Context: an optimization exercise on an open-source flow, tuned for small area and a short achievable clock period. The choices shown serve that exercise and are no tape-out recipe. At most, simulation tests tie the RTL to the original design; equivalence was not proved. The series may have gaps, and a smaller design here may also do less where the tests do not look. No functional check of the RTL was part of runs 2 to 9 and 17 to 19.

==> design/flow/design.v <==
module iq_comp (
	input clk, RESETn,
	input freeze_iqcomp,
	input [1:0] op_mode,
	input [3:0] Ix, Qx,
	input signed [12:0] Wr_in, Wj_in,
	output reg signed [3:0] Iy, Qy,
	output wire settled,
	output reg signed [12:0] Wr, Wj
);
assign settled = freeze_iqcomp;
wire [3:0] xi = {~Ix[3], Ix[2:0]};
wire [3:0] xq = {~Qx[3], Qx[2:0]};
wire int_w = ~op_mode[1] & op_mode[0];                   
wire sel_c = op_mode[1] ^ op_mode[0];                    
wire upd   = RESETn & int_w & ~freeze_iqcomp;           
wire keep  = RESETn & (op_mode[1] ^ op_mode[0]);        
wire n1; iq_nor2b2 u_n1 (.a(op_mode[1]), .bn(op_mode[0]), .y(n1));
wire n2; iq_nor2b2 u_n2 (.a(op_mode[1]), .bn(op_mode[0]), .y(n2));
wire [12:0] ur, uj;
iq_mux2x2 u_ur_0 (.a0(Wr_in[0]), .a1(Wr[0]), .s(n1), .y(ur[0]));
iq_mux2x2 u_ur_1 (.a0(Wr_in[1]), .a1(Wr[1]), .s(n1), .y(ur[1]));
iq_mux2x2 u_ur_2 (.a0(Wr_in[2]), .a1(Wr[2]), .s(n1), .y(ur[2]));
iq_mux2x2 u_ur_3 (.a0(Wr_in[3]), .a1(Wr[3]), .s(n1), .y(ur[3]));
iq_mux2x2 u_ur_4 (.a0(Wr_in[4]), .a1(Wr[4]), .s(n1), .y(ur[4]));
iq_mux2x2 u_ur_5 (.a0(Wr_in[5]), .a1(Wr[5]), .s(n1), .y(ur[5]));
iq_mux2x2 u_ur_6 (.a0(Wr_in[6]), .a1(Wr[6]), .s(n1), .y(ur[6]));
iq_mux2x2 u_ur_7 (.a0(Wr_in[7]), .a1(Wr[7]), .s(n1), .y(ur[7]));
iq_mux2x2 u_ur_8 (.a0(Wr_in[8]), .a1(Wr[8]), .s(n1), .y(ur[8]));
iq_mux2x2 u_ur_9 (.a0(Wr_in[9]), .a1(Wr[9]), .s(n1), .y(ur[9]));
iq_mux2x2 u_ur_10 (.a0(Wr_in[10]), .a1(Wr[10]), .s(n1), .y(ur[10]));
iq_mux2x2 u_ur_11 (.a0(Wr_in[11]), .a1(Wr[11]), .s(n1), .y(ur[11]));
iq_mux2x2 u_ur_12 (.a0(Wr_in[12]), .a1(Wr[12]), .s(n1), .y(ur[12]));
iq_mux2x2 u_uj_0 (.a0(Wj_in[0]), .a1(Wj[0]), .s(n2), .y(uj[0]));
iq_mux2x2 u_uj_1 (.a0(Wj_in[1]), .a1(Wj[1]), .s(n2), .y(uj[1]));
iq_mux2x2 u_uj_2 (.a0(Wj_in[2]), .a1(Wj[2]), .s(n2), .y(uj[2]));
iq_mux2x2 u_uj_3 (.a0(Wj_in[3]), .a1(Wj[3]), .s(n2), .y(uj[3]));
iq_mux2x2 u_uj_4 (.a0(Wj_in[4]), .a1(Wj[4]), .s(n2), .y(uj[4]));
iq_mux2x2 u_uj_5 (.a0(Wj_in[5]), .a1(Wj[5]), .s(n2), .y(uj[5]));
iq_mux2x2 u_uj_6 (.a0(Wj_in[6]), .a1(Wj[6]), .s(n2), .y(uj[6]));
iq_mux2x2 u_uj_7 (.a0(Wj_in[7]), .a1(Wj[7]), .s(n2), .y(uj[7]));
iq_mux2x2 u_uj_8 (.a0(Wj_in[8]), .a1(Wj[8]), .s(n2), .y(uj[8]));
iq_mux2x2 u_uj_9 (.a0(Wj_in[9]), .a1(Wj[9]), .s(n2), .y(uj[9]));
iq_mux2x2 u_uj_10 (.a0(Wj_in[10]), .a1(Wj[10]), .s(n2), .y(uj[10]));
iq_mux2x2 u_uj_11 (.a0(Wj_in[11]), .a1(Wj[11]), .s(n2), .y(uj[11]));
iq_mux2x2 u_uj_12 (.a0(Wj_in[12]), .a1(Wj[12]), .s(n2), .y(uj[12]));
wire [5:0] e_ia, e_ib, e_qa, e_qb;
iq_benc u_benc_ia (.I(Ix), .e(e_ia));
iq_benc u_benc_ib (.I(Ix), .e(e_ib));
iq_benc u_benc_qa (.I(Qx), .e(e_qa));
iq_bencn u_benc_qb (.I(Qx), .e(e_qb));
wire n3; iq_nand2 u_n3 (.a(e_ia[0]), .b(ur[0]), .y(n3));
wire n4; iq_xnor2 u_n4 (.a(n3), .b(e_ia[2]), .y(n4));
wire n5; iq_a22oi u_n5 (.a(e_ia[0]), .b(ur[1]), .c(e_ia[1]), .d(ur[0]), .y(n5));
wire n6; iq_xnor2 u_n6 (.a(n5), .b(e_ia[2]), .y(n6));
wire n7; iq_a22oi u_n7 (.a(e_ia[0]), .b(ur[2]), .c(e_ia[1]), .d(ur[1]), .y(n7));
wire n8; iq_xnor2 u_n8 (.a(n7), .b(e_ia[2]), .y(n8));
wire n9; iq_a22oi u_n9 (.a(e_ia[0]), .b(ur[3]), .c(e_ia[1]), .d(ur[2]), .y(n9));
wire n10; iq_xnor2 u_n10 (.a(n9), .b(e_ia[2]), .y(n10));
wire n11; iq_a22oi u_n11 (.a(e_ia[0]), .b(ur[4]), .c(e_ia[1]), .d(ur[3]), .y(n11));
wire n12; iq_xnor2 u_n12 (.a(n11), .b(e_ia[2]), .y(n12));
wire n13; iq_a22oi u_n13 (.a(e_ia[0]), .b(ur[5]), .c(e_ia[1]), .d(ur[4]), .y(n13));
wire n14; iq_xnor2 u_n14 (.a(n13), .b(e_ia[2]), .y(n14));
wire n15; iq_a22oi u_n15 (.a(e_ia[0]), .b(ur[6]), .c(e_ia[1]), .d(ur[5]), .y(n15));
wire n16; iq_xnor2 u_n16 (.a(n15), .b(e_ia[2]), .y(n16));
wire n17; iq_a22oi u_n17 (.a(e_ia[0]), .b(ur[7]), .c(e_ia[1]), .d(ur[6]), .y(n17));
wire n18; iq_xnor2 u_n18 (.a(n17), .b(e_ia[2]), .y(n18));
wire n19; iq_a22oi u_n19 (.a(e_ia[0]), .b(ur[8]), .c(e_ia[1]), .d(ur[7]), .y(n19));
wire n20; iq_xnor2 u_n20 (.a(n19), .b(e_ia[2]), .y(n20));
wire n21; iq_a22oi u_n21 (.a(e_ia[0]), .b(ur[9]), .c(e_ia[1]), .d(ur[8]), .y(n21));
wire n22; iq_xnor2 u_n22 (.a(n21), .b(e_ia[2]), .y(n22));
wire n23; iq_a22oi u_n23 (.a(e_ia[0]), .b(ur[10]), .c(e_ia[1]), .d(ur[9]), .y(n23));
wire n24; iq_xnor2 u_n24 (.a(n23), .b(e_ia[2]), .y(n24));
wire n25; iq_a22oi u_n25 (.a(e_ia[0]), .b(ur[11]), .c(e_ia[1]), .d(ur[10]), .y(n25));
wire n26; iq_xnor2 u_n26 (.a(n25), .b(e_ia[2]), .y(n26));
wire n27; iq_a22oi u_n27 (.a(e_ia[0]), .b(ur[12]), .c(e_ia[1]), .d(ur[11]), .y(n27));
wire n28; iq_xnor2 u_n28 (.a(n27), .b(e_ia[2]), .y(n28));
wire n29; iq_nand2 u_n29 (.a(e_qa[0]), .b(uj[0]), .y(n29));
wire n30; iq_xnor2 u_n30 (.a(n29), .b(e_qa[2]), .y(n30));
wire n31; iq_a22oi u_n31 (.a(e_qa[0]), .b(uj[1]), .c(e_qa[1]), .d(uj[0]), .y(n31));
wire n32; iq_xnor2 u_n32 (.a(n31), .b(e_qa[2]), .y(n32));
wire n33; iq_a22oi u_n33 (.a(e_qa[0]), .b(uj[2]), .c(e_qa[1]), .d(uj[1]), .y(n33));
wire n34; iq_xnor2 u_n34 (.a(n33), .b(e_qa[2]), .y(n34));
wire n35; iq_a22oi u_n35 (.a(e_qa[0]), .b(uj[3]), .c(e_qa[1]), .d(uj[2]), .y(n35));
wire n36; iq_xnor2 u_n36 (.a(n35), .b(e_qa[2]), .y(n36));
wire n37; iq_a22oi u_n37 (.a(e_qa[0]), .b(uj[4]), .c(e_qa[1]), .d(uj[3]), .y(n37));
wire n38; iq_xnor2 u_n38 (.a(n37), .b(e_qa[2]), .y(n38));
wire n39; iq_a22oi u_n39 (.a(e_qa[0]), .b(uj[5]), .c(e_qa[1]), .d(uj[4]), .y(n39));
wire n40; iq_xnor2 u_n40 (.a(n39), .b(e_qa[2]), .y(n40));
wire n41; iq_a22oi u_n41 (.a(e_qa[0]), .b(uj[6]), .c(e_qa[1]), .d(uj[5]), .y(n41));
wire n42; iq_xnor2 u_n42 (.a(n41), .b(e_qa[2]), .y(n42));
wire n43; iq_a22oi u_n43 (.a(e_qa[0]), .b(uj[7]), .c(e_qa[1]), .d(uj[6]), .y(n43));
wire n44; iq_xnor2 u_n44 (.a(n43), .b(e_qa[2]), .y(n44));
wire n45; iq_a22oi u_n45 (.a(e_qa[0]), .b(uj[8]), .c(e_qa[1]), .d(uj[7]), .y(n45));
wire n46; iq_xnor2 u_n46 (.a(n45), .b(e_qa[2]), .y(n46));
wire n47; iq_a22oi u_n47 (.a(e_qa[0]), .b(uj[9]), .c(e_qa[1]), .d(uj[8]), .y(n47));
wire n48; iq_xnor2 u_n48 (.a(n47), .b(e_qa[2]), .y(n48));
wire n49; iq_a22oi u_n49 (.a(e_qa[0]), .b(uj[10]), .c(e_qa[1]), .d(uj[9]), .y(n49));
wire n50; iq_xnor2 u_n50 (.a(n49), .b(e_qa[2]), .y(n50));
wire n51; iq_a22oi u_n51 (.a(e_qa[0]), .b(uj[11]), .c(e_qa[1]), .d(uj[10]), .y(n51));
wire n52; iq_xnor2 u_n52 (.a(n51), .b(e_qa[2]), .y(n52));
wire n53; iq_a22oi u_n53 (.a(e_qa[0]), .b(uj[12]), .c(e_qa[1]), .d(uj[11]), .y(n53));
wire n54; iq_xnor2 u_n54 (.a(n53), .b(e_qa[2]), .y(n54));
wire n55; iq_nand2 u_n55 (.a(e_ib[0]), .b(uj[0]), .y(n55));
wire n56; iq_xnor2 u_n56 (.a(n55), .b(e_ib[2]), .y(n56));
wire n57; iq_a22oi u_n57 (.a(e_ib[0]), .b(uj[1]), .c(e_ib[1]), .d(uj[0]), .y(n57));
wire n58; iq_xnor2 u_n58 (.a(n57), .b(e_ib[2]), .y(n58));
wire n59; iq_a22oi u_n59 (.a(e_ib[0]), .b(uj[2]), .c(e_ib[1]), .d(uj[1]), .y(n59));
wire n60; iq_xnor2 u_n60 (.a(n59), .b(e_ib[2]), .y(n60));
wire n61; iq_a22oi u_n61 (.a(e_ib[0]), .b(uj[3]), .c(e_ib[1]), .d(uj[2]), .y(n61));
wire n62; iq_xnor2 u_n62 (.a(n61), .b(e_ib[2]), .y(n62));
wire n63; iq_a22oi u_n63 (.a(e_ib[0]), .b(uj[4]), .c(e_ib[1]), .d(uj[3]), .y(n63));
wire n64; iq_xnor2 u_n64 (.a(n63), .b(e_ib[2]), .y(n64));
wire n65; iq_a22oi u_n65 (.a(e_ib[0]), .b(uj[5]), .c(e_ib[1]), .d(uj[4]), .y(n65));
wire n66; iq_xnor2 u_n66 (.a(n65), .b(e_ib[2]), .y(n66));
wire n67; iq_a22oi u_n67 (.a(e_ib[0]), .b(uj[6]), .c(e_ib[1]), .d(uj[5]), .y(n67));
wire n68; iq_xnor2 u_n68 (.a(n67), .b(e_ib[2]), .y(n68));
wire n69; iq_a22oi u_n69 (.a(e_ib[0]), .b(uj[7]), .c(e_ib[1]), .d(uj[6]), .y(n69));
wire n70; iq_xnor2 u_n70 (.a(n69), .b(e_ib[2]), .y(n70));
wire n71; iq_a22oi u_n71 (.a(e_ib[0]), .b(uj[8]), .c(e_ib[1]), .d(uj[7]), .y(n71));
wire n72; iq_xnor2 u_n72 (.a(n71), .b(e_ib[2]), .y(n72));
wire n73; iq_a22oi u_n73 (.a(e_ib[0]), .b(uj[9]), .c(e_ib[1]), .d(uj[8]), .y(n73));
wire n74; iq_xnor2 u_n74 (.a(n73), .b(e_ib[2]), .y(n74));
wire n75; iq_a22oi u_n75 (.a(e_ib[0]), .b(uj[10]), .c(e_ib[1]), .d(uj[9]), .y(n75));
wire n76; iq_xnor2 u_n76 (.a(n75), .b(e_ib[2]), .y(n76));
wire n77; iq_a22oi u_n77 (.a(e_ib[0]), .b(uj[11]), .c(e_ib[1]), .d(uj[10]), .y(n77));
wire n78; iq_xnor2 u_n78 (.a(n77), .b(e_ib[2]), .y(n78));
wire n79; iq_a22oi u_n79 (.a(e_ib[0]), .b(uj[12]), .c(e_ib[1]), .d(uj[11]), .y(n79));
wire n80; iq_xnor2 u_n80 (.a(n79), .b(e_ib[2]), .y(n80));
wire n81; iq_nand2 u_n81 (.a(e_qb[0]), .b(ur[0]), .y(n81));
wire n82; iq_xnor2 u_n82 (.a(n81), .b(e_qb[2]), .y(n82));
wire n83; iq_a22oi u_n83 (.a(e_qb[0]), .b(ur[1]), .c(e_qb[1]), .d(ur[0]), .y(n83));
wire n84; iq_xnor2 u_n84 (.a(n83), .b(e_qb[2]), .y(n84));
wire n85; iq_a22oi u_n85 (.a(e_qb[0]), .b(ur[2]), .c(e_qb[1]), .d(ur[1]), .y(n85));
wire n86; iq_xnor2 u_n86 (.a(n85), .b(e_qb[2]), .y(n86));
wire n87; iq_a22oi u_n87 (.a(e_qb[0]), .b(ur[3]), .c(e_qb[1]), .d(ur[2]), .y(n87));
wire n88; iq_xnor2 u_n88 (.a(n87), .b(e_qb[2]), .y(n88));
wire n89; iq_a22oi u_n89 (.a(e_qb[0]), .b(ur[4]), .c(e_qb[1]), .d(ur[3]), .y(n89));
wire n90; iq_xnor2 u_n90 (.a(n89), .b(e_qb[2]), .y(n90));
wire n91; iq_a22oi u_n91 (.a(e_qb[0]), .b(ur[5]), .c(e_qb[1]), .d(ur[4]), .y(n91));
wire n92; iq_xnor2 u_n92 (.a(n91), .b(e_qb[2]), .y(n92));
wire n93; iq_a22oi u_n93 (.a(e_qb[0]), .b(ur[6]), .c(e_qb[1]), .d(ur[5]), .y(n93));
wire n94; iq_xnor2 u_n94 (.a(n93), .b(e_qb[2]), .y(n94));
wire n95; iq_a22oi u_n95 (.a(e_qb[0]), .b(ur[7]), .c(e_qb[1]), .d(ur[6]), .y(n95));
wire n96; iq_xnor2 u_n96 (.a(n95), .b(e_qb[2]), .y(n96));
wire n97; iq_a22oi u_n97 (.a(e_qb[0]), .b(ur[8]), .c(e_qb[1]), .d(ur[7]), .y(n97));
wire n98; iq_xnor2 u_n98 (.a(n97), .b(e_qb[2]), .y(n98));
wire n99; iq_a22oi u_n99 (.a(e_qb[0]), .b(ur[9]), .c(e_qb[1]), .d(ur[8]), .y(n99));
wire n100; iq_xnor2 u_n100 (.a(n99), .b(e_qb[2]), .y(n100));
wire n101; iq_a22oi u_n101 (.a(e_qb[0]), .b(ur[10]), .c(e_qb[1]), .d(ur[9]), .y(n101));
wire n102; iq_xnor2 u_n102 (.a(n101), .b(e_qb[2]), .y(n102));
wire n103; iq_a22oi u_n103 (.a(e_qb[0]), .b(ur[11]), .c(e_qb[1]), .d(ur[10]), .y(n103));
wire n104; iq_xnor2 u_n104 (.a(n103), .b(e_qb[2]), .y(n104));
wire n105; iq_a22oi u_n105 (.a(e_qb[0]), .b(ur[12]), .c(e_qb[1]), .d(ur[11]), .y(n105));
wire n106; iq_xnor2 u_n106 (.a(n105), .b(e_qb[2]), .y(n106));
wire n107; iq_nand2 u_n107 (.a(e_ia[3]), .b(ur[0]), .y(n107));
wire n108; iq_xnor2 u_n108 (.a(n107), .b(e_ia[5]), .y(n108));
wire n109; iq_a22oi u_n109 (.a(e_ia[3]), .b(ur[1]), .c(e_ia[4]), .d(ur[0]), .y(n109));
wire n110; iq_xnor2 u_n110 (.a(n109), .b(e_ia[5]), .y(n110));
wire n111; iq_a22oi u_n111 (.a(e_ia[3]), .b(ur[2]), .c(e_ia[4]), .d(ur[1]), .y(n111));
wire n112; iq_xnor2 u_n112 (.a(n111), .b(e_ia[5]), .y(n112));
wire n113; iq_a22oi u_n113 (.a(e_ia[3]), .b(ur[3]), .c(e_ia[4]), .d(ur[2]), .y(n113));
wire n114; iq_xnor2 u_n114 (.a(n113), .b(e_ia[5]), .y(n114));
wire n115; iq_a22oi u_n115 (.a(e_ia[3]), .b(ur[4]), .c(e_ia[4]), .d(ur[3]), .y(n115));
wire n116; iq_xnor2 u_n116 (.a(n115), .b(e_ia[5]), .y(n116));
wire n117; iq_a22oi u_n117 (.a(e_ia[3]), .b(ur[5]), .c(e_ia[4]), .d(ur[4]), .y(n117));
wire n118; iq_xnor2 u_n118 (.a(n117), .b(e_ia[5]), .y(n118));
wire n119; iq_a22oi u_n119 (.a(e_ia[3]), .b(ur[6]), .c(e_ia[4]), .d(ur[5]), .y(n119));
wire n120; iq_xnor2 u_n120 (.a(n119), .b(e_ia[5]), .y(n120));
wire n121; iq_a22oi u_n121 (.a(e_ia[3]), .b(ur[7]), .c(e_ia[4]), .d(ur[6]), .y(n121));
wire n122; iq_xnor2 u_n122 (.a(n121), .b(e_ia[5]), .y(n122));
wire n123; iq_a22oi u_n123 (.a(e_ia[3]), .b(ur[8]), .c(e_ia[4]), .d(ur[7]), .y(n123));
wire n124; iq_xnor2 u_n124 (.a(n123), .b(e_ia[5]), .y(n124));
wire n125; iq_a22oi u_n125 (.a(e_ia[3]), .b(ur[9]), .c(e_ia[4]), .d(ur[8]), .y(n125));
wire n126; iq_xnor2 u_n126 (.a(n125), .b(e_ia[5]), .y(n126));
wire n127; iq_a22oi u_n127 (.a(e_ia[3]), .b(ur[10]), .c(e_ia[4]), .d(ur[9]), .y(n127));
wire n128; iq_xnor2 u_n128 (.a(n127), .b(e_ia[5]), .y(n128));
wire n129; iq_nand2 u_n129 (.a(e_qa[3]), .b(uj[0]), .y(n129));
wire n130; iq_xnor2 u_n130 (.a(n129), .b(e_qa[5]), .y(n130));
wire n131; iq_a22oi u_n131 (.a(e_qa[3]), .b(uj[1]), .c(e_qa[4]), .d(uj[0]), .y(n131));
wire n132; iq_xnor2 u_n132 (.a(n131), .b(e_qa[5]), .y(n132));
wire n133; iq_a22oi u_n133 (.a(e_qa[3]), .b(uj[2]), .c(e_qa[4]), .d(uj[1]), .y(n133));
wire n134; iq_xnor2 u_n134 (.a(n133), .b(e_qa[5]), .y(n134));
wire n135; iq_a22oi u_n135 (.a(e_qa[3]), .b(uj[3]), .c(e_qa[4]), .d(uj[2]), .y(n135));
wire n136; iq_xnor2 u_n136 (.a(n135), .b(e_qa[5]), .y(n136));
wire n137; iq_a22oi u_n137 (.a(e_qa[3]), .b(uj[4]), .c(e_qa[4]), .d(uj[3]), .y(n137));
wire n138; iq_xnor2 u_n138 (.a(n137), .b(e_qa[5]), .y(n138));
wire n139; iq_a22oi u_n139 (.a(e_qa[3]), .b(uj[5]), .c(e_qa[4]), .d(uj[4]), .y(n139));
wire n140; iq_xnor2 u_n140 (.a(n139), .b(e_qa[5]), .y(n140));
wire n141; iq_a22oi u_n141 (.a(e_qa[3]), .b(uj[6]), .c(e_qa[4]), .d(uj[5]), .y(n141));
wire n142; iq_xnor2 u_n142 (.a(n141), .b(e_qa[5]), .y(n142));
wire n143; iq_a22oi u_n143 (.a(e_qa[3]), .b(uj[7]), .c(e_qa[4]), .d(uj[6]), .y(n143));
wire n144; iq_xnor2 u_n144 (.a(n143), .b(e_qa[5]), .y(n144));
wire n145; iq_a22oi u_n145 (.a(e_qa[3]), .b(uj[8]), .c(e_qa[4]), .d(uj[7]), .y(n145));
wire n146; iq_xnor2 u_n146 (.a(n145), .b(e_qa[5]), .y(n146));
wire n147; iq_a22oi u_n147 (.a(e_qa[3]), .b(uj[9]), .c(e_qa[4]), .d(uj[8]), .y(n147));
wire n148; iq_xnor2 u_n148 (.a(n147), .b(e_qa[5]), .y(n148));
wire n149; iq_a22oi u_n149 (.a(e_qa[3]), .b(uj[10]), .c(e_qa[4]), .d(uj[9]), .y(n149));
wire n150; iq_xnor2 u_n150 (.a(n149), .b(e_qa[5]), .y(n150));
wire n151; iq_nand2 u_n151 (.a(e_ib[3]), .b(uj[0]), .y(n151));
wire n152; iq_xnor2 u_n152 (.a(n151), .b(e_ib[5]), .y(n152));
wire n153; iq_a22oi u_n153 (.a(e_ib[3]), .b(uj[1]), .c(e_ib[4]), .d(uj[0]), .y(n153));
wire n154; iq_xnor2 u_n154 (.a(n153), .b(e_ib[5]), .y(n154));
wire n155; iq_a22oi u_n155 (.a(e_ib[3]), .b(uj[2]), .c(e_ib[4]), .d(uj[1]), .y(n155));
wire n156; iq_xnor2 u_n156 (.a(n155), .b(e_ib[5]), .y(n156));
wire n157; iq_a22oi u_n157 (.a(e_ib[3]), .b(uj[3]), .c(e_ib[4]), .d(uj[2]), .y(n157));
wire n158; iq_xnor2 u_n158 (.a(n157), .b(e_ib[5]), .y(n158));
wire n159; iq_a22oi u_n159 (.a(e_ib[3]), .b(uj[4]), .c(e_ib[4]), .d(uj[3]), .y(n159));
wire n160; iq_xnor2 u_n160 (.a(n159), .b(e_ib[5]), .y(n160));
wire n161; iq_a22oi u_n161 (.a(e_ib[3]), .b(uj[5]), .c(e_ib[4]), .d(uj[4]), .y(n161));
wire n162; iq_xnor2 u_n162 (.a(n161), .b(e_ib[5]), .y(n162));
wire n163; iq_a22oi u_n163 (.a(e_ib[3]), .b(uj[6]), .c(e_ib[4]), .d(uj[5]), .y(n163));
wire n164; iq_xnor2 u_n164 (.a(n163), .b(e_ib[5]), .y(n164));
wire n165; iq_a22oi u_n165 (.a(e_ib[3]), .b(uj[7]), .c(e_ib[4]), .d(uj[6]), .y(n165));
wire n166; iq_xnor2 u_n166 (.a(n165), .b(e_ib[5]), .y(n166));
wire n167; iq_a22oi u_n167 (.a(e_ib[3]), .b(uj[8]), .c(e_ib[4]), .d(uj[7]), .y(n167));
wire n168; iq_xnor2 u_n168 (.a(n167), .b(e_ib[5]), .y(n168));
wire n169; iq_a22oi u_n169 (.a(e_ib[3]), .b(uj[9]), .c(e_ib[4]), .d(uj[8]), .y(n169));
wire n170; iq_xnor2 u_n170 (.a(n169), .b(e_ib[5]), .y(n170));
wire n171; iq_a22oi u_n171 (.a(e_ib[3]), .b(uj[10]), .c(e_ib[4]), .d(uj[9]), .y(n171));
wire n172; iq_xnor2 u_n172 (.a(n171), .b(e_ib[5]), .y(n172));
wire n173; iq_nand2 u_n173 (.a(e_qb[3]), .b(ur[0]), .y(n173));
wire n174; iq_xnor2 u_n174 (.a(n173), .b(e_qb[5]), .y(n174));
wire n175; iq_a22oi u_n175 (.a(e_qb[3]), .b(ur[1]), .c(e_qb[4]), .d(ur[0]), .y(n175));
wire n176; iq_xnor2 u_n176 (.a(n175), .b(e_qb[5]), .y(n176));
wire n177; iq_a22oi u_n177 (.a(e_qb[3]), .b(ur[2]), .c(e_qb[4]), .d(ur[1]), .y(n177));
wire n178; iq_xnor2 u_n178 (.a(n177), .b(e_qb[5]), .y(n178));
wire n179; iq_a22oi u_n179 (.a(e_qb[3]), .b(ur[3]), .c(e_qb[4]), .d(ur[2]), .y(n179));
wire n180; iq_xnor2 u_n180 (.a(n179), .b(e_qb[5]), .y(n180));
wire n181; iq_a22oi u_n181 (.a(e_qb[3]), .b(ur[4]), .c(e_qb[4]), .d(ur[3]), .y(n181));
wire n182; iq_xnor2 u_n182 (.a(n181), .b(e_qb[5]), .y(n182));
wire n183; iq_a22oi u_n183 (.a(e_qb[3]), .b(ur[5]), .c(e_qb[4]), .d(ur[4]), .y(n183));
wire n184; iq_xnor2 u_n184 (.a(n183), .b(e_qb[5]), .y(n184));
wire n185; iq_a22oi u_n185 (.a(e_qb[3]), .b(ur[6]), .c(e_qb[4]), .d(ur[5]), .y(n185));
wire n186; iq_xnor2 u_n186 (.a(n185), .b(e_qb[5]), .y(n186));
wire n187; iq_a22oi u_n187 (.a(e_qb[3]), .b(ur[7]), .c(e_qb[4]), .d(ur[6]), .y(n187));
wire n188; iq_xnor2 u_n188 (.a(n187), .b(e_qb[5]), .y(n188));
wire n189; iq_a22oi u_n189 (.a(e_qb[3]), .b(ur[8]), .c(e_qb[4]), .d(ur[7]), .y(n189));
wire n190; iq_xnor2 u_n190 (.a(n189), .b(e_qb[5]), .y(n190));
wire n191; iq_a22oi u_n191 (.a(e_qb[3]), .b(ur[9]), .c(e_qb[4]), .d(ur[8]), .y(n191));
wire n192; iq_xnor2 u_n192 (.a(n191), .b(e_qb[5]), .y(n192));
wire n193; iq_a22oi u_n193 (.a(e_qb[3]), .b(ur[10]), .c(e_qb[4]), .d(ur[9]), .y(n193));
wire n194; iq_xnor2 u_n194 (.a(n193), .b(e_qb[5]), .y(n194));
wire ta195, ta196; iq_fa u_ta195 (.a(e_ia[5]), .b(e_qa[5]), .c(n8), .s(ta195), .co(ta196));
wire ta197, ta198; iq_ha u_ta197 (.a(n10), .b(n36), .s(ta197), .co(ta198));
wire ta199, ta200; iq_ha u_ta199 (.a(n12), .b(n38), .s(ta199), .co(ta200));
wire ta201, ta202; iq_ha u_ta201 (.a(n14), .b(n40), .s(ta201), .co(ta202));
wire ta203, ta204; iq_ha u_ta203 (.a(n16), .b(n42), .s(ta203), .co(ta204));
wire ta205, ta206; iq_ha u_ta205 (.a(n18), .b(n44), .s(ta205), .co(ta206));
wire ta207, ta208; iq_ha u_ta207 (.a(n20), .b(n46), .s(ta207), .co(ta208));
wire ta209, ta210; iq_ha u_ta209 (.a(n22), .b(n48), .s(ta209), .co(ta210));
wire ta211, ta212; iq_ha u_ta211 (.a(n24), .b(n50), .s(ta211), .co(ta212));
wire ta213, ta214; iq_ha u_ta213 (.a(n26), .b(n52), .s(ta213), .co(ta214));
wire n215; iq_xor2 u_n215 (.a(n28), .b(n54), .y(n215));
wire ta216, ta217; iq_ha u_ta216 (.a(e_ia[2]), .b(e_qa[2]), .s(ta216), .co(ta217));
wire ta218, ta219; iq_ha u_ta218 (.a(n34), .b(n108), .s(ta218), .co(ta219));
wire ta220, ta221; iq_fa u_ta220 (.a(n110), .b(n132), .c(ta197), .s(ta220), .co(ta221));
wire ta222, ta223; iq_fa u_ta222 (.a(n112), .b(n134), .c(ta199), .s(ta222), .co(ta223));
wire ta224, ta225; iq_fa u_ta224 (.a(n114), .b(n136), .c(ta201), .s(ta224), .co(ta225));
wire ta226, ta227; iq_fa u_ta226 (.a(n116), .b(n138), .c(ta203), .s(ta226), .co(ta227));
wire ta228, ta229; iq_fa u_ta228 (.a(n118), .b(n140), .c(ta205), .s(ta228), .co(ta229));
wire ta230, ta231; iq_fa u_ta230 (.a(n120), .b(n142), .c(ta207), .s(ta230), .co(ta231));
wire ta232, ta233; iq_fa u_ta232 (.a(n122), .b(n144), .c(ta209), .s(ta232), .co(ta233));
wire ta234, ta235; iq_fa u_ta234 (.a(n124), .b(n146), .c(ta211), .s(ta234), .co(ta235));
wire ta236, ta237; iq_fa u_ta236 (.a(n126), .b(n148), .c(ta213), .s(ta236), .co(ta237));
wire n238; iq_xor2 u_n238 (.a(n128), .b(n150), .y(n238));
wire n239; iq_xor2 u_n239 (.a(n238), .b(n215), .y(n239));
wire ta240, ta241; iq_ha u_ta240 (.a(ta216), .b(n4), .s(ta240), .co(ta241));
wire ta242, ta243; iq_fa u_ta242 (.a(ta217), .b(n6), .c(n32), .s(ta242), .co(ta243));
wire ta244, ta245; iq_fa u_ta244 (.a(n130), .b(ta218), .c(ta195), .s(ta244), .co(ta245));
wire ta246, ta247; iq_fa u_ta246 (.a(ta219), .b(ta196), .c(ta220), .s(ta246), .co(ta247));
wire ta248, ta249; iq_fa u_ta248 (.a(ta198), .b(ta221), .c(ta222), .s(ta248), .co(ta249));
wire ta250, ta251; iq_fa u_ta250 (.a(ta200), .b(ta223), .c(ta224), .s(ta250), .co(ta251));
wire ta252, ta253; iq_fa u_ta252 (.a(ta202), .b(ta225), .c(ta226), .s(ta252), .co(ta253));
wire ta254, ta255; iq_fa u_ta254 (.a(ta204), .b(ta227), .c(ta228), .s(ta254), .co(ta255));
wire ta256, ta257; iq_fa u_ta256 (.a(ta206), .b(ta229), .c(ta230), .s(ta256), .co(ta257));
wire ta258, ta259; iq_fa u_ta258 (.a(ta208), .b(ta231), .c(ta232), .s(ta258), .co(ta259));
wire ta260, ta261; iq_fa u_ta260 (.a(ta210), .b(ta233), .c(ta234), .s(ta260), .co(ta261));
wire ta262, ta263; iq_fa u_ta262 (.a(ta212), .b(ta235), .c(ta236), .s(ta262), .co(ta263));
wire n264; iq_xor2 u_n264 (.a(ta214), .b(n239), .y(n264));
wire n265; iq_xor2 u_n265 (.a(n264), .b(ta237), .y(n265));
wire tb266, tb267; iq_fa u_tb266 (.a(e_ib[5]), .b(e_qb[5]), .c(n60), .s(tb266), .co(tb267));
wire tb268, tb269; iq_ha u_tb268 (.a(n62), .b(n88), .s(tb268), .co(tb269));
wire tb270, tb271; iq_ha u_tb270 (.a(n64), .b(n90), .s(tb270), .co(tb271));
wire tb272, tb273; iq_ha u_tb272 (.a(n66), .b(n92), .s(tb272), .co(tb273));
wire tb274, tb275; iq_ha u_tb274 (.a(n68), .b(n94), .s(tb274), .co(tb275));
wire tb276, tb277; iq_ha u_tb276 (.a(n70), .b(n96), .s(tb276), .co(tb277));
wire tb278, tb279; iq_ha u_tb278 (.a(n72), .b(n98), .s(tb278), .co(tb279));
wire tb280, tb281; iq_ha u_tb280 (.a(n74), .b(n100), .s(tb280), .co(tb281));
wire tb282, tb283; iq_ha u_tb282 (.a(n76), .b(n102), .s(tb282), .co(tb283));
wire tb284, tb285; iq_ha u_tb284 (.a(n78), .b(n104), .s(tb284), .co(tb285));
wire n286; iq_xor2 u_n286 (.a(n80), .b(n106), .y(n286));
wire tb287, tb288; iq_ha u_tb287 (.a(e_ib[2]), .b(e_qb[2]), .s(tb287), .co(tb288));
wire tb289, tb290; iq_ha u_tb289 (.a(n86), .b(n152), .s(tb289), .co(tb290));
wire tb291, tb292; iq_fa u_tb291 (.a(n154), .b(n176), .c(tb268), .s(tb291), .co(tb292));
wire tb293, tb294; iq_fa u_tb293 (.a(n156), .b(n178), .c(tb270), .s(tb293), .co(tb294));
wire tb295, tb296; iq_fa u_tb295 (.a(n158), .b(n180), .c(tb272), .s(tb295), .co(tb296));
wire tb297, tb298; iq_fa u_tb297 (.a(n160), .b(n182), .c(tb274), .s(tb297), .co(tb298));
wire tb299, tb300; iq_fa u_tb299 (.a(n162), .b(n184), .c(tb276), .s(tb299), .co(tb300));
wire tb301, tb302; iq_fa u_tb301 (.a(n164), .b(n186), .c(tb278), .s(tb301), .co(tb302));
wire tb303, tb304; iq_fa u_tb303 (.a(n166), .b(n188), .c(tb280), .s(tb303), .co(tb304));
wire tb305, tb306; iq_fa u_tb305 (.a(n168), .b(n190), .c(tb282), .s(tb305), .co(tb306));
wire tb307, tb308; iq_fa u_tb307 (.a(n170), .b(n192), .c(tb284), .s(tb307), .co(tb308));
wire n309; iq_xor2 u_n309 (.a(n172), .b(n194), .y(n309));
wire n310; iq_xor2 u_n310 (.a(n309), .b(n286), .y(n310));
wire tb311, tb312; iq_ha u_tb311 (.a(tb287), .b(n56), .s(tb311), .co(tb312));
wire tb313, tb314; iq_fa u_tb313 (.a(tb288), .b(n58), .c(n84), .s(tb313), .co(tb314));
wire tb315, tb316; iq_fa u_tb315 (.a(n174), .b(tb289), .c(tb266), .s(tb315), .co(tb316));
wire tb317, tb318; iq_fa u_tb317 (.a(tb290), .b(tb267), .c(tb291), .s(tb317), .co(tb318));
wire tb319, tb320; iq_fa u_tb319 (.a(tb269), .b(tb292), .c(tb293), .s(tb319), .co(tb320));
wire tb321, tb322; iq_fa u_tb321 (.a(tb271), .b(tb294), .c(tb295), .s(tb321), .co(tb322));
wire tb323, tb324; iq_fa u_tb323 (.a(tb273), .b(tb296), .c(tb297), .s(tb323), .co(tb324));
wire tb325, tb326; iq_fa u_tb325 (.a(tb275), .b(tb298), .c(tb299), .s(tb325), .co(tb326));
wire tb327, tb328; iq_fa u_tb327 (.a(tb277), .b(tb300), .c(tb301), .s(tb327), .co(tb328));
wire tb329, tb330; iq_fa u_tb329 (.a(tb279), .b(tb302), .c(tb303), .s(tb329), .co(tb330));
wire tb331, tb332; iq_fa u_tb331 (.a(tb281), .b(tb304), .c(tb305), .s(tb331), .co(tb332));
wire tb333, tb334; iq_fa u_tb333 (.a(tb283), .b(tb306), .c(tb307), .s(tb333), .co(tb334));
wire n335; iq_xor2 u_n335 (.a(tb285), .b(n310), .y(n335));
wire n336; iq_xor2 u_n336 (.a(n335), .b(tb308), .y(n336));
wire [3:0] Iy_d, Qy_d;
wire selR = sel_c & RESETn;
wire nselR = ~selR;
wire [3:0] Iy_d_s = RESETn ? (sel_c ? {xi[3], {3{~xi[3]}}} : xi) : 4'd0;
wire [3:0] Qy_d_s = RESETn ? (sel_c ? {xq[3], {3{~xq[3]}}} : xq) : 4'd0;
wire n337; iq_nand2 u_n337 (.a(n30), .b(ta240), .y(n337));
wire n338; iq_nor2 u_n338 (.a(n30), .b(ta240), .y(n338));
wire n339; iq_nand2 u_n339 (.a(ta241), .b(ta242), .y(n339));
wire n340; iq_nor2 u_n340 (.a(ta241), .b(ta242), .y(n340));
wire n341; iq_nand2 u_n341 (.a(ta243), .b(ta244), .y(n341));
wire n342; iq_nor2 u_n342 (.a(ta243), .b(ta244), .y(n342));
wire n343; iq_nand2 u_n343 (.a(ta245), .b(ta246), .y(n343));
wire n344; iq_nor2 u_n344 (.a(ta245), .b(ta246), .y(n344));
wire n345; iq_nand2 u_n345 (.a(ta247), .b(ta248), .y(n345));
wire n346; iq_nor2 u_n346 (.a(ta247), .b(ta248), .y(n346));
wire n347; iq_nand2 u_n347 (.a(ta249), .b(ta250), .y(n347));
wire n348; iq_nor2 u_n348 (.a(ta249), .b(ta250), .y(n348));
wire n349; iq_nand2 u_n349 (.a(ta251), .b(ta252), .y(n349));
wire n350; iq_nor2 u_n350 (.a(ta251), .b(ta252), .y(n350));
wire n351; iq_nand2 u_n351 (.a(ta253), .b(ta254), .y(n351));
wire n352; iq_nor2 u_n352 (.a(ta253), .b(ta254), .y(n352));
wire n353; iq_nand2 u_n353 (.a(ta255), .b(ta256), .y(n353));
wire n354; iq_nor2 u_n354 (.a(ta255), .b(ta256), .y(n354));
wire n355; iq_o21ai u_n355 (.a(n340), .b(n337), .c(n339), .y(n355));
wire n356; iq_o21ai u_n356 (.a(n344), .b(n341), .c(n343), .y(n356));
wire n357; iq_nor2 u_n357 (.a(n344), .b(n342), .y(n357));
wire n358; iq_a21oi u_n358 (.a(n357), .b(n355), .c(n356), .y(n358));
wire n359; iq_o21ai u_n359 (.a(n348), .b(n345), .c(n347), .y(n359));
wire n360; iq_nor2 u_n360 (.a(n348), .b(n346), .y(n360));
wire n361; iq_o21ai u_n361 (.a(n354), .b(n351), .c(n353), .y(n361));
wire n362; iq_nor2 u_n362 (.a(n354), .b(n352), .y(n362));
wire n363; iq_inv u_n363 (.a(n349), .y(n363));
wire n364; iq_inv u_n364 (.a(n350), .y(n364));
wire n365; iq_a21oi u_n365 (.a(n362), .b(n363), .c(n361), .y(n365));
wire n366; iq_nand2 u_n366 (.a(n362), .b(n364), .y(n366));
wire n367; iq_inv u_n367 (.a(n359), .y(n367));
wire n368; iq_inv u_n368 (.a(n360), .y(n368));
wire n369; iq_o21ai u_n369 (.a(n366), .b(n367), .c(n365), .y(n369));
wire n370; iq_nor2 u_n370 (.a(n366), .b(n368), .y(n370));
wire n371; iq_inv u_n371 (.a(n358), .y(n371));
wire n372; iq_a21oi u_n372 (.a(n370), .b(n371), .c(n369), .y(n372));
wire n373; iq_inv u_n373 (.a(n372), .y(n373));
wire n374; iq_nand2 u_n374 (.a(ta257), .b(ta258), .y(n374));
wire n375; iq_nor2 u_n375 (.a(ta257), .b(ta258), .y(n375));
wire n376; iq_nand2 u_n376 (.a(ta259), .b(ta260), .y(n376));
wire n377; iq_nor2 u_n377 (.a(ta259), .b(ta260), .y(n377));
wire n378; iq_nand2 u_n378 (.a(ta261), .b(ta262), .y(n378));
wire n379; iq_nor2 u_n379 (.a(ta261), .b(ta262), .y(n379));
wire n380; iq_o21ai u_n380 (.a(n379), .b(n376), .c(n378), .y(n380));
wire n381; iq_nor2 u_n381 (.a(n379), .b(n377), .y(n381));
wire n382; iq_inv u_n382 (.a(n374), .y(n382));
wire n383; iq_inv u_n383 (.a(n375), .y(n383));
wire n384; iq_a21oi u_n384 (.a(n381), .b(n382), .c(n380), .y(n384));
wire n385; iq_nand2 u_n385 (.a(n381), .b(n383), .y(n385));
wire n386; iq_inv u_n386 (.a(n384), .y(n386));
wire n387; iq_inv u_n387 (.a(n385), .y(n387));
wire n388; iq_a21o u_n388 (.a(n387), .b(n373), .c(n386), .y(n388));
wire n389; iq_xor2 u_n389 (.a(n265), .b(ta263), .y(n389));
wire n390; iq_xnor2 u_n390 (.a(xi[3]), .b(n389), .y(n390));
wire n391; iq_xor2 u_n391 (.a(n390), .b(n388), .y(n391));
wire n392; iq_xor2 u_n392 (.a(ta257), .b(ta258), .y(n392));
wire n393; iq_xor2 u_n393 (.a(n392), .b(xi[0]), .y(n393));
wire n394; iq_maj3 u_n394 (.a(ta257), .b(ta258), .c(xi[0]), .y(n394));
wire n395; iq_xor2 u_n395 (.a(ta259), .b(ta260), .y(n395));
wire n396; iq_xor2 u_n396 (.a(n395), .b(xi[1]), .y(n396));
wire n397; iq_maj3 u_n397 (.a(ta259), .b(ta260), .c(xi[1]), .y(n397));
wire n398; iq_xor2 u_n398 (.a(ta261), .b(ta262), .y(n398));
wire n399; iq_xor2 u_n399 (.a(n398), .b(xi[2]), .y(n399));
wire n400; iq_maj3 u_n400 (.a(ta261), .b(ta262), .c(xi[2]), .y(n400));
wire n401; iq_xor2 u_n401 (.a(xi[3]), .b(n389), .y(n401));
wire n402; iq_xor2 u_n402 (.a(n396), .b(n394), .y(n402));
wire n403; iq_xor2 u_n403 (.a(n399), .b(n397), .y(n403));
wire n404; iq_xor2 u_n404 (.a(n401), .b(n400), .y(n404));
wire n405; iq_nand2 u_n405 (.a(n396), .b(n394), .y(n405));
wire n406; iq_nor2 u_n406 (.a(n396), .b(n394), .y(n406));
wire n407; iq_nand2 u_n407 (.a(n399), .b(n397), .y(n407));
wire n408; iq_nor2 u_n408 (.a(n399), .b(n397), .y(n408));
wire n409; iq_inv u_n409 (.a(n393), .y(n409));
wire n410; iq_inv u_n410 (.a(n405), .y(n410));
wire n411; iq_nor2 u_n411 (.a(n406), .b(n409), .y(n411));
wire n412; iq_o21ai u_n412 (.a(n408), .b(n405), .c(n407), .y(n412));
wire n413; iq_nor3 u_n413 (.a(n408), .b(n406), .c(n409), .y(n413));
wire n414; iq_xor2 u_n414 (.a(n393), .b(n373), .y(n414));
wire n415; iq_and2 u_n415 (.a(n393), .b(n373), .y(n415));
wire n416; iq_xor2 u_n416 (.a(n402), .b(n415), .y(n416));
wire n417; iq_a21o u_n417 (.a(n411), .b(n373), .c(n410), .y(n417));
wire n418; iq_xor2 u_n418 (.a(n403), .b(n417), .y(n418));
wire n419; iq_a21o u_n419 (.a(n413), .b(n373), .c(n412), .y(n419));
wire n420; iq_xor2 u_n420 (.a(n404), .b(xi[3]), .y(n420));
wire n421; iq_xor2 u_n421 (.a(n420), .b(n419), .y(n421));
wire n422; iq_xor2 u_n422 (.a(n404), .b(n419), .y(n422));
wire n423; iq_a21o u_n423 (.a(n391), .b(n421), .c(nselR), .y(n423));
iq_mux2 u_Iy_d_0 (.a0(n414), .a1(Iy_d_s[0]), .s(n423), .y(Iy_d[0]));
iq_mux2 u_Iy_d_1 (.a0(n416), .a1(Iy_d_s[1]), .s(n423), .y(Iy_d[1]));
iq_mux2 u_Iy_d_2 (.a0(n418), .a1(Iy_d_s[2]), .s(n423), .y(Iy_d[2]));
iq_mux2 u_Iy_d_3 (.a0(n422), .a1(Iy_d_s[3]), .s(n423), .y(Iy_d[3]));
wire n424; iq_nand2 u_n424 (.a(n82), .b(tb311), .y(n424));
wire n425; iq_nor2 u_n425 (.a(n82), .b(tb311), .y(n425));
wire n426; iq_nand2 u_n426 (.a(tb312), .b(tb313), .y(n426));
wire n427; iq_nor2 u_n427 (.a(tb312), .b(tb313), .y(n427));
wire n428; iq_nand2 u_n428 (.a(tb314), .b(tb315), .y(n428));
wire n429; iq_nor2 u_n429 (.a(tb314), .b(tb315), .y(n429));
wire n430; iq_nand2 u_n430 (.a(tb316), .b(tb317), .y(n430));
wire n431; iq_nor2 u_n431 (.a(tb316), .b(tb317), .y(n431));
wire n432; iq_nand2 u_n432 (.a(tb318), .b(tb319), .y(n432));
wire n433; iq_nor2 u_n433 (.a(tb318), .b(tb319), .y(n433));
wire n434; iq_nand2 u_n434 (.a(tb320), .b(tb321), .y(n434));
wire n435; iq_nor2 u_n435 (.a(tb320), .b(tb321), .y(n435));
wire n436; iq_nand2 u_n436 (.a(tb322), .b(tb323), .y(n436));
wire n437; iq_nor2 u_n437 (.a(tb322), .b(tb323), .y(n437));
wire n438; iq_nand2 u_n438 (.a(tb324), .b(tb325), .y(n438));
wire n439; iq_nor2 u_n439 (.a(tb324), .b(tb325), .y(n439));
wire n440; iq_nand2 u_n440 (.a(tb326), .b(tb327), .y(n440));
wire n441; iq_nor2 u_n441 (.a(tb326), .b(tb327), .y(n441));
wire n442; iq_o21ai u_n442 (.a(n427), .b(n424), .c(n426), .y(n442));
wire n443; iq_o21ai u_n443 (.a(n431), .b(n428), .c(n430), .y(n443));
wire n444; iq_nor2 u_n444 (.a(n431), .b(n429), .y(n444));
wire n445; iq_a21oi u_n445 (.a(n444), .b(n442), .c(n443), .y(n445));
wire n446; iq_o21ai u_n446 (.a(n435), .b(n432), .c(n434), .y(n446));
wire n447; iq_nor2 u_n447 (.a(n435), .b(n433), .y(n447));
wire n448; iq_o21ai u_n448 (.a(n441), .b(n438), .c(n440), .y(n448));
wire n449; iq_nor2 u_n449 (.a(n441), .b(n439), .y(n449));
wire n450; iq_inv u_n450 (.a(n436), .y(n450));
wire n451; iq_inv u_n451 (.a(n437), .y(n451));
wire n452; iq_a21oi u_n452 (.a(n449), .b(n450), .c(n448), .y(n452));
wire n453; iq_nand2 u_n453 (.a(n449), .b(n451), .y(n453));
wire n454; iq_inv u_n454 (.a(n446), .y(n454));
wire n455; iq_inv u_n455 (.a(n447), .y(n455));
wire n456; iq_o21ai u_n456 (.a(n453), .b(n454), .c(n452), .y(n456));
wire n457; iq_nor2 u_n457 (.a(n453), .b(n455), .y(n457));
wire n458; iq_inv u_n458 (.a(n445), .y(n458));
wire n459; iq_a21oi u_n459 (.a(n457), .b(n458), .c(n456), .y(n459));
wire n460; iq_inv u_n460 (.a(n459), .y(n460));
wire n461; iq_nand2 u_n461 (.a(tb328), .b(tb329), .y(n461));
wire n462; iq_nor2 u_n462 (.a(tb328), .b(tb329), .y(n462));
wire n463; iq_nand2 u_n463 (.a(tb330), .b(tb331), .y(n463));
wire n464; iq_nor2 u_n464 (.a(tb330), .b(tb331), .y(n464));
wire n465; iq_nand2 u_n465 (.a(tb332), .b(tb333), .y(n465));
wire n466; iq_nor2 u_n466 (.a(tb332), .b(tb333), .y(n466));
wire n467; iq_o21ai u_n467 (.a(n466), .b(n463), .c(n465), .y(n467));
wire n468; iq_nor2 u_n468 (.a(n466), .b(n464), .y(n468));
wire n469; iq_inv u_n469 (.a(n461), .y(n469));
wire n470; iq_inv u_n470 (.a(n462), .y(n470));
wire n471; iq_a21oi u_n471 (.a(n468), .b(n469), .c(n467), .y(n471));
wire n472; iq_nand2 u_n472 (.a(n468), .b(n470), .y(n472));
wire n473; iq_inv u_n473 (.a(n471), .y(n473));
wire n474; iq_inv u_n474 (.a(n472), .y(n474));
wire n475; iq_a21o u_n475 (.a(n474), .b(n460), .c(n473), .y(n475));
wire n476; iq_xor2 u_n476 (.a(n336), .b(tb334), .y(n476));
wire n477; iq_xnor2 u_n477 (.a(xq[3]), .b(n476), .y(n477));
wire n478; iq_xor2 u_n478 (.a(n477), .b(n475), .y(n478));
wire n479; iq_xor2 u_n479 (.a(tb328), .b(tb329), .y(n479));
wire n480; iq_xor2 u_n480 (.a(n479), .b(xq[0]), .y(n480));
wire n481; iq_maj3 u_n481 (.a(tb328), .b(tb329), .c(xq[0]), .y(n481));
wire n482; iq_xor2 u_n482 (.a(tb330), .b(tb331), .y(n482));
wire n483; iq_xor2 u_n483 (.a(n482), .b(xq[1]), .y(n483));
wire n484; iq_maj3 u_n484 (.a(tb330), .b(tb331), .c(xq[1]), .y(n484));
wire n485; iq_xor2 u_n485 (.a(tb332), .b(tb333), .y(n485));
wire n486; iq_xor2 u_n486 (.a(n485), .b(xq[2]), .y(n486));
wire n487; iq_maj3 u_n487 (.a(tb332), .b(tb333), .c(xq[2]), .y(n487));
wire n488; iq_xor2 u_n488 (.a(xq[3]), .b(n476), .y(n488));
wire n489; iq_xor2 u_n489 (.a(n483), .b(n481), .y(n489));
wire n490; iq_xor2 u_n490 (.a(n486), .b(n484), .y(n490));
wire n491; iq_xor2 u_n491 (.a(n488), .b(n487), .y(n491));
wire n492; iq_nand2 u_n492 (.a(n483), .b(n481), .y(n492));
wire n493; iq_nor2 u_n493 (.a(n483), .b(n481), .y(n493));
wire n494; iq_nand2 u_n494 (.a(n486), .b(n484), .y(n494));
wire n495; iq_nor2 u_n495 (.a(n486), .b(n484), .y(n495));
wire n496; iq_inv u_n496 (.a(n480), .y(n496));
wire n497; iq_inv u_n497 (.a(n492), .y(n497));
wire n498; iq_nor2 u_n498 (.a(n493), .b(n496), .y(n498));
wire n499; iq_o21ai u_n499 (.a(n495), .b(n492), .c(n494), .y(n499));
wire n500; iq_nor3 u_n500 (.a(n495), .b(n493), .c(n496), .y(n500));
wire n501; iq_xor2 u_n501 (.a(n480), .b(n460), .y(n501));
wire n502; iq_and2 u_n502 (.a(n480), .b(n460), .y(n502));
wire n503; iq_xor2 u_n503 (.a(n489), .b(n502), .y(n503));
wire n504; iq_a21o u_n504 (.a(n498), .b(n460), .c(n497), .y(n504));
wire n505; iq_xor2 u_n505 (.a(n490), .b(n504), .y(n505));
wire n506; iq_a21o u_n506 (.a(n500), .b(n460), .c(n499), .y(n506));
wire n507; iq_xor2 u_n507 (.a(n491), .b(xq[3]), .y(n507));
wire n508; iq_xor2 u_n508 (.a(n507), .b(n506), .y(n508));
wire n509; iq_xor2 u_n509 (.a(n491), .b(n506), .y(n509));
wire n510; iq_a21o u_n510 (.a(n478), .b(n508), .c(nselR), .y(n510));
iq_mux2 u_Qy_d_0 (.a0(n501), .a1(Qy_d_s[0]), .s(n510), .y(Qy_d[0]));
iq_mux2 u_Qy_d_1 (.a0(n503), .a1(Qy_d_s[1]), .s(n510), .y(Qy_d[1]));
iq_mux2 u_Qy_d_2 (.a0(n505), .a1(Qy_d_s[2]), .s(n510), .y(Qy_d[2]));
iq_mux2 u_Qy_d_3 (.a0(n509), .a1(Qy_d_s[3]), .s(n510), .y(Qy_d[3]));
wire nbIy2 = ~Iy[2]; wire nbQy2 = ~Qy[2];
wire n511; iq_and2 u_n511 (.a(Qy[0]), .b(Qy[1]), .y(n511));
wire n512; iq_and2 u_n512 (.a(Qy[0]), .b(Qy[2]), .y(n512));
wire n513; iq_and2 u_n513 (.a(Qy[1]), .b(Qy[2]), .y(n513));
wire n514; iq_nand2 u_n514 (.a(Qy[0]), .b(Qy[3]), .y(n514));
wire n515; iq_nand2 u_n515 (.a(Qy[1]), .b(Qy[3]), .y(n515));
wire n516; iq_and2 u_n516 (.a(Qy[3]), .b(nbQy2), .y(n516));
wire n517; iq_inv u_n517 (.a(Iy[0]), .y(n517));
wire n518; iq_inv u_n518 (.a(Iy[1]), .y(n518));
wire n519; iq_nand2 u_n519 (.a(Iy[0]), .b(Iy[1]), .y(n519));
wire n520; iq_nand2 u_n520 (.a(Iy[0]), .b(Iy[2]), .y(n520));
wire n521; iq_inv u_n521 (.a(Iy[2]), .y(n521));
wire n522; iq_nand2 u_n522 (.a(Iy[1]), .b(Iy[2]), .y(n522));
wire n523; iq_and2 u_n523 (.a(Iy[0]), .b(Iy[3]), .y(n523));
wire n524; iq_and2 u_n524 (.a(Iy[1]), .b(Iy[3]), .y(n524));
wire n525; iq_nand2 u_n525 (.a(Iy[3]), .b(nbIy2), .y(n525));
wire n526; iq_xnor2 u_n526 (.a(Wr[4]), .b(Qy[2]), .y(n526));
wire n527; iq_nor2 u_n527 (.a(Wr[4]), .b(Qy[2]), .y(n527));
wire n528; iq_inv u_n528 (.a(n527), .y(n528));
wire n529; iq_xnor2 u_n529 (.a(Wr[2]), .b(Qy[1]), .y(n529));
wire n530; iq_nor2 u_n530 (.a(Wr[2]), .b(Qy[1]), .y(n530));
wire n531; iq_inv u_n531 (.a(n530), .y(n531));
wire n532; iq_inv u_n532 (.a(Wr[3]), .y(n532));
wire tr533, tr534; iq_fa u_tr533 (.a(n513), .b(n514), .c(n521), .s(tr533), .co(tr534));
wire tr535, tr536; iq_ha u_tr535 (.a(n522), .b(n523), .s(tr535), .co(tr536));
wire tr537, tr538; iq_fa u_tr537 (.a(Wr[5]), .b(n515), .c(n524), .s(tr537), .co(tr538));
wire n539; iq_inv u_n539 (.a(Wr[6]), .y(n539));
wire n540; iq_inv u_n540 (.a(Wr[0]), .y(n540));
wire tr541, tr542; iq_ha u_tr541 (.a(n511), .b(n518), .s(tr541), .co(tr542));
wire tr543, tr544; iq_fa u_tr543 (.a(n532), .b(n512), .c(n520), .s(tr543), .co(tr544));
wire tr545, tr546; iq_fa u_tr545 (.a(Wr[3]), .b(n526), .c(tr535), .s(tr545), .co(tr546));
wire tr547, tr548; iq_fa u_tr547 (.a(n528), .b(tr536), .c(tr534), .s(tr547), .co(tr548));
wire tr549, tr550; iq_fa u_tr549 (.a(n539), .b(n516), .c(n525), .s(tr549), .co(tr550));
wire tr551, tr552; iq_ha u_tr551 (.a(n540), .b(Qy[0]), .s(tr551), .co(tr552));
wire n553; iq_xnor2 u_n553 (.a(Wr[1]), .b(Wr[0]), .y(n553));
wire n554; iq_nor2 u_n554 (.a(Wr[1]), .b(Wr[0]), .y(n554));
wire n555; iq_inv u_n555 (.a(n554), .y(n555));
wire tr556, tr557; iq_fa u_tr556 (.a(n519), .b(n529), .c(tr541), .s(tr556), .co(tr557));
wire tr558, tr559; iq_fa u_tr558 (.a(n531), .b(tr542), .c(tr543), .s(tr558), .co(tr559));
wire tr560, tr561; iq_fa u_tr560 (.a(tr544), .b(tr533), .c(tr545), .s(tr560), .co(tr561));
wire tr562, tr563; iq_fa u_tr562 (.a(tr537), .b(tr546), .c(tr547), .s(tr562), .co(tr563));
wire tr564, tr565; iq_fa u_tr564 (.a(tr538), .b(tr549), .c(tr548), .s(tr564), .co(tr565));
wire tr566, tr567; iq_fa u_tr566 (.a(Wr[7]), .b(Wr[6]), .c(tr550), .s(tr566), .co(tr567));
wire n568; iq_inv u_n568 (.a(Wr[8]), .y(n568));
wire n569; iq_inv u_n569 (.a(Wr[9]), .y(n569));
wire n570; iq_inv u_n570 (.a(Wr[10]), .y(n570));
wire n571; iq_inv u_n571 (.a(Wr[11]), .y(n571));
wire n572; iq_inv u_n572 (.a(Wr[12]), .y(n572));
wire n573; iq_nand2 u_n573 (.a(Iy[0]), .b(Qy[0]), .y(n573));
wire n574; iq_nand2 u_n574 (.a(Iy[0]), .b(Qy[1]), .y(n574));
wire n575; iq_nand2 u_n575 (.a(Iy[0]), .b(Qy[2]), .y(n575));
wire n576; iq_and2 u_n576 (.a(Iy[0]), .b(Qy[3]), .y(n576));
wire n577; iq_nand2 u_n577 (.a(Iy[1]), .b(Qy[0]), .y(n577));
wire n578; iq_nand2 u_n578 (.a(Iy[1]), .b(Qy[1]), .y(n578));
wire n579; iq_nand2 u_n579 (.a(Iy[1]), .b(Qy[2]), .y(n579));
wire n580; iq_and2 u_n580 (.a(Iy[1]), .b(Qy[3]), .y(n580));
wire n581; iq_nand2 u_n581 (.a(Iy[2]), .b(Qy[0]), .y(n581));
wire n582; iq_nand2 u_n582 (.a(Iy[2]), .b(Qy[1]), .y(n582));
wire n583; iq_nand2 u_n583 (.a(Iy[2]), .b(Qy[2]), .y(n583));
wire n584; iq_and2 u_n584 (.a(Iy[2]), .b(Qy[3]), .y(n584));
wire n585; iq_and2 u_n585 (.a(Iy[3]), .b(Qy[0]), .y(n585));
wire n586; iq_and2 u_n586 (.a(Iy[3]), .b(Qy[1]), .y(n586));
wire n587; iq_and2 u_n587 (.a(Iy[3]), .b(Qy[2]), .y(n587));
wire n588; iq_nand2 u_n588 (.a(Iy[3]), .b(Qy[3]), .y(n588));
wire n589; iq_inv u_n589 (.a(Wj[3]), .y(n589));
wire n590; iq_xnor2 u_n590 (.a(Wj[4]), .b(n576), .y(n590));
wire n591; iq_nor2 u_n591 (.a(Wj[4]), .b(n576), .y(n591));
wire n592; iq_inv u_n592 (.a(n591), .y(n592));
wire tj593, tj594; iq_ha u_tj593 (.a(n579), .b(n582), .s(tj593), .co(tj594));
wire tj595, tj596; iq_fa u_tj595 (.a(Wj[5]), .b(n580), .c(n583), .s(tj595), .co(tj596));
wire n597; iq_inv u_n597 (.a(Wj[2]), .y(n597));
wire tj598, tj599; iq_fa u_tj598 (.a(n589), .b(n575), .c(n578), .s(tj598), .co(tj599));
wire tj600, tj601; iq_fa u_tj600 (.a(Wj[3]), .b(n585), .c(n590), .s(tj600), .co(tj601));
wire tj602, tj603; iq_fa u_tj602 (.a(n586), .b(n592), .c(tj594), .s(tj602), .co(tj603));
wire tj604, tj605; iq_fa u_tj604 (.a(Wj[6]), .b(n584), .c(n587), .s(tj604), .co(tj605));
wire n606; iq_inv u_n606 (.a(Wj[1]), .y(n606));
wire tj607, tj608; iq_fa u_tj607 (.a(n597), .b(n574), .c(n577), .s(tj607), .co(tj608));
wire tj609, tj610; iq_fa u_tj609 (.a(Wj[2]), .b(n581), .c(tj598), .s(tj609), .co(tj610));
wire tj611, tj612; iq_fa u_tj611 (.a(tj593), .b(tj599), .c(tj600), .s(tj611), .co(tj612));
wire tj613, tj614; iq_fa u_tj613 (.a(tj595), .b(tj601), .c(tj602), .s(tj613), .co(tj614));
wire tj615, tj616; iq_fa u_tj615 (.a(tj596), .b(tj604), .c(tj603), .s(tj615), .co(tj616));
wire tj617, tj618; iq_fa u_tj617 (.a(Wj[7]), .b(n588), .c(tj605), .s(tj617), .co(tj618));
wire n619; iq_inv u_n619 (.a(Wj[8]), .y(n619));
wire n620; iq_inv u_n620 (.a(Wj[9]), .y(n620));
wire n621; iq_inv u_n621 (.a(Wj[10]), .y(n621));
wire n622; iq_inv u_n622 (.a(Wj[11]), .y(n622));
wire n623; iq_inv u_n623 (.a(Wj[12]), .y(n623));
wire [12:0] Wr_d, Wj_d;
wire kn = keep & ~upd;
wire [12:0] Sr, Sj;
iq_add13 u_add_r (.A({Wr[11], Wr[10], Wr[9], Wr[8], n568, tr566, tr564, tr561, tr559, tr557, n555, n553, n517}), .B({n572, n571, n570, n569, tr567, tr565, tr563, tr562, tr560, tr558, tr556, tr552, tr551}), .s(Sr));
iq_add13 u_add_j (.A({Wj[11], Wj[10], Wj[9], Wj[8], n619, tj617, tj615, tj612, tj610, tj608, Wj[1], n606, Wj[0]}), .B({n623, n622, n621, n620, tj618, tj616, tj614, tj613, tj611, tj609, tj607, n573, 1'b0}), .s(Sj));
iq_a22o u_Wr_d_0 (.a(upd), .b(Sr[0]), .c(kn), .d(ur[0]), .y(Wr_d[0]));
iq_a22o u_Wj_d_0 (.a(upd), .b(Sj[0]), .c(kn), .d(uj[0]), .y(Wj_d[0]));
iq_a22o u_Wr_d_1 (.a(upd), .b(Sr[1]), .c(kn), .d(ur[1]), .y(Wr_d[1]));
iq_a22o u_Wj_d_1 (.a(upd), .b(Sj[1]), .c(kn), .d(uj[1]), .y(Wj_d[1]));
iq_a22o u_Wr_d_2 (.a(upd), .b(Sr[2]), .c(kn), .d(ur[2]), .y(Wr_d[2]));
iq_a22o u_Wj_d_2 (.a(upd), .b(Sj[2]), .c(kn), .d(uj[2]), .y(Wj_d[2]));
iq_a22o u_Wr_d_3 (.a(upd), .b(Sr[3]), .c(kn), .d(ur[3]), .y(Wr_d[3]));
iq_a22o u_Wj_d_3 (.a(upd), .b(Sj[3]), .c(kn), .d(uj[3]), .y(Wj_d[3]));
iq_a22o u_Wr_d_4 (.a(upd), .b(Sr[4]), .c(kn), .d(ur[4]), .y(Wr_d[4]));
iq_a22o u_Wj_d_4 (.a(upd), .b(Sj[4]), .c(kn), .d(uj[4]), .y(Wj_d[4]));
iq_a22o u_Wr_d_5 (.a(upd), .b(Sr[5]), .c(kn), .d(ur[5]), .y(Wr_d[5]));
iq_a22o u_Wj_d_5 (.a(upd), .b(Sj[5]), .c(kn), .d(uj[5]), .y(Wj_d[5]));
iq_a22o u_Wr_d_6 (.a(upd), .b(Sr[6]), .c(kn), .d(ur[6]), .y(Wr_d[6]));
iq_a22o u_Wj_d_6 (.a(upd), .b(Sj[6]), .c(kn), .d(uj[6]), .y(Wj_d[6]));
iq_a22o u_Wr_d_7 (.a(upd), .b(Sr[7]), .c(kn), .d(ur[7]), .y(Wr_d[7]));
iq_a22o u_Wj_d_7 (.a(upd), .b(Sj[7]), .c(kn), .d(uj[7]), .y(Wj_d[7]));
iq_a22o u_Wr_d_8 (.a(upd), .b(Sr[8]), .c(kn), .d(ur[8]), .y(Wr_d[8]));
iq_a22o u_Wj_d_8 (.a(upd), .b(Sj[8]), .c(kn), .d(uj[8]), .y(Wj_d[8]));
iq_a22o u_Wr_d_9 (.a(upd), .b(Sr[9]), .c(kn), .d(ur[9]), .y(Wr_d[9]));
iq_a22o u_Wj_d_9 (.a(upd), .b(Sj[9]), .c(kn), .d(uj[9]), .y(Wj_d[9]));
iq_a22o u_Wr_d_10 (.a(upd), .b(Sr[10]), .c(kn), .d(ur[10]), .y(Wr_d[10]));
iq_a22o u_Wj_d_10 (.a(upd), .b(Sj[10]), .c(kn), .d(uj[10]), .y(Wj_d[10]));
iq_a22o u_Wr_d_11 (.a(upd), .b(Sr[11]), .c(kn), .d(ur[11]), .y(Wr_d[11]));
iq_a22o u_Wj_d_11 (.a(upd), .b(Sj[11]), .c(kn), .d(uj[11]), .y(Wj_d[11]));
iq_a22o u_Wr_d_12 (.a(upd), .b(Sr[12]), .c(kn), .d(ur[12]), .y(Wr_d[12]));
iq_a22o u_Wj_d_12 (.a(upd), .b(Sj[12]), .c(kn), .d(uj[12]), .y(Wj_d[12]));
always @(posedge clk) begin
	Iy <= Iy_d;
	Qy <= Qy_d;
	Wr <= Wr_d;
	Wj <= Wj_d;
end
endmodule
module iq_a21o (input a, b, c, output y);
assign y = (a & b) | c;
endmodule
module iq_a21oi (input a, b, c, output y);
assign y = ~((a & b) | c);
endmodule
module iq_a22o (input a, b, c, d, output y);
assign y = (a & b) | (c & d);
endmodule
module iq_a22oi (input a, b, c, d, output y);
assign y = ~((a & b) | (c & d));
endmodule
module iq_and2 (input a, b, output y);
assign y = a & b;
endmodule
module iq_fa (input a, b, c, output s, co);
assign {co, s} = a + b + c;
endmodule
module iq_ha (input a, b, output s, co);
assign {co, s} = a + b;
endmodule
module iq_inv (input a, output y);
assign y = ~a;
endmodule
module iq_maj3 (input a, b, c, output y);
assign y = (a & b) | (a & c) | (b & c);
endmodule
module iq_mux2 (input a0, a1, s, output y);
assign y = s ? a1 : a0;
endmodule
module iq_mux2x2 (input a0, a1, s, output y);
assign y = s ? a1 : a0;
endmodule
module iq_nand2 (input a, b, output y);
assign y = ~(a & b);
endmodule
module iq_nor2 (input a, b, output y);
assign y = ~(a | b);
endmodule
module iq_nor2b2 (input a, bn, output y);
assign y = ~a & bn;
endmodule
module iq_nor3 (input a, b, c, output y);
assign y = ~(a | b | c);
endmodule
module iq_o21ai (input a, b, c, output y);
assign y = ~((a | b) & c);
endmodule
module iq_xnor2 (input a, b, output y);
assign y = ~(a ^ b);
endmodule
module iq_xor2 (input a, b, output y);
assign y = a ^ b;
endmodule
module iq_benc (input [3:0] I, output [5:0] e);
wire [3:0] x = {~I[3], I[2:0]};
assign e[0] = x[0];
assign e[1] = x[1] & ~x[0];
assign e[2] = x[1];
assign e[3] = x[1] ^ x[2];
assign e[4] = (x[3] & ~x[2] & ~x[1]) | (~x[3] & x[2] & x[1]);
assign e[5] = x[3];
endmodule
module iq_bencn (input [3:0] I, output [5:0] e);
wire [3:0] x = {~I[3], I[2:0]};
assign e[0] = x[0];
assign e[1] = x[1] & ~x[0];
assign e[2] = ~x[1];
assign e[3] = x[1] ^ x[2];
assign e[4] = (x[3] & ~x[2] & ~x[1]) | (~x[3] & x[2] & x[1]);
assign e[5] = ~x[3];
endmodule
module iq_add13 (input [12:0] A, B, output [12:0] s);
assign s = A + B;
endmodule
==> design/flow/flow/run.sh <==
#!/bin/bash
# Layout flow: the standard flow, with two changes:
#  - synthesis maps the RTL's leaf modules to the cells given in
#    flow/cells_map.v (via ORFS's SYNTH_CANONICALIZE_TCL hook);
#  - port buffers are buf_2 cells.
set -euo pipefail
here=$(pwd)
export SYNTH_CANONICALIZE_TCL="$here/flow/canon.tcl"
export BUFFER_PORTS_ARGS="-buffer_cell sky130_fd_sc_hd__buf_1"
bash standard.sh > "$here/standard.log" 2>&1
==> design/flow/flow/canon.tcl <==
# Sourced by ORFS's synthesis canonicalize step (SYNTH_CANONICALIZE_TCL):
# replaces the leaf modules of the RTL by their cell-level views in
# cells_map.v (same functions, as sky130 cells).
set here [file dirname [file normalize [info script]]]
set f [open [file join $here leaf_modules.txt] r]
set leaves [string trim [read $f]]
close $f
foreach m $leaves {
  delete =$m
}
read_verilog [file join $here cells_map.v]
hierarchy -check -top $::env(DESIGN_NAME)
==> design/flow/flow/cells_map.v <==
// Generated by gen/gen8.py: cell-level views of the leaf modules of rtl/iq_comp.v

module iq_a21o (input a, b, c, output y);
sky130_fd_sc_hd__a21o_1 g (.A1(a), .A2(b), .B1(c), .X(y));
endmodule

module iq_a21oi (input a, b, c, output y);
sky130_fd_sc_hd__a21oi_1 g (.A1(a), .A2(b), .B1(c), .Y(y));
endmodule

module iq_a22o (input a, b, c, d, output y);
sky130_fd_sc_hd__a22o_1 g (.A1(a), .A2(b), .B1(c), .B2(d), .X(y));
endmodule

module iq_a22oi (input a, b, c, d, output y);
sky130_fd_sc_hd__a22oi_1 g (.A1(a), .A2(b), .B1(c), .B2(d), .Y(y));
endmodule

module iq_and2 (input a, b, output y);
sky130_fd_sc_hd__and2_1 g (.A(a), .B(b), .X(y));
endmodule

module iq_fa (input a, b, c, output s, co);
sky130_fd_sc_hd__fa_1 g (.A(a), .B(b), .CIN(c), .SUM(s), .COUT(co));
endmodule

module iq_ha (input a, b, output s, co);
sky130_fd_sc_hd__ha_1 g (.A(a), .B(b), .SUM(s), .COUT(co));
endmodule

module iq_inv (input a, output y);
sky130_fd_sc_hd__inv_1 g (.A(a), .Y(y));
endmodule

module iq_maj3 (input a, b, c, output y);
sky130_fd_sc_hd__maj3_1 g (.A(a), .B(b), .C(c), .X(y));
endmodule

module iq_mux2 (input a0, a1, s, output y);
sky130_fd_sc_hd__mux2_1 g (.A0(a0), .A1(a1), .S(s), .X(y));
endmodule

module iq_mux2x2 (input a0, a1, s, output y);
sky130_fd_sc_hd__mux2_2 g (.A0(a0), .A1(a1), .S(s), .X(y));
endmodule

module iq_nand2 (input a, b, output y);
sky130_fd_sc_hd__nand2_1 g (.A(a), .B(b), .Y(y));
endmodule

module iq_nor2 (input a, b, output y);
sky130_fd_sc_hd__nor2_1 g (.A(a), .B(b), .Y(y));
endmodule

module iq_nor2b2 (input a, bn, output y);
sky130_fd_sc_hd__nor2b_2 g (.A(a), .B_N(bn), .Y(y));
endmodule

module iq_nor3 (input a, b, c, output y);
sky130_fd_sc_hd__nor3_1 g (.A(a), .B(b), .C(c), .Y(y));
endmodule

module iq_o21ai (input a, b, c, output y);
sky130_fd_sc_hd__o21ai_0 g (.A1(a), .A2(b), .B1(c), .Y(y));
endmodule

module iq_xnor2 (input a, b, output y);
sky130_fd_sc_hd__xnor2_1 g (.A(a), .B(b), .Y(y));
endmodule

module iq_xor2 (input a, b, output y);
sky130_fd_sc_hd__xor2_1 g (.A(a), .B(b), .X(y));
endmodule

module iq_benc (input [3:0] I, output [5:0] e);
wire nI0, nI1, e1n, f;
sky130_fd_sc_hd__inv_1 g0 (.A(I[0]), .Y(nI0));
sky130_fd_sc_hd__inv_4 g1 (.A(nI0), .Y(e[0]));
sky130_fd_sc_hd__inv_1 g2 (.A(I[1]), .Y(nI1));
sky130_fd_sc_hd__nor2_4 g3 (.A(nI1), .B(I[0]), .Y(e[1]));
sky130_fd_sc_hd__inv_4 g4 (.A(nI1), .Y(e[2]));
sky130_fd_sc_hd__xnor2_1 g5 (.A(I[1]), .B(I[2]), .Y(e1n));
sky130_fd_sc_hd__inv_4 g6 (.A(e1n), .Y(e[3]));
sky130_fd_sc_hd__xor2_1 g7 (.A(I[3]), .B(I[2]), .X(f));
sky130_fd_sc_hd__nor2b_4 g8 (.A(f), .B_N(e1n), .Y(e[4]));
sky130_fd_sc_hd__inv_4 g9 (.A(I[3]), .Y(e[5]));
endmodule

module iq_bencn (input [3:0] I, output [5:0] e);
wire nI0, nI1, nI3, e1n, f;
sky130_fd_sc_hd__inv_1 g0 (.A(I[0]), .Y(nI0));
sky130_fd_sc_hd__inv_4 g1 (.A(nI0), .Y(e[0]));
sky130_fd_sc_hd__inv_1 g2 (.A(I[1]), .Y(nI1));
sky130_fd_sc_hd__nor2_4 g3 (.A(nI1), .B(I[0]), .Y(e[1]));
sky130_fd_sc_hd__inv_4 g4 (.A(I[1]), .Y(e[2]));
sky130_fd_sc_hd__xnor2_1 g5 (.A(I[1]), .B(I[2]), .Y(e1n));
sky130_fd_sc_hd__inv_4 g6 (.A(e1n), .Y(e[3]));
sky130_fd_sc_hd__xor2_1 g7 (.A(I[3]), .B(I[2]), .X(f));
sky130_fd_sc_hd__nor2b_4 g8 (.A(f), .B_N(e1n), .Y(e[4]));
sky130_fd_sc_hd__inv_1 g9 (.A(I[3]), .Y(nI3));
sky130_fd_sc_hd__inv_4 g10 (.A(nI3), .Y(e[5]));
endmodule



module iq_add13(A, B, s);
  input [12:0] A;
  wire [12:0] A;
  input [12:0] B;
  wire [12:0] B;
  output [12:0] s;
  wire [12:0] s;
  wire _00_;
  wire _01_;
  wire _02_;
  wire _03_;
  wire _04_;
  wire _05_;
  wire _06_;
  wire _07_;
  wire _08_;
  wire _09_;
  wire _10_;
  wire _11_;
  wire _12_;
  wire _13_;
  wire _14_;
  wire _15_;
  wire _16_;
  wire _17_;
  wire _18_;
  wire _19_;
  wire _20_;
  wire _21_;
  wire _22_;
  wire _23_;
  wire _24_;
  wire _25_;
  wire _26_;
  wire _27_;
  wire _28_;
  wire _29_;
  wire _30_;
  wire _31_;
  wire _32_;
  wire _33_;
  wire _34_;
  wire _35_;
  wire _36_;
  wire _37_;
  wire _38_;
  sky130_fd_sc_hd__nand2_1 _39_ (
    .A(A[0]),
    .B(B[0]),
    .Y(_00_)
  );
  sky130_fd_sc_hd__xor2_1 _40_ (
    .A(A[0]),
    .B(B[0]),
    .X(s[0])
  );
  sky130_fd_sc_hd__nor2_1 _41_ (
    .A(A[11]),
    .B(B[11]),
    .Y(_01_)
  );
  sky130_fd_sc_hd__nand2_1 _42_ (
    .A(A[11]),
    .B(B[11]),
    .Y(_02_)
  );
  sky130_fd_sc_hd__and2_0 _43_ (
    .A(A[10]),
    .B(B[10]),
    .X(_03_)
  );
  sky130_fd_sc_hd__nor2_1 _44_ (
    .A(A[10]),
    .B(B[10]),
    .Y(_04_)
  );
  sky130_fd_sc_hd__nor2_1 _45_ (
    .A(_03_),
    .B(_04_),
    .Y(_05_)
  );
  sky130_fd_sc_hd__nand2_1 _46_ (
    .A(A[9]),
    .B(B[9]),
    .Y(_06_)
  );
  sky130_fd_sc_hd__or2_0 _47_ (
    .A(A[9]),
    .B(B[9]),
    .X(_07_)
  );
  sky130_fd_sc_hd__nand2_1 _48_ (
    .A(A[8]),
    .B(B[8]),
    .Y(_08_)
  );
  sky130_fd_sc_hd__xnor2_1 _49_ (
    .A(A[8]),
    .B(B[8]),
    .Y(_09_)
  );
  sky130_fd_sc_hd__and2_0 _50_ (
    .A(A[7]),
    .B(B[7]),
    .X(_10_)
  );
  sky130_fd_sc_hd__nor2_1 _51_ (
    .A(A[7]),
    .B(B[7]),
    .Y(_11_)
  );
  sky130_fd_sc_hd__and2_0 _52_ (
    .A(A[6]),
    .B(B[6]),
    .X(_12_)
  );
  sky130_fd_sc_hd__nor2_1 _53_ (
    .A(A[6]),
    .B(B[6]),
    .Y(_13_)
  );
  sky130_fd_sc_hd__nor2_1 _54_ (
    .A(_12_),
    .B(_13_),
    .Y(_14_)
  );
  sky130_fd_sc_hd__nand2_1 _55_ (
    .A(A[1]),
    .B(B[1]),
    .Y(_15_)
  );
  sky130_fd_sc_hd__nor2_1 _56_ (
    .A(A[1]),
    .B(B[1]),
    .Y(_16_)
  );
  sky130_fd_sc_hd__xor2_1 _57_ (
    .A(A[1]),
    .B(B[1]),
    .X(_17_)
  );
  sky130_fd_sc_hd__o21ai_0 _58_ (
    .A1(_00_),
    .A2(_16_),
    .B1(_15_),
    .Y(_18_)
  );
  sky130_fd_sc_hd__xnor2_1 _59_ (
    .A(A[2]),
    .B(B[2]),
    .Y(_19_)
  );
  sky130_fd_sc_hd__maj3_1 _60_ (
    .A(A[2]),
    .B(B[2]),
    .C(_18_),
    .X(_20_)
  );
  sky130_fd_sc_hd__xnor2_1 _61_ (
    .A(A[3]),
    .B(B[3]),
    .Y(_21_)
  );
  sky130_fd_sc_hd__maj3_1 _62_ (
    .A(A[3]),
    .B(B[3]),
    .C(_20_),
    .X(_22_)
  );
  sky130_fd_sc_hd__xnor2_1 _63_ (
    .A(A[4]),
    .B(B[4]),
    .Y(_23_)
  );
  sky130_fd_sc_hd__maj3_1 _64_ (
    .A(A[4]),
    .B(B[4]),
    .C(_22_),
    .X(_24_)
  );
  sky130_fd_sc_hd__xnor2_1 _65_ (
    .A(A[5]),
    .B(B[5]),
    .Y(_25_)
  );
  sky130_fd_sc_hd__maj3_1 _66_ (
    .A(A[5]),
    .B(B[5]),
    .C(_24_),
    .X(_26_)
  );
  sky130_fd_sc_hd__a21o_1 _67_ (
    .A1(_14_),
    .A2(_26_),
    .B1(_12_),
    .X(_27_)
  );
  sky130_fd_sc_hd__a211oi_1 _68_ (
    .A1(_14_),
    .A2(_26_),
    .B1(_10_),
    .C1(_12_),
    .Y(_28_)
  );
  sky130_fd_sc_hd__nor2_1 _69_ (
    .A(_11_),
    .B(_28_),
    .Y(_29_)
  );
  sky130_fd_sc_hd__o31ai_1 _70_ (
    .A1(_09_),
    .A2(_11_),
    .A3(_28_),
    .B1(_08_),
    .Y(_30_)
  );
  sky130_fd_sc_hd__o311ai_0 _71_ (
    .A1(_09_),
    .A2(_11_),
    .A3(_28_),
    .B1(_08_),
    .C1(_06_),
    .Y(_31_)
  );
  sky130_fd_sc_hd__nand2_1 _72_ (
    .A(_07_),
    .B(_31_),
    .Y(_32_)
  );
  sky130_fd_sc_hd__a31oi_1 _73_ (
    .A1(_05_),
    .A2(_07_),
    .A3(_31_),
    .B1(_03_),
    .Y(_33_)
  );
  sky130_fd_sc_hd__o21ai_0 _74_ (
    .A1(_01_),
    .A2(_33_),
    .B1(_02_),
    .Y(_34_)
  );
  sky130_fd_sc_hd__xnor2_1 _75_ (
    .A(A[12]),
    .B(B[12]),
    .Y(_35_)
  );
  sky130_fd_sc_hd__xnor2_1 _76_ (
    .A(_34_),
    .B(_35_),
    .Y(s[12])
  );
  sky130_fd_sc_hd__nor2b_1 _77_ (
    .A(_01_),
    .B_N(_02_),
    .Y(_36_)
  );
  sky130_fd_sc_hd__xnor2_1 _78_ (
    .A(_33_),
    .B(_36_),
    .Y(s[11])
  );
  sky130_fd_sc_hd__xnor2_1 _79_ (
    .A(_05_),
    .B(_32_),
    .Y(s[10])
  );
  sky130_fd_sc_hd__nand2_1 _80_ (
    .A(_06_),
    .B(_07_),
    .Y(_37_)
  );
  sky130_fd_sc_hd__xnor2_1 _81_ (
    .A(_30_),
    .B(_37_),
    .Y(s[9])
  );
  sky130_fd_sc_hd__xnor2_1 _82_ (
    .A(_09_),
    .B(_29_),
    .Y(s[8])
  );
  sky130_fd_sc_hd__or2_0 _83_ (
    .A(_10_),
    .B(_11_),
    .X(_38_)
  );
  sky130_fd_sc_hd__xnor2_1 _84_ (
    .A(_27_),
    .B(_38_),
    .Y(s[7])
  );
  sky130_fd_sc_hd__xor2_1 _85_ (
    .A(_14_),
    .B(_26_),
    .X(s[6])
  );
  sky130_fd_sc_hd__xnor2_1 _86_ (
    .A(_24_),
    .B(_25_),
    .Y(s[5])
  );
  sky130_fd_sc_hd__xnor2_1 _87_ (
    .A(_22_),
    .B(_23_),
    .Y(s[4])
  );
  sky130_fd_sc_hd__xnor2_1 _88_ (
    .A(_20_),
    .B(_21_),
    .Y(s[3])
  );
  sky130_fd_sc_hd__xnor2_1 _89_ (
    .A(_18_),
    .B(_19_),
    .Y(s[2])
  );
  sky130_fd_sc_hd__xnor2_1 _90_ (
    .A(_00_),
    .B(_17_),
    .Y(s[1])
  );
endmodule
==> design/flow/flow/leaf_modules.txt <==
iq_a21o iq_a21oi iq_a22o iq_a22oi iq_and2 iq_fa iq_ha iq_inv iq_maj3 iq_mux2 iq_mux2x2 iq_nand2 iq_nor2 iq_nor2b2 iq_nor3 iq_o21ai iq_xnor2 iq_xor2 iq_benc iq_bencn iq_add13
==> design/flow/standard.sh <==
#!/bin/bash
# synth_recipe.tcl (not shown) runs the flow's synth.tcl, then flattens the netlist and writes it again
# the make line also repeats each setting of config.mk as NAME=value (left out here)
make -C /OpenROAD-flow-scripts/flow DESIGN_CONFIG=/design/flow/config.mk WORK_HOME=/design/flow/orfs CLKGATE_MAP_FILE= SYNTH_SCRIPT=/design/flow/synth_recipe.tcl "${@:-finish}"
==> design/flow/config.mk <==
export PLATFORM = sky130hd
export DESIGN_NAME = iq_comp
export DESIGN_NICKNAME = iq_comp
export VERILOG_FILES = /design/flow/design.v
export SDC_FILE = /design/flow/constraint.sdc
export NUM_CORES = 4
export LEC_CHECK = 0
export CAP_MARGIN = 20
export CORE_MARGIN = 2
export CORE_UTILIZATION = 40
export CTS_BUF_LIST = sky130_fd_sc_hd__clkbuf_8
export SETUP_SLACK_MARGIN = 2.0
export SLEW_MARGIN = 20
export SYNTH_HIERARCHICAL = 1
export SYNTH_MINIMUM_KEEP_SIZE = 0
==> design/flow/constraint.sdc <==
create_clock -name core_clock -period 8.0 [get_ports {clk}]
set_input_delay 1.6000 -clock core_clock [delete_from_list [all_inputs] [get_ports {clk}]]
set_output_delay 1.6000 -clock core_clock [all_outputs]
set_load 0.01 [all_outputs]
==> results.json, run 1 <==
{
  "hold_violations": 0,
  "place_area_mm2": 0.00757,
  "syn2layout_area_growth_pct": 10.0,
  "synth_cells": 796,
  "met2_length_um": 8670,
  "required_ns": 8.21,
  "synth_edf_count": 0,
  "r2r_end": "Wr[12]$_DFF_P_",
  "whs_path_depth": 2,
  "clock_latency_ns": 0.32,
  "postCtsHoldBufs": 0,
  "yosys.area.top_type": "fa_1",
  "diodes": 0,
  "row_count": 48,
  "nNetsFinal": 1013,
  "synth_top_area_frac": 0.185,
  "slew_headroom": 0.522,
  "r2r_slack_ns": 3.02,
  "synthTopCellsByArea": "fa_1, xnor2_1, dfxtp_1, a22oi_1, xor2_1",
  "final_max_slew_viol_count": 0,
  "place_ws_ns": 1.57,
  "top_usage_layer": "met2",
  "crit_type": "in2reg",
  "detail_route.wl_per_cell_um": 16.6,
  "cts_max_level": 2,
  "design_area_mm2": 0.00773,
  "fin_tns_setup_ns": 0,
  "die_h_um": 137,
  "rsz0062_at_grt": "no",
  "end_kind": "flop",
  "routed-wl-met3_um": 957,
  "die_w_um": 137,
  "path_clk_slew_ns": 0.08,
  "ys_warn_count": 7,
  "fin_worst_skew_ns": 0.00949,
  "endpoint": "Qy[1]$_DFF_P_",
  "vias": 5863,
  "use_met3": 0.0230,
  "wl_met1_um": 8470,
  "fp.coreArea_mm2": 0.0172,
  "io_pins": 74,
  "maxCapViolCount": 0,
  "ant_nets": 0,
  "fin_ws_ns": 2.31,
  "gp_congestion": 0.841,
  "grt.total_usage": 0.206,
  "grt_pass1_vias": 5778,
  "grt_max_degree": 27,
  "netlist_area_mm2": 0.00702,
  "routed_wl_um": 18400,
  "synthFlopType": "dfxtp_1",
  "ctsResizeCount": 2,
  "start_kind": "primary input",
  "cts_tree": "yes",
  "layout_min_cycle_time_ns": 5.69,
  "drtIter0Drc": 315,
  "clkSinkCount": 34,
  "reg2reg_depth": 13,
  "max_freq_mhz": 176,
  "fp.dieArea_mm2": 0.0186,
  "hpwl_um": 14900,
  "netlist-cell-type-count": 36,
  "avgSynthCellArea_um2": 8.82,
  "whs_ns": 0.735,
  "drive_gt1_frac": 0.0851,
  "cts_buffer_depth": 2,
  "yosys-top-cells-count": "xnor2_1, a22oi_1, nand2_1",
  "ys_seq_area_frac": 0.0969,
  "drcViolationCount": 0,
  "overflow": 0,
  "reg2reg_from": "Qy[1]$_DFF_P_",
  "topRoutingLayerUsed": "met4",
  "critPathMaxFanout": 10,
  "numPortBuffers": 73,
  "post-route-util": 0.448,
  "worstHoldStart": "Wr[12]$_DFF_P_",
  "yosysMostFrequentCell": "xnor2_1",
  "cts_root_buffer": "clkbuf_8",
  "final_cell_mix": "xnor2_1, a22oi_1, nand2_1, buf_1, fa_1",
  "fillers": 1700,
  "fin_crit_sh": 0.711,
  "met2_usage": 0.336,
  "cts_setup_buffers": 0,
  "antenna_found_initial": 0,
  "outcome": "complete, no violations",
  "grt_pass1_wl_um": 30000,
  "synth-seq-cells": 34,
  "report.final.setup_viol": 0,
  "worstHoldEndpoint": "Wr[12]$_DFF_P_",
  "tightest_slew_ns": 0.717,
  "ys_async_sr_fraction": 0,
  "via_per_inst": 5.30,
  "holdCritPathClass": "reg2reg",
  "use_met1": 0.287,
  "dr.pass1.iters": 5,
  "arrival_ns": 5.89,
  "dp_cells": 1094,
  "start_util": 0.407,
  "cts_made_buffers": 5,
  "critPathLaunch": "op_mode[0]"
}
## run 1: flip-flops by register name, indices dropped and copies added (netlist names)
register  count
Wj           13
Wr           13
Iy            4
Qy            4
## run 1: critical path: stages
cell and delay (ns):
buf_1 0.13, nor2b_4 0.19, buf_12 0.14, mux2_2 0.44, a22oi_1 0.27, xnor2_1 0.12, ha_1 0.32, fa_1 0.40
fa_1 0.64, xor2_1 0.20, xor2_1 0.27, nor2_1 0.10, nor3_1 0.17, a21o_1 0.18, xor2_1 0.16, a21o_1 0.22
mux2_1 0.34
## run 1: area by class of cell
| class | count | area, um^2 | area share |
|---|---|---|---|
| clock buffer | 6 | 82.6 | 0.0107 |
| clock inverter | 2 | 8.76 | 0.00113 |
| inverter | 78 | 333 | 0.0431 |
| multi-input combinational | 683 | 6010 | 0.777 |
| sequential | 34 | 681 | 0.0881 |
| tap | 225 | 282 | 0.0364 |
| timing repair buffer | 78 | 337 | 0.0435 |
## run 1: cell families after synthesis
logic type / count (synthesis) / share of synthesized area
fa+ha+maj: 108 / 0.257
other cells: 1 / 0.000534
xor+xnor: 196 / 0.244
compound gates: 165 / 0.175
buf+inv: 80 / 0.0501
flops: 34 / 0.0969
mux: 34 / 0.0545
simple gates: 178 / 0.122
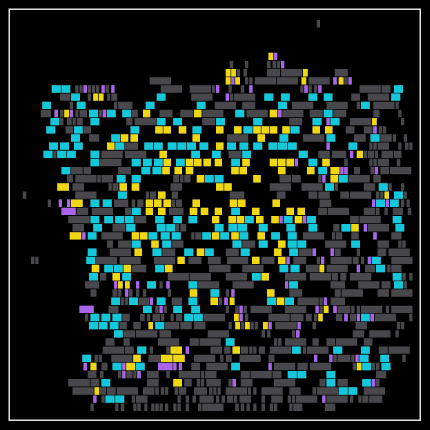
Fig. 1. Logic cells by family (run 1).
Scale: 3 px per um.
- yellow: inverting AOI/OAI gates (cells 129; most used a22oi_1)
- cyan: XOR/XNOR gates (cells 196; most used xnor2_1)
- purple: NAND gates (cells 79; most used nand2_1; where all over the die)
most common cell after layout, fill and taps aside: xnor2_1
share of cell area taken by multi-input logic gates: 0.777
Cell Count, Final, Fillers Out: 1106

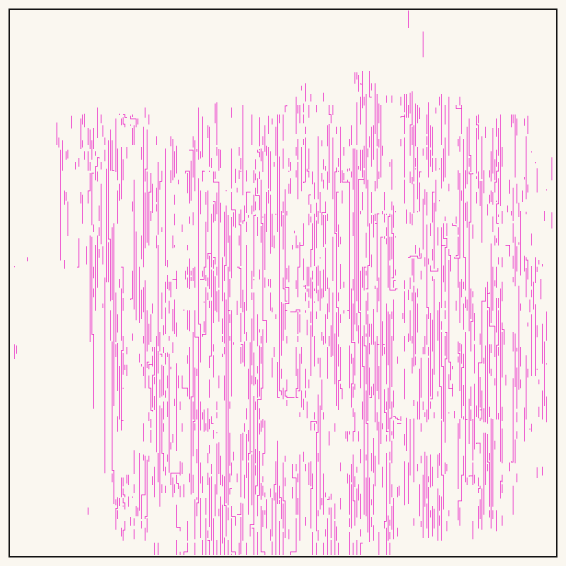
Fig. 2. Met2 routing (run 1).
Scale: 4 px per um.
- wire length on this layer: 8670 um
- nets with wire on the layer: 825
- longest straight run: 59.5 um
- main direction: vertical
- share of all routed wire: 47%

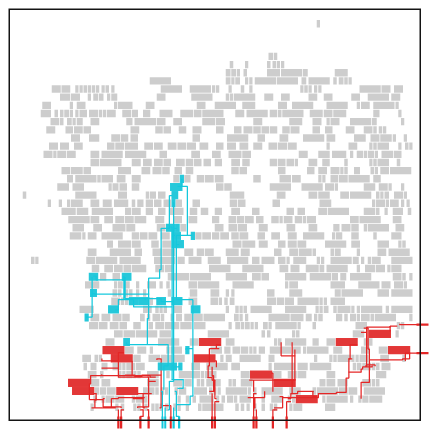
Fig. 3. Nets reached from selected ports (run 1).
Scale: 3 px per um.
- red: Wr (bits 13; direction output; end cells 13; buffers 13; wire 507 um)
- cyan: Ix (bits 4; direction input; end cells 24; buffers 4; wire 453 um)

Fig. 4: run 1, pin placement
Scale: 3 px per um. Pins as bars across the die edge, other pins in grey.
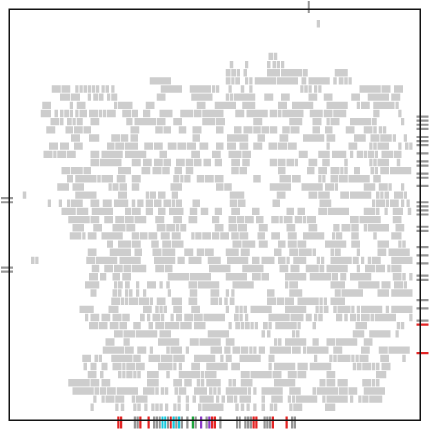

==> inputs of run 2 (changes only) <==
--- a/design/flow/design.v
+++ b/design/flow/design.v
@@ -17,31 +17,31 @@
 wire keep  = RESETn & (op_mode[1] ^ op_mode[0]);        
-wire n1; iq_nor2b2 u_n1 (.a(op_mode[1]), .bn(op_mode[0]), .y(n1));
-wire n2; iq_nor2b2 u_n2 (.a(op_mode[1]), .bn(op_mode[0]), .y(n2));
+wire n1; iq_nor2b4 u_n1 (.a(op_mode[1]), .bn(op_mode[0]), .y(n1));
+wire n2; iq_nand2b4 u_n2 (.an(op_mode[1]), .b(op_mode[0]), .y(n2));
 wire [12:0] ur, uj;
-iq_mux2x2 u_ur_0 (.a0(Wr_in[0]), .a1(Wr[0]), .s(n1), .y(ur[0]));
-iq_mux2x2 u_ur_1 (.a0(Wr_in[1]), .a1(Wr[1]), .s(n1), .y(ur[1]));
-iq_mux2x2 u_ur_2 (.a0(Wr_in[2]), .a1(Wr[2]), .s(n1), .y(ur[2]));
-iq_mux2x2 u_ur_3 (.a0(Wr_in[3]), .a1(Wr[3]), .s(n1), .y(ur[3]));
-iq_mux2x2 u_ur_4 (.a0(Wr_in[4]), .a1(Wr[4]), .s(n1), .y(ur[4]));
-iq_mux2x2 u_ur_5 (.a0(Wr_in[5]), .a1(Wr[5]), .s(n1), .y(ur[5]));
-iq_mux2x2 u_ur_6 (.a0(Wr_in[6]), .a1(Wr[6]), .s(n1), .y(ur[6]));
-iq_mux2x2 u_ur_7 (.a0(Wr_in[7]), .a1(Wr[7]), .s(n1), .y(ur[7]));
-iq_mux2x2 u_ur_8 (.a0(Wr_in[8]), .a1(Wr[8]), .s(n1), .y(ur[8]));
-iq_mux2x2 u_ur_9 (.a0(Wr_in[9]), .a1(Wr[9]), .s(n1), .y(ur[9]));
-iq_mux2x2 u_ur_10 (.a0(Wr_in[10]), .a1(Wr[10]), .s(n1), .y(ur[10]));
-iq_mux2x2 u_ur_11 (.a0(Wr_in[11]), .a1(Wr[11]), .s(n1), .y(ur[11]));
-iq_mux2x2 u_ur_12 (.a0(Wr_in[12]), .a1(Wr[12]), .s(n1), .y(ur[12]));
-iq_mux2x2 u_uj_0 (.a0(Wj_in[0]), .a1(Wj[0]), .s(n2), .y(uj[0]));
-iq_mux2x2 u_uj_1 (.a0(Wj_in[1]), .a1(Wj[1]), .s(n2), .y(uj[1]));
-iq_mux2x2 u_uj_2 (.a0(Wj_in[2]), .a1(Wj[2]), .s(n2), .y(uj[2]));
-iq_mux2x2 u_uj_3 (.a0(Wj_in[3]), .a1(Wj[3]), .s(n2), .y(uj[3]));
-iq_mux2x2 u_uj_4 (.a0(Wj_in[4]), .a1(Wj[4]), .s(n2), .y(uj[4]));
-iq_mux2x2 u_uj_5 (.a0(Wj_in[5]), .a1(Wj[5]), .s(n2), .y(uj[5]));
-iq_mux2x2 u_uj_6 (.a0(Wj_in[6]), .a1(Wj[6]), .s(n2), .y(uj[6]));
-iq_mux2x2 u_uj_7 (.a0(Wj_in[7]), .a1(Wj[7]), .s(n2), .y(uj[7]));
-iq_mux2x2 u_uj_8 (.a0(Wj_in[8]), .a1(Wj[8]), .s(n2), .y(uj[8]));
-iq_mux2x2 u_uj_9 (.a0(Wj_in[9]), .a1(Wj[9]), .s(n2), .y(uj[9]));
-iq_mux2x2 u_uj_10 (.a0(Wj_in[10]), .a1(Wj[10]), .s(n2), .y(uj[10]));
-iq_mux2x2 u_uj_11 (.a0(Wj_in[11]), .a1(Wj[11]), .s(n2), .y(uj[11]));
-iq_mux2x2 u_uj_12 (.a0(Wj_in[12]), .a1(Wj[12]), .s(n2), .y(uj[12]));
+iq_a22ox2 u_ur_0 (.a(Wr[0]), .b(n1), .c(Wr_in[0]), .d(n2), .y(ur[0]));
+iq_a22ox2 u_ur_1 (.a(Wr[1]), .b(n1), .c(Wr_in[1]), .d(n2), .y(ur[1]));
+iq_a22ox2 u_ur_2 (.a(Wr[2]), .b(n1), .c(Wr_in[2]), .d(n2), .y(ur[2]));
+iq_a22ox2 u_ur_3 (.a(Wr[3]), .b(n1), .c(Wr_in[3]), .d(n2), .y(ur[3]));
+iq_a22ox2 u_ur_4 (.a(Wr[4]), .b(n1), .c(Wr_in[4]), .d(n2), .y(ur[4]));
+iq_a22ox2 u_ur_5 (.a(Wr[5]), .b(n1), .c(Wr_in[5]), .d(n2), .y(ur[5]));
+iq_a22ox2 u_ur_6 (.a(Wr[6]), .b(n1), .c(Wr_in[6]), .d(n2), .y(ur[6]));
+iq_a22ox2 u_ur_7 (.a(Wr[7]), .b(n1), .c(Wr_in[7]), .d(n2), .y(ur[7]));
+iq_a22ox2 u_ur_8 (.a(Wr[8]), .b(n1), .c(Wr_in[8]), .d(n2), .y(ur[8]));
+iq_a22ox2 u_ur_9 (.a(Wr[9]), .b(n1), .c(Wr_in[9]), .d(n2), .y(ur[9]));
+iq_a22ox2 u_ur_10 (.a(Wr[10]), .b(n1), .c(Wr_in[10]), .d(n2), .y(ur[10]));
+iq_a22ox2 u_ur_11 (.a(Wr[11]), .b(n1), .c(Wr_in[11]), .d(n2), .y(ur[11]));
+iq_a22ox2 u_ur_12 (.a(Wr[12]), .b(n1), .c(Wr_in[12]), .d(n2), .y(ur[12]));
+iq_a22ox2 u_uj_0 (.a(Wj[0]), .b(n1), .c(Wj_in[0]), .d(n2), .y(uj[0]));
+iq_a22ox2 u_uj_1 (.a(Wj[1]), .b(n1), .c(Wj_in[1]), .d(n2), .y(uj[1]));
+iq_a22ox2 u_uj_2 (.a(Wj[2]), .b(n1), .c(Wj_in[2]), .d(n2), .y(uj[2]));
+iq_a22ox2 u_uj_3 (.a(Wj[3]), .b(n1), .c(Wj_in[3]), .d(n2), .y(uj[3]));
+iq_a22ox2 u_uj_4 (.a(Wj[4]), .b(n1), .c(Wj_in[4]), .d(n2), .y(uj[4]));
+iq_a22ox2 u_uj_5 (.a(Wj[5]), .b(n1), .c(Wj_in[5]), .d(n2), .y(uj[5]));
+iq_a22ox2 u_uj_6 (.a(Wj[6]), .b(n1), .c(Wj_in[6]), .d(n2), .y(uj[6]));
+iq_a22ox2 u_uj_7 (.a(Wj[7]), .b(n1), .c(Wj_in[7]), .d(n2), .y(uj[7]));
+iq_a22ox2 u_uj_8 (.a(Wj[8]), .b(n1), .c(Wj_in[8]), .d(n2), .y(uj[8]));
+iq_a22ox2 u_uj_9 (.a(Wj[9]), .b(n1), .c(Wj_in[9]), .d(n2), .y(uj[9]));
+iq_a22ox2 u_uj_10 (.a(Wj[10]), .b(n1), .c(Wj_in[10]), .d(n2), .y(uj[10]));
+iq_a22ox2 u_uj_11 (.a(Wj[11]), .b(n1), .c(Wj_in[11]), .d(n2), .y(uj[11]));
+iq_a22ox2 u_uj_12 (.a(Wj[12]), .b(n1), .c(Wj_in[12]), .d(n2), .y(uj[12]));
 wire [5:0] e_ia, e_ib, e_qa, e_qb;
@@ -643,2 +643,5 @@
 endmodule
+module iq_a22ox2 (input a, b, c, d, output y);
+assign y = (a & b) | (c & d);
+endmodule
 module iq_and2 (input a, b, output y);
@@ -661,5 +664,2 @@
 endmodule
-module iq_mux2x2 (input a0, a1, s, output y);
-assign y = s ? a1 : a0;
-endmodule
 module iq_nand2 (input a, b, output y);
@@ -667,2 +667,5 @@
 endmodule
+module iq_nand2b4 (input an, b, output y);
+assign y = an | ~b;
+endmodule
 module iq_nor2 (input a, b, output y);
@@ -670,3 +673,3 @@
 endmodule
-module iq_nor2b2 (input a, bn, output y);
+module iq_nor2b4 (input a, bn, output y);
 assign y = ~a & bn;
--- a/design/flow/flow/cells_map.v
+++ b/design/flow/flow/cells_map.v
@@ -1,2 +1,2 @@
-// Generated by gen/gen8.py: cell-level views of the leaf modules of rtl/iq_comp.v
+// Generated by gen/gen9.py: cell-level views of the leaf modules of rtl/iq_comp.v
 
@@ -18,2 +18,6 @@
 
+module iq_a22ox2 (input a, b, c, d, output y);
+sky130_fd_sc_hd__a22o_2 g (.A1(a), .A2(b), .B1(c), .B2(d), .X(y));
+endmodule
+
 module iq_and2 (input a, b, output y);
@@ -42,6 +46,2 @@
 
-module iq_mux2x2 (input a0, a1, s, output y);
-sky130_fd_sc_hd__mux2_2 g (.A0(a0), .A1(a1), .S(s), .X(y));
-endmodule
-
 module iq_nand2 (input a, b, output y);
@@ -50,2 +50,6 @@
 
+module iq_nand2b4 (input an, b, output y);
+sky130_fd_sc_hd__nand2b_4 g (.A_N(an), .B(b), .Y(y));
+endmodule
+
 module iq_nor2 (input a, b, output y);
@@ -54,4 +58,4 @@
 
-module iq_nor2b2 (input a, bn, output y);
-sky130_fd_sc_hd__nor2b_2 g (.A(a), .B_N(bn), .Y(y));
+module iq_nor2b4 (input a, bn, output y);
+sky130_fd_sc_hd__nor2b_4 g (.A(a), .B_N(bn), .Y(y));
 endmodule
==> design/flow/flow/leaf_modules.txt (replaced) <==
iq_a21o iq_a21oi iq_a22o iq_a22oi iq_a22ox2 iq_and2 iq_fa iq_ha iq_inv iq_maj3 iq_mux2 iq_nand2 iq_nand2b4 iq_nor2 iq_nor2b4 iq_nor3 iq_o21ai iq_xnor2 iq_xor2 iq_benc iq_bencn iq_add13
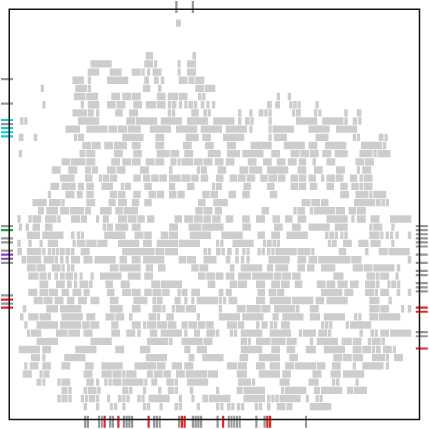
Fig. 5. Pin placement (run 2).
Scale: 3 px per um. Pins as bars across the die edge, other pins in grey.
- purple: op_mode (pins 2; direction input; edge left)
- green: freeze_iqcomp (pins 1; direction input; edge left)
- cyan: Ix (pins 4; direction input; edge left)
- red: Wr (pins 13; direction output; edge 8 bottom, 3 right, 2 left)
- all pins by edge: 35 bottom, 19 left, 18 right, 2 top
die height: 136 um
Buffers on Ports: 73

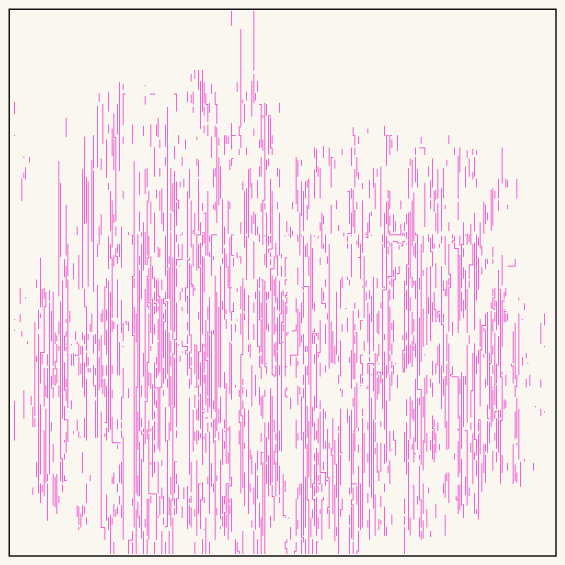
Fig. 6. Met2 routing (run 2).
Scale: 4 px per um.
- longest straight run: 63.2 um
- nets with wire on the layer: 848
WL final: 20200 um
M2 GR Usage: 0.363
routed via count: 6110

==> results.json, run 2 <==
{
  "outcome": "complete, no violations",
  "slew_headroom": 0.550,
  "top_usage_layer": "met2",
  "max_freq_mhz": 174,
  "start_kind": "primary input",
  "crit_type": "in2reg",
  "avgSynthCellArea_um2": 8.79,
  "netlist_area_mm2": 0.00700,
  "netlist-cell-type-count": 35,
  "critPathMaxFanout": 13,
  "cts_root_buffer": "clkbuf_8",
  "start_util": 0.408,
  "fin_tns_setup_ns": 0,
  "synthXorXnorAreaFrac": 0.245,
  "synthTopCellsByArea": "fa_1, xnor2_1, dfxtp_1, a22oi_1, xor2_1",
  "synth_top_area_frac": 0.186,
  "rsz0062_at_grt": "no",
  "dr.pass1.iters": 5,
  "ctsResizeCount": 0,
  "cts_buffer_depth": 2,
  "cts_made_buffers": 5,
  "routed-wl-met3_um": 1310,
  "synthMuxAreaShare": 0.0129,
  "yosysMostFrequentCell": "xnor2_1",
  "synthFlopType": "dfxtp_1",
  "path_clk_slew_ns": 0.08,
  "yosys-top-cells-count": "xnor2_1, a22oi_1, nand2_1",
  "cts_tree": "yes",
  "report.final.setup_viol": 0,
  "synth_top_family_by_area": "adder cells",
  "cts_max_level": 2,
  "holdCritPathClass": "reg2reg",
  "fin_worst_skew_ns": 0.0138,
  "layout_min_cycle_time_ns": 5.74,
  "postCtsHoldBufs": 0,
  "grt_max_degree": 27,
  "slowest_stage": "fa_1",
  "fp.dieArea_mm2": 0.0186,
  "yosys.area_share.adder": 0.258,
  "mostFrequentLayoutCell": "xnor2_1",
  "hold_violations": 0,
  "gp_congestion": 0.876,
  "clock_latency_ns": 0.33,
  "clkSinkCount": 34,
  "antenna_found_initial": 0,
  "ys_seq_area_frac": 0.0972,
  "nNetsFinal": 1015,
  "synth_compound_area_frac": 0.213,
  "fp.coreArea_mm2": 0.0172,
  "topRoutingLayerUsed": "met4",
  "ys_async_sr_fraction": 0,
  "use_met3": 0.0418,
  "end_kind": "flop",
  "row_count": 48,
  "grt_pass1_vias": 6144,
  "ys_warn_count": 7,
  "crit_buf_inv": 2,
  "drtIter0Drc": 533,
  "use_met1": 0.313,
  "arrival_ns": 5.95,
  "path_cells": "clkbuf_2, nor2b_4, buf_12, a22o_2, a22oi_1, xnor2_1, ha_1, fa_1, fa_1, xor2_1, xor2_1, nor2_1, nor3_1, a21o_1, xor2_1, a21o_1, mux2_1",
  "detail_route.wl_per_cell_um": 18.2,
  "maxCapViolCount": 0,
  "synth_edf_count": 0,
  "critical_path.max_stage_delay_ns": 0.64,
  "drcViolationCount": 0,
  "synth-simple-area-share": 0.123,
  "wl_met1_um": 9290,
  "overflow": 0,
  "synth_cells": 796,
  "io_pins": 74,
  "fillers": 1757,
  "fin_crit_sh": 0.718,
  "die_w_um": 136,
  "diodes": 0,
  "via_per_inst": 5.51,
  "cts_setup_buffers": 0,
  "final_max_slew_viol_count": 0,
  "grt.total_usage": 0.226,
  "met2_length_um": 9160,
  "drive_gt1_frac": 0.0929,
  "synth-seq-cells": 34,
  "final_cell_mix": "xnor2_1, a22oi_1, nand2_1, buf_1, fa_1",
  "ant_nets": 0,
  "tightest_slew_ns": 0.675,
  "cpLargestDelayFamily": "adder cells",
  "yosys.area.top_type": "fa_1",
  "required_ns": 8.21,
  "path_common_cell": "xor2_1",
  "hpwl_um": 15100,
  "grt_pass1_wl_um": 32600,
  "post-route-util": 0.453,
  "largest_registers": "Wj x13, Wr x13",
  "syn2layout_area_growth_pct": 11.1,
  "whs_ns": 0.714
}
run 2: per-stage QoR:
stage / area, um^2 / std cells / setup slack, ns
floorplan: 7000 / 797 / 2.60
global placement: 7550 / 1094 / 1.80
detailed placement: 7550 / 1094 / 1.74
CTS: 7690 / 1102 / 2.06
global route: 7770 / 1108 / 2.01
finish: 7770 / 1108 / 2.26
run 2: final cells by class:
class | instances | area (um^2) | share of cell area
clock buffers | 5 | 68.8 | 0.00885
clock inverters | 3 | 68.8 | 0.00885
inverters | 78 | 333 | 0.0428
multi-input cells | 685 | 6000 | 0.772
flip-flops and latches | 34 | 681 | 0.0875
well taps | 225 | 282 | 0.0362
repair buffers | 78 | 342 | 0.0439
run 2: worst paths after layout:
kind            startpoint              to  slack [ns]  cells after the start
max             op_mode[0]   Iy[1]$_DFF_P_        2.26                     17
max reg2reg  Qy[0]$_DFF_P_  Wr[12]$_DFF_P_        2.94                     13
min reg2reg  Wj[0]$_DFF_P_   Wj[0]$_DFF_P_        0.71                      2
min          Wj[0]$_DFF_P_   Wj[0]$_DFF_P_        0.71                      2
Fig. 7: run 2, nets reached from selected ports
Scale: 3 px per um.
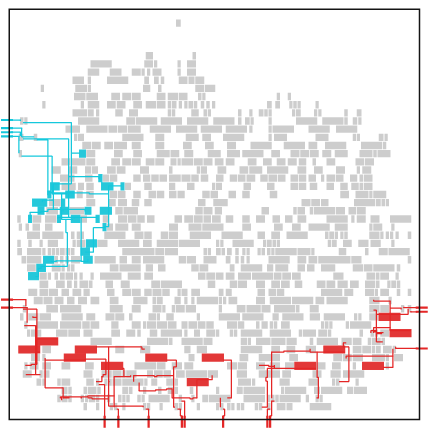

==> inputs of run 3 (changes only) <==
--- a/design/flow/config.mk
+++ b/design/flow/config.mk
@@ -11,3 +11,3 @@
 export CTS_BUF_LIST = sky130_fd_sc_hd__clkbuf_8
-export SETUP_SLACK_MARGIN = 2.0
+export SETUP_SLACK_MARGIN = 1.75
 export SLEW_MARGIN = 20
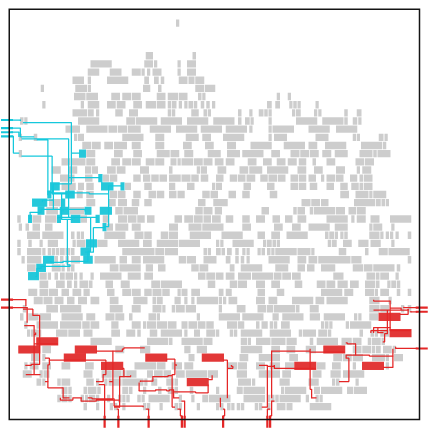
Fig. 8. Nets reached from selected ports (run 3).
Scale: 3 px per um.
Ports: 74

==> results.json, run 3 <==
{
  "start_util": 0.408,
  "grt_pass1_wl_um": 32600,
  "report.final.setup_viol": 0,
  "drcViolationCount": 0,
  "cts_root_buffer": "clkbuf_8",
  "fin_ws_ns": 2.03,
  "synth-simple-area-share": 0.123,
  "cts_max_level": 2,
  "die_w_um": 136,
  "grt_max_degree": 27,
  "detail_route.wl_per_cell_um": 18.1,
  "synthFlopType": "dfxtp_1",
  "place_ws_ns": 1.74,
  "synth_edf_count": 0,
  "antenna_found_initial": 0,
  "syn2layout_area_growth_pct": 10.3,
  "slowest_stage": "fa_1",
  "row_count": 48,
  "routed_wl_um": 20000,
  "tightest_slew_ns": 0.670,
  "top_usage_layer": "met2",
  "final_max_slew_viol_count": 0,
  "topRoutingLayerUsed": "met4",
  "nNetsFinal": 1011,
  "wl_met1_um": 9330,
  "drive_gt1_frac": 0.0842,
  "synth_cells": 796,
  "diodes": 0,
  "rsz0062_at_grt": "no",
  "fp.dieArea_mm2": 0.0186,
  "avgSynthCellArea_um2": 8.79,
  "fin_crit_sh": 0.746,
  "synth-seq-cells": 34,
  "outcome": "complete, no violations",
  "use_met1": 0.313,
  "critical_path.max_stage_delay_ns": 0.60,
  "synthMuxAreaShare": 0.0129,
  "ant_nets": 0,
  "cpLargestDelayFamily": "adder cells",
  "maxCapViolCount": 0,
  "netlist_area_mm2": 0.00700,
  "fin_tns_setup_ns": 0,
  "fin_cells": 1104,
  "max_freq_mhz": 168,
  "drtIter0Drc": 425,
  "critPathMaxFanout": 26,
  "crit_type": "in2reg",
  "use_met3": 0.0418,
  "yosysMostFrequentCell": "xnor2_1",
  "met2_usage": 0.363,
  "ys_async_sr_fraction": 0,
  "slew_headroom": 0.552,
  "ys_seq_area_frac": 0.0972,
  "numPortBuffers": 73,
  "grt.total_usage": 0.226
}
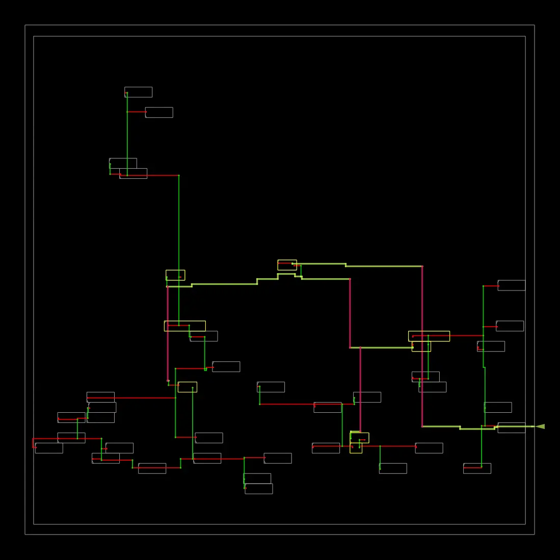
Fig. 9. Clock nets (run 3).
Seq cells: 34
CTS Sinks: 34
Setup Skew: 0.0144 ns
CTS Buf Count: 5

run 3: cell counts after synthesis:
No cell type changed its count.
run 3: per-module statistics from Yosys (local to each module, per instance), a selection:
module     times used  cells  area [um^2]  flops+latches
iq_nor2            42      1         3.75              0
iq_benc             3     10         75.1              0
iq_o21ai           14      1         5.00              0
iq_inv             47      1         3.75              0
iq_a22ox2          26      1         10.0              0
iq_a22o            26      1         8.76              0
iq_add13            2     52          357              0
iq_maj3             6      1         10.0              0
iq_nor3             2      1         5.00              0
iq_a22oi           88      1         7.51              0
run 3: final cells by class:
class                   count  area [um^2]
fillers                  1757         9460
multi-input cells         684         5990
flip-flops and latches     34          681
inverters                  78          333
repair buffers             75          302
well taps                 225          282
clock buffers               5         68.8
clock inverters             3         68.8
run 3: worst paths after layout:
path	start	end	slack, ns	cells past startpoint
max	op_mode[1]	Iy[1]$_DFF_P_	2.03	16
max reg2reg	Qy[1]$_DFF_P_	Wr[12]$_DFF_P_	2.93	13
min	Wj[0]$_DFF_P_	Wj[0]$_DFF_P_	0.71	2
min reg2reg	Wj[0]$_DFF_P_	Wj[0]$_DFF_P_	0.71	2
Fig. 10: run 3, met2 routing
Scale: 4 px per um.
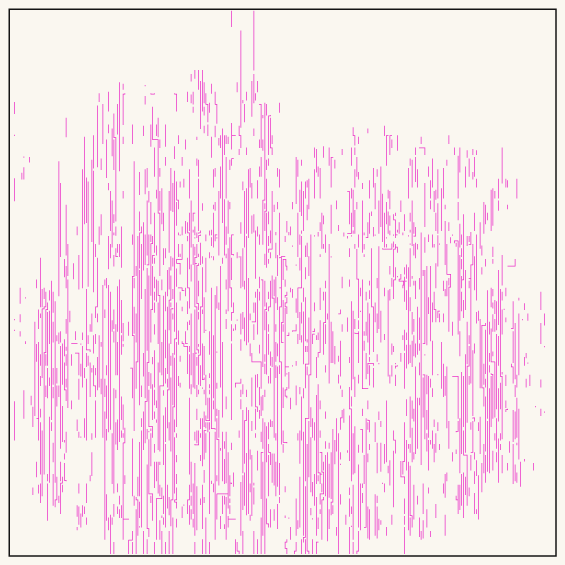

==> run 4: too many edits to list; what changed since run 3 <==
design/flow/design.v: 709 -> 707 lines; modules unchanged: 22
  iq_comp: edited, 631 -> 629 lines
--- a/design/flow/flow/run.sh
+++ b/design/flow/flow/run.sh
@@ -3,5 +3,5 @@
 #  - synthesis maps the RTL's leaf modules to the cells given in
 #    flow/cells_map.v (via ORFS's SYNTH_CANONICALIZE_TCL hook);
-#  - port buffers are buf_2 cells.
+#  - port buffers are buf_1 cells.
 set -euo pipefail
 here=$(pwd)
--- a/design/flow/flow/cells_map.v
+++ b/design/flow/flow/cells_map.v
@@ -1,3 +1,3 @@
-// Generated by gen/gen9.py: cell-level views of the leaf modules of rtl/iq_comp.v
+// Generated by gen/gen10.py: cell-level views of the leaf modules of rtl/iq_comp.v
 
 module iq_a21o (input a, b, c, output y);
--- a/design/flow/config.mk
+++ b/design/flow/config.mk
@@ -10,5 +10,7 @@
 export CORE_UTILIZATION = 40
 export CTS_BUF_LIST = sky130_fd_sc_hd__clkbuf_8
-export SETUP_SLACK_MARGIN = 1.75
+export CTS_CLUSTER_DIAMETER = 200
+export CTS_CLUSTER_SIZE = 30
+export SETUP_SLACK_MARGIN = 2.0
 export SLEW_MARGIN = 20
 export SYNTH_HIERARCHICAL = 1
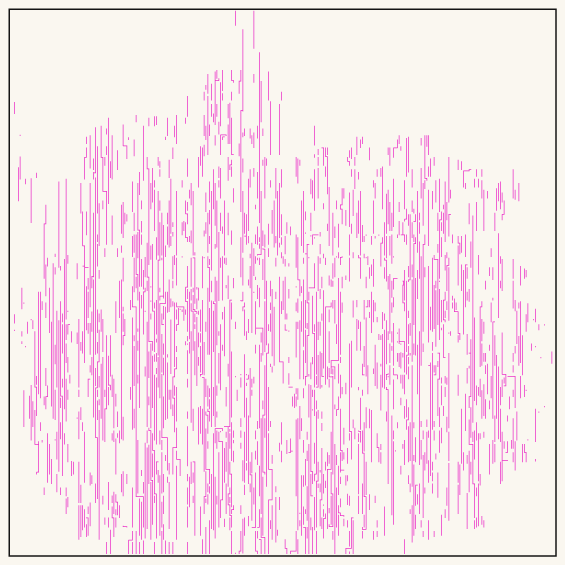
Fig. 11. Met2 routing (run 4).
Scale: 4 px per um.
- nets with wire on the layer: 840
- share of all routed wire: 44%

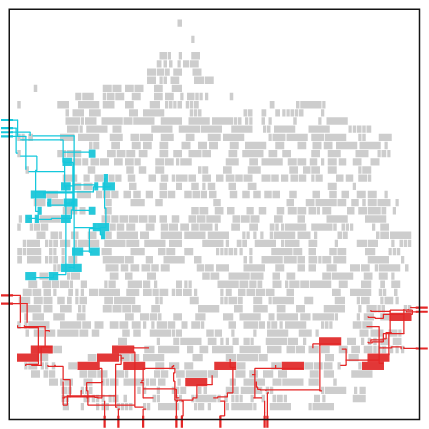
Fig. 12. Nets reached from selected ports (run 4).
Scale: 3 px per um.

==> results.json, run 4 <==
{
  "dominant_cells": "multi-input combinational cells",
  "start_kind": "primary input",
  "path_common_cell": "xor2_1",
  "synthMuxAreaShare": 0.0129,
  "cts_tree": "yes",
  "hpwl_um": 15000,
  "wl_met1_um": 9640,
  "avgSynthCellArea_um2": 8.79,
  "ys_seq_area_frac": 0.0972,
  "clock_latency_ns": 0.31,
  "taps": 225,
  "topRoutingLayerUsed": "met4",
  "synth_cells": 796,
  "cpLargestDelayFamily": "adder cells",
  "use_met3": 0.0224,
  "fp.dieArea_mm2": 0.0186,
  "cts_made_buffers": 5,
  "yosysMostFrequentCell": "xnor2_1",
  "worstHoldEndpoint": "Wj[0]$_DFF_P_",
  "tightest_slew_ns": 0.650,
  "clkSinkCount": 34,
  "netlist_area_mm2": 0.00700,
  "via_per_inst": 5.48,
  "yosys.area.top_type": "fa_1",
  "numPortBuffers": 73,
  "outcome": "complete, no violations",
  "syn2layout_area_growth_pct": 10.4,
  "r2r_end": "Wr[12]$_DFF_P_",
  "slowest_stage": "fa_1",
  "critPathMaxFanout": 13,
  "diodes": 0,
  "place_area_mm2": 0.00756,
  "row_count": 48,
  "crit_type": "in2reg",
  "routed-wl-met3_um": 1140,
  "grt.total_usage": 0.223,
  "report.final.setup_viol": 0,
  "max_freq_mhz": 176,
  "place_ws_ns": 1.70,
  "yosys-top-cells-count": "xnor2_1, a22oi_1, nand2_1",
  "synthXorXnorAreaFrac": 0.245,
  "die_h_um": 136,
  "synthFlopType": "dfxtp_1",
  "final_max_slew_viol_count": 0,
  "clk_share": 0.0118,
  "clock_buffers": 6,
  "top_usage_layer": "met2",
  "cts_root_buffer": "clkbuf_8",
  "synth-simple-area-share": 0.123,
  "grt_pass1_vias": 6085,
  "fin_worst_skew_ns": 0.00580,
  "antenna_found_initial": 0,
  "cts_buffer_depth": 2,
  "synth_compound_area_frac": 0.213,
  "grt_pass1_wl_um": 32500,
  "fillers": 1762,
  "fin_crit_sh": 0.709,
  "detail_route.wl_per_cell_um": 18.2,
  "ys_warn_count": 7,
  "ant_nets": 0,
  "inverters_excl_clock": 78,
  "drcViolationCount": 0,
  "final_cell_mix": "xnor2_1, a22oi_1, nand2_1, buf_1, fa_1",
  "multi_input_area_share": 0.777,
  "nMultiInputCombCells": 685,
  "cts_max_level": 2,
  "rsz0062_at_grt": "no",
  "mostFrequentLayoutCell": "xnor2_1"
}
-- run 4: changes by cell type in the layout (fill, tap and decap cells not counted), sizes merged --
cell    previous run  this run
buf               75        74
inv               78        79
clkbuf             5        10
nand2b             4         5
bufinv             2         0
-- run 4: how the worst max path moves through the flow --
stage / startpoint / end / slack [ns]
5_1_grt: op_mode[0] / Iy[1]$_DFF_P_ / 2.02
2_1_floorplan: op_mode[0] / Iy[0]$_DFF_P_ / 2.60
3_5_place_dp: op_mode[0] / Iy[1]$_DFF_P_ / 1.70
3_3_place_gp: op_mode[0] / Iy[1]$_DFF_P_ / 1.75
6_report: op_mode[0] / Iy[1]$_DFF_P_ / 2.33
4_1_cts: op_mode[0] / Iy[1]$_DFF_P_ / 2.01
==> inputs of run 5 (changes only) <==
--- a/design/flow/config.mk
+++ b/design/flow/config.mk
@@ -11,4 +11,2 @@
 export CTS_BUF_LIST = sky130_fd_sc_hd__clkbuf_8
-export CTS_CLUSTER_DIAMETER = 200
-export CTS_CLUSTER_SIZE = 30
 export SETUP_SLACK_MARGIN = 2.0
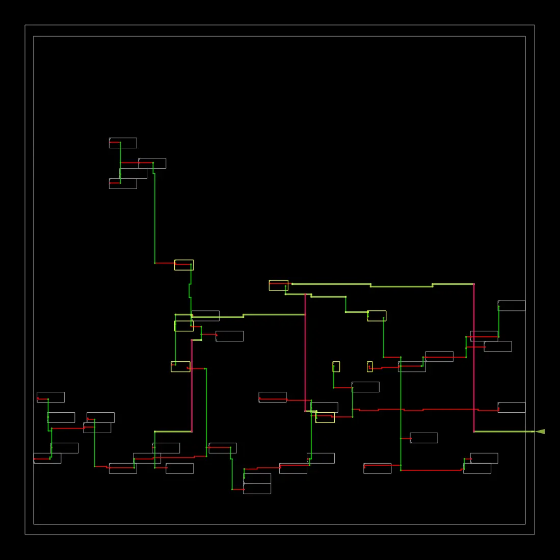
Fig. 13. Clock nets (run 5).
Clock Latency Late Sink: 0.31 ns
number of clock buffers in the layout: 6
Setup Skew: 0.00580 ns

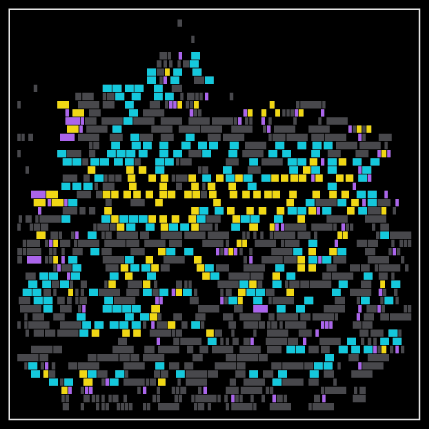
Fig. 14. Logic cells by family (run 5).
Scale: 3 px per um.
- cyan: XOR/XNOR gates (cells 196; most used xnor2_1)
- purple: NAND gates (cells 81; most used nand2_1; where all over the die)
- yellow: inverting AOI/OAI gates (cells 129; most used a22oi_1)

==> results.json, run 5 <==
{
  "ys_seq_area_frac": 0.0972,
  "grt_pass1_vias": 6085,
  "outcome": "complete, no violations",
  "post-route-util": 0.450,
  "slew_headroom": 0.566,
  "syn2layout_area_growth_pct": 10.4,
  "design_area_mm2": 0.00773,
  "r2r_end": "Wr[12]$_DFF_P_",
  "whs_ns": 0.726,
  "arrival_ns": 5.87,
  "netlist_area_mm2": 0.00700,
  "avgSynthCellArea_um2": 8.79,
  "ctsResizeCount": 0,
  "netlist-cell-type-count": 35,
  "dr.pass1.iters": 5,
  "detail_route.wl_per_cell_um": 18.2,
  "row_count": 48,
  "die_w_um": 136,
  "synth-seq-cells": 34,
  "endpoint": "Iy[1]$_DFF_P_",
  "die_h_um": 136,
  "path_cells": "clkbuf_2, nor2b_4, buf_12, a22o_2, a22oi_1, xnor2_1, ha_1, fa_1, fa_1, xor2_1, xor2_1, nor2_1, nor3_1, a21o_1, xor2_1, a21o_1, mux2_1",
  "cts_tree": "yes",
  "routed_wl_um": 20200,
  "fin_ws_ns": 2.33,
  "vias": 6071,
  "path_clk_slew_ns": 0.08,
  "synth_cells": 796,
  "required_ns": 8.20,
  "fin_crit_sh": 0.709,
  "crit_buf_inv": 2,
  "reg2reg_depth": 13,
  "synthTopCellsByArea": "fa_1, xnor2_1, dfxtp_1, a22oi_1, xor2_1",
  "cpLargestDelayFamily": "adder cells",
  "place_ws_ns": 1.70,
  "mostFrequentLayoutCell": "xnor2_1",
  "drtIter0Drc": 394,
  "ys_async_sr_fraction": 0,
  "ant_nets": 0,
  "end_kind": "flop",
  "grt.total_usage": 0.223,
  "crit_cells": 17,
  "report.final.setup_viol": 0,
  "dp_cells": 1095,
  "routed-wl-met3_um": 1140,
  "cts_made_buffers": 5,
  "numPortBuffers": 73,
  "fin_tns_setup_ns": 0,
  "critical_path.max_stage_delay_ns": 0.59,
  "met2_usage": 0.353,
  "largest_registers": "Wj x13, Wr x13",
  "max_freq_mhz": 176,
  "grt_pass1_wl_um": 32500,
  "cts_root_buffer": "clkbuf_8",
  "holdCritPathClass": "reg2reg",
  "synthFlopType": "dfxtp_1",
  "grt_max_degree": 27,
  "whs_path_depth": 2,
  "hpwl_um": 15000,
  "overflow": 0,
  "worstHoldEndpoint": "Wj[0]$_DFF_P_",
  "critPathLaunch": "op_mode[0]",
  "postCtsHoldBufs": 0,
  "via_per_inst": 5.48,
  "final_cell_mix": "xnor2_1, a22oi_1, nand2_1, buf_1, fa_1",
  "cts_max_level": 2,
  "start_kind": "primary input",
  "layout_min_cycle_time_ns": 5.67,
  "yosys.area.top_type": "fa_1",
  "path_common_cell": "xor2_1",
  "fp.dieArea_mm2": 0.0186,
  "use_met1": 0.324,
  "drive_gt1_frac": 0.0917,
  "cts_buffer_depth": 2,
  "io_pins": 74,
  "slowest_stage": "fa_1",
  "yosys-top-cells-count": "xnor2_1, a22oi_1, nand2_1",
  "maxCapViolCount": 0,
  "final_max_slew_viol_count": 0,
  "drcViolationCount": 0,
  "place_area_mm2": 0.00756,
  "clkSinkCount": 34,
  "cts_setup_buffers": 0,
  "nNetsFinal": 1015,
  "hold_violations": 0,
  "reg2reg_from": "Qy[1]$_DFF_P_",
  "antenna_found_initial": 0,
  "synth_edf_count": 0,
  "r2r_slack_ns": 3.04,
  "topRoutingLayerUsed": "met4",
  "synth_top_area_frac": 0.186,
  "diodes": 0,
  "met2_length_um": 8950,
  "top_usage_layer": "met2",
  "use_met3": 0.0224,
  "crit_type": "in2reg",
  "yosysMostFrequentCell": "xnor2_1",
  "ys_warn_count": 7,
  "start_util": 0.408,
  "fin_cells": 1108,
  "wl_met1_um": 9640,
  "critPathMaxFanout": 13,
  "rsz0062_at_grt": "no",
  "gp_congestion": 0.843,
  "fp.coreArea_mm2": 0.0172,
  "tightest_slew_ns": 0.650,
  "worstHoldStart": "Wj[0]$_DFF_P_",
  "fillers": 1762
}
run 5: cell counts after synthesis:
Identical to the previous run, type by type.
run 5: area by class of cell:
class                      count  area, um^2  area share
tap                          225         282      0.0364
clock buffer                   6        82.6      0.0107
timing repair buffer          78         342      0.0442
sequential                    34         681      0.0880
inverter                      78         333      0.0430
multi-input combinational    685        6000       0.777
clock inverter                 2        8.76     0.00113
run 5: kinds of logic (layout without fill, tap and decap cells):
kind of cell / after synthesis / after routing / share of synthesized area
XOR/XNOR: 196 / 196 / 0.245
AO/OA/AOI/OAI: 191 / 191 / 0.213
AND/OR/NAND/NOR: 178 / 180 / 0.123
adder cells (fa/ha/maj): 108 / 108 / 0.258
buffers and inverters: 80 / 164 / 0.0502
flip-flops: 34 / 34 / 0.0972
multiplexers: 8 / 8 / 0.0129
other: 1 / 2 / 0.000536
Fig. 15: run 5, pin placement
Scale: 3 px per um. Pins as bars across the die edge, other pins in grey.
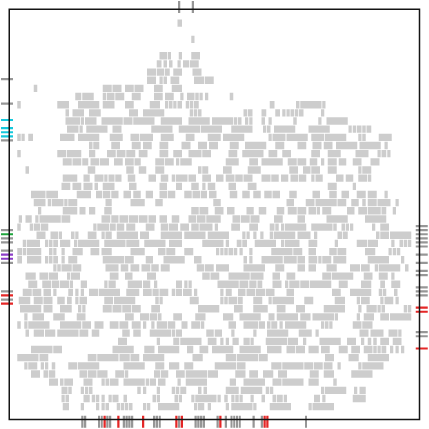

## Run 6: large edit since run 5, in outline
design/flow/design.v: 707 -> 699 lines; modules unchanged: 19
  iq_comp: edited, 629 -> 627 lines
  iq_mux2x2: new, 3 lines
  removed: iq_a22ox2, iq_nand2b4, iq_nor2b4
==> module iq_mux2x2 as of run 6 <==
module iq_mux2x2 (input a0, a1, s, output y);
assign y = s ? a1 : a0;
endmodule
--- a/design/flow/flow/cells_map.v
+++ b/design/flow/flow/cells_map.v
@@ -1,3 +1,3 @@
-// Generated by gen/gen10.py: cell-level views of the leaf modules of rtl/iq_comp.v
+// Generated by gen/gen11.py: cell-level views of the leaf modules of rtl/iq_comp.v
 
 module iq_a21o (input a, b, c, output y);
@@ -17,8 +17,4 @@
 endmodule
 
-module iq_a22ox2 (input a, b, c, d, output y);
-sky130_fd_sc_hd__a22o_2 g (.A1(a), .A2(b), .B1(c), .B2(d), .X(y));
-endmodule
-
 module iq_and2 (input a, b, output y);
 sky130_fd_sc_hd__and2_1 g (.A(a), .B(b), .X(y));
@@ -45,10 +41,10 @@
 endmodule
 
-module iq_nand2 (input a, b, output y);
-sky130_fd_sc_hd__nand2_1 g (.A(a), .B(b), .Y(y));
+module iq_mux2x2 (input a0, a1, s, output y);
+sky130_fd_sc_hd__mux2_2 g (.A0(a0), .A1(a1), .S(s), .X(y));
 endmodule
 
-module iq_nand2b4 (input an, b, output y);
-sky130_fd_sc_hd__nand2b_4 g (.A_N(an), .B(b), .Y(y));
+module iq_nand2 (input a, b, output y);
+sky130_fd_sc_hd__nand2_1 g (.A(a), .B(b), .Y(y));
 endmodule
 
@@ -57,8 +53,4 @@
 endmodule
 
-module iq_nor2b4 (input a, bn, output y);
-sky130_fd_sc_hd__nor2b_4 g (.A(a), .B_N(bn), .Y(y));
-endmodule
-
 module iq_nor3 (input a, b, c, output y);
 sky130_fd_sc_hd__nor3_1 g (.A(a), .B(b), .C(c), .Y(y));
==> design/flow/flow/leaf_modules.txt (replaced) <==
iq_a21o iq_a21oi iq_a22o iq_a22oi iq_and2 iq_fa iq_ha iq_inv iq_maj3 iq_mux2 iq_mux2x2 iq_nand2 iq_nor2 iq_nor3 iq_o21ai iq_xnor2 iq_xor2 iq_benc iq_bencn iq_add13
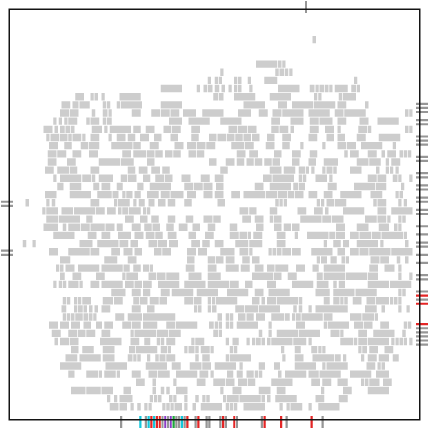
Fig. 16. Pin placement (run 6).
Scale: 3 px per um. Pins as bars across the die edge, other pins in grey.
die height: 136 um
Die X: 136 um

==> results.json, run 6 <==
{
  "drtIter0Drc": 401,
  "nNetsFinal": 1008,
  "overflow": 0,
  "tightest_slew_ns": 0.736,
  "start_util": 0.406,
  "fin_tns_setup_ns": 0,
  "worstHoldEndpoint": "Wj[0]$_DFF_P_",
  "final_cell_mix": "xnor2_1, a22oi_1, nand2_1, buf_1, fa_1",
  "mostFrequentLayoutCell": "xnor2_1",
  "end_kind": "flop",
  "synth_cells": 794,
  "synth-seq-cells": 34,
  "fin_worst_skew_ns": 0.0123,
  "topRoutingLayerUsed": "met4",
  "cts_root_buffer": "clkbuf_8",
  "netlist-cell-type-count": 35,
  "met2_length_um": 8530,
  "yosys.area.top_type": "fa_1",
  "vias": 5855,
  "largest_registers": "Wj x13, Wr x13",
  "clkSinkCount": 34,
  "synth_compound_area_frac": 0.176,
  "arrival_ns": 5.90,
  "synth_top_family_by_area": "adder cells",
  "crit_type": "in2reg",
  "fin_crit_sh": 0.713,
  "ys_warn_count": 7,
  "grt.total_usage": 0.207,
  "diodes": 0,
  "yosys-top-cells-count": "xnor2_1, a22oi_1, nand2_1",
  "place_ws_ns": 1.99,
  "post-route-util": 0.447,
  "maxCapViolCount": 0,
  "grt_max_degree": 28,
  "routed-wl-met3_um": 873,
  "antenna_found_initial": 0,
  "outcome": "complete, no violations",
  "via_per_inst": 5.32,
  "detail_route.wl_per_cell_um": 17.0,
  "r2r_slack_ns": 3.03,
  "io_pins": 74,
  "place_area_mm2": 0.00756,
  "slew_headroom": 0.509,
  "rsz0062_at_grt": "no",
  "cts_made_buffers": 5,
  "cts_tree": "yes",
  "dr.pass1.iters": 7,
  "yosysMostFrequentCell": "xnor2_1",
  "hpwl_um": 14900,
  "postCtsHoldBufs": 0,
  "routed_wl_um": 18700,
  "ctsResizeCount": 0,
  "start_kind": "primary input",
  "worstHoldStart": "Wj[0]$_DFF_P_",
  "r2r_end": "Wr[12]$_DFF_P_",
  "hold_violations": 0,
  "whs_path_depth": 2,
  "synthTopCellsByArea": "fa_1, xnor2_1, dfxtp_1, a22oi_1, xor2_1",
  "reg2reg_from": "Qy[1]$_DFF_P_",
  "synth_edf_count": 0,
  "drcViolationCount": 0,
  "use_met3": 0.0201,
  "synthXorXnorAreaFrac": 0.245,
  "final_max_slew_viol_count": 0,
  "fillers": 1754,
  "critPathMaxFanout": 12,
  "ys_seq_area_frac": 0.0972,
  "ant_nets": 0,
  "cts_setup_buffers": 0,
  "grt_pass1_wl_um": 30200,
  "max_freq_mhz": 175
}
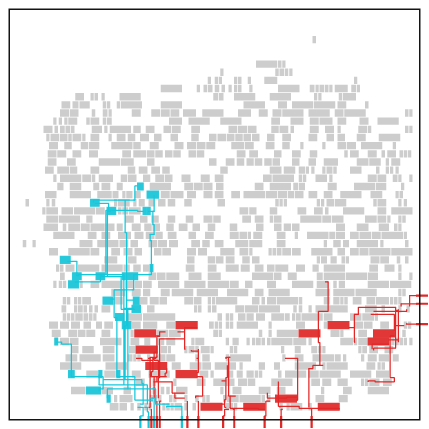
Fig. 17. Nets reached from selected ports (run 6).
Scale: 3 px per um.
- cyan: Ix (bits 4; direction input; end cells 24; buffers 4; wire 511 um)
- red: Wr (bits 13; direction output; end cells 13; buffers 13; wire 512 um)

run 6: worst max-delay path: stages:
cell and delay [ns]:
buf_1 0.39, inv_1 0.21, nor2_4 0.34, a22oi_1 0.14
xnor2_1 0.16, ha_1 0.31, fa_1 0.48, fa_1 0.59
xor2_1 0.20, xor2_1 0.31, nor2_1 0.10, nor3_1 0.20
a21o_1 0.18, xor2_1 0.15, a21o_1 0.22, mux2_1 0.34
run 6: worst max path at each step:
| stage | start | endpoint | slack [ns] |
|---|---|---|---|
| after floorplan | op_mode[0] | Iy[0]$_DFF_P_ | 2.82 |
| after global placement | op_mode[0] | Qy[2]$_DFF_P_ | 2.02 |
| after detailed placement | Ix[1] | Qy[1]$_DFF_P_ | 1.99 |
| after CTS | Ix[1] | Qy[1]$_DFF_P_ | 2.31 |
| after global routing | Ix[1] | Qy[0]$_DFF_P_ | 2.01 |
| final | Ix[1] | Qy[1]$_DFF_P_ | 2.30 |
run 6: area by class of cell:
class                           count  area [um^2]  area share
Inverter                           78          333      0.0432
Clock buffer                        5         68.8     0.00894
Tap cell                          225          282      0.0366
Multi-Input combinational cell    681         5980       0.776
Clock inverter                      3         68.8     0.00894
Sequential cell                    34          681      0.0884
Timing Repair Buffer               75          289      0.0375
Fig. 18: run 6, met2 routing
Scale: 4 px per um.
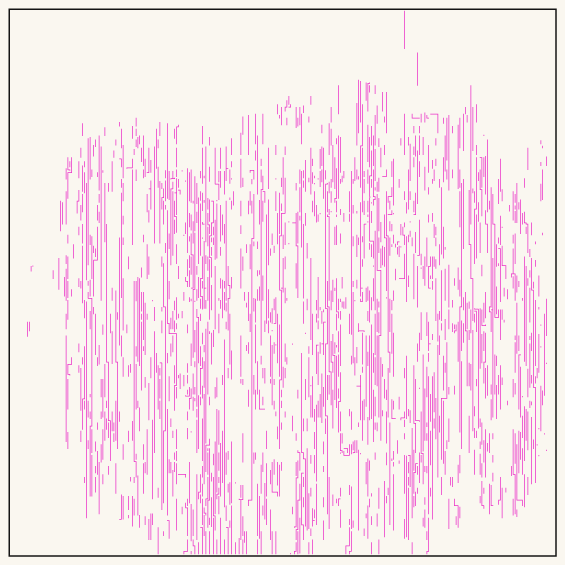

==> inputs of run 7 (changes only) <==
--- a/design/flow/config.mk
+++ b/design/flow/config.mk
@@ -11,3 +11,3 @@
 export CTS_BUF_LIST = sky130_fd_sc_hd__clkbuf_8
-export SETUP_SLACK_MARGIN = 2.0
+export SETUP_SLACK_MARGIN = 2.25
 export SLEW_MARGIN = 20
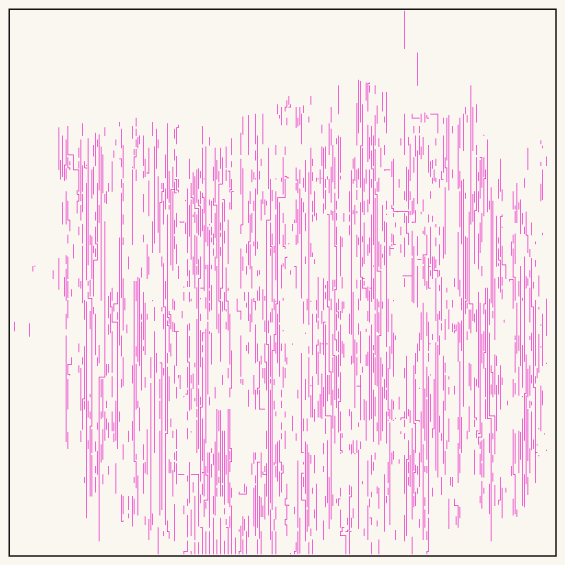
Fig. 19. Met2 routing (run 7).
Scale: 4 px per um.
- wire length on this layer: 8730 um
- share of all routed wire: 46%

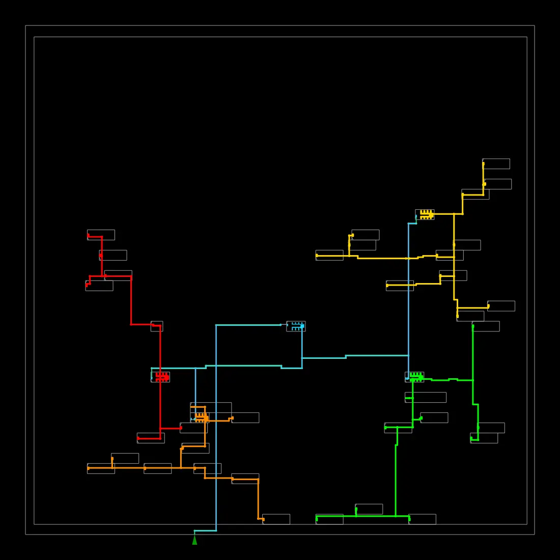
Fig. 20. Clock tree branches (run 7).
Clock Tree Root: clkbuf_8
H-tree Lvls: 2

==> results.json, run 7 <==
{
  "synth-seq-cells": 34,
  "cts_made_buffers": 5,
  "fin_cells": 1106,
  "gp_congestion": 0.933,
  "post-route-util": 0.455,
  "crit_cells": 16,
  "slowest_stage": "fa_2",
  "top_usage_layer": "met2",
  "via_per_inst": 5.32,
  "whs_path_depth": 2,
  "end_kind": "flop",
  "synth-simple-area-share": 0.119,
  "arrival_ns": 5.81,
  "synthMuxAreaShare": 0.0547,
  "clkSinkCount": 34,
  "r2r_end": "Wr[12]$_DFF_P_",
  "overflow": 0,
  "final_cell_mix": "xnor2_1, a22oi_1, nand2_1, buf_1, fa_1",
  "numPortBuffers": 73,
  "topRoutingLayerUsed": "met4",
  "layout_min_cycle_time_ns": 5.61,
  "vias": 5884,
  "synthFlopType": "dfxtp_1",
  "worstHoldEndpoint": "Wj[0]$_DFF_P_",
  "critPathLaunch": "op_mode[0]",
  "use_met1": 0.304,
  "yosysMostFrequentCell": "xnor2_1",
  "fp.coreArea_mm2": 0.0172,
  "start_kind": "primary input",
  "fin_crit_sh": 0.701,
  "met2_usage": 0.332,
  "dr.pass1.iters": 5,
  "worstHoldStart": "Wj[0]$_DFF_P_",
  "slew_headroom": 0.577,
  "reg2reg_depth": 13,
  "routed_wl_um": 19200,
  "wl_met1_um": 9240,
  "fin_tns_setup_ns": 0,
  "hold_violations": 0,
  "critPathMaxFanout": 14,
  "syn2layout_area_growth_pct": 12.0,
  "die_h_um": 136,
  "max_freq_mhz": 178,
  "final_max_slew_viol_count": 0,
  "crit_buf_inv": 2,
  "row_count": 48,
  "grt_pass1_vias": 5695,
  "outcome": "complete, no violations",
  "r2r_slack_ns": 3.05,
  "drtIter0Drc": 426,
  "path_clk_slew_ns": 0.09,
  "ys_warn_count": 7,
  "rsz0062_at_grt": "yes"
}
[run 7: cell types whose count changed in the layout (fill, tap and decap cells not counted)]
cell       previous run  this run
clkbuf_2              0         6
mux2_4                0        17
fa_1                 65        63
a22oi_1              88        87
buf_1                73        67
buf_4                 2         5
inv_2                 0         1
a22oi_2               0         1
fa_2                  0         2
inv_1                62        61
mux2_2               26         9
clkbuf_16             0         1
buf_12                0         1
[run 7: metrics by stage]
step / setup slack (ns) / cell area, um^2
floorplan: 2.82 / 7010
global placement: 2.02 / 7560
detailed placement: 1.99 / 7560
CTS: 2.31 / 7700
global route: 2.20 / 7850
finish: 2.39 / 7850
[run 7: final cells by class]
class                   count  area (um^2)
fillers                  1742         9390
multi-input cells         681         6050
flip-flops and latches     34          681
repair buffers             80          364
inverters                  78          333
well taps                 225          282
clock buffers               5         68.8
clock inverters             3         68.8
[run 7: what timing repair did]
item | 4_1_cts | 5_1_grt
endpoints found under the setup margin | 0 | 8
gates resized for setup | 0 | 30
buffers inserted | 0 | 4
Fig. 21: run 7, logic cells by family
Scale: 3 px per um.
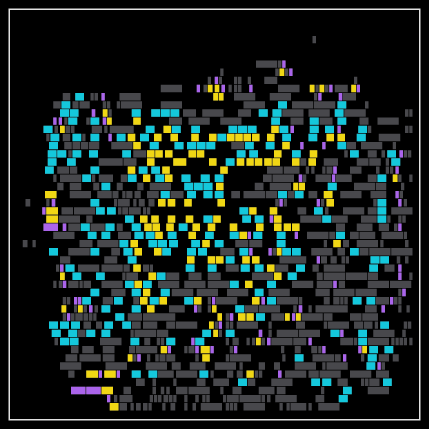

==> inputs of run 8 (changes only) <==
--- a/design/flow/flow/cells_map.v
+++ b/design/flow/flow/cells_map.v
@@ -1,2 +1,2 @@
-// Generated by gen/gen11.py: cell-level views of the leaf modules of rtl/iq_comp.v
+// Generated by gen/gen12.py: cell-level views of the leaf modules of rtl/iq_comp.v
 
@@ -75,3 +75,3 @@
 sky130_fd_sc_hd__inv_1 g2 (.A(I[1]), .Y(nI1));
-sky130_fd_sc_hd__nor2_4 g3 (.A(nI1), .B(I[0]), .Y(e[1]));
+sky130_fd_sc_hd__and2b_4 g3 (.A_N(I[0]), .B(I[1]), .X(e[1]));
 sky130_fd_sc_hd__inv_4 g4 (.A(nI1), .Y(e[2]));
@@ -85,7 +85,6 @@
 module iq_bencn (input [3:0] I, output [5:0] e);
-wire nI0, nI1, nI3, e1n, f;
+wire nI0, nI3, e1n, f;
 sky130_fd_sc_hd__inv_1 g0 (.A(I[0]), .Y(nI0));
 sky130_fd_sc_hd__inv_4 g1 (.A(nI0), .Y(e[0]));
-sky130_fd_sc_hd__inv_1 g2 (.A(I[1]), .Y(nI1));
-sky130_fd_sc_hd__nor2_4 g3 (.A(nI1), .B(I[0]), .Y(e[1]));
+sky130_fd_sc_hd__and2b_4 g3 (.A_N(I[0]), .B(I[1]), .X(e[1]));
 sky130_fd_sc_hd__inv_4 g4 (.A(I[1]), .Y(e[2]));
--- a/design/flow/config.mk
+++ b/design/flow/config.mk
@@ -11,3 +11,3 @@
 export CTS_BUF_LIST = sky130_fd_sc_hd__clkbuf_8
-export SETUP_SLACK_MARGIN = 2.25
+export SETUP_SLACK_MARGIN = 2.0
 export SLEW_MARGIN = 20
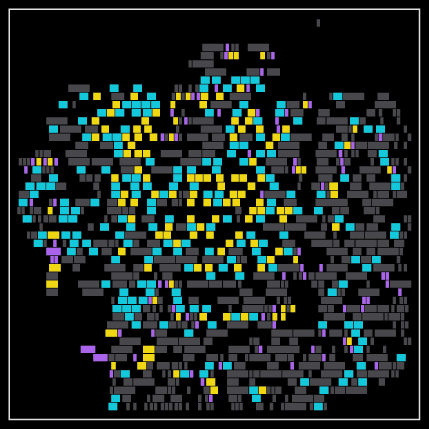
Fig. 22. Logic cells by family (run 8).
Scale: 3 px per um.
share of cell area taken by multi-input logic gates: 0.776
Cell Count, Final, Fillers Out: 1101

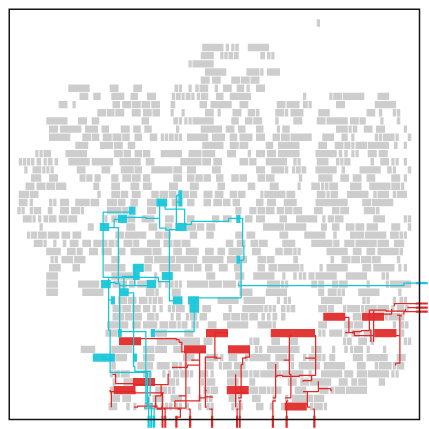
Fig. 23. Nets reached from selected ports (run 8).
Scale: 3 px per um.
- cyan: Ix (bits 4; direction input; end cells 24; buffers 4; wire 526 um)
- red: Wr (bits 13; direction output; end cells 13; buffers 13; wire 484 um)

==> results.json, run 8 <==
{
  "use_met1": 0.287,
  "topRoutingLayerUsed": "met4",
  "path_cells": "buf_1, buf_4, mux2_2, a22oi_1, xnor2_1, ha_1, fa_1, fa_1, nor2_1, o21ai_0, a21oi_1, inv_1, a21oi_1, inv_1, a21o_1, xor2_1, a21o_1, mux2_1",
  "seq_cells": 34,
  "inverters_excl_clock": 77,
  "cts_max_level": 2,
  "dominant_cells": "multi-input combinational cells",
  "synth_compound_area_frac": 0.176,
  "numPortBuffers": 73,
  "reg2reg_depth": 13,
  "final_cell_mix": "xnor2_1, a22oi_1, nand2_1, buf_1, fa_1",
  "cts_root_buffer": "clkbuf_8",
  "die_h_um": 136,
  "clock_buffers": 5,
  "cts_buffer_depth": 2,
  "vias": 5940,
  "largest_registers": "Wj x13, Wr x13",
  "ys_seq_area_frac": 0.0973,
  "worstHoldEndpoint": "Wj[12]$_DFF_P_",
  "fillers": 1754,
  "detail_route.wl_per_cell_um": 17.2,
  "top_usage_layer": "met2",
  "dp_cells": 1093,
  "io_pins": 74,
  "cts_made_buffers": 5,
  "postCtsHoldBufs": 0,
  "fin_tns_setup_ns": 0,
  "crit_buf_inv": 4,
  "max_freq_mhz": 175,
  "synth-simple-area-share": 0.119,
  "nMultiInputCombCells": 681,
  "required_ns": 8.20,
  "slowest_stage": "fa_1",
  "slew_headroom": 0.291,
  "mostFrequentLayoutCell": "xnor2_1",
  "die_w_um": 136,
  "ys_warn_count": 7,
  "nNetsFinal": 1008,
  "row_count": 48,
  "path_clk_slew_ns": 0.08,
  "drive_gt1_frac": 0.0811,
  "routed_wl_um": 18900,
  "start_util": 0.407,
  "cts_setup_buffers": 0,
  "drcViolationCount": 0,
  "synthFlopType": "dfxtp_1",
  "netlist-cell-type-count": 35,
  "arrival_ns": 5.91,
  "fp.dieArea_mm2": 0.0186,
  "yosys.area_share.adder": 0.258,
  "sh_seq_area": 0.0884,
  "met2_length_um": 9000,
  "start_kind": "primary input",
  "gp_congestion": 0.896,
  "synth_cells": 793,
  "ant_nets": 0,
  "met2_usage": 0.357,
  "yosys-top-cells-count": "xnor2_1, a22oi_1, nand2_1",
  "cts_tree": "yes",
  "r2r_end": "Wr[12]$_DFF_P_",
  "taps": 225,
  "dr.pass1.iters": 5,
  "hold_violations": 0,
  "r2r_slack_ns": 3.12,
  "synth_edf_count": 0,
  "drtIter0Drc": 381,
  "post-route-util": 0.448,
  "whs_ns": 0.713,
  "synth_top_area_frac": 0.186,
  "via_per_inst": 5.40,
  "yosys.area.top_type": "fa_1",
  "end_kind": "flop",
  "bufAreaShareNonClock": 0.0385,
  "seqCellArea_um2": 681,
  "ctsResizeCount": 0,
  "maxCapViolCount": 0,
  "clkSinkCount": 34,
  "syn2layout_area_growth_pct": 10.0,
  "synthTopCellsByArea": "fa_1, xnor2_1, dfxtp_1, a22oi_1, xor2_1",
  "reg2reg_from": "Qy[1]$_DFF_P_",
  "use_met3": 0.0205,
  "holdCritPathClass": "reg2reg",
  "yosysMostFrequentCell": "xnor2_1",
  "multiInputGateArea_mm2": 0.00597,
  "diodes": 0,
  "outcome": "complete, no violations",
  "grt_max_degree": 27,
  "clock_latency_ns": 0.31,
  "tightest_slew_ns": 1.06,
  "synthMuxAreaShare": 0.0547,
  "num-nonclk-buffers": 76,
  "fp.coreArea_mm2": 0.0172,
  "ys_async_sr_fraction": 0,
  "fin_crit_sh": 0.714,
  "netlist_area_mm2": 0.00700,
  "fin_worst_skew_ns": 0.00662,
  "layout_min_cycle_time_ns": 5.71,
  "report.final.setup_viol": 0,
  "crit_type": "in2reg",
  "wl_met1_um": 8710,
  "synthXorXnorAreaFrac": 0.245,
  "avgSynthCellArea_um2": 8.82,
  "rsz0062_at_grt": "no",
  "final_max_slew_viol_count": 0,
  "grt_pass1_vias": 5792,
  "hpwl_um": 14900,
  "routed-wl-met3_um": 948,
  "whs_path_depth": 2,
  "critical_path.max_stage_delay_ns": 0.52,
  "antenna_found_initial": 0,
  "grt.total_usage": 0.209,
  "worstHoldStart": "Wj[12]$_DFF_P_",
  "overflow": 0,
  "cpLargestDelayFamily": "adder cells",
  "synth_top_family_by_area": "adder cells",
  "critPathMaxFanout": 15,
  "clk_share": 0.0179,
  "grt_pass1_wl_um": 30300,
  "synth-seq-cells": 34
}
## run 8: cell types whose count changed after synthesis, sizes merged
cell / delta
and2b: +4
nor2: -4
inv: -1
## run 8: logic make-up (layout without fill, tap and decap cells)
group	count (synthesis)	after routing
AO/OA/AOI/OAI	165	165
buffers and inverters	79	161
flip-flops	34	34
XOR/XNOR	196	196
AND/OR/NAND/NOR	176	176
other	1	2
adder cells (fa/ha/maj)	108	108
multiplexers	34	34
## run 8: how the worst max path moves through the flow
stage          startpoint             to  cells after the start
2_1_floorplan  op_mode[0]  Iy[0]$_DFF_P_                     14
3_3_place_gp   op_mode[0]  Qy[3]$_DFF_P_                     18
3_5_place_dp   op_mode[0]  Qy[3]$_DFF_P_                     18
4_1_cts        op_mode[0]  Qy[3]$_DFF_P_                     18
5_1_grt             Ix[1]  Qy[1]$_DFF_P_                     15
6_report       op_mode[0]  Qy[3]$_DFF_P_                     18
## run 8: through the flow
step                      worst slack [ns]  instance area (um^2)
final                                 2.29                  7700
after global routing                  2.05                  7700
after CTS                             2.27                  7700
after detailed placement              1.94                  7560
after global placement                1.95                  7560
after floorplan                       2.82                  7000
Fig. 24: run 8, met2 routing
Scale: 4 px per um.
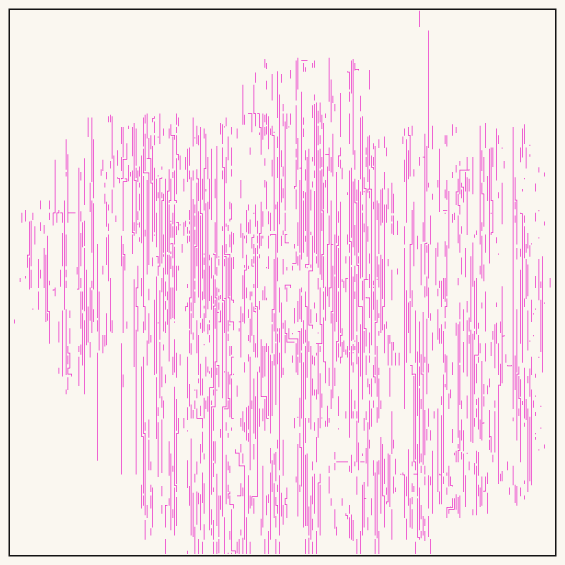

==> inputs of run 9 (changes only) <==
--- a/design/flow/config.mk
+++ b/design/flow/config.mk
@@ -11,3 +11,3 @@
 export CTS_BUF_LIST = sky130_fd_sc_hd__clkbuf_8
-export SETUP_SLACK_MARGIN = 2.0
+export SETUP_SLACK_MARGIN = 2.25
 export SLEW_MARGIN = 20
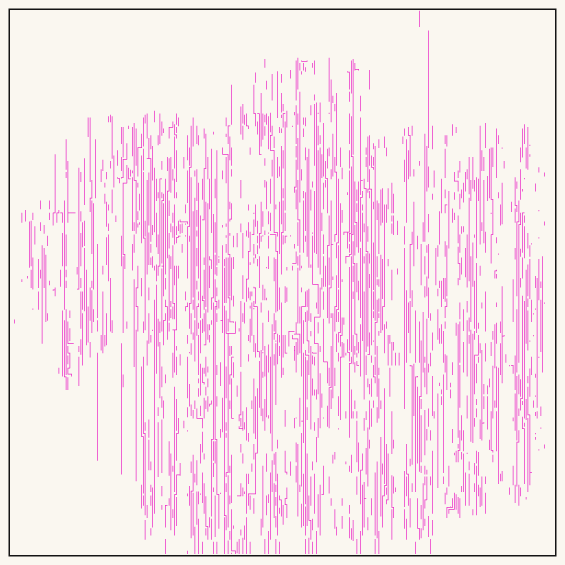
Fig. 25. Met2 routing (run 9).
Scale: 4 px per um.
routed via count: 5938
M2 GR Usage: 0.357
WL final: 19200 um

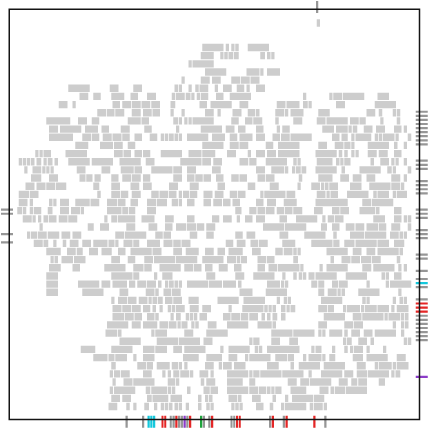
Fig. 26. Pin placement (run 9).
Scale: 3 px per um. Pins as bars across the die edge, other pins in grey.
- red: Wr (pins 13; direction output; edge 10 bottom, 3 right)
- purple: op_mode (pins 2; direction input; edge 1 right, 1 bottom)
- cyan: Ix (pins 4; direction input; edge 3 bottom, 1 right)
- green: freeze_iqcomp (pins 1; direction input; edge bottom)
- all pins by edge: 40 right, 29 bottom, 4 left, 1 top
die height: 136 um
Die X: 136 um

==> results.json, run 9 <==
{
  "outcome": "complete, no violations",
  "yosys.area_share.adder": 0.258,
  "path_cells": "clkbuf_2, clkbuf_4, buf_4, mux2_2, a22oi_1, xnor2_1, ha_1, fa_1, fa_1, nand2_1, o21ai_0, inv_1, o21ai_0, a21oi_2, inv_2, a21o_1, xor2_1, a21o_1, mux2_1",
  "design_area_mm2": 0.00784,
  "clock_latency_ns": 0.31,
  "hpwl_um": 14900,
  "synth-seq-cells": 34,
  "cpLargestDelayFamily": "adder cells",
  "postCtsHoldBufs": 0,
  "fin_ws_ns": 2.41,
  "layout_min_cycle_time_ns": 5.59,
  "holdCritPathClass": "reg2reg",
  "fin_crit_sh": 0.699,
  "largest_registers": "Wj x13, Wr x13",
  "wl_met1_um": 8680,
  "maxCapViolCount": 0,
  "post-route-util": 0.456,
  "netlist-cell-type-count": 35,
  "synthFlopType": "dfxtp_1",
  "top_usage_layer": "met2",
  "use_met1": 0.287,
  "synthTopCellsByArea": "fa_1, xnor2_1, dfxtp_1, a22oi_1, xor2_1",
  "place_area_mm2": 0.00756,
  "final_max_slew_viol_count": 0,
  "slew_headroom": 0.284,
  "cts_made_buffers": 5,
  "tightest_slew_ns": 1.07,
  "report.final.setup_viol": 0,
  "crit_buf_inv": 5,
  "drive_gt1_frac": 0.105,
  "synth_cells": 793,
  "critical_path.max_stage_delay_ns": 0.54,
  "yosysMostFrequentCell": "xnor2_1",
  "overflow": 0,
  "cts_tree": "yes",
  "drtIter0Drc": 337,
  "drcViolationCount": 0,
  "numPortBuffers": 73,
  "netlist_area_mm2": 0.00700,
  "synth_edf_count": 0,
  "path_clk_slew_ns": 0.08,
  "nNetsFinal": 1017,
  "mostFrequentLayoutCell": "xnor2_1",
  "routed-wl-met3_um": 1010,
  "io_pins": 74,
  "grt_pass1_vias": 5792,
  "dr.pass1.iters": 6,
  "met2_length_um": 9250,
  "synthXorXnorAreaFrac": 0.245,
  "gp_congestion": 0.896,
  "via_per_inst": 5.35,
  "clkSinkCount": 34,
  "row_count": 48,
  "synth_top_family_by_area": "adder cells",
  "end_kind": "flop",
  "arrival_ns": 5.78,
  "avgSynthCellArea_um2": 8.82,
  "reg2reg_from": "Qy[1]$_DFF_P_",
  "syn2layout_area_growth_pct": 12.0,
  "synth_top_area_frac": 0.186,
  "whs_ns": 0.713
}
-- run 9: final timing paths --
| kind | slack [ns] | cells after the start | to |
|---|---|---|---|
| min reg2reg | 0.71 | 2 | Wj[12]$_DFF_P_ |
| max reg2reg | 3.14 | 13 | Wr[12]$_DFF_P_ |
| max | 2.41 | 19 | Qy[3]$_DFF_P_ |
| min | 0.71 | 2 | Wj[12]$_DFF_P_ |
-- run 9: repair_timing --
action	CTS	global route
buffers inserted	0	8
endpoints found under the setup margin	0	8
gates resized for setup	0	25
-- run 9: area by class of cell --
type | instances | area (um^2) | area share
multi-input cells | 681 | 6030 | 0.769
flip-flops and latches | 34 | 681 | 0.0869
repair buffers | 85 | 379 | 0.0484
inverters | 77 | 329 | 0.0420
well taps | 225 | 282 | 0.0359
clock buffers | 5 | 68.8 | 0.00878
clock inverters | 3 | 68.8 | 0.00878
Fig. 27: run 9, clock nets
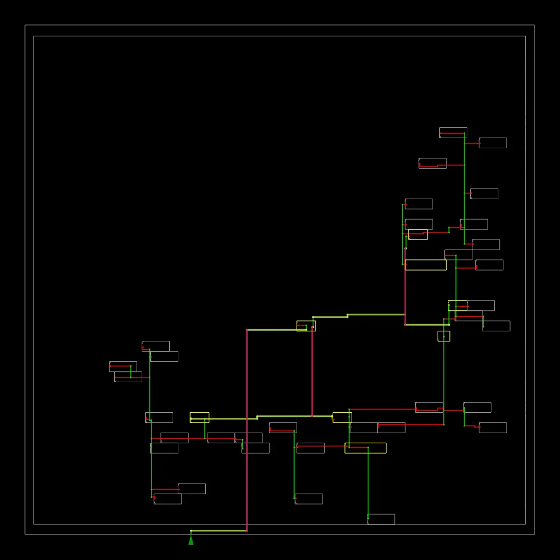

==> run 10: too many edits to list; what changed since run 9 <==
design/flow/design.v: 699 -> 696 lines; modules unchanged: 19
  iq_comp: edited, 627 -> 621 lines
  iq_mux2i: new, 3 lines
  iq_xor3: new, 3 lines
  removed: iq_mux2
==> module iq_xor3 as of run 10 <==
module iq_xor3 (input a, b, c, output y);
assign y = a ^ b ^ c;
endmodule
==> module iq_mux2i as of run 10 <==
module iq_mux2i (input a0, a1, s, output y);
assign y = ~(s ? a1 : a0);
endmodule
--- a/design/flow/flow/cells_map.v
+++ b/design/flow/flow/cells_map.v
@@ -1,3 +1,3 @@
-// Generated by gen/gen12.py: cell-level views of the leaf modules of rtl/iq_comp.v
+// Generated by gen/gen13.py: cell-level views of the leaf modules of rtl/iq_comp.v
 
 module iq_a21o (input a, b, c, output y);
@@ -37,6 +37,6 @@
 endmodule
 
-module iq_mux2 (input a0, a1, s, output y);
-sky130_fd_sc_hd__mux2_1 g (.A0(a0), .A1(a1), .S(s), .X(y));
+module iq_mux2i (input a0, a1, s, output y);
+sky130_fd_sc_hd__mux2i_1 g (.A0(a0), .A1(a1), .S(s), .Y(y));
 endmodule
 
@@ -69,4 +69,8 @@
 endmodule
 
+module iq_xor3 (input a, b, c, output y);
+sky130_fd_sc_hd__xor3_1 g (.A(a), .B(b), .C(c), .X(y));
+endmodule
+
 module iq_benc (input [3:0] I, output [5:0] e);
 wire nI0, nI1, e1n, f;
==> design/flow/flow/leaf_modules.txt (replaced) <==
iq_a21o iq_a21oi iq_a22o iq_a22oi iq_and2 iq_fa iq_ha iq_inv iq_maj3 iq_mux2i iq_mux2x2 iq_nand2 iq_nor2 iq_nor3 iq_o21ai iq_xnor2 iq_xor2 iq_xor3 iq_benc iq_bencn iq_add13
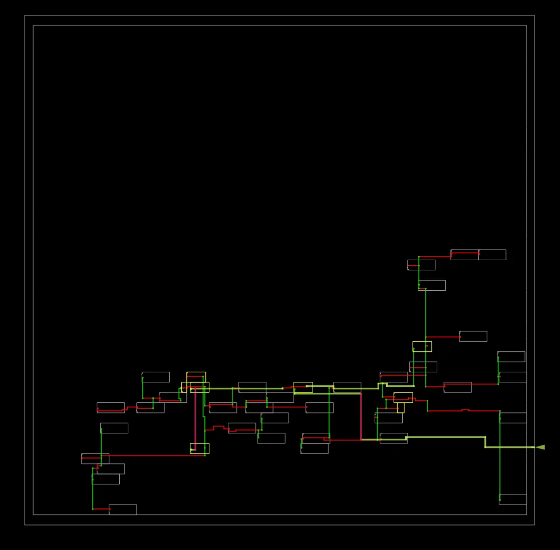
Fig. 28. Clock nets (run 10).
Clock Latency Late Sink: 0.30 ns
Setup Skew: 0.00616 ns

==> results.json, run 10 <==
{
  "fp.coreArea_mm2": 0.0172,
  "r2r_slack_ns": 3.24,
  "final_max_slew_viol_count": 0,
  "post-route-util": 0.445,
  "multiInputGateArea_mm2": 0.00595,
  "netlist-cell-type-count": 35,
  "synthFlopType": "dfxtp_1",
  "endpoint": "Qy[1]$_DFF_P_",
  "cts_made_buffers": 5,
  "via_per_inst": 5.29,
  "overflow": 0,
  "grt_pass1_vias": 5672,
  "yosysMostFrequentCell": "xnor2_1",
  "layout_min_cycle_time_ns": 5.49,
  "yosys.area.top_type": "fa_1",
  "numPortBuffers": 73,
  "critPathMaxFanout": 21,
  "start_kind": "primary input",
  "seqCellArea_um2": 681,
  "clock_buffers": 6,
  "row_count": 48,
  "synthXorXnorAreaFrac": 0.252,
  "report.final.setup_viol": 0,
  "grt_pass1_wl_um": 30600,
  "maxCapViolCount": 0,
  "yosys.area_share.adder": 0.259,
  "fin_ws_ns": 2.51,
  "postCtsHoldBufs": 0,
  "final_cell_mix": "xnor2_1, a22oi_1, nand2_1, buf_1, fa_1",
  "diodes": 0,
  "slew_headroom": 0.253,
  "syn2layout_area_growth_pct": 9.66,
  "path_cells": "buf_4, mux2_2, a22oi_1, xnor2_1, ha_1, fa_1, fa_1, nor2_1, o21ai_0, a21oi_1, inv_1, a21oi_1, inv_1, a21o_1, xor2_1, a21o_1, mux2i_1",
  "hold_violations": 0,
  "crit_cells": 17,
  "yosys-top-cells-count": "xnor2_1, a22oi_1, nand2_1",
  "fin_tns_setup_ns": 0,
  "ant_nets": 0,
  "required_ns": 8.23,
  "cts_tree": "yes",
  "nMultiInputCombCells": 675,
  "outcome": "complete, no violations",
  "grt.total_usage": 0.212,
  "cts_buffer_depth": 2,
  "synth-seq-cells": 34,
  "cpLargestDelayFamily": "compound AO/OA/AOI/OAI gates",
  "reg2reg_depth": 13,
  "num-nonclk-buffers": 76,
  "max_freq_mhz": 182,
  "ys_warn_count": 7,
  "r2r_end": "Wr[12]$_DFF_P_",
  "holdCritPathClass": "reg2reg",
  "mostFrequentLayoutCell": "xnor2_1",
  "tightest_slew_ns": 1.12,
  "end_kind": "flop",
  "nNetsFinal": 1002,
  "fin_crit_sh": 0.686,
  "start_util": 0.406,
  "place_ws_ns": 2.05,
  "die_h_um": 136,
  "taps": 225,
  "drtIter0Drc": 489,
  "clk_share": 0.0120,
  "synth_top_family_by_area": "adder cells",
  "slowest_stage": "fa_1",
  "crit_type": "in2reg",
  "path_clk_slew_ns": 0.08,
  "routed_wl_um": 19100,
  "critPathLaunch": "op_mode[0]",
  "io_pins": 74,
  "antenna_found_initial": 0,
  "detail_route.wl_per_cell_um": 17.4,
  "design_area_mm2": 0.00764
}
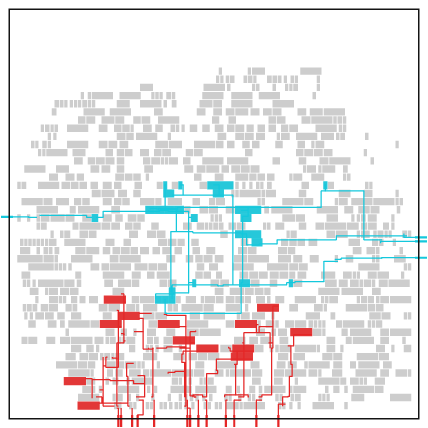
Fig. 29. Nets reached from selected ports (run 10).
Scale: 3 px per um.
- cyan: Ix (bits 4; direction input; end cells 23; buffers 4; wire 579 um)
- red: Wr (bits 13; direction output; end cells 13; buffers 13; wire 585 um)

run 10: changes by cell type in the layout (fill, tap and decap cells not counted), sizes merged, moves of 4 or more:
cell    change
xor2       -20
mux2i       +8
o21ai       +6
xor3        +6
mux2        -8
a21boi      -6
buf         -5
xnor2       +8
nand2       -4
and2        +6
run 10: worst min path at each step:
stage	from	cells past startpoint	end	slack, ns
final	Wr[12]$_DFF_P_	2	Wr[12]$_DFF_P_	0.73
after global routing	Wr[12]$_DFF_P_	2	Wr[12]$_DFF_P_	0.77
after CTS	Wr[12]$_DFF_P_	2	Wr[12]$_DFF_P_	0.73
after detailed placement	Wr[12]$_DFF_P_	2	Wr[12]$_DFF_P_	0.72
after global placement	Wr[12]$_DFF_P_	2	Wr[12]$_DFF_P_	0.69
after floorplan	Wj[12]$_DFF_P_	2	Wj[12]$_DFF_P_	0.69
run 10: what timing repair did:
item,in CTS,in global routing
resized for setup,0,5
buffers inserted,0,0
setup endpoints to repair,0,8
run 10: routing by layer:
layer  up-vias  routed length [um]  global-route usage  share of wire
met5         -                   0                   0              0
met4         0                  86              0.0191         0.0045
met3         8                1130              0.0276          0.059
met2       157                8890               0.354           0.47
met1      2792                8970               0.305           0.47
li1       2841                   -                   -              -
Fig. 30: run 10, met2 routing
Scale: 4 px per um.
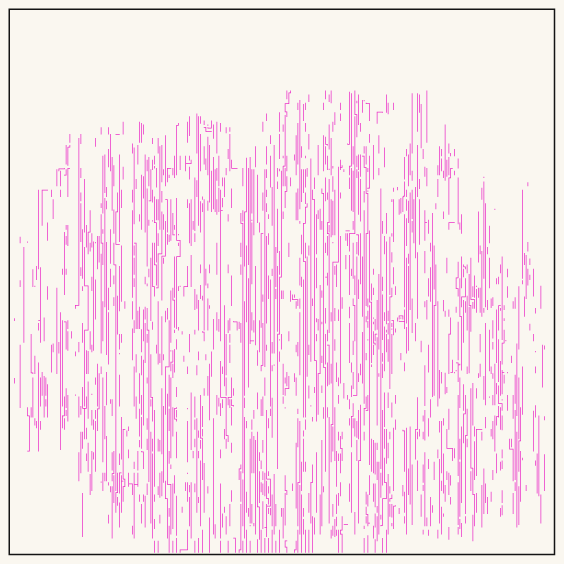

==> inputs of run 11 (changes only) <==
--- a/design/flow/config.mk
+++ b/design/flow/config.mk
@@ -11,3 +11,3 @@
 export CTS_BUF_LIST = sky130_fd_sc_hd__clkbuf_8
-export SETUP_SLACK_MARGIN = 2.25
+export SETUP_SLACK_MARGIN = 2.0
 export SLEW_MARGIN = 20
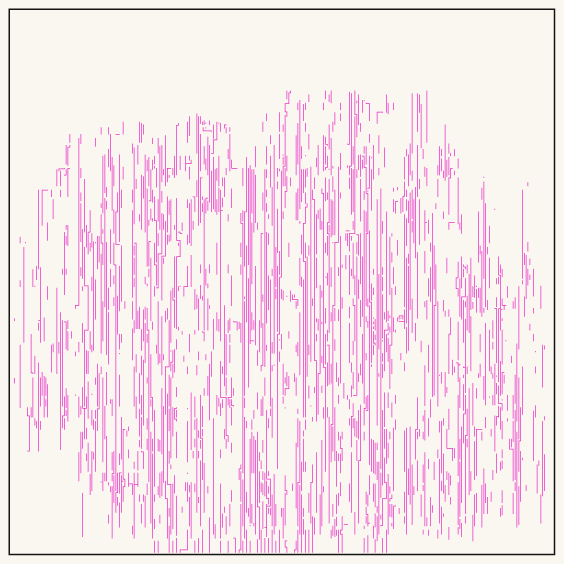
Fig. 31. Met2 routing (run 11).
Scale: 4 px per um.
- longest straight run: 70.0 um
- wire length on this layer: 8900 um
- share of all routed wire: 47%
- main direction: vertical
WL final: 19100 um
routed via count: 5798
M2 GR Usage: 0.354

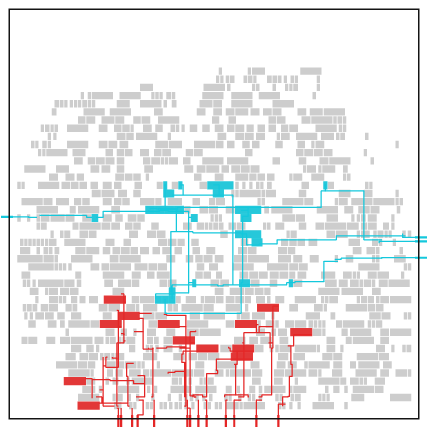
Fig. 32. Nets reached from selected ports (run 11).
Scale: 3 px per um.
- red: Wr (bits 13; direction output; end cells 13; buffers 13; wire 585 um)
- cyan: Ix (bits 4; direction input; end cells 23; buffers 4; wire 580 um)

==> results.json, run 11 <==
{
  "outcome": "complete, no violations",
  "dominant_cells": "multi-input combinational cells",
  "crit_type": "in2reg",
  "cts_tree": "yes",
  "crit_buf_inv": 3,
  "holdCritPathClass": "reg2reg",
  "cpLargestDelayFamily": "compound AO/OA/AOI/OAI gates",
  "synth-seq-cells": 34,
  "synth_top_family_by_area": "adder cells",
  "clkSinkCount": 34,
  "ys_seq_area_frac": 0.0977,
  "largest_registers": "Wj x13, Wr x13",
  "die_h_um": 136,
  "seq_cells": 34,
  "netlist-cell-type-count": 35,
  "inverters_excl_clock": 77,
  "die_w_um": 136,
  "clk_share": 0.0120,
  "end_kind": "flop",
  "synthXorXnorAreaFrac": 0.252,
  "detail_route.wl_per_cell_um": 17.4,
  "synth_compound_area_frac": 0.171,
  "yosys-top-cells-count": "xnor2_1, a22oi_1, nand2_1",
  "grt_max_degree": 27,
  "synth_edf_count": 0,
  "final_max_slew_viol_count": 0,
  "synth_top_area_frac": 0.187,
  "numPortBuffers": 73,
  "nNetsFinal": 1002,
  "fin_tns_setup_ns": 0,
  "whs_ns": 0.726,
  "ys_warn_count": 7,
  "taps": 225,
  "max_freq_mhz": 177,
  "cts_max_level": 2,
  "cts_buffer_depth": 2,
  "antenna_found_initial": 0,
  "cts_setup_buffers": 0,
  "yosys.area.top_type": "fa_1",
  "start_util": 0.406,
  "multi_input_area_share": 0.780,
  "fillers": 1754,
  "top_usage_layer": "met2",
  "diodes": 0,
  "fp.dieArea_mm2": 0.0185,
  "ys_async_sr_fraction": 0,
  "slowest_stage": "mux2_2",
  "layout_min_cycle_time_ns": 5.66,
  "synthTopCellsByArea": "fa_1, xnor2_1, dfxtp_1, a22oi_1, ha_1",
  "grt_pass1_wl_um": 30600,
  "yosys.area_share.adder": 0.259,
  "ctsResizeCount": 0,
  "use_met3": 0.0276,
  "grt_pass1_vias": 5672,
  "use_met1": 0.305,
  "critical_path.max_stage_delay_ns": 0.52,
  "synthFlopType": "dfxtp_1",
  "rsz0062_at_grt": "no",
  "arrival_ns": 5.88,
  "overflow": 0,
  "clock_latency_ns": 0.30,
  "drcViolationCount": 0,
  "postCtsHoldBufs": 0,
  "slew_headroom": 0.253,
  "synth-simple-area-share": 0.118,
  "gp_congestion": 0.964,
  "nMultiInputCombCells": 675,
  "sh_seq_area": 0.0892,
  "syn2layout_area_growth_pct": 9.57,
  "row_count": 48,
  "fin_crit_sh": 0.707,
  "clock_buffers": 6,
  "path_cells": "buf_2, mux2_2, a22oi_1, xnor2_1, ha_1, fa_1, fa_1, nor2_1, o21ai_0, a21oi_1, inv_1, a21oi_1, inv_1, a21o_1, xor2_1, a21o_1, mux2i_1",
  "required_ns": 8.23,
  "yosysMostFrequentCell": "xnor2_1",
  "drtIter0Drc": 489,
  "fin_worst_skew_ns": 0.00617,
  "ant_nets": 0,
  "via_per_inst": 5.29,
  "cts_made_buffers": 5,
  "r2r_slack_ns": 3.24,
  "netlist_area_mm2": 0.00697,
  "start_kind": "primary input",
  "avgSynthCellArea_um2": 8.86,
  "grt.total_usage": 0.212,
  "io_pins": 74
}
## run 11: stage by stage
stage,util,instances,worst slack (ns),instance area [um^2]
floorplan,-,787,3.05,6970
global placement,0.439,1087,1.58,7540
detailed placement,0.439,1087,2.05,7540
CTS,0.444,1095,2.34,7630
global route,0.444,1095,2.08,7630
finish,0.444,1095,2.34,7630
## run 11: worst paths after layout
check | endpoint | start | cells past startpoint
setup / recovery | Qy[1]$_DFF_P_ | op_mode[0] | 17
setup reg to reg | Wr[12]$_DFF_P_ | Qy[1]$_DFF_P_ | 13
hold reg to reg | Wr[12]$_DFF_P_ | Wr[12]$_DFF_P_ | 2
hold / removal | Wr[12]$_DFF_P_ | Wr[12]$_DFF_P_ | 2
## run 11: routing by layer
metal | routed length (um) | share of wire | vias up
li1 | - | - | 2841
met3 | 1070 | 0.056 | 8
met1 | 9080 | 0.48 | 2808
met2 | 8900 | 0.47 | 141
met5 | 0 | 0 | -
met4 | 63 | 0.0033 | 0
Fig. 33: run 11, clock nets
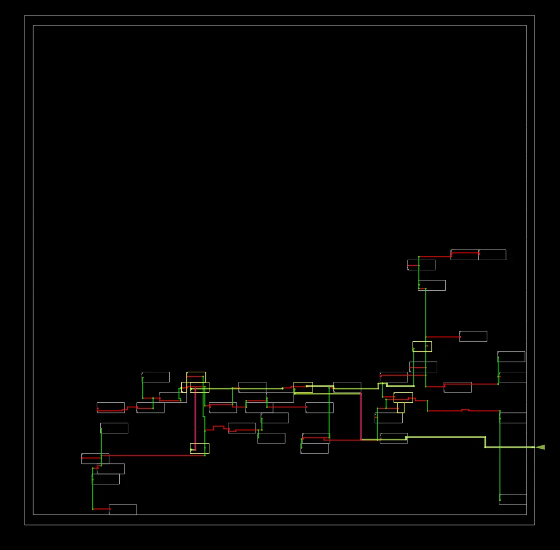

==> inputs of run 12 (changes only) <==
--- a/design/flow/config.mk
+++ b/design/flow/config.mk
@@ -11,3 +11,3 @@
 export CTS_BUF_LIST = sky130_fd_sc_hd__clkbuf_8
-export SETUP_SLACK_MARGIN = 2.0
+export SETUP_SLACK_MARGIN = 2.75
 export SLEW_MARGIN = 20
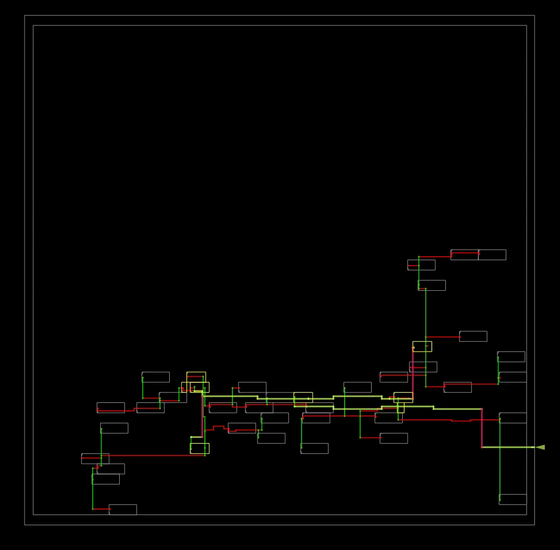
Fig. 34. Clock nets (run 12).
Setup Skew: 0.00623 ns

==> results.json, run 12 <==
{
  "path_cells": "buf_16, buf_4, mux2_4, a22oi_1, xnor2_1, ha_1, fa_1, fa_2, xor3_1, nor2_1, nor3_1, a21o_1, xor2_1, a21o_1, mux2i_1",
  "maxCapViolCount": 0,
  "cts_max_level": 2,
  "slowest_stage": "fa_2",
  "final_cell_mix": "xnor2_1, nand2_1, a22oi_1, buf_1",
  "cts_root_buffer": "clkbuf_8",
  "largest_registers": "Wj x13, Wr x13",
  "critical_path.max_stage_delay_ns": 0.60,
  "final_max_slew_viol_count": 0,
  "topRoutingLayerUsed": "met4",
  "synth_cells": 786,
  "synth-seq-cells": 34,
  "fp.dieArea_mm2": 0.0185,
  "synthXorXnorAreaFrac": 0.252,
  "yosys.area.top_type": "fa_1",
  "start_kind": "primary input",
  "tightest_slew_ns": 1.13,
  "ys_async_sr_fraction": 0,
  "design_area_mm2": 0.00820,
  "yosysMostFrequentCell": "xnor2_1",
  "hpwl_um": 15200,
  "dominant_cells": "multi-input combinational cells",
  "grt_max_degree": 27,
  "grt.total_usage": 0.212,
  "ant_nets": 0,
  "dr.pass1.iters": 5,
  "fin_tns_setup_ns": 0,
  "nMultiInputCombCells": 678,
  "grt_pass1_vias": 5690,
  "clock_buffers": 6,
  "grt_pass1_wl_um": 30700,
  "synth_edf_count": 0,
  "postCtsHoldBufs": 0,
  "hold_violations": 0,
  "clock_latency_ns": 0.30,
  "ys_warn_count": 7,
  "routed_wl_um": 20200,
  "crit_type": "in2reg",
  "vias": 5939,
  "path_clk_slew_ns": 0.08,
  "netlist_area_mm2": 0.00697,
  "fin_cells": 1119,
  "fillers": 1723,
  "synthTopCellsByArea": "fa_1, xnor2_1, dfxtp_1, a22oi_1, ha_1",
  "cpLargestDelayFamily": "adder cells",
  "synth_top_family_by_area": "adder cells",
  "die_w_um": 136,
  "taps": 225,
  "dp_cells": 1087,
  "rsz0062_at_grt": "yes",
  "met2_usage": 0.354,
  "numPortBuffers": 73,
  "fp.coreArea_mm2": 0.0172,
  "row_count": 48,
  "use_met1": 0.304,
  "avgSynthCellArea_um2": 8.86,
  "io_pins": 74,
  "routed-wl-met3_um": 1250,
  "syn2layout_area_growth_pct": 17.7,
  "bufAreaShareNonClock": 0.0646,
  "holdCritPathClass": "reg2reg",
  "synth_top_area_frac": 0.187,
  "cts_tree": "yes",
  "fin_crit_sh": 0.641,
  "top_usage_layer": "met2",
  "antenna_found_initial": 0,
  "clkSinkCount": 34,
  "cts_made_buffers": 5,
  "mostFrequentLayoutCell": "xnor2_1",
  "drcViolationCount": 0,
  "seq_cells": 34,
  "nNetsFinal": 1026,
  "drtIter0Drc": 371,
  "place_ws_ns": 2.05,
  "synthFlopType": "dfxtp_1",
  "gp_congestion": 0.964,
  "end_kind": "flop",
  "fin_ws_ns": 2.87,
  "cts_buffer_depth": 2,
  "path_common_cell": "a21o_1",
  "use_met3": 0.0276,
  "ys_seq_area_frac": 0.0977,
  "layout_min_cycle_time_ns": 5.13,
  "arrival_ns": 5.36,
  "outcome": "complete, no violations",
  "clk_share": 0.0111,
  "max_freq_mhz": 195,
  "critPathMaxFanout": 11,
  "wl_met1_um": 9230,
  "met2_length_um": 9580,
  "yosys-top-cells-count": "xnor2_1, a22oi_1, nand2_1",
  "synthMuxAreaShare": 0.0535,
  "drive_gt1_frac": 0.155,
  "yosys.area_share.adder": 0.259,
  "seqCellArea_um2": 681,
  "place_area_mm2": 0.00754,
  "synth_compound_area_frac": 0.171,
  "multiInputGateArea_mm2": 0.00629,
  "required_ns": 8.23,
  "diodes": 0,
  "whs_ns": 0.722,
  "report.final.setup_viol": 0,
  "multi_input_area_share": 0.767,
  "start_util": 0.406,
  "synth-simple-area-share": 0.118,
  "overflow": 0,
  "post-route-util": 0.477,
  "netlist-cell-type-count": 35,
  "inverters_excl_clock": 77,
  "num-nonclk-buffers": 97,
  "via_per_inst": 5.31,
  "sh_seq_area": 0.0830,
  "detail_route.wl_per_cell_um": 18.1,
  "crit_buf_inv": 2,
  "die_h_um": 136,
  "slew_headroom": 0.249
}
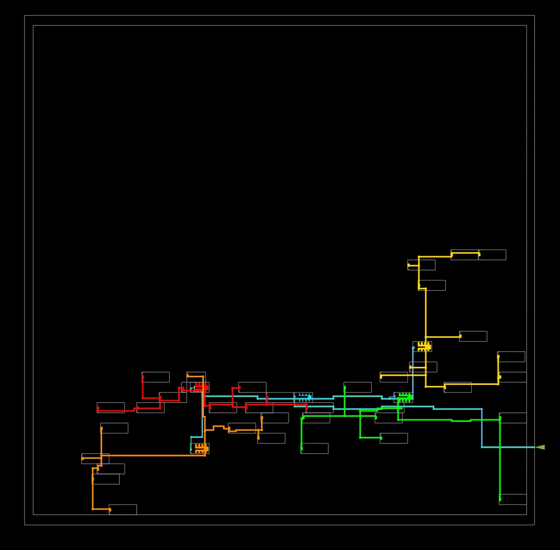
Fig. 35. Clock tree branches (run 12).

[run 12: cell count changes in the layout (fill, tap and decap cells not counted), moves of 8 or more]
cell,change
a22oi_2,+17
mux2_4,+19
buf_4,+18
a22oi_1,-17
buf_1,-8
mux2_2,-19
[run 12: path summary, 6_finish.rpt]
kind                  startpoint              to  slack (ns)  depth (start not counted)
setup reg to reg   Qy[1]$_DFF_P_  Wr[12]$_DFF_P_        3.21                         13
hold / removal    Wr[12]$_DFF_P_  Wr[12]$_DFF_P_        0.72                          2
hold reg to reg   Wr[12]$_DFF_P_  Wr[12]$_DFF_P_        0.72                          2
setup / recovery      op_mode[0]   Iy[3]$_DFF_P_        2.87                         15
[run 12: Yosys stat by module (local to each module, per instance), excerpt]
module	flops+latches	times used
iq_xnor2	0	110
iq_comp	34	1
iq_add13	0	2
iq_a22o	0	26
iq_bencn	0	1
iq_nor2	0	42
iq_xor3	0	6
iq_o21ai	0	14
[run 12: what timing repair did]
action                                  CTS  global route
resized for setup                        21            65
endpoints found under the setup margin    8             8
buffers inserted                          0            20
cloned                                    0             4
pin swaps                                 2            17
Fig. 36: run 12, met2 routing
Scale: 4 px per um.
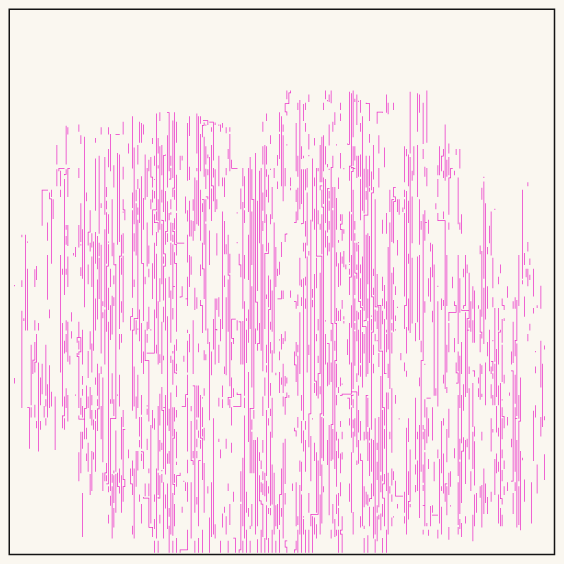

==> inputs of run 13 (changes only) <==
--- a/design/flow/config.mk
+++ b/design/flow/config.mk
@@ -9,5 +9,5 @@
 export CORE_MARGIN = 2
-export CORE_UTILIZATION = 40
+export CORE_UTILIZATION = 50
 export CTS_BUF_LIST = sky130_fd_sc_hd__clkbuf_8
-export SETUP_SLACK_MARGIN = 2.75
+export SETUP_SLACK_MARGIN = 2.5
 export SLEW_MARGIN = 20
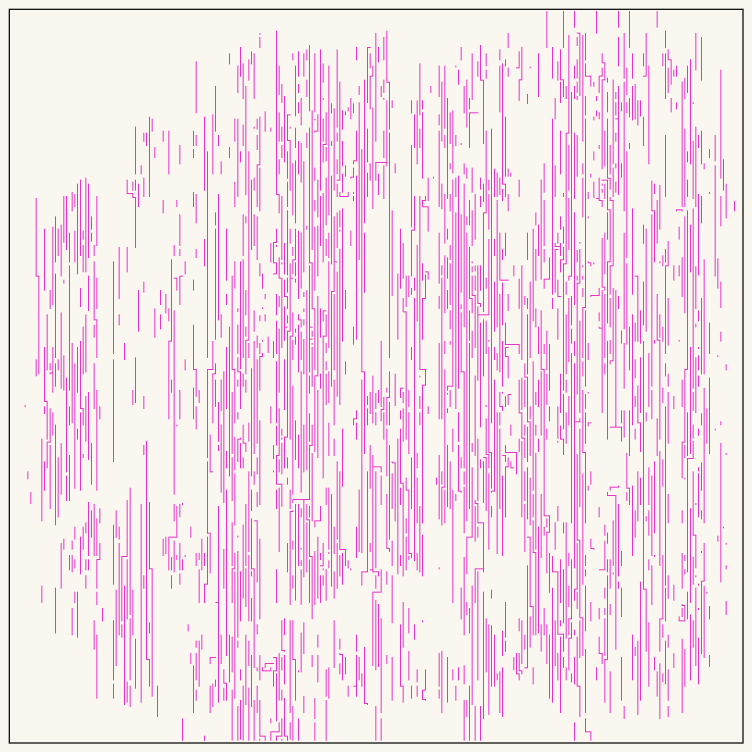
Fig. 37. Met2 routing (run 13).
Scale: 6 px per um.
routed via count: 6124
WL final: 20800 um

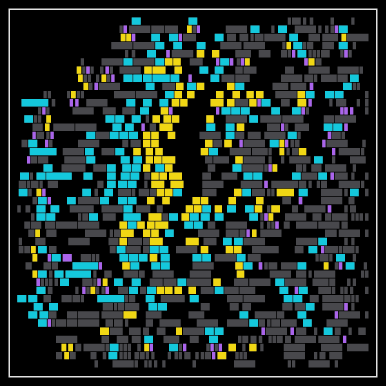
Fig. 38. Logic cells by family (run 13).
Scale: 3 px per um.
- purple: NAND gates (cells 73; most used nand2_1; where all over the die)
- cyan: XOR/XNOR gates (cells 190; most used xnor2_1; where all over the die)
- yellow: inverting AOI/OAI gates (cells 129; most used a22oi_1)
share of cell area taken by multi-input logic gates: 0.780
Cell Count, Final, Fillers Out: 1056

==> results.json, run 13 <==
{
  "multiInputGateArea_mm2": 0.00614,
  "critPathLaunch": "op_mode[0]",
  "outcome": "complete, no violations",
  "synthFlopType": "dfxtp_1",
  "fin_crit_sh": 0.666,
  "critPathMaxFanout": 12,
  "path_clk_slew_ns": 0.08,
  "clkSinkCount": 34,
  "reg2reg_from": "Qy[1]$_DFF_P_",
  "row_count": 43,
  "detail_route.wl_per_cell_um": 19.7,
  "final_cell_mix": "xnor2_1, a22oi_1, nand2_1, buf_1, fa_1",
  "ys_async_sr_fraction": 0,
  "slowest_stage": "fa_2",
  "crit_type": "in2reg",
  "r2r_slack_ns": 3.06,
  "synth_cells": 786,
  "bufAreaShareNonClock": 0.0506,
  "netlist_area_mm2": 0.00697,
  "met2_length_um": 9770,
  "taps": 180,
  "fin_worst_skew_ns": 0.0142,
  "yosys-top-cells-count": "xnor2_1, a22oi_1, nand2_1",
  "drtIter0Drc": 616,
  "largest_registers": "Wj x13, Wr x13",
  "ys_seq_area_frac": 0.0977,
  "rsz0062_at_grt": "yes",
  "place_area_mm2": 0.00748,
  "synthMuxAreaShare": 0.0535,
  "final_max_slew_viol_count": 0,
  "top_usage_layer": "met2",
  "fin_ws_ns": 2.67,
  "crit_buf_inv": 2,
  "endpoint": "Iy[0]$_DFF_P_",
  "synth_compound_area_frac": 0.171,
  "sh_seq_area": 0.0865,
  "holdCritPathClass": "reg2reg",
  "path_cells": "clkbuf_4, clkbuf_16, mux2_2, a22oi_2, xnor2_1, ha_1, fa_1, fa_2, xor3_2, nor2_1, o21ai_0, a21o_1, xor2_1, a21o_1, mux2i_1",
  "grt_pass1_wl_um": 31900,
  "fp.dieArea_mm2": 0.0149,
  "clock_latency_ns": 0.32,
  "cpLargestDelayFamily": "adder cells",
  "place_ws_ns": 2.02,
  "ant_nets": 0,
  "synthTopCellsByArea": "fa_1, xnor2_1, dfxtp_1, a22oi_1, ha_1",
  "worstHoldEndpoint": "Wr[12]$_DFF_P_",
  "critical_path.max_stage_delay_ns": 0.64,
  "whs_ns": 0.731,
  "gp_congestion": 0.931,
  "mostFrequentLayoutCell": "xnor2_1",
  "slew_headroom": 0.596,
  "netlist-cell-type-count": 35,
  "r2r_end": "Wr[12]$_DFF_P_",
  "arrival_ns": 5.57,
  "use_met1": 0.371,
  "dr.pass1.iters": 6,
  "synthXorXnorAreaFrac": 0.252,
  "grt.total_usage": 0.278,
  "whs_path_depth": 2,
  "met2_usage": 0.456,
  "seq_cells": 34,
  "drive_gt1_frac": 0.118,
  "cts_buffer_depth": 2,
  "routed-wl-met3_um": 1560,
  "reg2reg_depth": 13,
  "yosys.area_share.adder": 0.259,
  "die_h_um": 122,
  "ys_warn_count": 7,
  "synth_edf_count": 0,
  "avgSynthCellArea_um2": 8.86,
  "wl_met1_um": 8810,
  "overflow": 0,
  "cts_max_level": 2,
  "num-nonclk-buffers": 82,
  "inverters_excl_clock": 77,
  "drcViolationCount": 0,
  "diodes": 0,
  "tightest_slew_ns": 0.605,
  "grt_max_degree": 28,
  "max_freq_mhz": 188,
  "start_kind": "primary input",
  "dp_cells": 1041,
  "report.final.setup_viol": 0,
  "nMultiInputCombCells": 675,
  "die_w_um": 122,
  "start_util": 0.508,
  "antenna_found_initial": 0,
  "topRoutingLayerUsed": "met4",
  "end_kind": "flop",
  "via_per_inst": 5.80,
  "yosys.area.top_type": "fa_1",
  "post-route-util": 0.573,
  "fin_tns_setup_ns": 0,
  "cts_root_buffer": "clkbuf_8",
  "cts_made_buffers": 5,
  "path_common_cell": "a21o_1",
  "cts_tree": "yes",
  "design_area_mm2": 0.00787,
  "grt_pass1_vias": 6025,
  "seqCellArea_um2": 681,
  "numPortBuffers": 73,
  "synth-simple-area-share": 0.118,
  "clock_buffers": 6,
  "fp.coreArea_mm2": 0.0137,
  "dominant_cells": "multi-input combinational cells",
  "syn2layout_area_growth_pct": 12.9,
  "worstHoldStart": "Wr[12]$_DFF_P_",
  "hold_violations": 0,
  "synth_top_family_by_area": "adder cells",
  "synth_top_area_frac": 0.187,
  "layout_min_cycle_time_ns": 5.33,
  "crit_cells": 15,
  "nNetsFinal": 1008,
  "use_met3": 0.0384,
  "required_ns": 8.24,
  "hpwl_um": 16100,
  "io_pins": 74,
  "fillers": 1282,
  "yosysMostFrequentCell": "xnor2_1",
  "clk_share": 0.0121,
  "maxCapViolCount": 0,
  "synth-seq-cells": 34,
  "postCtsHoldBufs": 0
}
-- run 13: cell count changes in the layout (fill, tap and decap cells not counted), moves of 3 or more --
cell,change
a22oi_2,-4
buf_4,-15
xor2_2,-6
buf_1,+4
xor2_1,+6
a22oi_1,+4
xnor2_4,-3
-- run 13: cell families (layout without fill, tap and decap cells) --
logic type / Yosys count / after routing
xor gates and xnor gates: 190 / 190
adders and majority gates: 108 / 108
other: 1 / 2
muxes: 34 / 34
and+or+nand+nor: 176 / 176
buffers and inverters: 78 / 167
AOI/OAI and AO/OA: 165 / 165
DFF: 34 / 34
-- run 13: timing repair --
action | in CTS | in global routing
gates cloned | 0 | 2
setup endpoints to repair | 8 | 8
setup buffers | 0 | 5
hold endpoints to repair | 0 | 0
pin swaps | 0 | 6
gates resized for setup | 2 | 57
Fig. 39: run 13, clock nets
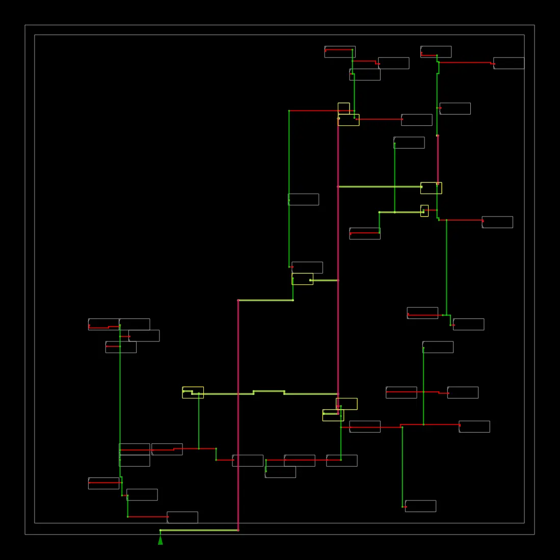

==> inputs of run 14 (changes only) <==
--- a/design/flow/config.mk
+++ b/design/flow/config.mk
@@ -9,4 +9,5 @@
 export CORE_MARGIN = 2
-export CORE_UTILIZATION = 50
+export CORE_UTILIZATION = 40
 export CTS_BUF_LIST = sky130_fd_sc_hd__clkbuf_8
+export PLACE_DENSITY = 0.7
 export SETUP_SLACK_MARGIN = 2.5
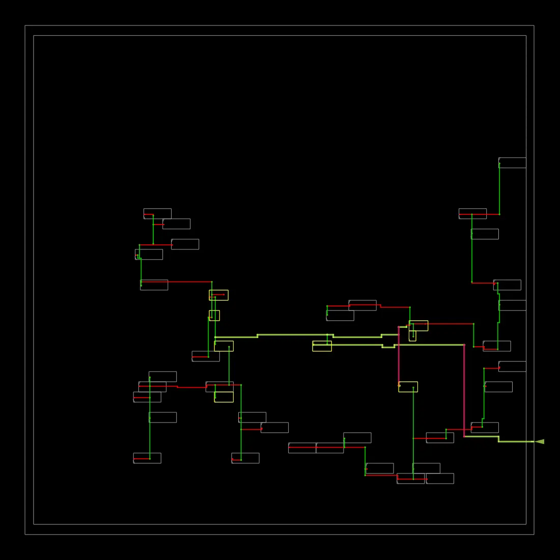
Fig. 40. Clock nets (run 14).
Setup Skew: 0.0113 ns

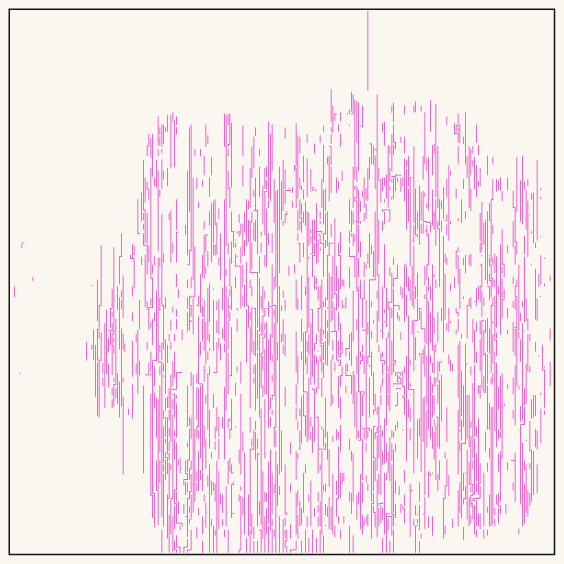
Fig. 41. Met2 routing (run 14).
Scale: 4 px per um.
- longest straight run: 46.9 um
- nets with wire on the layer: 847
- main direction: vertical
routed via count: 5965
WL final: 18900 um

==> results.json, run 14 <==
{
  "outcome": "complete, no violations",
  "nNetsFinal": 1007,
  "final_max_slew_viol_count": 0,
  "drive_gt1_frac": 0.111,
  "cts_root_buffer": "clkbuf_8",
  "synth_top_family_by_area": "adder cells",
  "postCtsHoldBufs": 0,
  "path_cells": "clkbuf_4, clkbuf_16, mux2_2, a22oi_2, xnor2_1, ha_1, fa_1, fa_2, xor3_1, nor2_1, o21ai_0, a21o_1, xor2_1, a21o_1, mux2i_1",
  "synth_cells": 786,
  "fp.dieArea_mm2": 0.0185,
  "netlist-cell-type-count": 35,
  "ys_seq_area_frac": 0.0977,
  "clkSinkCount": 34,
  "routed-wl-met3_um": 847,
  "cpLargestDelayFamily": "adder cells",
  "synth_compound_area_frac": 0.171,
  "layout_min_cycle_time_ns": 5.32,
  "met2_length_um": 8920,
  "ys_warn_count": 7,
  "yosys-top-cells-count": "xnor2_1, a22oi_1, nand2_1",
  "cts_buffer_depth": 2,
  "grt_pass1_wl_um": 30000,
  "cts_max_level": 2,
  "path_clk_slew_ns": 0.08,
  "synth-seq-cells": 34,
  "arrival_ns": 5.54,
  "synthTopCellsByArea": "fa_1, xnor2_1, dfxtp_1, a22oi_1, ha_1",
  "start_kind": "primary input",
  "netlist_area_mm2": 0.00697,
  "die_w_um": 136,
  "critical_path.max_stage_delay_ns": 0.59,
  "via_per_inst": 5.42,
  "grt_max_degree": 28,
  "ys_async_sr_fraction": 0,
  "slew_headroom": 0.289,
  "antenna_found_initial": 0,
  "start_util": 0.406,
  "cts_setup_buffers": 0,
  "yosys.area_share.adder": 0.259,
  "syn2layout_area_growth_pct": 13.0,
  "use_met3": 0.0227,
  "dp_cells": 1086,
  "mostFrequentLayoutCell": "xnor2_1",
  "yosysMostFrequentCell": "xnor2_1",
  "clock_latency_ns": 0.30,
  "end_kind": "flop",
  "critPathMaxFanout": 13,
  "avgSynthCellArea_um2": 8.86,
  "overflow": 0,
  "fin_cells": 1100,
  "top_usage_layer": "met2",
  "report.final.setup_viol": 0,
  "row_count": 48,
  "fp.coreArea_mm2": 0.0172,
  "cts_made_buffers": 5,
  "yosys.area.top_type": "fa_1",
  "max_freq_mhz": 188
}
## run 14: metrics by stage
stage,area [um^2],setup slack (ns)
after floorplan,6970,3.05
after global placement,7530,2.06
after detailed placement,7530,2.03
after CTS,7650,2.56
after global routing,7870,2.49
final,7870,2.68
## run 14: path summary, 6_finish.rpt
path / start / to / slack, ns / depth (start not counted)
worst max register to register: Iy[1]$_DFF_P_ / Wr[12]$_DFF_P_ / 3.21 / 13
worst max-delay path: op_mode[0] / Qy[2]$_DFF_P_ / 2.68 / 15
worst min register to register: Wj[0]$_DFF_P_ / Wj[0]$_DFF_P_ / 0.71 / 2
worst min-delay path: Wj[0]$_DFF_P_ / Wj[0]$_DFF_P_ / 0.71 / 2
## run 14: layout make-up
class | instances | area, um^2 | share of cell area
sequential | 34 | 681 | 0.0865
tap | 225 | 282 | 0.0358
clock buffer | 6 | 82.6 | 0.0105
timing repair buffer | 81 | 407 | 0.0517
inverter | 77 | 329 | 0.0418
clock inverter | 2 | 12.5 | 0.00159
multi-input combinational | 675 | 6080 | 0.772
Fig. 42: run 14, nets reached from selected ports
Scale: 3 px per um.
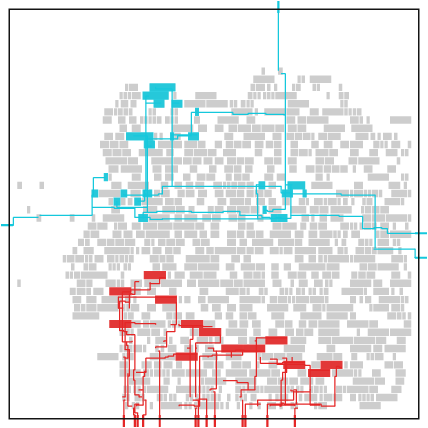

==> inputs of run 15 (changes only) <==
--- a/design/flow/config.mk
+++ b/design/flow/config.mk
@@ -11,3 +11,2 @@
 export CTS_BUF_LIST = sky130_fd_sc_hd__clkbuf_8
-export PLACE_DENSITY = 0.7
 export SETUP_SLACK_MARGIN = 2.5
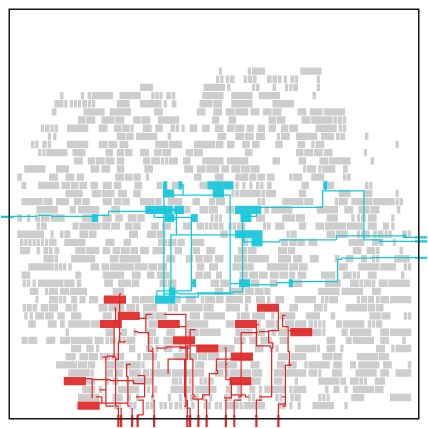
Fig. 43. Nets reached from selected ports (run 15).
Scale: 3 px per um.
- cyan: Ix (bits 4; direction input; end cells 23; buffers 4; wire 571 um)
- red: Wr (bits 13; direction output; end cells 13; buffers 13; wire 591 um)

==> results.json, run 15 <==
{
  "synthTopCellsByArea": "fa_1, xnor2_1, dfxtp_1, a22oi_1, ha_1",
  "cts_root_buffer": "clkbuf_8",
  "ant_nets": 0,
  "clk_share": 0.0118,
  "dr.pass1.iters": 6,
  "dp_cells": 1087,
  "clkSinkCount": 34,
  "yosys.area.top_type": "fa_1",
  "fin_ws_ns": 2.70,
  "cts_setup_buffers": 0,
  "slew_headroom": 0.263,
  "antenna_found_initial": 0,
  "avgSynthCellArea_um2": 8.86,
  "place_ws_ns": 2.05,
  "crit_type": "in2reg",
  "worstHoldEndpoint": "Wr[12]$_DFF_P_",
  "die_w_um": 136,
  "fin_cells": 1096,
  "path_common_cell": "a21o_1",
  "final_cell_mix": "xnor2_1, a22oi_1, nand2_1, buf_1, fa_1",
  "drive_gt1_frac": 0.0953,
  "drcViolationCount": 0,
  "wl_met1_um": 9110,
  "whs_path_depth": 2,
  "seq_cells": 34,
  "reg2reg_from": "Qy[0]$_DFF_P_",
  "yosys.area_share.adder": 0.259,
  "grt_pass1_wl_um": 30600,
  "yosysMostFrequentCell": "xnor2_1",
  "use_met1": 0.305,
  "synthMuxAreaShare": 0.0535,
  "gp_congestion": 0.964,
  "largest_registers": "Wj x13, Wr x13",
  "final_max_slew_viol_count": 0,
  "detail_route.wl_per_cell_um": 17.7,
  "synth_cells": 786,
  "routed-wl-met3_um": 1100,
  "reg2reg_depth": 13,
  "seqCellArea_um2": 681,
  "max_freq_mhz": 189,
  "ys_async_sr_fraction": 0,
  "mostFrequentLayoutCell": "xnor2_1",
  "critPathMaxFanout": 21,
  "overflow": 0,
  "grt_pass1_vias": 5672,
  "ys_seq_area_frac": 0.0977,
  "ys_warn_count": 7,
  "fillers": 1750,
  "clock_latency_ns": 0.30,
  "clock_buffers": 6,
  "yosys-top-cells-count": "xnor2_1, a22oi_1, nand2_1",
  "whs_ns": 0.729,
  "arrival_ns": 5.53,
  "end_kind": "flop",
  "synth_top_area_frac": 0.187,
  "critical_path.max_stage_delay_ns": 0.60,
  "cts_made_buffers": 5,
  "diodes": 0,
  "r2r_end": "Wr[12]$_DFF_P_",
  "rsz0062_at_grt": "yes",
  "hold_violations": 0,
  "num-nonclk-buffers": 76,
  "start_util": 0.406,
  "maxCapViolCount": 0,
  "outcome": "complete, no violations",
  "synth-seq-cells": 34,
  "fin_tns_setup_ns": 0
}
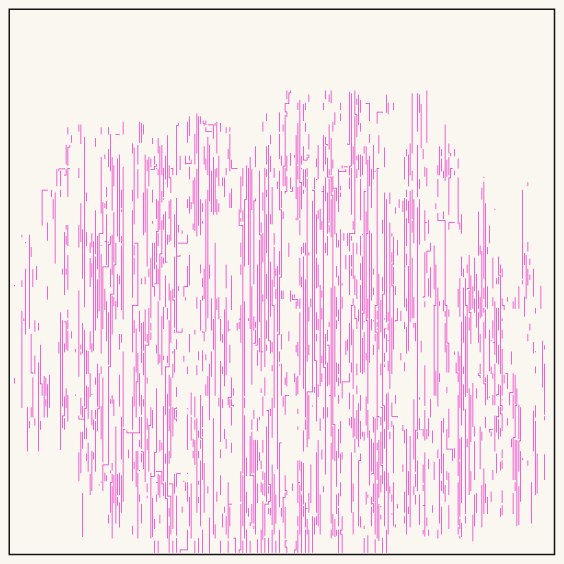
Fig. 44. Met2 routing (run 15).
Scale: 4 px per um.
routed via count: 5778
WL final: 19400 um

[run 15: what timing repair did]
| item | CTS | global route |
|---|---|---|
| resized for setup | 3 | 30 |
| pin swaps | 0 | 4 |
| hold buffers | 0 | 0 |
| setup endpoints to repair | 8 | 8 |
| cloned | 0 | 1 |
[run 15: worst max-delay path: cells and delay by family]
kind	cells	cell delay, ns
adder cells (fa/ha/maj)	3	1.37
AO/OA/AOI/OAI	4	0.76
multiplexers	2	0.63
XOR/XNOR	3	0.61
buffers and inverters	2	0.39
AND/OR/NAND/NOR	1	0.16
[run 15: worst max-delay path by stage]
stage	startpoint	end	slack (ns)	cells past startpoint
floorplan	op_mode[0]	Iy[0]$_DFF_P_	3.05	13
global placement	op_mode[0]	Iy[0]$_DFF_P_	1.58	15
detailed placement	op_mode[0]	Qy[1]$_DFF_P_	2.05	17
CTS	op_mode[0]	Qy[1]$_DFF_P_	2.51	17
global route	Qx[3]	Qy[3]$_DFF_P_	2.48	17
finish	op_mode[0]	Qy[1]$_DFF_P_	2.70	15
Fig. 45: run 15, clock tree branches
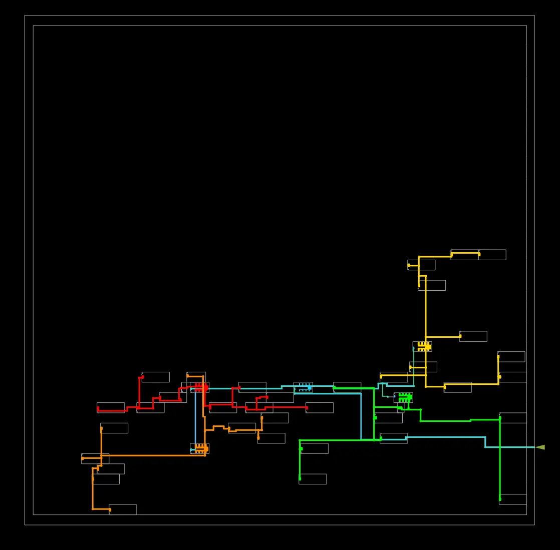

==> inputs of run 16 (changes only) <==
--- a/design/flow/config.mk
+++ b/design/flow/config.mk
@@ -11,3 +11,3 @@
 export CTS_BUF_LIST = sky130_fd_sc_hd__clkbuf_8
-export SETUP_SLACK_MARGIN = 2.5
+export SETUP_SLACK_MARGIN = 2.6
 export SLEW_MARGIN = 20
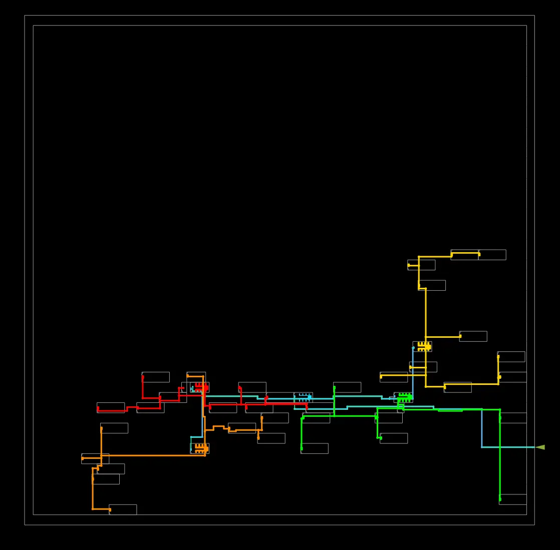
Fig. 46. Clock tree branches (run 16).

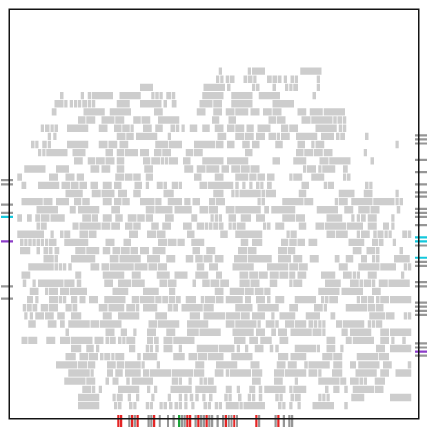
Fig. 47. Pin placement (run 16).
Scale: 3 px per um. Pins as bars across the die edge, other pins in grey.
- purple: op_mode (pins 2; direction input; edge 1 right, 1 left)
- green: freeze_iqcomp (pins 1; direction input; edge bottom)
- cyan: Ix (pins 4; direction input; edge 3 right, 1 left)
- red: Wr (pins 13; direction output; edge bottom)
- all pins by edge: 38 bottom, 28 right, 8 left

==> results.json, run 16 <==
{
  "critPathMaxFanout": 21,
  "via_per_inst": 5.32,
  "fp.dieArea_mm2": 0.0185,
  "report.final.setup_viol": 0,
  "wl_met1_um": 9110,
  "vias": 5851,
  "outcome": "complete, no violations",
  "maxCapViolCount": 0,
  "avgSynthCellArea_um2": 8.86,
  "postCtsHoldBufs": 0,
  "hpwl_um": 15200,
  "clkSinkCount": 34,
  "die_w_um": 136,
  "fin_ws_ns": 2.74,
  "io_pins": 74,
  "yosysMostFrequentCell": "xnor2_1",
  "numPortBuffers": 73,
  "ys_async_sr_fraction": 0,
  "crit_cells": 14,
  "cpLargestDelayFamily": "adder cells",
  "netlist-cell-type-count": 35,
  "worstHoldEndpoint": "Wr[12]$_DFF_P_",
  "yosys.area.top_type": "fa_1",
  "cts_setup_buffers": 0,
  "endpoint": "Iy[3]$_DFF_P_",
  "cts_root_buffer": "clkbuf_8",
  "grt_pass1_vias": 5684,
  "start_util": 0.406,
  "use_met3": 0.0276,
  "routed_wl_um": 19500,
  "crit_type": "in2reg",
  "cts_tree": "yes",
  "r2r_slack_ns": 3.23,
  "holdCritPathClass": "reg2reg",
  "met2_usage": 0.353,
  "dr.pass1.iters": 5,
  "yosys-top-cells-count": "xnor2_1, a22oi_1, nand2_1",
  "whs_ns": 0.724,
  "met2_length_um": 9170,
  "tightest_slew_ns": 1.12,
  "design_area_mm2": 0.00788,
  "fillers": 1741,
  "row_count": 48,
  "fin_worst_skew_ns": 0.00340,
  "synthTopCellsByArea": "fa_1, xnor2_1, dfxtp_1, a22oi_1, ha_1",
  "path_clk_slew_ns": 0.08,
  "cts_made_buffers": 5,
  "fp.coreArea_mm2": 0.0172,
  "whs_path_depth": 2,
  "final_cell_mix": "xnor2_1, a22oi_1, nand2_1, buf_1, inv_1",
  "critical_path.max_stage_delay_ns": 0.51,
  "fin_crit_sh": 0.657,
  "drcViolationCount": 0,
  "drive_gt1_frac": 0.114,
  "ant_nets": 0,
  "cts_max_level": 2,
  "end_kind": "flop",
  "final_max_slew_viol_count": 0,
  "layout_min_cycle_time_ns": 5.26,
  "ys_seq_area_frac": 0.0977,
  "slowest_stage": "fa_1",
  "synth_cells": 786,
  "place_area_mm2": 0.00754,
  "nNetsFinal": 1007,
  "top_usage_layer": "met2",
  "slew_headroom": 0.250,
  "grt_pass1_wl_um": 30700,
  "synthFlopType": "dfxtp_1",
  "drtIter0Drc": 341,
  "place_ws_ns": 2.05,
  "topRoutingLayerUsed": "met4",
  "max_freq_mhz": 190,
  "ys_warn_count": 7,
  "cts_buffer_depth": 2,
  "fin_cells": 1100,
  "arrival_ns": 5.49,
  "synth_top_area_frac": 0.187,
  "syn2layout_area_growth_pct": 13.1,
  "rsz0062_at_grt": "no",
  "netlist_area_mm2": 0.00697,
  "grt_max_degree": 27,
  "gp_congestion": 0.964,
  "crit_buf_inv": 2,
  "ctsResizeCount": 11,
  "die_h_um": 136,
  "critPathLaunch": "op_mode[0]",
  "dp_cells": 1087,
  "fin_tns_setup_ns": 0,
  "start_kind": "primary input",
  "grt.total_usage": 0.212,
  "detail_route.wl_per_cell_um": 17.7,
  "use_met1": 0.304,
  "clock_latency_ns": 0.30,
  "routed-wl-met3_um": 1050,
  "reg2reg_depth": 13,
  "required_ns": 8.23,
  "overflow": 0,
  "r2r_end": "Wr[12]$_DFF_P_",
  "synth-seq-cells": 34,
  "mostFrequentLayoutCell": "xnor2_1",
  "largest_registers": "Wj x13, Wr x13",
  "hold_violations": 0,
  "worstHoldStart": "Wr[12]$_DFF_P_",
  "path_cells": "buf_12, buf_4, mux2_2, a22oi_1, xnor2_1, ha_1, fa_1, fa_2, maj3_1, xor2_1, xor2_1, xor2_1, a21o_1, mux2i_1",
  "synth_edf_count": 0,
  "antenna_found_initial": 0,
  "post-route-util": 0.458,
  "reg2reg_from": "Qy[0]$_DFF_P_",
  "diodes": 0
}
## run 16: changes by cell type in the layout (fill, tap and decap cells not counted), moves of 2 or more
| cell | before | now |
|---|---|---|
| a22oi_1 | 86 | 79 |
| a22oi_2 | 2 | 9 |
| mux2_2 | 15 | 8 |
| mux2_4 | 11 | 18 |
| buf_4 | 3 | 7 |
| fa_1 | 63 | 60 |
| fa_2 | 2 | 5 |
| buf_2 | 2 | 4 |
## run 16: cell type report
| class | count | area (um^2) | area share |
|---|---|---|---|
| inverter | 77 | 329 | 0.0418 |
| timing repair buffer | 80 | 353 | 0.0448 |
| clock inverter | 2 | 8.76 | 0.00111 |
| sequential | 34 | 681 | 0.0864 |
| multi-input combinational | 676 | 6140 | 0.780 |
| clock buffer | 6 | 82.6 | 0.0105 |
| tap | 225 | 282 | 0.0357 |
## run 16: kinds of logic (layout without fill, tap and decap cells)
family	count (synthesis)	count (layout)	synth area share
multiplexers	34	34	0.0535
other	1	2	0.000538
flip-flops	34	34	0.0977
adder cells (fa/ha/maj)	108	108	0.259
buffers and inverters	78	165	0.0483
AO/OA/AOI/OAI	165	165	0.171
XOR/XNOR	190	190	0.252
AND/OR/NAND/NOR	176	177	0.118
Fig. 48: run 16, nets reached from selected ports
Scale: 3 px per um.
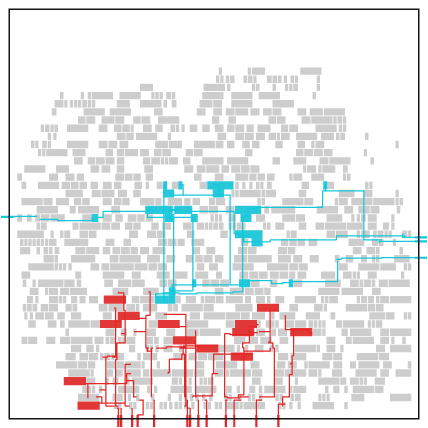

==> inputs of run 17 (changes only) <==
--- a/design/flow/design.v
+++ b/design/flow/design.v
@@ -377,7 +377,7 @@
 wire n389; iq_xor3 u_n389 (.a(ta255), .b(ta256), .c(xi[0]), .y(n389));
-wire n390; iq_maj3 u_n390 (.a(ta255), .b(ta256), .c(xi[0]), .y(n390));
+wire n390; iq_mux2i u_n390 (.a0(n374), .a1(n380), .s(xi[0]), .y(n390));
 wire n391; iq_xor3 u_n391 (.a(ta257), .b(ta258), .c(xi[1]), .y(n391));
-wire n392; iq_maj3 u_n392 (.a(ta257), .b(ta258), .c(xi[1]), .y(n392));
+wire n392; iq_mux2i u_n392 (.a0(n376), .a1(n372), .s(xi[1]), .y(n392));
 wire n393; iq_xor3 u_n393 (.a(ta259), .b(ta260), .c(xi[2]), .y(n393));
-wire n394; iq_maj3 u_n394 (.a(ta259), .b(ta260), .c(xi[2]), .y(n394));
+wire n394; iq_mux2i u_n394 (.a0(n377), .a1(n371), .s(xi[2]), .y(n394));
 wire n395; iq_xor2 u_n395 (.a(xi[3]), .b(n386), .y(n395));
@@ -464,7 +464,7 @@
 wire n472; iq_xor3 u_n472 (.a(tb326), .b(tb327), .c(xq[0]), .y(n472));
-wire n473; iq_maj3 u_n473 (.a(tb326), .b(tb327), .c(xq[0]), .y(n473));
+wire n473; iq_mux2i u_n473 (.a0(n457), .a1(n463), .s(xq[0]), .y(n473));
 wire n474; iq_xor3 u_n474 (.a(tb328), .b(tb329), .c(xq[1]), .y(n474));
-wire n475; iq_maj3 u_n475 (.a(tb328), .b(tb329), .c(xq[1]), .y(n475));
+wire n475; iq_mux2i u_n475 (.a0(n459), .a1(n455), .s(xq[1]), .y(n475));
 wire n476; iq_xor3 u_n476 (.a(tb330), .b(tb331), .c(xq[2]), .y(n476));
-wire n477; iq_maj3 u_n477 (.a(tb330), .b(tb331), .c(xq[2]), .y(n477));
+wire n477; iq_mux2i u_n477 (.a0(n460), .a1(n454), .s(xq[2]), .y(n477));
 wire n478; iq_xor2 u_n478 (.a(xq[3]), .b(n469), .y(n478));
@@ -645,5 +645,2 @@
 endmodule
-module iq_maj3 (input a, b, c, output y);
-assign y = (a & b) | (a & c) | (b & c);
-endmodule
 module iq_mux2i (input a0, a1, s, output y);
--- a/design/flow/flow/cells_map.v
+++ b/design/flow/flow/cells_map.v
@@ -1,2 +1,2 @@
-// Generated by gen/gen13.py: cell-level views of the leaf modules of rtl/iq_comp.v
+// Generated by gen/gen14.py: cell-level views of the leaf modules of rtl/iq_comp.v
 
@@ -33,6 +33,2 @@
 endmodule
-
-module iq_maj3 (input a, b, c, output y);
-sky130_fd_sc_hd__maj3_1 g (.A(a), .B(b), .C(c), .X(y));
-endmodule
 
==> design/flow/flow/leaf_modules.txt (replaced) <==
iq_a21o iq_a21oi iq_a22o iq_a22oi iq_and2 iq_fa iq_ha iq_inv iq_mux2i iq_mux2x2 iq_nand2 iq_nor2 iq_nor3 iq_o21ai iq_xnor2 iq_xor2 iq_xor3 iq_benc iq_bencn iq_add13
--- a/design/flow/config.mk
+++ b/design/flow/config.mk
@@ -11,3 +11,3 @@
 export CTS_BUF_LIST = sky130_fd_sc_hd__clkbuf_8
-export SETUP_SLACK_MARGIN = 2.6
+export SETUP_SLACK_MARGIN = 2.25
 export SLEW_MARGIN = 20
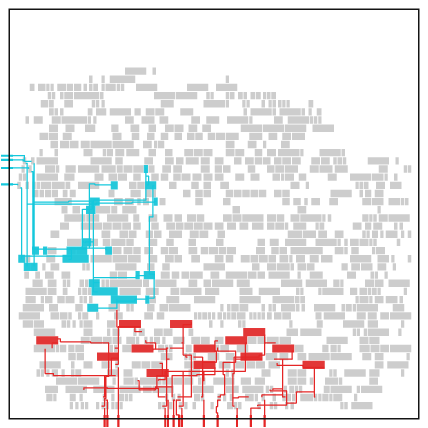
Fig. 49. Nets reached from selected ports (run 17).
Scale: 3 px per um.
- cyan: Ix (bits 4; direction input; end cells 23; buffers 4; wire 457 um)
- red: Wr (bits 13; direction output; end cells 13; buffers 13; wire 627 um)

==> results.json, run 17 <==
{
  "outcome": "complete, no violations",
  "netlist_area_mm2": 0.00697,
  "yosys-top-cells-count": "xnor2_1, a22oi_1, nand2_1",
  "hold_violations": 0,
  "ant_nets": 0,
  "worstHoldStart": "Wj[12]$_DFF_P_",
  "critical_path.max_stage_delay_ns": 0.51,
  "rsz0062_at_grt": "no",
  "post-route-util": 0.448,
  "synth_top_family_by_area": "XOR/XNOR gates",
  "critPathMaxFanout": 27,
  "path_clk_slew_ns": 0.09,
  "worstHoldEndpoint": "Wj[12]$_DFF_P_",
  "r2r_slack_ns": 3.13,
  "row_count": 48,
  "clock_latency_ns": 0.30,
  "start_util": 0.406,
  "numPortBuffers": 73,
  "syn2layout_area_growth_pct": 10.5,
  "ys_async_sr_fraction": 0,
  "synthFlopType": "dfxtp_1",
  "whs_ns": 0.744,
  "mostFrequentLayoutCell": "xnor2_1",
  "place_ws_ns": 2.11,
  "endpoint": "Qy[1]$_DFF_P_",
  "ys_warn_count": 7,
  "clkSinkCount": 34,
  "fp.coreArea_mm2": 0.0172,
  "dp_cells": 1086,
  "nNetsFinal": 1001,
  "diodes": 0,
  "postCtsHoldBufs": 0,
  "ys_seq_area_frac": 0.0977,
  "synth_top_area_frac": 0.187,
  "cts_tree": "yes",
  "synthTopCellsByArea": "fa_1, xnor2_1, dfxtp_1, a22oi_1, ha_1",
  "critPathLaunch": "op_mode[0]",
  "tightest_slew_ns": 0.917,
  "final_cell_mix": "xnor2_1, a22oi_1, nand2_1, buf_1, fa_1",
  "synthMuxAreaShare": 0.0622,
  "drtIter0Drc": 419,
  "slew_headroom": 0.387,
  "maxCapViolCount": 0,
  "largest_registers": "Wj x13, Wr x13",
  "dr.pass1.iters": 5,
  "cts_made_buffers": 5,
  "fp.dieArea_mm2": 0.0185,
  "max_freq_mhz": 183,
  "end_kind": "flop",
  "path_cells": "buf_1, buf_12, mux2_2, a22oi_1, xnor2_1, ha_1, fa_1, fa_1, nor2_1, o21ai_0, a21oi_1, inv_1, a21oi_1, inv_1, a21o_1, xor2_1, a21o_1, mux2i_1",
  "detail_route.wl_per_cell_um": 17.2,
  "layout_min_cycle_time_ns": 5.48,
  "hpwl_um": 14500,
  "vias": 5801,
  "drcViolationCount": 0,
  "cts_buffer_depth": 2,
  "synth_compound_area_frac": 0.171,
  "holdCritPathClass": "reg2reg",
  "fin_ws_ns": 2.52,
  "slowest_stage": "fa_1",
  "synth-simple-area-share": 0.118,
  "synth_edf_count": 0,
  "required_ns": 8.23,
  "yosys.area.top_type": "fa_1",
  "fin_tns_setup_ns": 0,
  "fin_cells": 1094,
  "design_area_mm2": 0.00769,
  "grt_pass1_vias": 5728,
  "avgSynthCellArea_um2": 8.86,
  "synth-seq-cells": 34,
  "synth_cells": 786,
  "crit_type": "in2reg",
  "cts_max_level": 2,
  "reg2reg_from": "Qy[1]$_DFF_P_",
  "cts_root_buffer": "clkbuf_8",
  "start_kind": "primary input",
  "report.final.setup_viol": 0,
  "place_area_mm2": 0.00754,
  "fin_worst_skew_ns": 0.00713,
  "grt_max_degree": 28,
  "arrival_ns": 5.71,
  "r2r_end": "Wr[12]$_DFF_P_",
  "via_per_inst": 5.30,
  "routed_wl_um": 18800,
  "overflow": 0,
  "reg2reg_depth": 13,
  "netlist-cell-type-count": 35
}
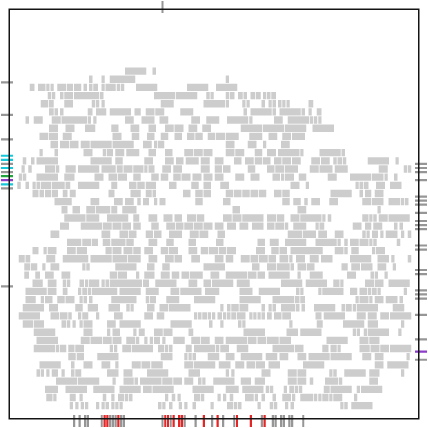
Fig. 50. Pin placement (run 17).
Scale: 3 px per um. Pins as bars across the die edge, other pins in grey.
- cyan: Ix (pins 4; direction input; edge left)
- purple: op_mode (pins 2; direction input; edge 1 right, 1 left)
- green: freeze_iqcomp (pins 1; direction input; edge left)
- red: Wr (pins 13; direction output; edge bottom)
- all pins by edge: 38 bottom, 22 right, 13 left, 1 top
die height: 136 um
Die X: 136 um

-- run 17: changes by cell type after synthesis, sizes merged --
cell / before / now
mux2i: 8 / 14
maj3: 14 / 8
-- run 17: routing by layer --
metal  share of wire  global-route usage  wire length (um)  up-vias
met2            0.46               0.341              8620      155
met1            0.48               0.297              8990     2793
met5               0                   0                 0        -
met4           0.014              0.0370               259        0
li1                -                   -                 -     2836
met3           0.051              0.0283               960       17
-- run 17: timing repair --
action,CTS,global route
hold endpoints to repair,0,0
buffers inserted,0,0
endpoints found under the setup margin,0,8
resized for setup,0,6
-- run 17: cell type report --
| class | instances | area (um^2) |
|---|---|---|
| clock buffers | 5 | 68.8 |
| clock inverters | 3 | 68.8 |
| fillers | 1780 | 9480 |
| inverters | 77 | 329 |
| multi-input cells | 675 | 5960 |
| flip-flops and latches | 34 | 681 |
| well taps | 225 | 282 |
| repair buffers | 75 | 303 |
-- run 17: critical path: cells and delay by family --
kind,cells,cell delay [ns]
multiplexers,2,0.67
AND/OR/NAND/NOR,1,0.14
AO/OA/AOI/OAI,6,1.22
adder cells (fa/ha/maj),3,1.25
XOR/XNOR,2,0.23
buffers and inverters,4,0.58
Fig. 51: run 17, clock tree branches
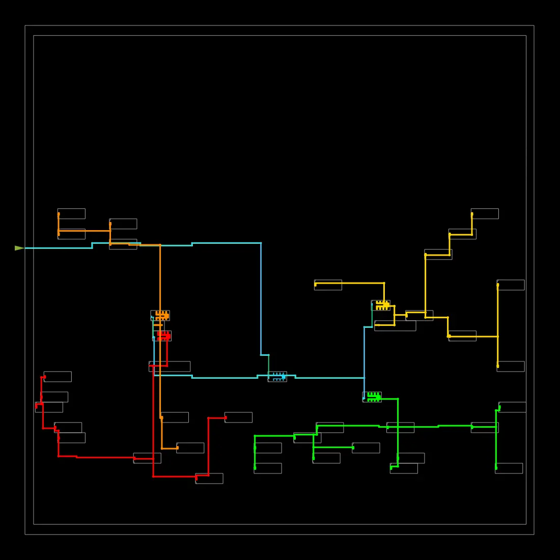

==> inputs of run 18 (changes only) <==
--- a/design/flow/config.mk
+++ b/design/flow/config.mk
@@ -11,3 +11,3 @@
 export CTS_BUF_LIST = sky130_fd_sc_hd__clkbuf_8
-export SETUP_SLACK_MARGIN = 2.25
+export SETUP_SLACK_MARGIN = 2.5
 export SLEW_MARGIN = 20
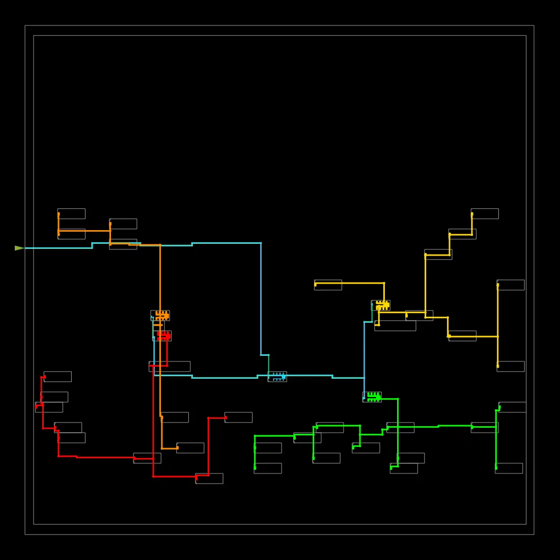
Fig. 52. Clock tree branches (run 18).

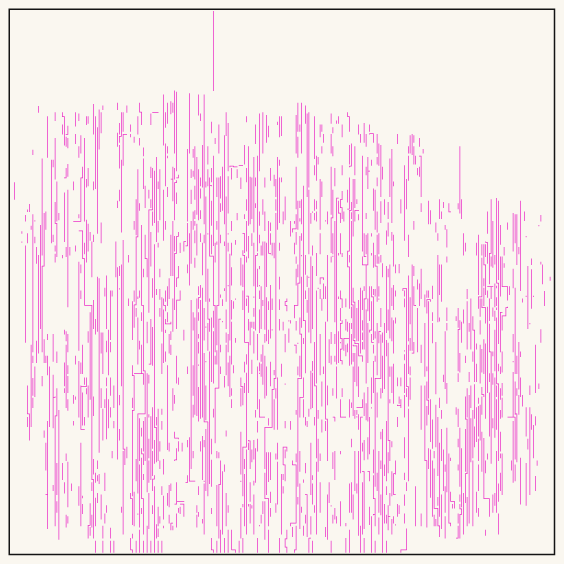
Fig. 53. Met2 routing (run 18).
Scale: 4 px per um.
- nets with wire on the layer: 839
- share of all routed wire: 46%
WL final: 19300 um
routed via count: 5868

==> results.json, run 18 <==
{
  "outcome": "complete, no violations",
  "drtIter0Drc": 475,
  "bufAreaShareNonClock": 0.0466,
  "numPortBuffers": 73,
  "ant_nets": 0,
  "hpwl_um": 14500,
  "path_cells": "clkbuf_4, clkbuf_16, mux2_2, a22oi_1, xnor2_1, ha_1, fa_1, fa_1, xor3_1, nor2_1, o21ai_0, a21o_1, xor2_1, a21o_1, mux2i_1",
  "sh_seq_area": 0.0863,
  "clk_share": 0.0174,
  "r2r_slack_ns": 3.11,
  "taps": 225,
  "die_w_um": 136,
  "hold_violations": 0,
  "num-nonclk-buffers": 78,
  "final_cell_mix": "xnor2_1, a22oi_1, nand2_1, buf_1, fa_1",
  "critPathLaunch": "op_mode[0]",
  "cts_max_level": 2,
  "r2r_end": "Wr[12]$_DFF_P_",
  "synth_cells": 786,
  "largest_registers": "Wj x13, Wr x13",
  "design_area_mm2": 0.00789,
  "ys_seq_area_frac": 0.0977,
  "layout_min_cycle_time_ns": 5.28,
  "synth-seq-cells": 34,
  "dr.pass1.iters": 6,
  "grt_pass1_wl_um": 30100,
  "cts_setup_buffers": 0,
  "tightest_slew_ns": 0.869,
  "final_max_slew_viol_count": 0,
  "synthFlopType": "dfxtp_1",
  "ys_warn_count": 7,
  "whs_ns": 0.739,
  "ys_async_sr_fraction": 0,
  "synth_edf_count": 0,
  "path_clk_slew_ns": 0.09,
  "multi_input_area_share": 0.772,
  "cts_tree": "yes",
  "fillers": 1757,
  "drcViolationCount": 0,
  "yosys.area.top_type": "fa_1",
  "yosysMostFrequentCell": "xnor2_1",
  "cpLargestDelayFamily": "adder cells",
  "via_per_inst": 5.35,
  "synth_top_area_frac": 0.187,
  "grt_pass1_vias": 5728,
  "antenna_found_initial": 0,
  "required_ns": 8.24,
  "end_kind": "flop",
  "ctsResizeCount": 2,
  "postCtsHoldBufs": 0,
  "netlist_area_mm2": 0.00697,
  "yosys-top-cells-count": "xnor2_1, a22oi_1, nand2_1",
  "critPathMaxFanout": 13,
  "clock_latency_ns": 0.30,
  "clock_buffers": 5,
  "multiInputGateArea_mm2": 0.00609,
  "endpoint": "Iy[2]$_DFF_P_",
  "maxCapViolCount": 0,
  "diodes": 0,
  "post-route-util": 0.459,
  "seq_cells": 34,
  "cts_made_buffers": 5,
  "syn2layout_area_growth_pct": 13.3,
  "arrival_ns": 5.52,
  "grt_max_degree": 28,
  "overflow": 0,
  "fp.dieArea_mm2": 0.0185,
  "place_ws_ns": 2.11,
  "synthTopCellsByArea": "fa_1, xnor2_1, dfxtp_1, a22oi_1, ha_1",
  "critical_path.max_stage_delay_ns": 0.53,
  "row_count": 48,
  "clkSinkCount": 34,
  "dp_cells": 1086,
  "place_area_mm2": 0.00754,
  "start_util": 0.406,
  "netlist-cell-type-count": 35,
  "fin_tns_setup_ns": 0,
  "nMultiInputCombCells": 675,
  "dominant_cells": "multi-input combinational cells",
  "reg2reg_depth": 13,
  "fin_cells": 1097,
  "holdCritPathClass": "reg2reg",
  "drive_gt1_frac": 0.0986,
  "fin_worst_skew_ns": 0.00714,
  "crit_cells": 15,
  "worstHoldStart": "Wj[12]$_DFF_P_",
  "io_pins": 74,
  "start_kind": "primary input",
  "cts_root_buffer": "clkbuf_8",
  "crit_type": "in2reg",
  "fin_crit_sh": 0.660,
  "slowest_stage": "fa_1",
  "slew_headroom": 0.419,
  "report.final.setup_viol": 0,
  "detail_route.wl_per_cell_um": 17.6,
  "nNetsFinal": 1004,
  "rsz0062_at_grt": "no",
  "die_h_um": 136,
  "fp.coreArea_mm2": 0.0172,
  "mostFrequentLayoutCell": "xnor2_1",
  "fin_ws_ns": 2.72,
  "worstHoldEndpoint": "Wj[12]$_DFF_P_",
  "gp_congestion": 0.829,
  "seqCellArea_um2": 681,
  "cts_buffer_depth": 2,
  "reg2reg_from": "Qy[1]$_DFF_P_",
  "avgSynthCellArea_um2": 8.86
}
run 18: kinds of logic (layout without fill, tap and decap cells):
family | count (synthesis) | after routing | share of synthesized area
flops | 34 | 34 | 0.0977
buf+inv | 78 | 163 | 0.0483
mux | 40 | 40 | 0.0622
fa+ha+maj | 102 | 102 | 0.250
compound gates | 165 | 165 | 0.171
other cells | 1 | 2 | 0.000538
xor+xnor | 190 | 190 | 0.252
simple gates | 176 | 176 | 0.118
run 18: routing by layer:
| layer | track usage | wire length [um] | share of wire |
|---|---|---|---|
| met2 | 0.341 | 8890 | 0.46 |
| met1 | 0.297 | 8890 | 0.46 |
| met3 | 0.0283 | 1330 | 0.069 |
| met4 | 0.0370 | 201 | 0.010 |
| met5 | 0 | 0 | 0 |
Fig. 54: run 18, clock nets
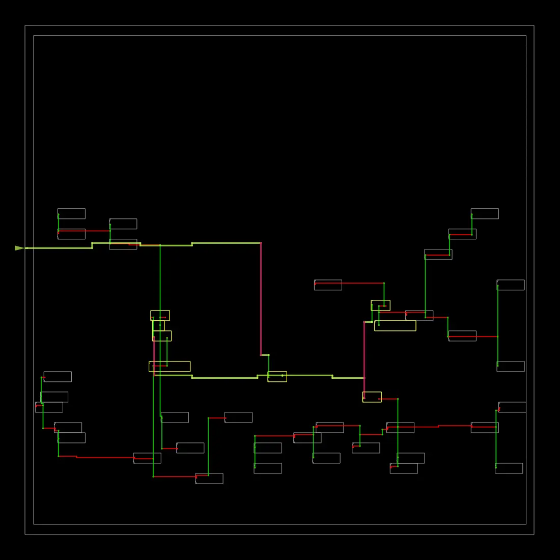

==> run 19: too many edits to list; what changed since run 18 <==
design/flow/design.v: 693 -> 680 lines; modules unchanged: 20
  iq_comp: edited, 621 -> 605 lines
  iq_or2: new, 3 lines
==> module iq_or2 as of run 19 <==
module iq_or2 (input a, b, output y);
assign y = a | b;
endmodule
--- a/design/flow/flow/cells_map.v
+++ b/design/flow/flow/cells_map.v
@@ -1,3 +1,3 @@
-// Generated by gen/gen14.py: cell-level views of the leaf modules of rtl/iq_comp.v
+// Generated by gen/gen15.py: cell-level views of the leaf modules of rtl/iq_comp.v
 
 module iq_a21o (input a, b, c, output y);
@@ -57,4 +57,8 @@
 endmodule
 
+module iq_or2 (input a, b, output y);
+sky130_fd_sc_hd__or2_1 g (.A(a), .B(b), .X(y));
+endmodule
+
 module iq_xnor2 (input a, b, output y);
 sky130_fd_sc_hd__xnor2_1 g (.A(a), .B(b), .Y(y));
==> design/flow/flow/leaf_modules.txt (replaced) <==
iq_a21o iq_a21oi iq_a22o iq_a22oi iq_and2 iq_fa iq_ha iq_inv iq_mux2i iq_mux2x2 iq_nand2 iq_nor2 iq_nor3 iq_o21ai iq_or2 iq_xnor2 iq_xor2 iq_xor3 iq_benc iq_bencn iq_add13
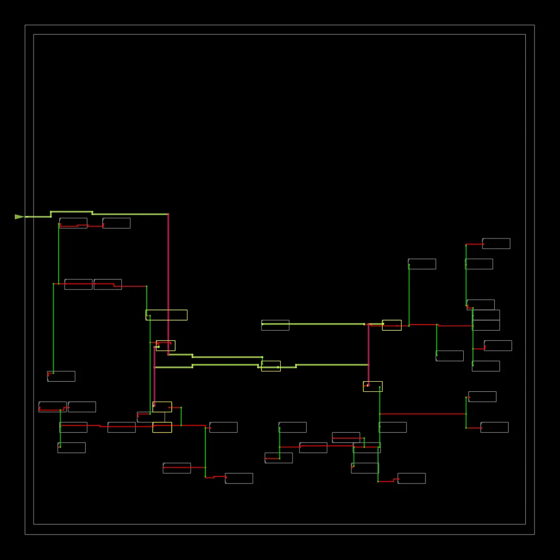
Fig. 55. Clock nets (run 19).
Setup Skew: 0.00673 ns

==> results.json, run 19 <==
{
  "outcome": "complete, no violations",
  "holdCritPathClass": "reg2reg",
  "critical_path.max_stage_delay_ns": 0.56,
  "io_pins": 74,
  "inverters_excl_clock": 57,
  "synth_top_area_frac": 0.187,
  "max_freq_mhz": 188,
  "hpwl_um": 14300,
  "via_per_inst": 5.42,
  "path_common_cell": "a21o_1",
  "cpLargestDelayFamily": "compound AO/OA/AOI/OAI gates",
  "fin_cells": 1087,
  "wl_met1_um": 9220,
  "row_count": 48,
  "dp_cells": 1070,
  "multi_input_area_share": 0.780,
  "dr.pass1.iters": 6,
  "yosys.area_share.adder": 0.251,
  "path_clk_slew_ns": 0.08,
  "clock_latency_ns": 0.30,
  "detail_route.wl_per_cell_um": 17.8,
  "synth-simple-area-share": 0.125,
  "synthMuxAreaShare": 0.0623,
  "topRoutingLayerUsed": "met4",
  "grt_max_degree": 28,
  "yosys-top-cells-count": "xnor2_1, a22oi_1, nand2_1",
  "synthXorXnorAreaFrac": 0.253,
  "layout_min_cycle_time_ns": 5.32,
  "crit_type": "in2reg",
  "post-route-util": 0.463,
  "met2_length_um": 9010,
  "final_cell_mix": "xnor2_1, a22oi_1, nand2_1, buf_1, fa_1",
  "fin_tns_setup_ns": 0,
  "synth_edf_count": 0,
  "ys_async_sr_fraction": 0,
  "overflow": 0,
  "whs_path_depth": 2,
  "cts_setup_buffers": 0,
  "clk_share": 0.0142,
  "synth_cells": 770,
  "drive_gt1_frac": 0.113,
  "end_kind": "flop",
  "nMultiInputCombCells": 679,
  "arrival_ns": 5.55,
  "vias": 5891,
  "routed-wl-met3_um": 959,
  "netlist_area_mm2": 0.00695,
  "fp.dieArea_mm2": 0.0184,
  "multiInputGateArea_mm2": 0.00618,
  "num-nonclk-buffers": 85,
  "cts_tree": "yes",
  "place_area_mm2": 0.00751,
  "crit_cells": 17,
  "drtIter0Drc": 435,
  "synthTopCellsByArea": "fa_1, xnor2_1, dfxtp_1, a22oi_1, ha_1",
  "largest_registers": "Wj x13, Wr x13",
  "whs_ns": 0.725,
  "grt_pass1_vias": 5784,
  "fillers": 1728,
  "taps": 225,
  "start_kind": "primary input",
  "place_ws_ns": 2.16,
  "antenna_found_initial": 0,
  "path_cells": "buf_2, clkbuf_16, buf_4, mux2_4, a22oi_1, xnor2_1, fa_1, fa_1, nor2_1, o21ai_0, a21oi_1, o21ai_0, a21o_1, a21o_1, xor2_1, a21o_1, mux2i_1",
  "seqCellArea_um2": 681,
  "nNetsFinal": 995,
  "diodes": 0,
  "synth_compound_area_frac": 0.173,
  "start_util": 0.406,
  "ys_seq_area_frac": 0.0980,
  "dominant_cells": "multi-input combinational cells",
  "mostFrequentLayoutCell": "xnor2_1",
  "grt.total_usage": 0.211,
  "hold_violations": 0,
  "fin_ws_ns": 2.68,
  "netlist-cell-type-count": 36,
  "cts_buffer_depth": 2,
  "synthFlopType": "dfxtp_1",
  "gp_congestion": 0.832,
  "report.final.setup_viol": 0,
  "reg2reg_depth": 13,
  "maxCapViolCount": 0,
  "final_max_slew_viol_count": 0,
  "syn2layout_area_growth_pct": 14.2,
  "fin_crit_sh": 0.665,
  "fp.coreArea_mm2": 0.0171,
  "required_ns": 8.23,
  "critPathMaxFanout": 9,
  "crit_buf_inv": 3,
  "seq_cells": 34
}
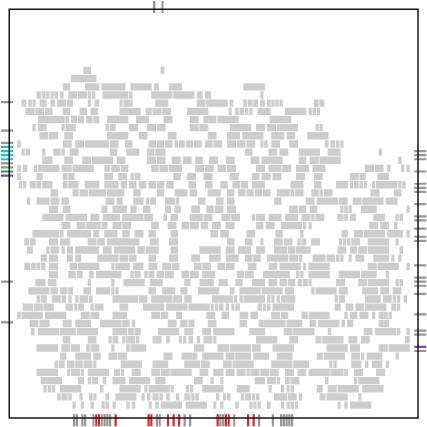
Fig. 56. Pin placement (run 19).
Scale: 3 px per um. Pins as bars across the die edge, other pins in grey.
die height: 136 um
Die X: 136 um

[run 19: cell types whose count changed after synthesis, sizes merged]
cell   previous run  this run
a21o             10        14
a21oi             9         5
and2             26        32
inv              77        57
nand2            72        68
nor2             58        54
or2               4        10
[run 19: path summary, 6_finish.rpt]
path                        from              to  slack, ns
hold reg to reg   Wj[12]$_DFF_P_  Wj[12]$_DFF_P_       0.73
setup reg to reg   Qy[1]$_DFF_P_  Wr[12]$_DFF_P_       3.18
hold / removal    Wj[12]$_DFF_P_  Wj[12]$_DFF_P_       0.73
setup / recovery      op_mode[0]   Iy[1]$_DFF_P_       2.68
[run 19: routing by layer]
metal | track usage | vias up
met5 | 0 | -
met4 | 0.0347 | 0
met2 | 0.339 | 159
li1 | - | 2830
met3 | 0.0221 | 12
met1 | 0.311 | 2890
[run 19: worst reg2reg max path: cells and delay by family (launching register included)]
family	cells	cell delay, ns
simple gates	1	0.21
flops	1	0.64
compound gates	5	1.33
xor+xnor	1	0.14
fa+ha+maj	6	2.39
Fig. 57: run 19, met2 routing
Scale: 4 px per um.
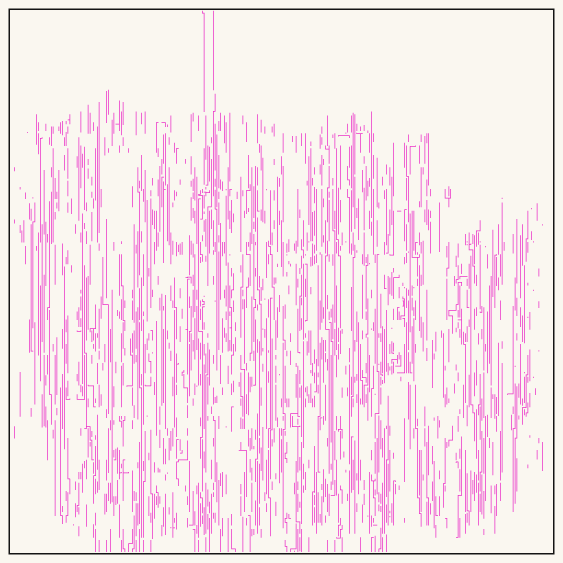

## Run 20: large edit since run 19, in outline
design/flow/design.v: 680 -> 685 lines; modules unchanged: 21
  iq_comp: edited, 605 -> 607 lines
  iq_maj3: new, 3 lines
==> module iq_maj3 as of run 20 <==
module iq_maj3 (input a, b, c, output y);
assign y = (a & b) | (a & c) | (b & c);
endmodule
--- a/design/flow/flow/cells_map.v
+++ b/design/flow/flow/cells_map.v
@@ -1,3 +1,3 @@
-// Generated by gen/gen15.py: cell-level views of the leaf modules of rtl/iq_comp.v
+// Generated by gen/gen17.py: cell-level views of the leaf modules of rtl/iq_comp.v
 
 module iq_a21o (input a, b, c, output y);
@@ -33,4 +33,8 @@
 endmodule
 
+module iq_maj3 (input a, b, c, output y);
+sky130_fd_sc_hd__maj3_1 g (.A(a), .B(b), .C(c), .X(y));
+endmodule
+
 module iq_mux2i (input a0, a1, s, output y);
 sky130_fd_sc_hd__mux2i_1 g (.A0(a0), .A1(a1), .S(s), .Y(y));
==> design/flow/flow/leaf_modules.txt (replaced) <==
iq_a21o iq_a21oi iq_a22o iq_a22oi iq_and2 iq_fa iq_ha iq_inv iq_maj3 iq_mux2i iq_mux2x2 iq_nand2 iq_nor2 iq_nor3 iq_o21ai iq_or2 iq_xnor2 iq_xor2 iq_xor3 iq_benc iq_bencn iq_add13
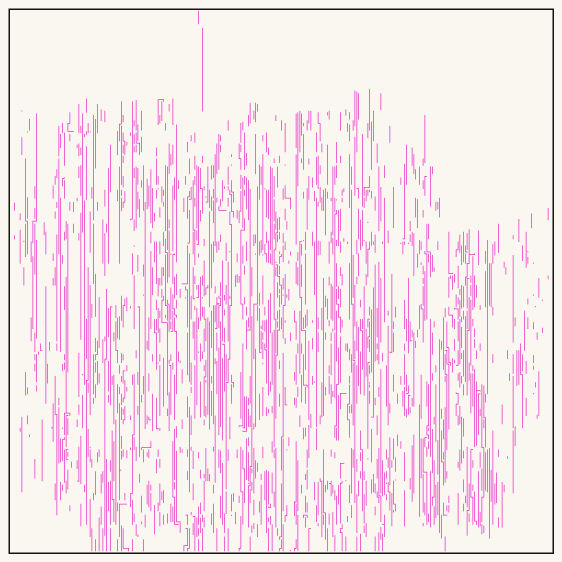
Fig. 58. Met2 routing (run 20).
Scale: 4 px per um.
routed via count: 5924
WL final: 19000 um
M2 GR Usage: 0.326

==> results.json, run 20 <==
{
  "outcome": "complete, no violations",
  "synth_top_area_frac": 0.188,
  "bufAreaShareNonClock": 0.0495,
  "use_met3": 0.0239,
  "wl_met1_um": 8960,
  "sh_seq_area": 0.0873,
  "io_pins": 74,
  "yosys.area_share.adder": 0.260,
  "final_max_slew_viol_count": 0,
  "design_area_mm2": 0.00779,
  "arrival_ns": 5.49,
  "whs_path_depth": 2,
  "path_clk_slew_ns": 0.07,
  "post-route-util": 0.455,
  "numPortBuffers": 73,
  "final_cell_mix": "xnor2_1, a22oi_1, nand2_1, buf_1, fa_1",
  "synthMuxAreaShare": 0.0538,
  "ys_seq_area_frac": 0.0982,
  "fin_cells": 1092,
  "synthFlopType": "dfxtp_1",
  "slew_headroom": 0.601,
  "critPathMaxFanout": 17,
  "yosys.area.top_type": "fa_1",
  "synth-seq-cells": 34,
  "cpLargestDelayFamily": "adder cells",
  "worstHoldEndpoint": "Wj[12]$_DFF_P_",
  "end_kind": "flop",
  "cts_root_buffer": "clkbuf_8",
  "seqCellArea_um2": 681,
  "synth_top_family_by_area": "adder cells",
  "drive_gt1_frac": 0.105,
  "cts_setup_buffers": 0,
  "reg2reg_depth": 13,
  "nNetsFinal": 999,
  "crit_buf_inv": 2,
  "worstHoldStart": "Wj[12]$_DFF_P_",
  "row_count": 48,
  "cts_max_level": 2,
  "report.final.setup_viol": 0,
  "cts_made_buffers": 5,
  "holdCritPathClass": "reg2reg",
  "fp.dieArea_mm2": 0.0184,
  "dp_cells": 1074,
  "diodes": 0,
  "clock_buffers": 6,
  "ctsResizeCount": 6,
  "yosys-top-cells-count": "xnor2_1, a22oi_1, nand2_1",
  "clkSinkCount": 34,
  "synth_cells": 772,
  "topRoutingLayerUsed": "met4",
  "synth_compound_area_frac": 0.173,
  "synthTopCellsByArea": "fa_1, xnor2_1, dfxtp_1, a22oi_1, ha_1",
  "antenna_found_initial": 0,
  "fillers": 1731,
  "dr.pass1.iters": 5,
  "dominant_cells": "multi-input combinational cells",
  "place_area_mm2": 0.00751,
  "netlist-cell-type-count": 36,
  "tightest_slew_ns": 0.590,
  "cts_buffer_depth": 2,
  "grt.total_usage": 0.205,
  "fin_ws_ns": 2.74,
  "fin_tns_setup_ns": 0,
  "max_freq_mhz": 190,
  "num-nonclk-buffers": 85,
  "critical_path.max_stage_delay_ns": 0.63,
  "overflow": 0,
  "ant_nets": 0,
  "mostFrequentLayoutCell": "xnor2_1",
  "fin_crit_sh": 0.658,
  "inverters_excl_clock": 65,
  "netlist_area_mm2": 0.00693,
  "via_per_inst": 5.42,
  "hold_violations": 0,
  "grt_pass1_wl_um": 29600,
  "synth-simple-area-share": 0.119,
  "drtIter0Drc": 332,
  "multi_input_area_share": 0.779,
  "top_usage_layer": "met2",
  "r2r_end": "Wr[12]$_DFF_P_",
  "ys_warn_count": 7,
  "taps": 225,
  "use_met1": 0.294,
  "hpwl_um": 14400,
  "drcViolationCount": 0,
  "slowest_stage": "fa_1",
  "reg2reg_from": "Qy[0]$_DFF_P_",
  "nMultiInputCombCells": 675,
  "start_kind": "primary input",
  "clock_latency_ns": 0.31,
  "start_util": 0.405,
  "detail_route.wl_per_cell_um": 17.4,
  "met2_length_um": 8760,
  "path_cells": "buf_8, buf_6, mux2_4, a22oi_1, xnor2_1, ha_1, fa_1, fa_1, xor3_1, nor2_1, nor3_1, a21o_1, xor2_1, a21o_1, mux2i_1",
  "synth_edf_count": 0,
  "rsz0062_at_grt": "no",
  "grt_pass1_vias": 5574,
  "yosysMostFrequentCell": "xnor2_1",
  "required_ns": 8.23,
  "routed-wl-met3_um": 985,
  "place_ws_ns": 1.57,
  "maxCapViolCount": 0,
  "crit_type": "in2reg",
  "ys_async_sr_fraction": 0,
  "multiInputGateArea_mm2": 0.00607,
  "gp_congestion": 0.872,
  "postCtsHoldBufs": 0,
  "fp.coreArea_mm2": 0.0171,
  "syn2layout_area_growth_pct": 12.5,
  "layout_min_cycle_time_ns": 5.26,
  "clk_share": 0.0117,
  "seq_cells": 34,
  "whs_ns": 0.729,
  "cts_tree": "yes",
  "synthXorXnorAreaFrac": 0.253,
  "r2r_slack_ns": 3.16,
  "largest_registers": "Wj x13, Wr x13",
  "grt_max_degree": 27,
  "avgSynthCellArea_um2": 8.97,
  "fin_worst_skew_ns": 0.00970
}
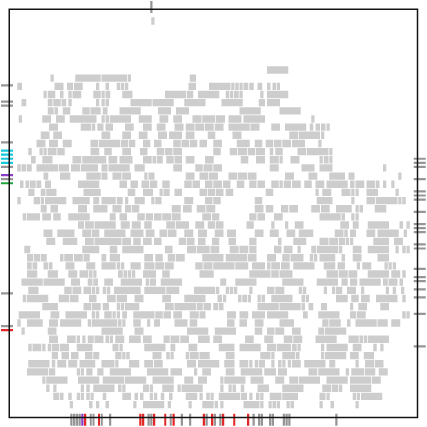
Fig. 59. Pin placement (run 20).
Scale: 3 px per um. Pins as bars across the die edge, other pins in grey.
die height: 136 um
Die X: 136 um

-- run 20: cell count changes after synthesis --
cell | before | now
nand2_1 | 68 | 70
inv_1 | 41 | 49
and2_1 | 26 | 22
maj3_1 | 8 | 14
a21o_1 | 14 | 12
or2_1 | 6 | 2
a21oi_1 | 4 | 6
mux2i_1 | 14 | 8
-- run 20: worst max path at each step --
stage / from / end / slack, ns / cells after the start
2_1_floorplan: op_mode[0] / Iy[0]$_DFF_P_ / 3.05 / 15
3_3_place_gp: op_mode[0] / Qy[2]$_DFF_P_ / 1.67 / 17
3_5_place_dp: op_mode[0] / Qy[1]$_DFF_P_ / 1.57 / 17
4_1_cts: Qx[1] / Qy[1]$_DFF_P_ / 2.51 / 16
5_1_grt: Ix[1] / Qy[1]$_DFF_P_ / 2.51 / 16
6_report: op_mode[0] / Qy[1]$_DFF_P_ / 2.74 / 15
-- run 20: worst reg2reg max path: cells and delay by family (launching register included) --
family,cells,cell delay (ns)
xor gates and xnor gates,1,0.14
and+or+nand+nor,1,0.22
adders and majority gates,6,2.38
DFF,1,0.67
AOI/OAI and AO/OA,5,1.34
Fig. 60: run 20, clock tree branches
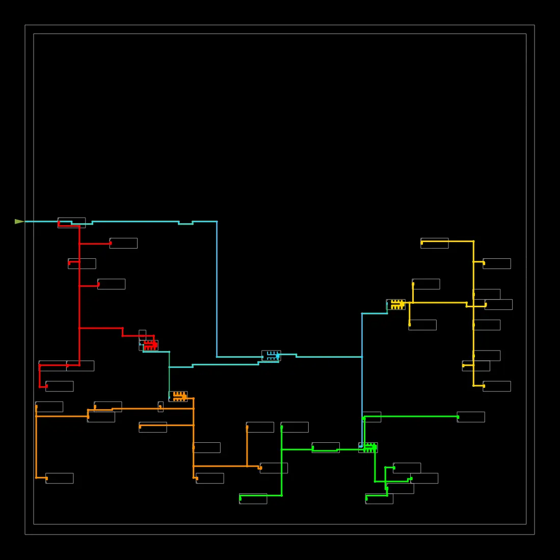

==> inputs of run 21 (changes only) <==
--- a/design/flow/config.mk
+++ b/design/flow/config.mk
@@ -11,3 +11,3 @@
 export CTS_BUF_LIST = sky130_fd_sc_hd__clkbuf_8
-export SETUP_SLACK_MARGIN = 2.5
+export SETUP_SLACK_MARGIN = 2.4
 export SLEW_MARGIN = 20
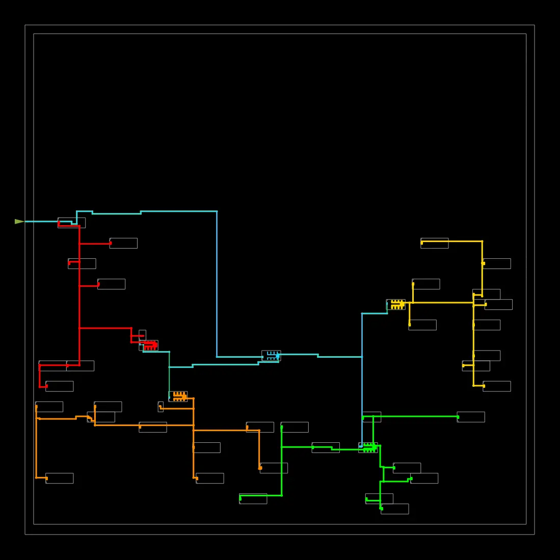
Fig. 61. Clock tree branches (run 21).

==> results.json, run 21 <==
{
  "outcome": "complete, no violations",
  "final_cell_mix": "xnor2_1, a22oi_1, nand2_1, buf_1, fa_1",
  "synthFlopType": "dfxtp_1",
  "netlist-cell-type-count": 36,
  "largest_registers": "Wj x13, Wr x13",
  "yosys.area_share.adder": 0.260,
  "grt.total_usage": 0.205,
  "critical_path.max_stage_delay_ns": 0.59,
  "detail_route.wl_per_cell_um": 17.1,
  "fin_ws_ns": 2.67,
  "cts_made_buffers": 5,
  "use_met3": 0.0239,
  "holdCritPathClass": "reg2reg",
  "routed-wl-met3_um": 920,
  "drcViolationCount": 0,
  "cts_tree": "yes",
  "avgSynthCellArea_um2": 8.97,
  "critPathMaxFanout": 17,
  "fp.dieArea_mm2": 0.0184,
  "yosys.area.top_type": "fa_1",
  "reg2reg_from": "Qy[0]$_DFF_P_",
  "hold_violations": 0,
  "critPathLaunch": "op_mode[0]",
  "io_pins": 74,
  "drive_gt1_frac": 0.0840,
  "endpoint": "Qy[1]$_DFF_P_",
  "yosysMostFrequentCell": "xnor2_1",
  "required_ns": 8.23,
  "dr.pass1.iters": 6,
  "clkSinkCount": 34,
  "place_area_mm2": 0.00751,
  "slowest_stage": "fa_2",
  "syn2layout_area_growth_pct": 10.4,
  "fin_cells": 1082,
  "antenna_found_initial": 0,
  "tightest_slew_ns": 0.593,
  "cts_setup_buffers": 0,
  "synth_cells": 772,
  "rsz0062_at_grt": "no",
  "design_area_mm2": 0.00765,
  "maxCapViolCount": 0,
  "diodes": 0,
  "top_usage_layer": "met2",
  "via_per_inst": 5.40,
  "row_count": 48,
  "nNetsFinal": 989,
  "crit_cells": 15,
  "arrival_ns": 5.56,
  "synth-seq-cells": 34,
  "topRoutingLayerUsed": "met4",
  "max_freq_mhz": 188,
  "reg2reg_depth": 13,
  "fin_worst_skew_ns": 0.00956,
  "numPortBuffers": 73,
  "drtIter0Drc": 339,
  "ys_seq_area_frac": 0.0982,
  "yosys-top-cells-count": "xnor2_1, a22oi_1, nand2_1",
  "fin_tns_setup_ns": 0,
  "die_w_um": 136,
  "start_kind": "primary input",
  "worstHoldEndpoint": "Wj[12]$_DFF_P_",
  "start_util": 0.405,
  "synthXorXnorAreaFrac": 0.253,
  "whs_ns": 0.720,
  "end_kind": "flop",
  "final_max_slew_viol_count": 0,
  "ys_async_sr_fraction": 0,
  "dp_cells": 1074,
  "layout_min_cycle_time_ns": 5.33,
  "hpwl_um": 14400,
  "r2r_slack_ns": 3.18,
  "post-route-util": 0.447,
  "cts_max_level": 2,
  "cts_root_buffer": "clkbuf_8",
  "synth_compound_area_frac": 0.173,
  "die_h_um": 136,
  "path_clk_slew_ns": 0.07,
  "slew_headroom": 0.599,
  "wl_met1_um": 8700,
  "worstHoldStart": "Wj[12]$_DFF_P_",
  "ys_warn_count": 7,
  "cpLargestDelayFamily": "adder cells",
  "grt_pass1_wl_um": 29600,
  "met2_usage": 0.326,
  "crit_type": "in2reg",
  "synth_top_family_by_area": "adder cells",
  "synth_top_area_frac": 0.188,
  "netlist_area_mm2": 0.00693,
  "cts_buffer_depth": 2,
  "fp.coreArea_mm2": 0.0171,
  "place_ws_ns": 1.57,
  "report.final.setup_viol": 0,
  "synth_edf_count": 0,
  "synthMuxAreaShare": 0.0538,
  "fin_crit_sh": 0.667,
  "synthTopCellsByArea": "fa_1, xnor2_1, dfxtp_1, a22oi_1, ha_1",
  "mostFrequentLayoutCell": "xnor2_1",
  "ant_nets": 0,
  "grt_pass1_vias": 5574,
  "overflow": 0,
  "grt_max_degree": 27,
  "crit_buf_inv": 2,
  "path_cells": "buf_6, buf_6, mux2_2, a22oi_1, xnor2_1, ha_1, fa_1, fa_2, xor3_1, nor2_1, o21ai_0, a21o_1, xor2_1, a21o_1, mux2i_1",
  "use_met1": 0.294,
  "gp_congestion": 0.872,
  "met2_length_um": 8520,
  "whs_path_depth": 2,
  "clock_latency_ns": 0.31,
  "r2r_end": "Wr[12]$_DFF_P_",
  "synth-simple-area-share": 0.119
}
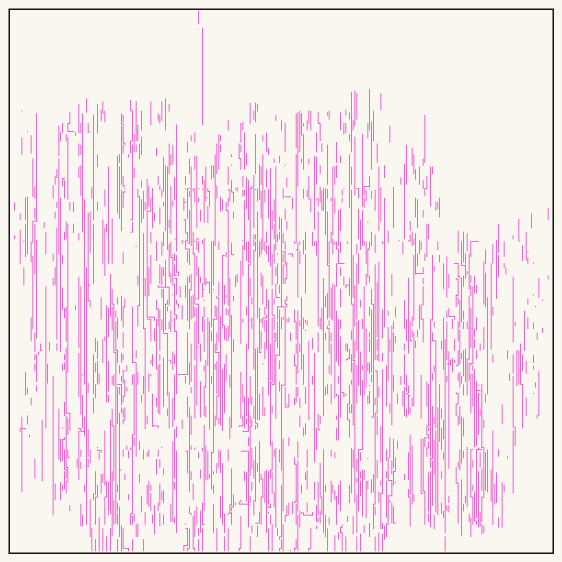
Fig. 62. Met2 routing (run 21).
Scale: 4 px per um.
routed via count: 5841
WL final: 18500 um

-- run 21: changes by cell type in the layout (fill, tap and decap cells not counted), sizes merged --
cell	delta
clkbuf	-1
nor2b	-2
buf	-7
-- run 21: repair_timing --
item                       CTS  global route
pin swaps                    0             3
gates resized for setup      5            15
hold buffers                 0             0
setup endpoints to repair    8             8
-- run 21: cell type report --
type                            count  area [um^2]
Sequential cell                    34          681
Inverter                           65          284
Clock inverter                      2         8.76
Multi-Input combinational cell    673         5990
Tap cell                          225          282
Timing Repair Buffer               77          320
Fill cell                        1740         9470
Clock buffer                        6         82.6
-- run 21: per-module statistics from Yosys, one instance, submodules excluded, a selection --
module | times used | area, um^2
iq_mux2i | 8 | 10.0
iq_add13 | 2 | 357
iq_a22oi | 88 | 7.51
iq_mux2x2 | 26 | 11.3
iq_o21ai | 14 | 5.00
iq_xor2 | 26 | 8.76
iq_a21oi | 6 | 5.00
iq_maj3 | 6 | 10.0
iq_nand2 | 54 | 3.75
iq_comp | 1 | 838
iq_fa | 65 | 20.0
iq_xnor2 | 110 | 8.76
iq_a21o | 10 | 7.51

## afterwards: timing with drivers on the ports
In the flow no input, the clock included, has a driving cell. The finished layouts below were timed again as built, in two steps. Step 1, drivers: a clkbuf_16 drives clk and a buf_2 each remaining input, both assumed. Step 2 moves the port delays by t, midway between the first and last clock arrival at a register: inputs arrive t later, outputs are due t later. That takes back most of the time a late clock gives input paths. Three values: no drivers, after step 1, after step 2; two values: the first two.
run | t, ns | setup slack, ns | worst hold slack (ns) | worst setup path after step 2 | worst data-port slew with drivers (ns)
run 1 | 0.353 | 2.313 / 2.319 / 1.966 | 0.735 / 0.735 / 0.735 | input to register | 0.04
run 2 | 0.357 | 2.258 / 2.276 / 1.919 | 0.714 / 0.714 / 0.714 | input to register | 0.04
run 3 | 0.357 | 2.033 / 2.048 / 1.690 | 0.711 / 0.711 / 0.711 | input to register | 0.04
run 4 | 0.346 | 2.331 / 2.349 / 2.003 | 0.726 / 0.726 / 0.726 | input to register | 0.04
run 5 | 0.346 | 2.331 / 2.349 / 2.003 | 0.726 / 0.726 / 0.726 | input to register | 0.04
run 6 | 0.346 | 2.296 / 2.301 / 1.955 | 0.741 / 0.741 / 0.741 | input to register | 0.04
run 7 | 0.347 | 2.395 / 2.404 / 2.058 | 0.740 / 0.740 / 0.740 | input to register | 0.04
run 8 | 0.341 | 2.285 / 2.294 / 1.953 | 0.713 / 0.713 / 0.713 | input to register | 0.06
run 9 | 0.342 | 2.411 / 2.420 / 2.078 | 0.713 / 0.713 / 0.713 | input to register | 0.06
run 10 | 0.325 | 2.513 / 2.519 / 2.194 | 0.726 / 0.726 / 0.726 | input to register | 0.04
run 11 | 0.325 | 2.345 / 2.355 / 2.030 | 0.726 / 0.726 / 0.726 | input to register | 0.04
run 12 | 0.327 | 2.871 / 2.739 / 2.412 | 0.722 / 0.722 / 0.722 | input to register | 0.18
run 13 | 0.348 | 2.669 / 2.679 / 2.331 | 0.731 / 0.731 / 0.731 | input to register | 0.04
run 14 | 0.329 | 2.676 / 2.684 / 2.356 | 0.711 / 0.711 / 0.711 | input to register | 0.04
run 15 | 0.326 | 2.700 / 2.680 / 2.354 | 0.729 / 0.729 / 0.729 | input to register | 0.05
run 16 | 0.327 | 2.740 / 2.706 / 2.380 | 0.724 / 0.724 / 0.724 | input to register | 0.06
run 17 | 0.338 | 2.523 / 2.538 / 2.200 | 0.744 / 0.744 / 0.744 | input to register | 0.04
run 18 | 0.339 | 2.719 / 2.734 / 2.396 | 0.739 / 0.739 / 0.739 | input to register | 0.04
run 19 | 0.334 | 2.679 / 2.693 / 2.359 | 0.725 / 0.725 / 0.725 | input to register | 0.04
run 20 | 0.337 | 2.738 / 2.708 / 2.371 | 0.729 / 0.729 / 0.729 | input to register | 0.06
run 21 | 0.339 | 2.667 / 2.667 / 2.328 | 0.720 / 0.720 / 0.720 | input to register | 0.04
After both steps every run listed still meets setup and hold. The setup slack of run 12, which loses most, moves by -0.132 ns with the drivers and by -0.459 ns with both steps.
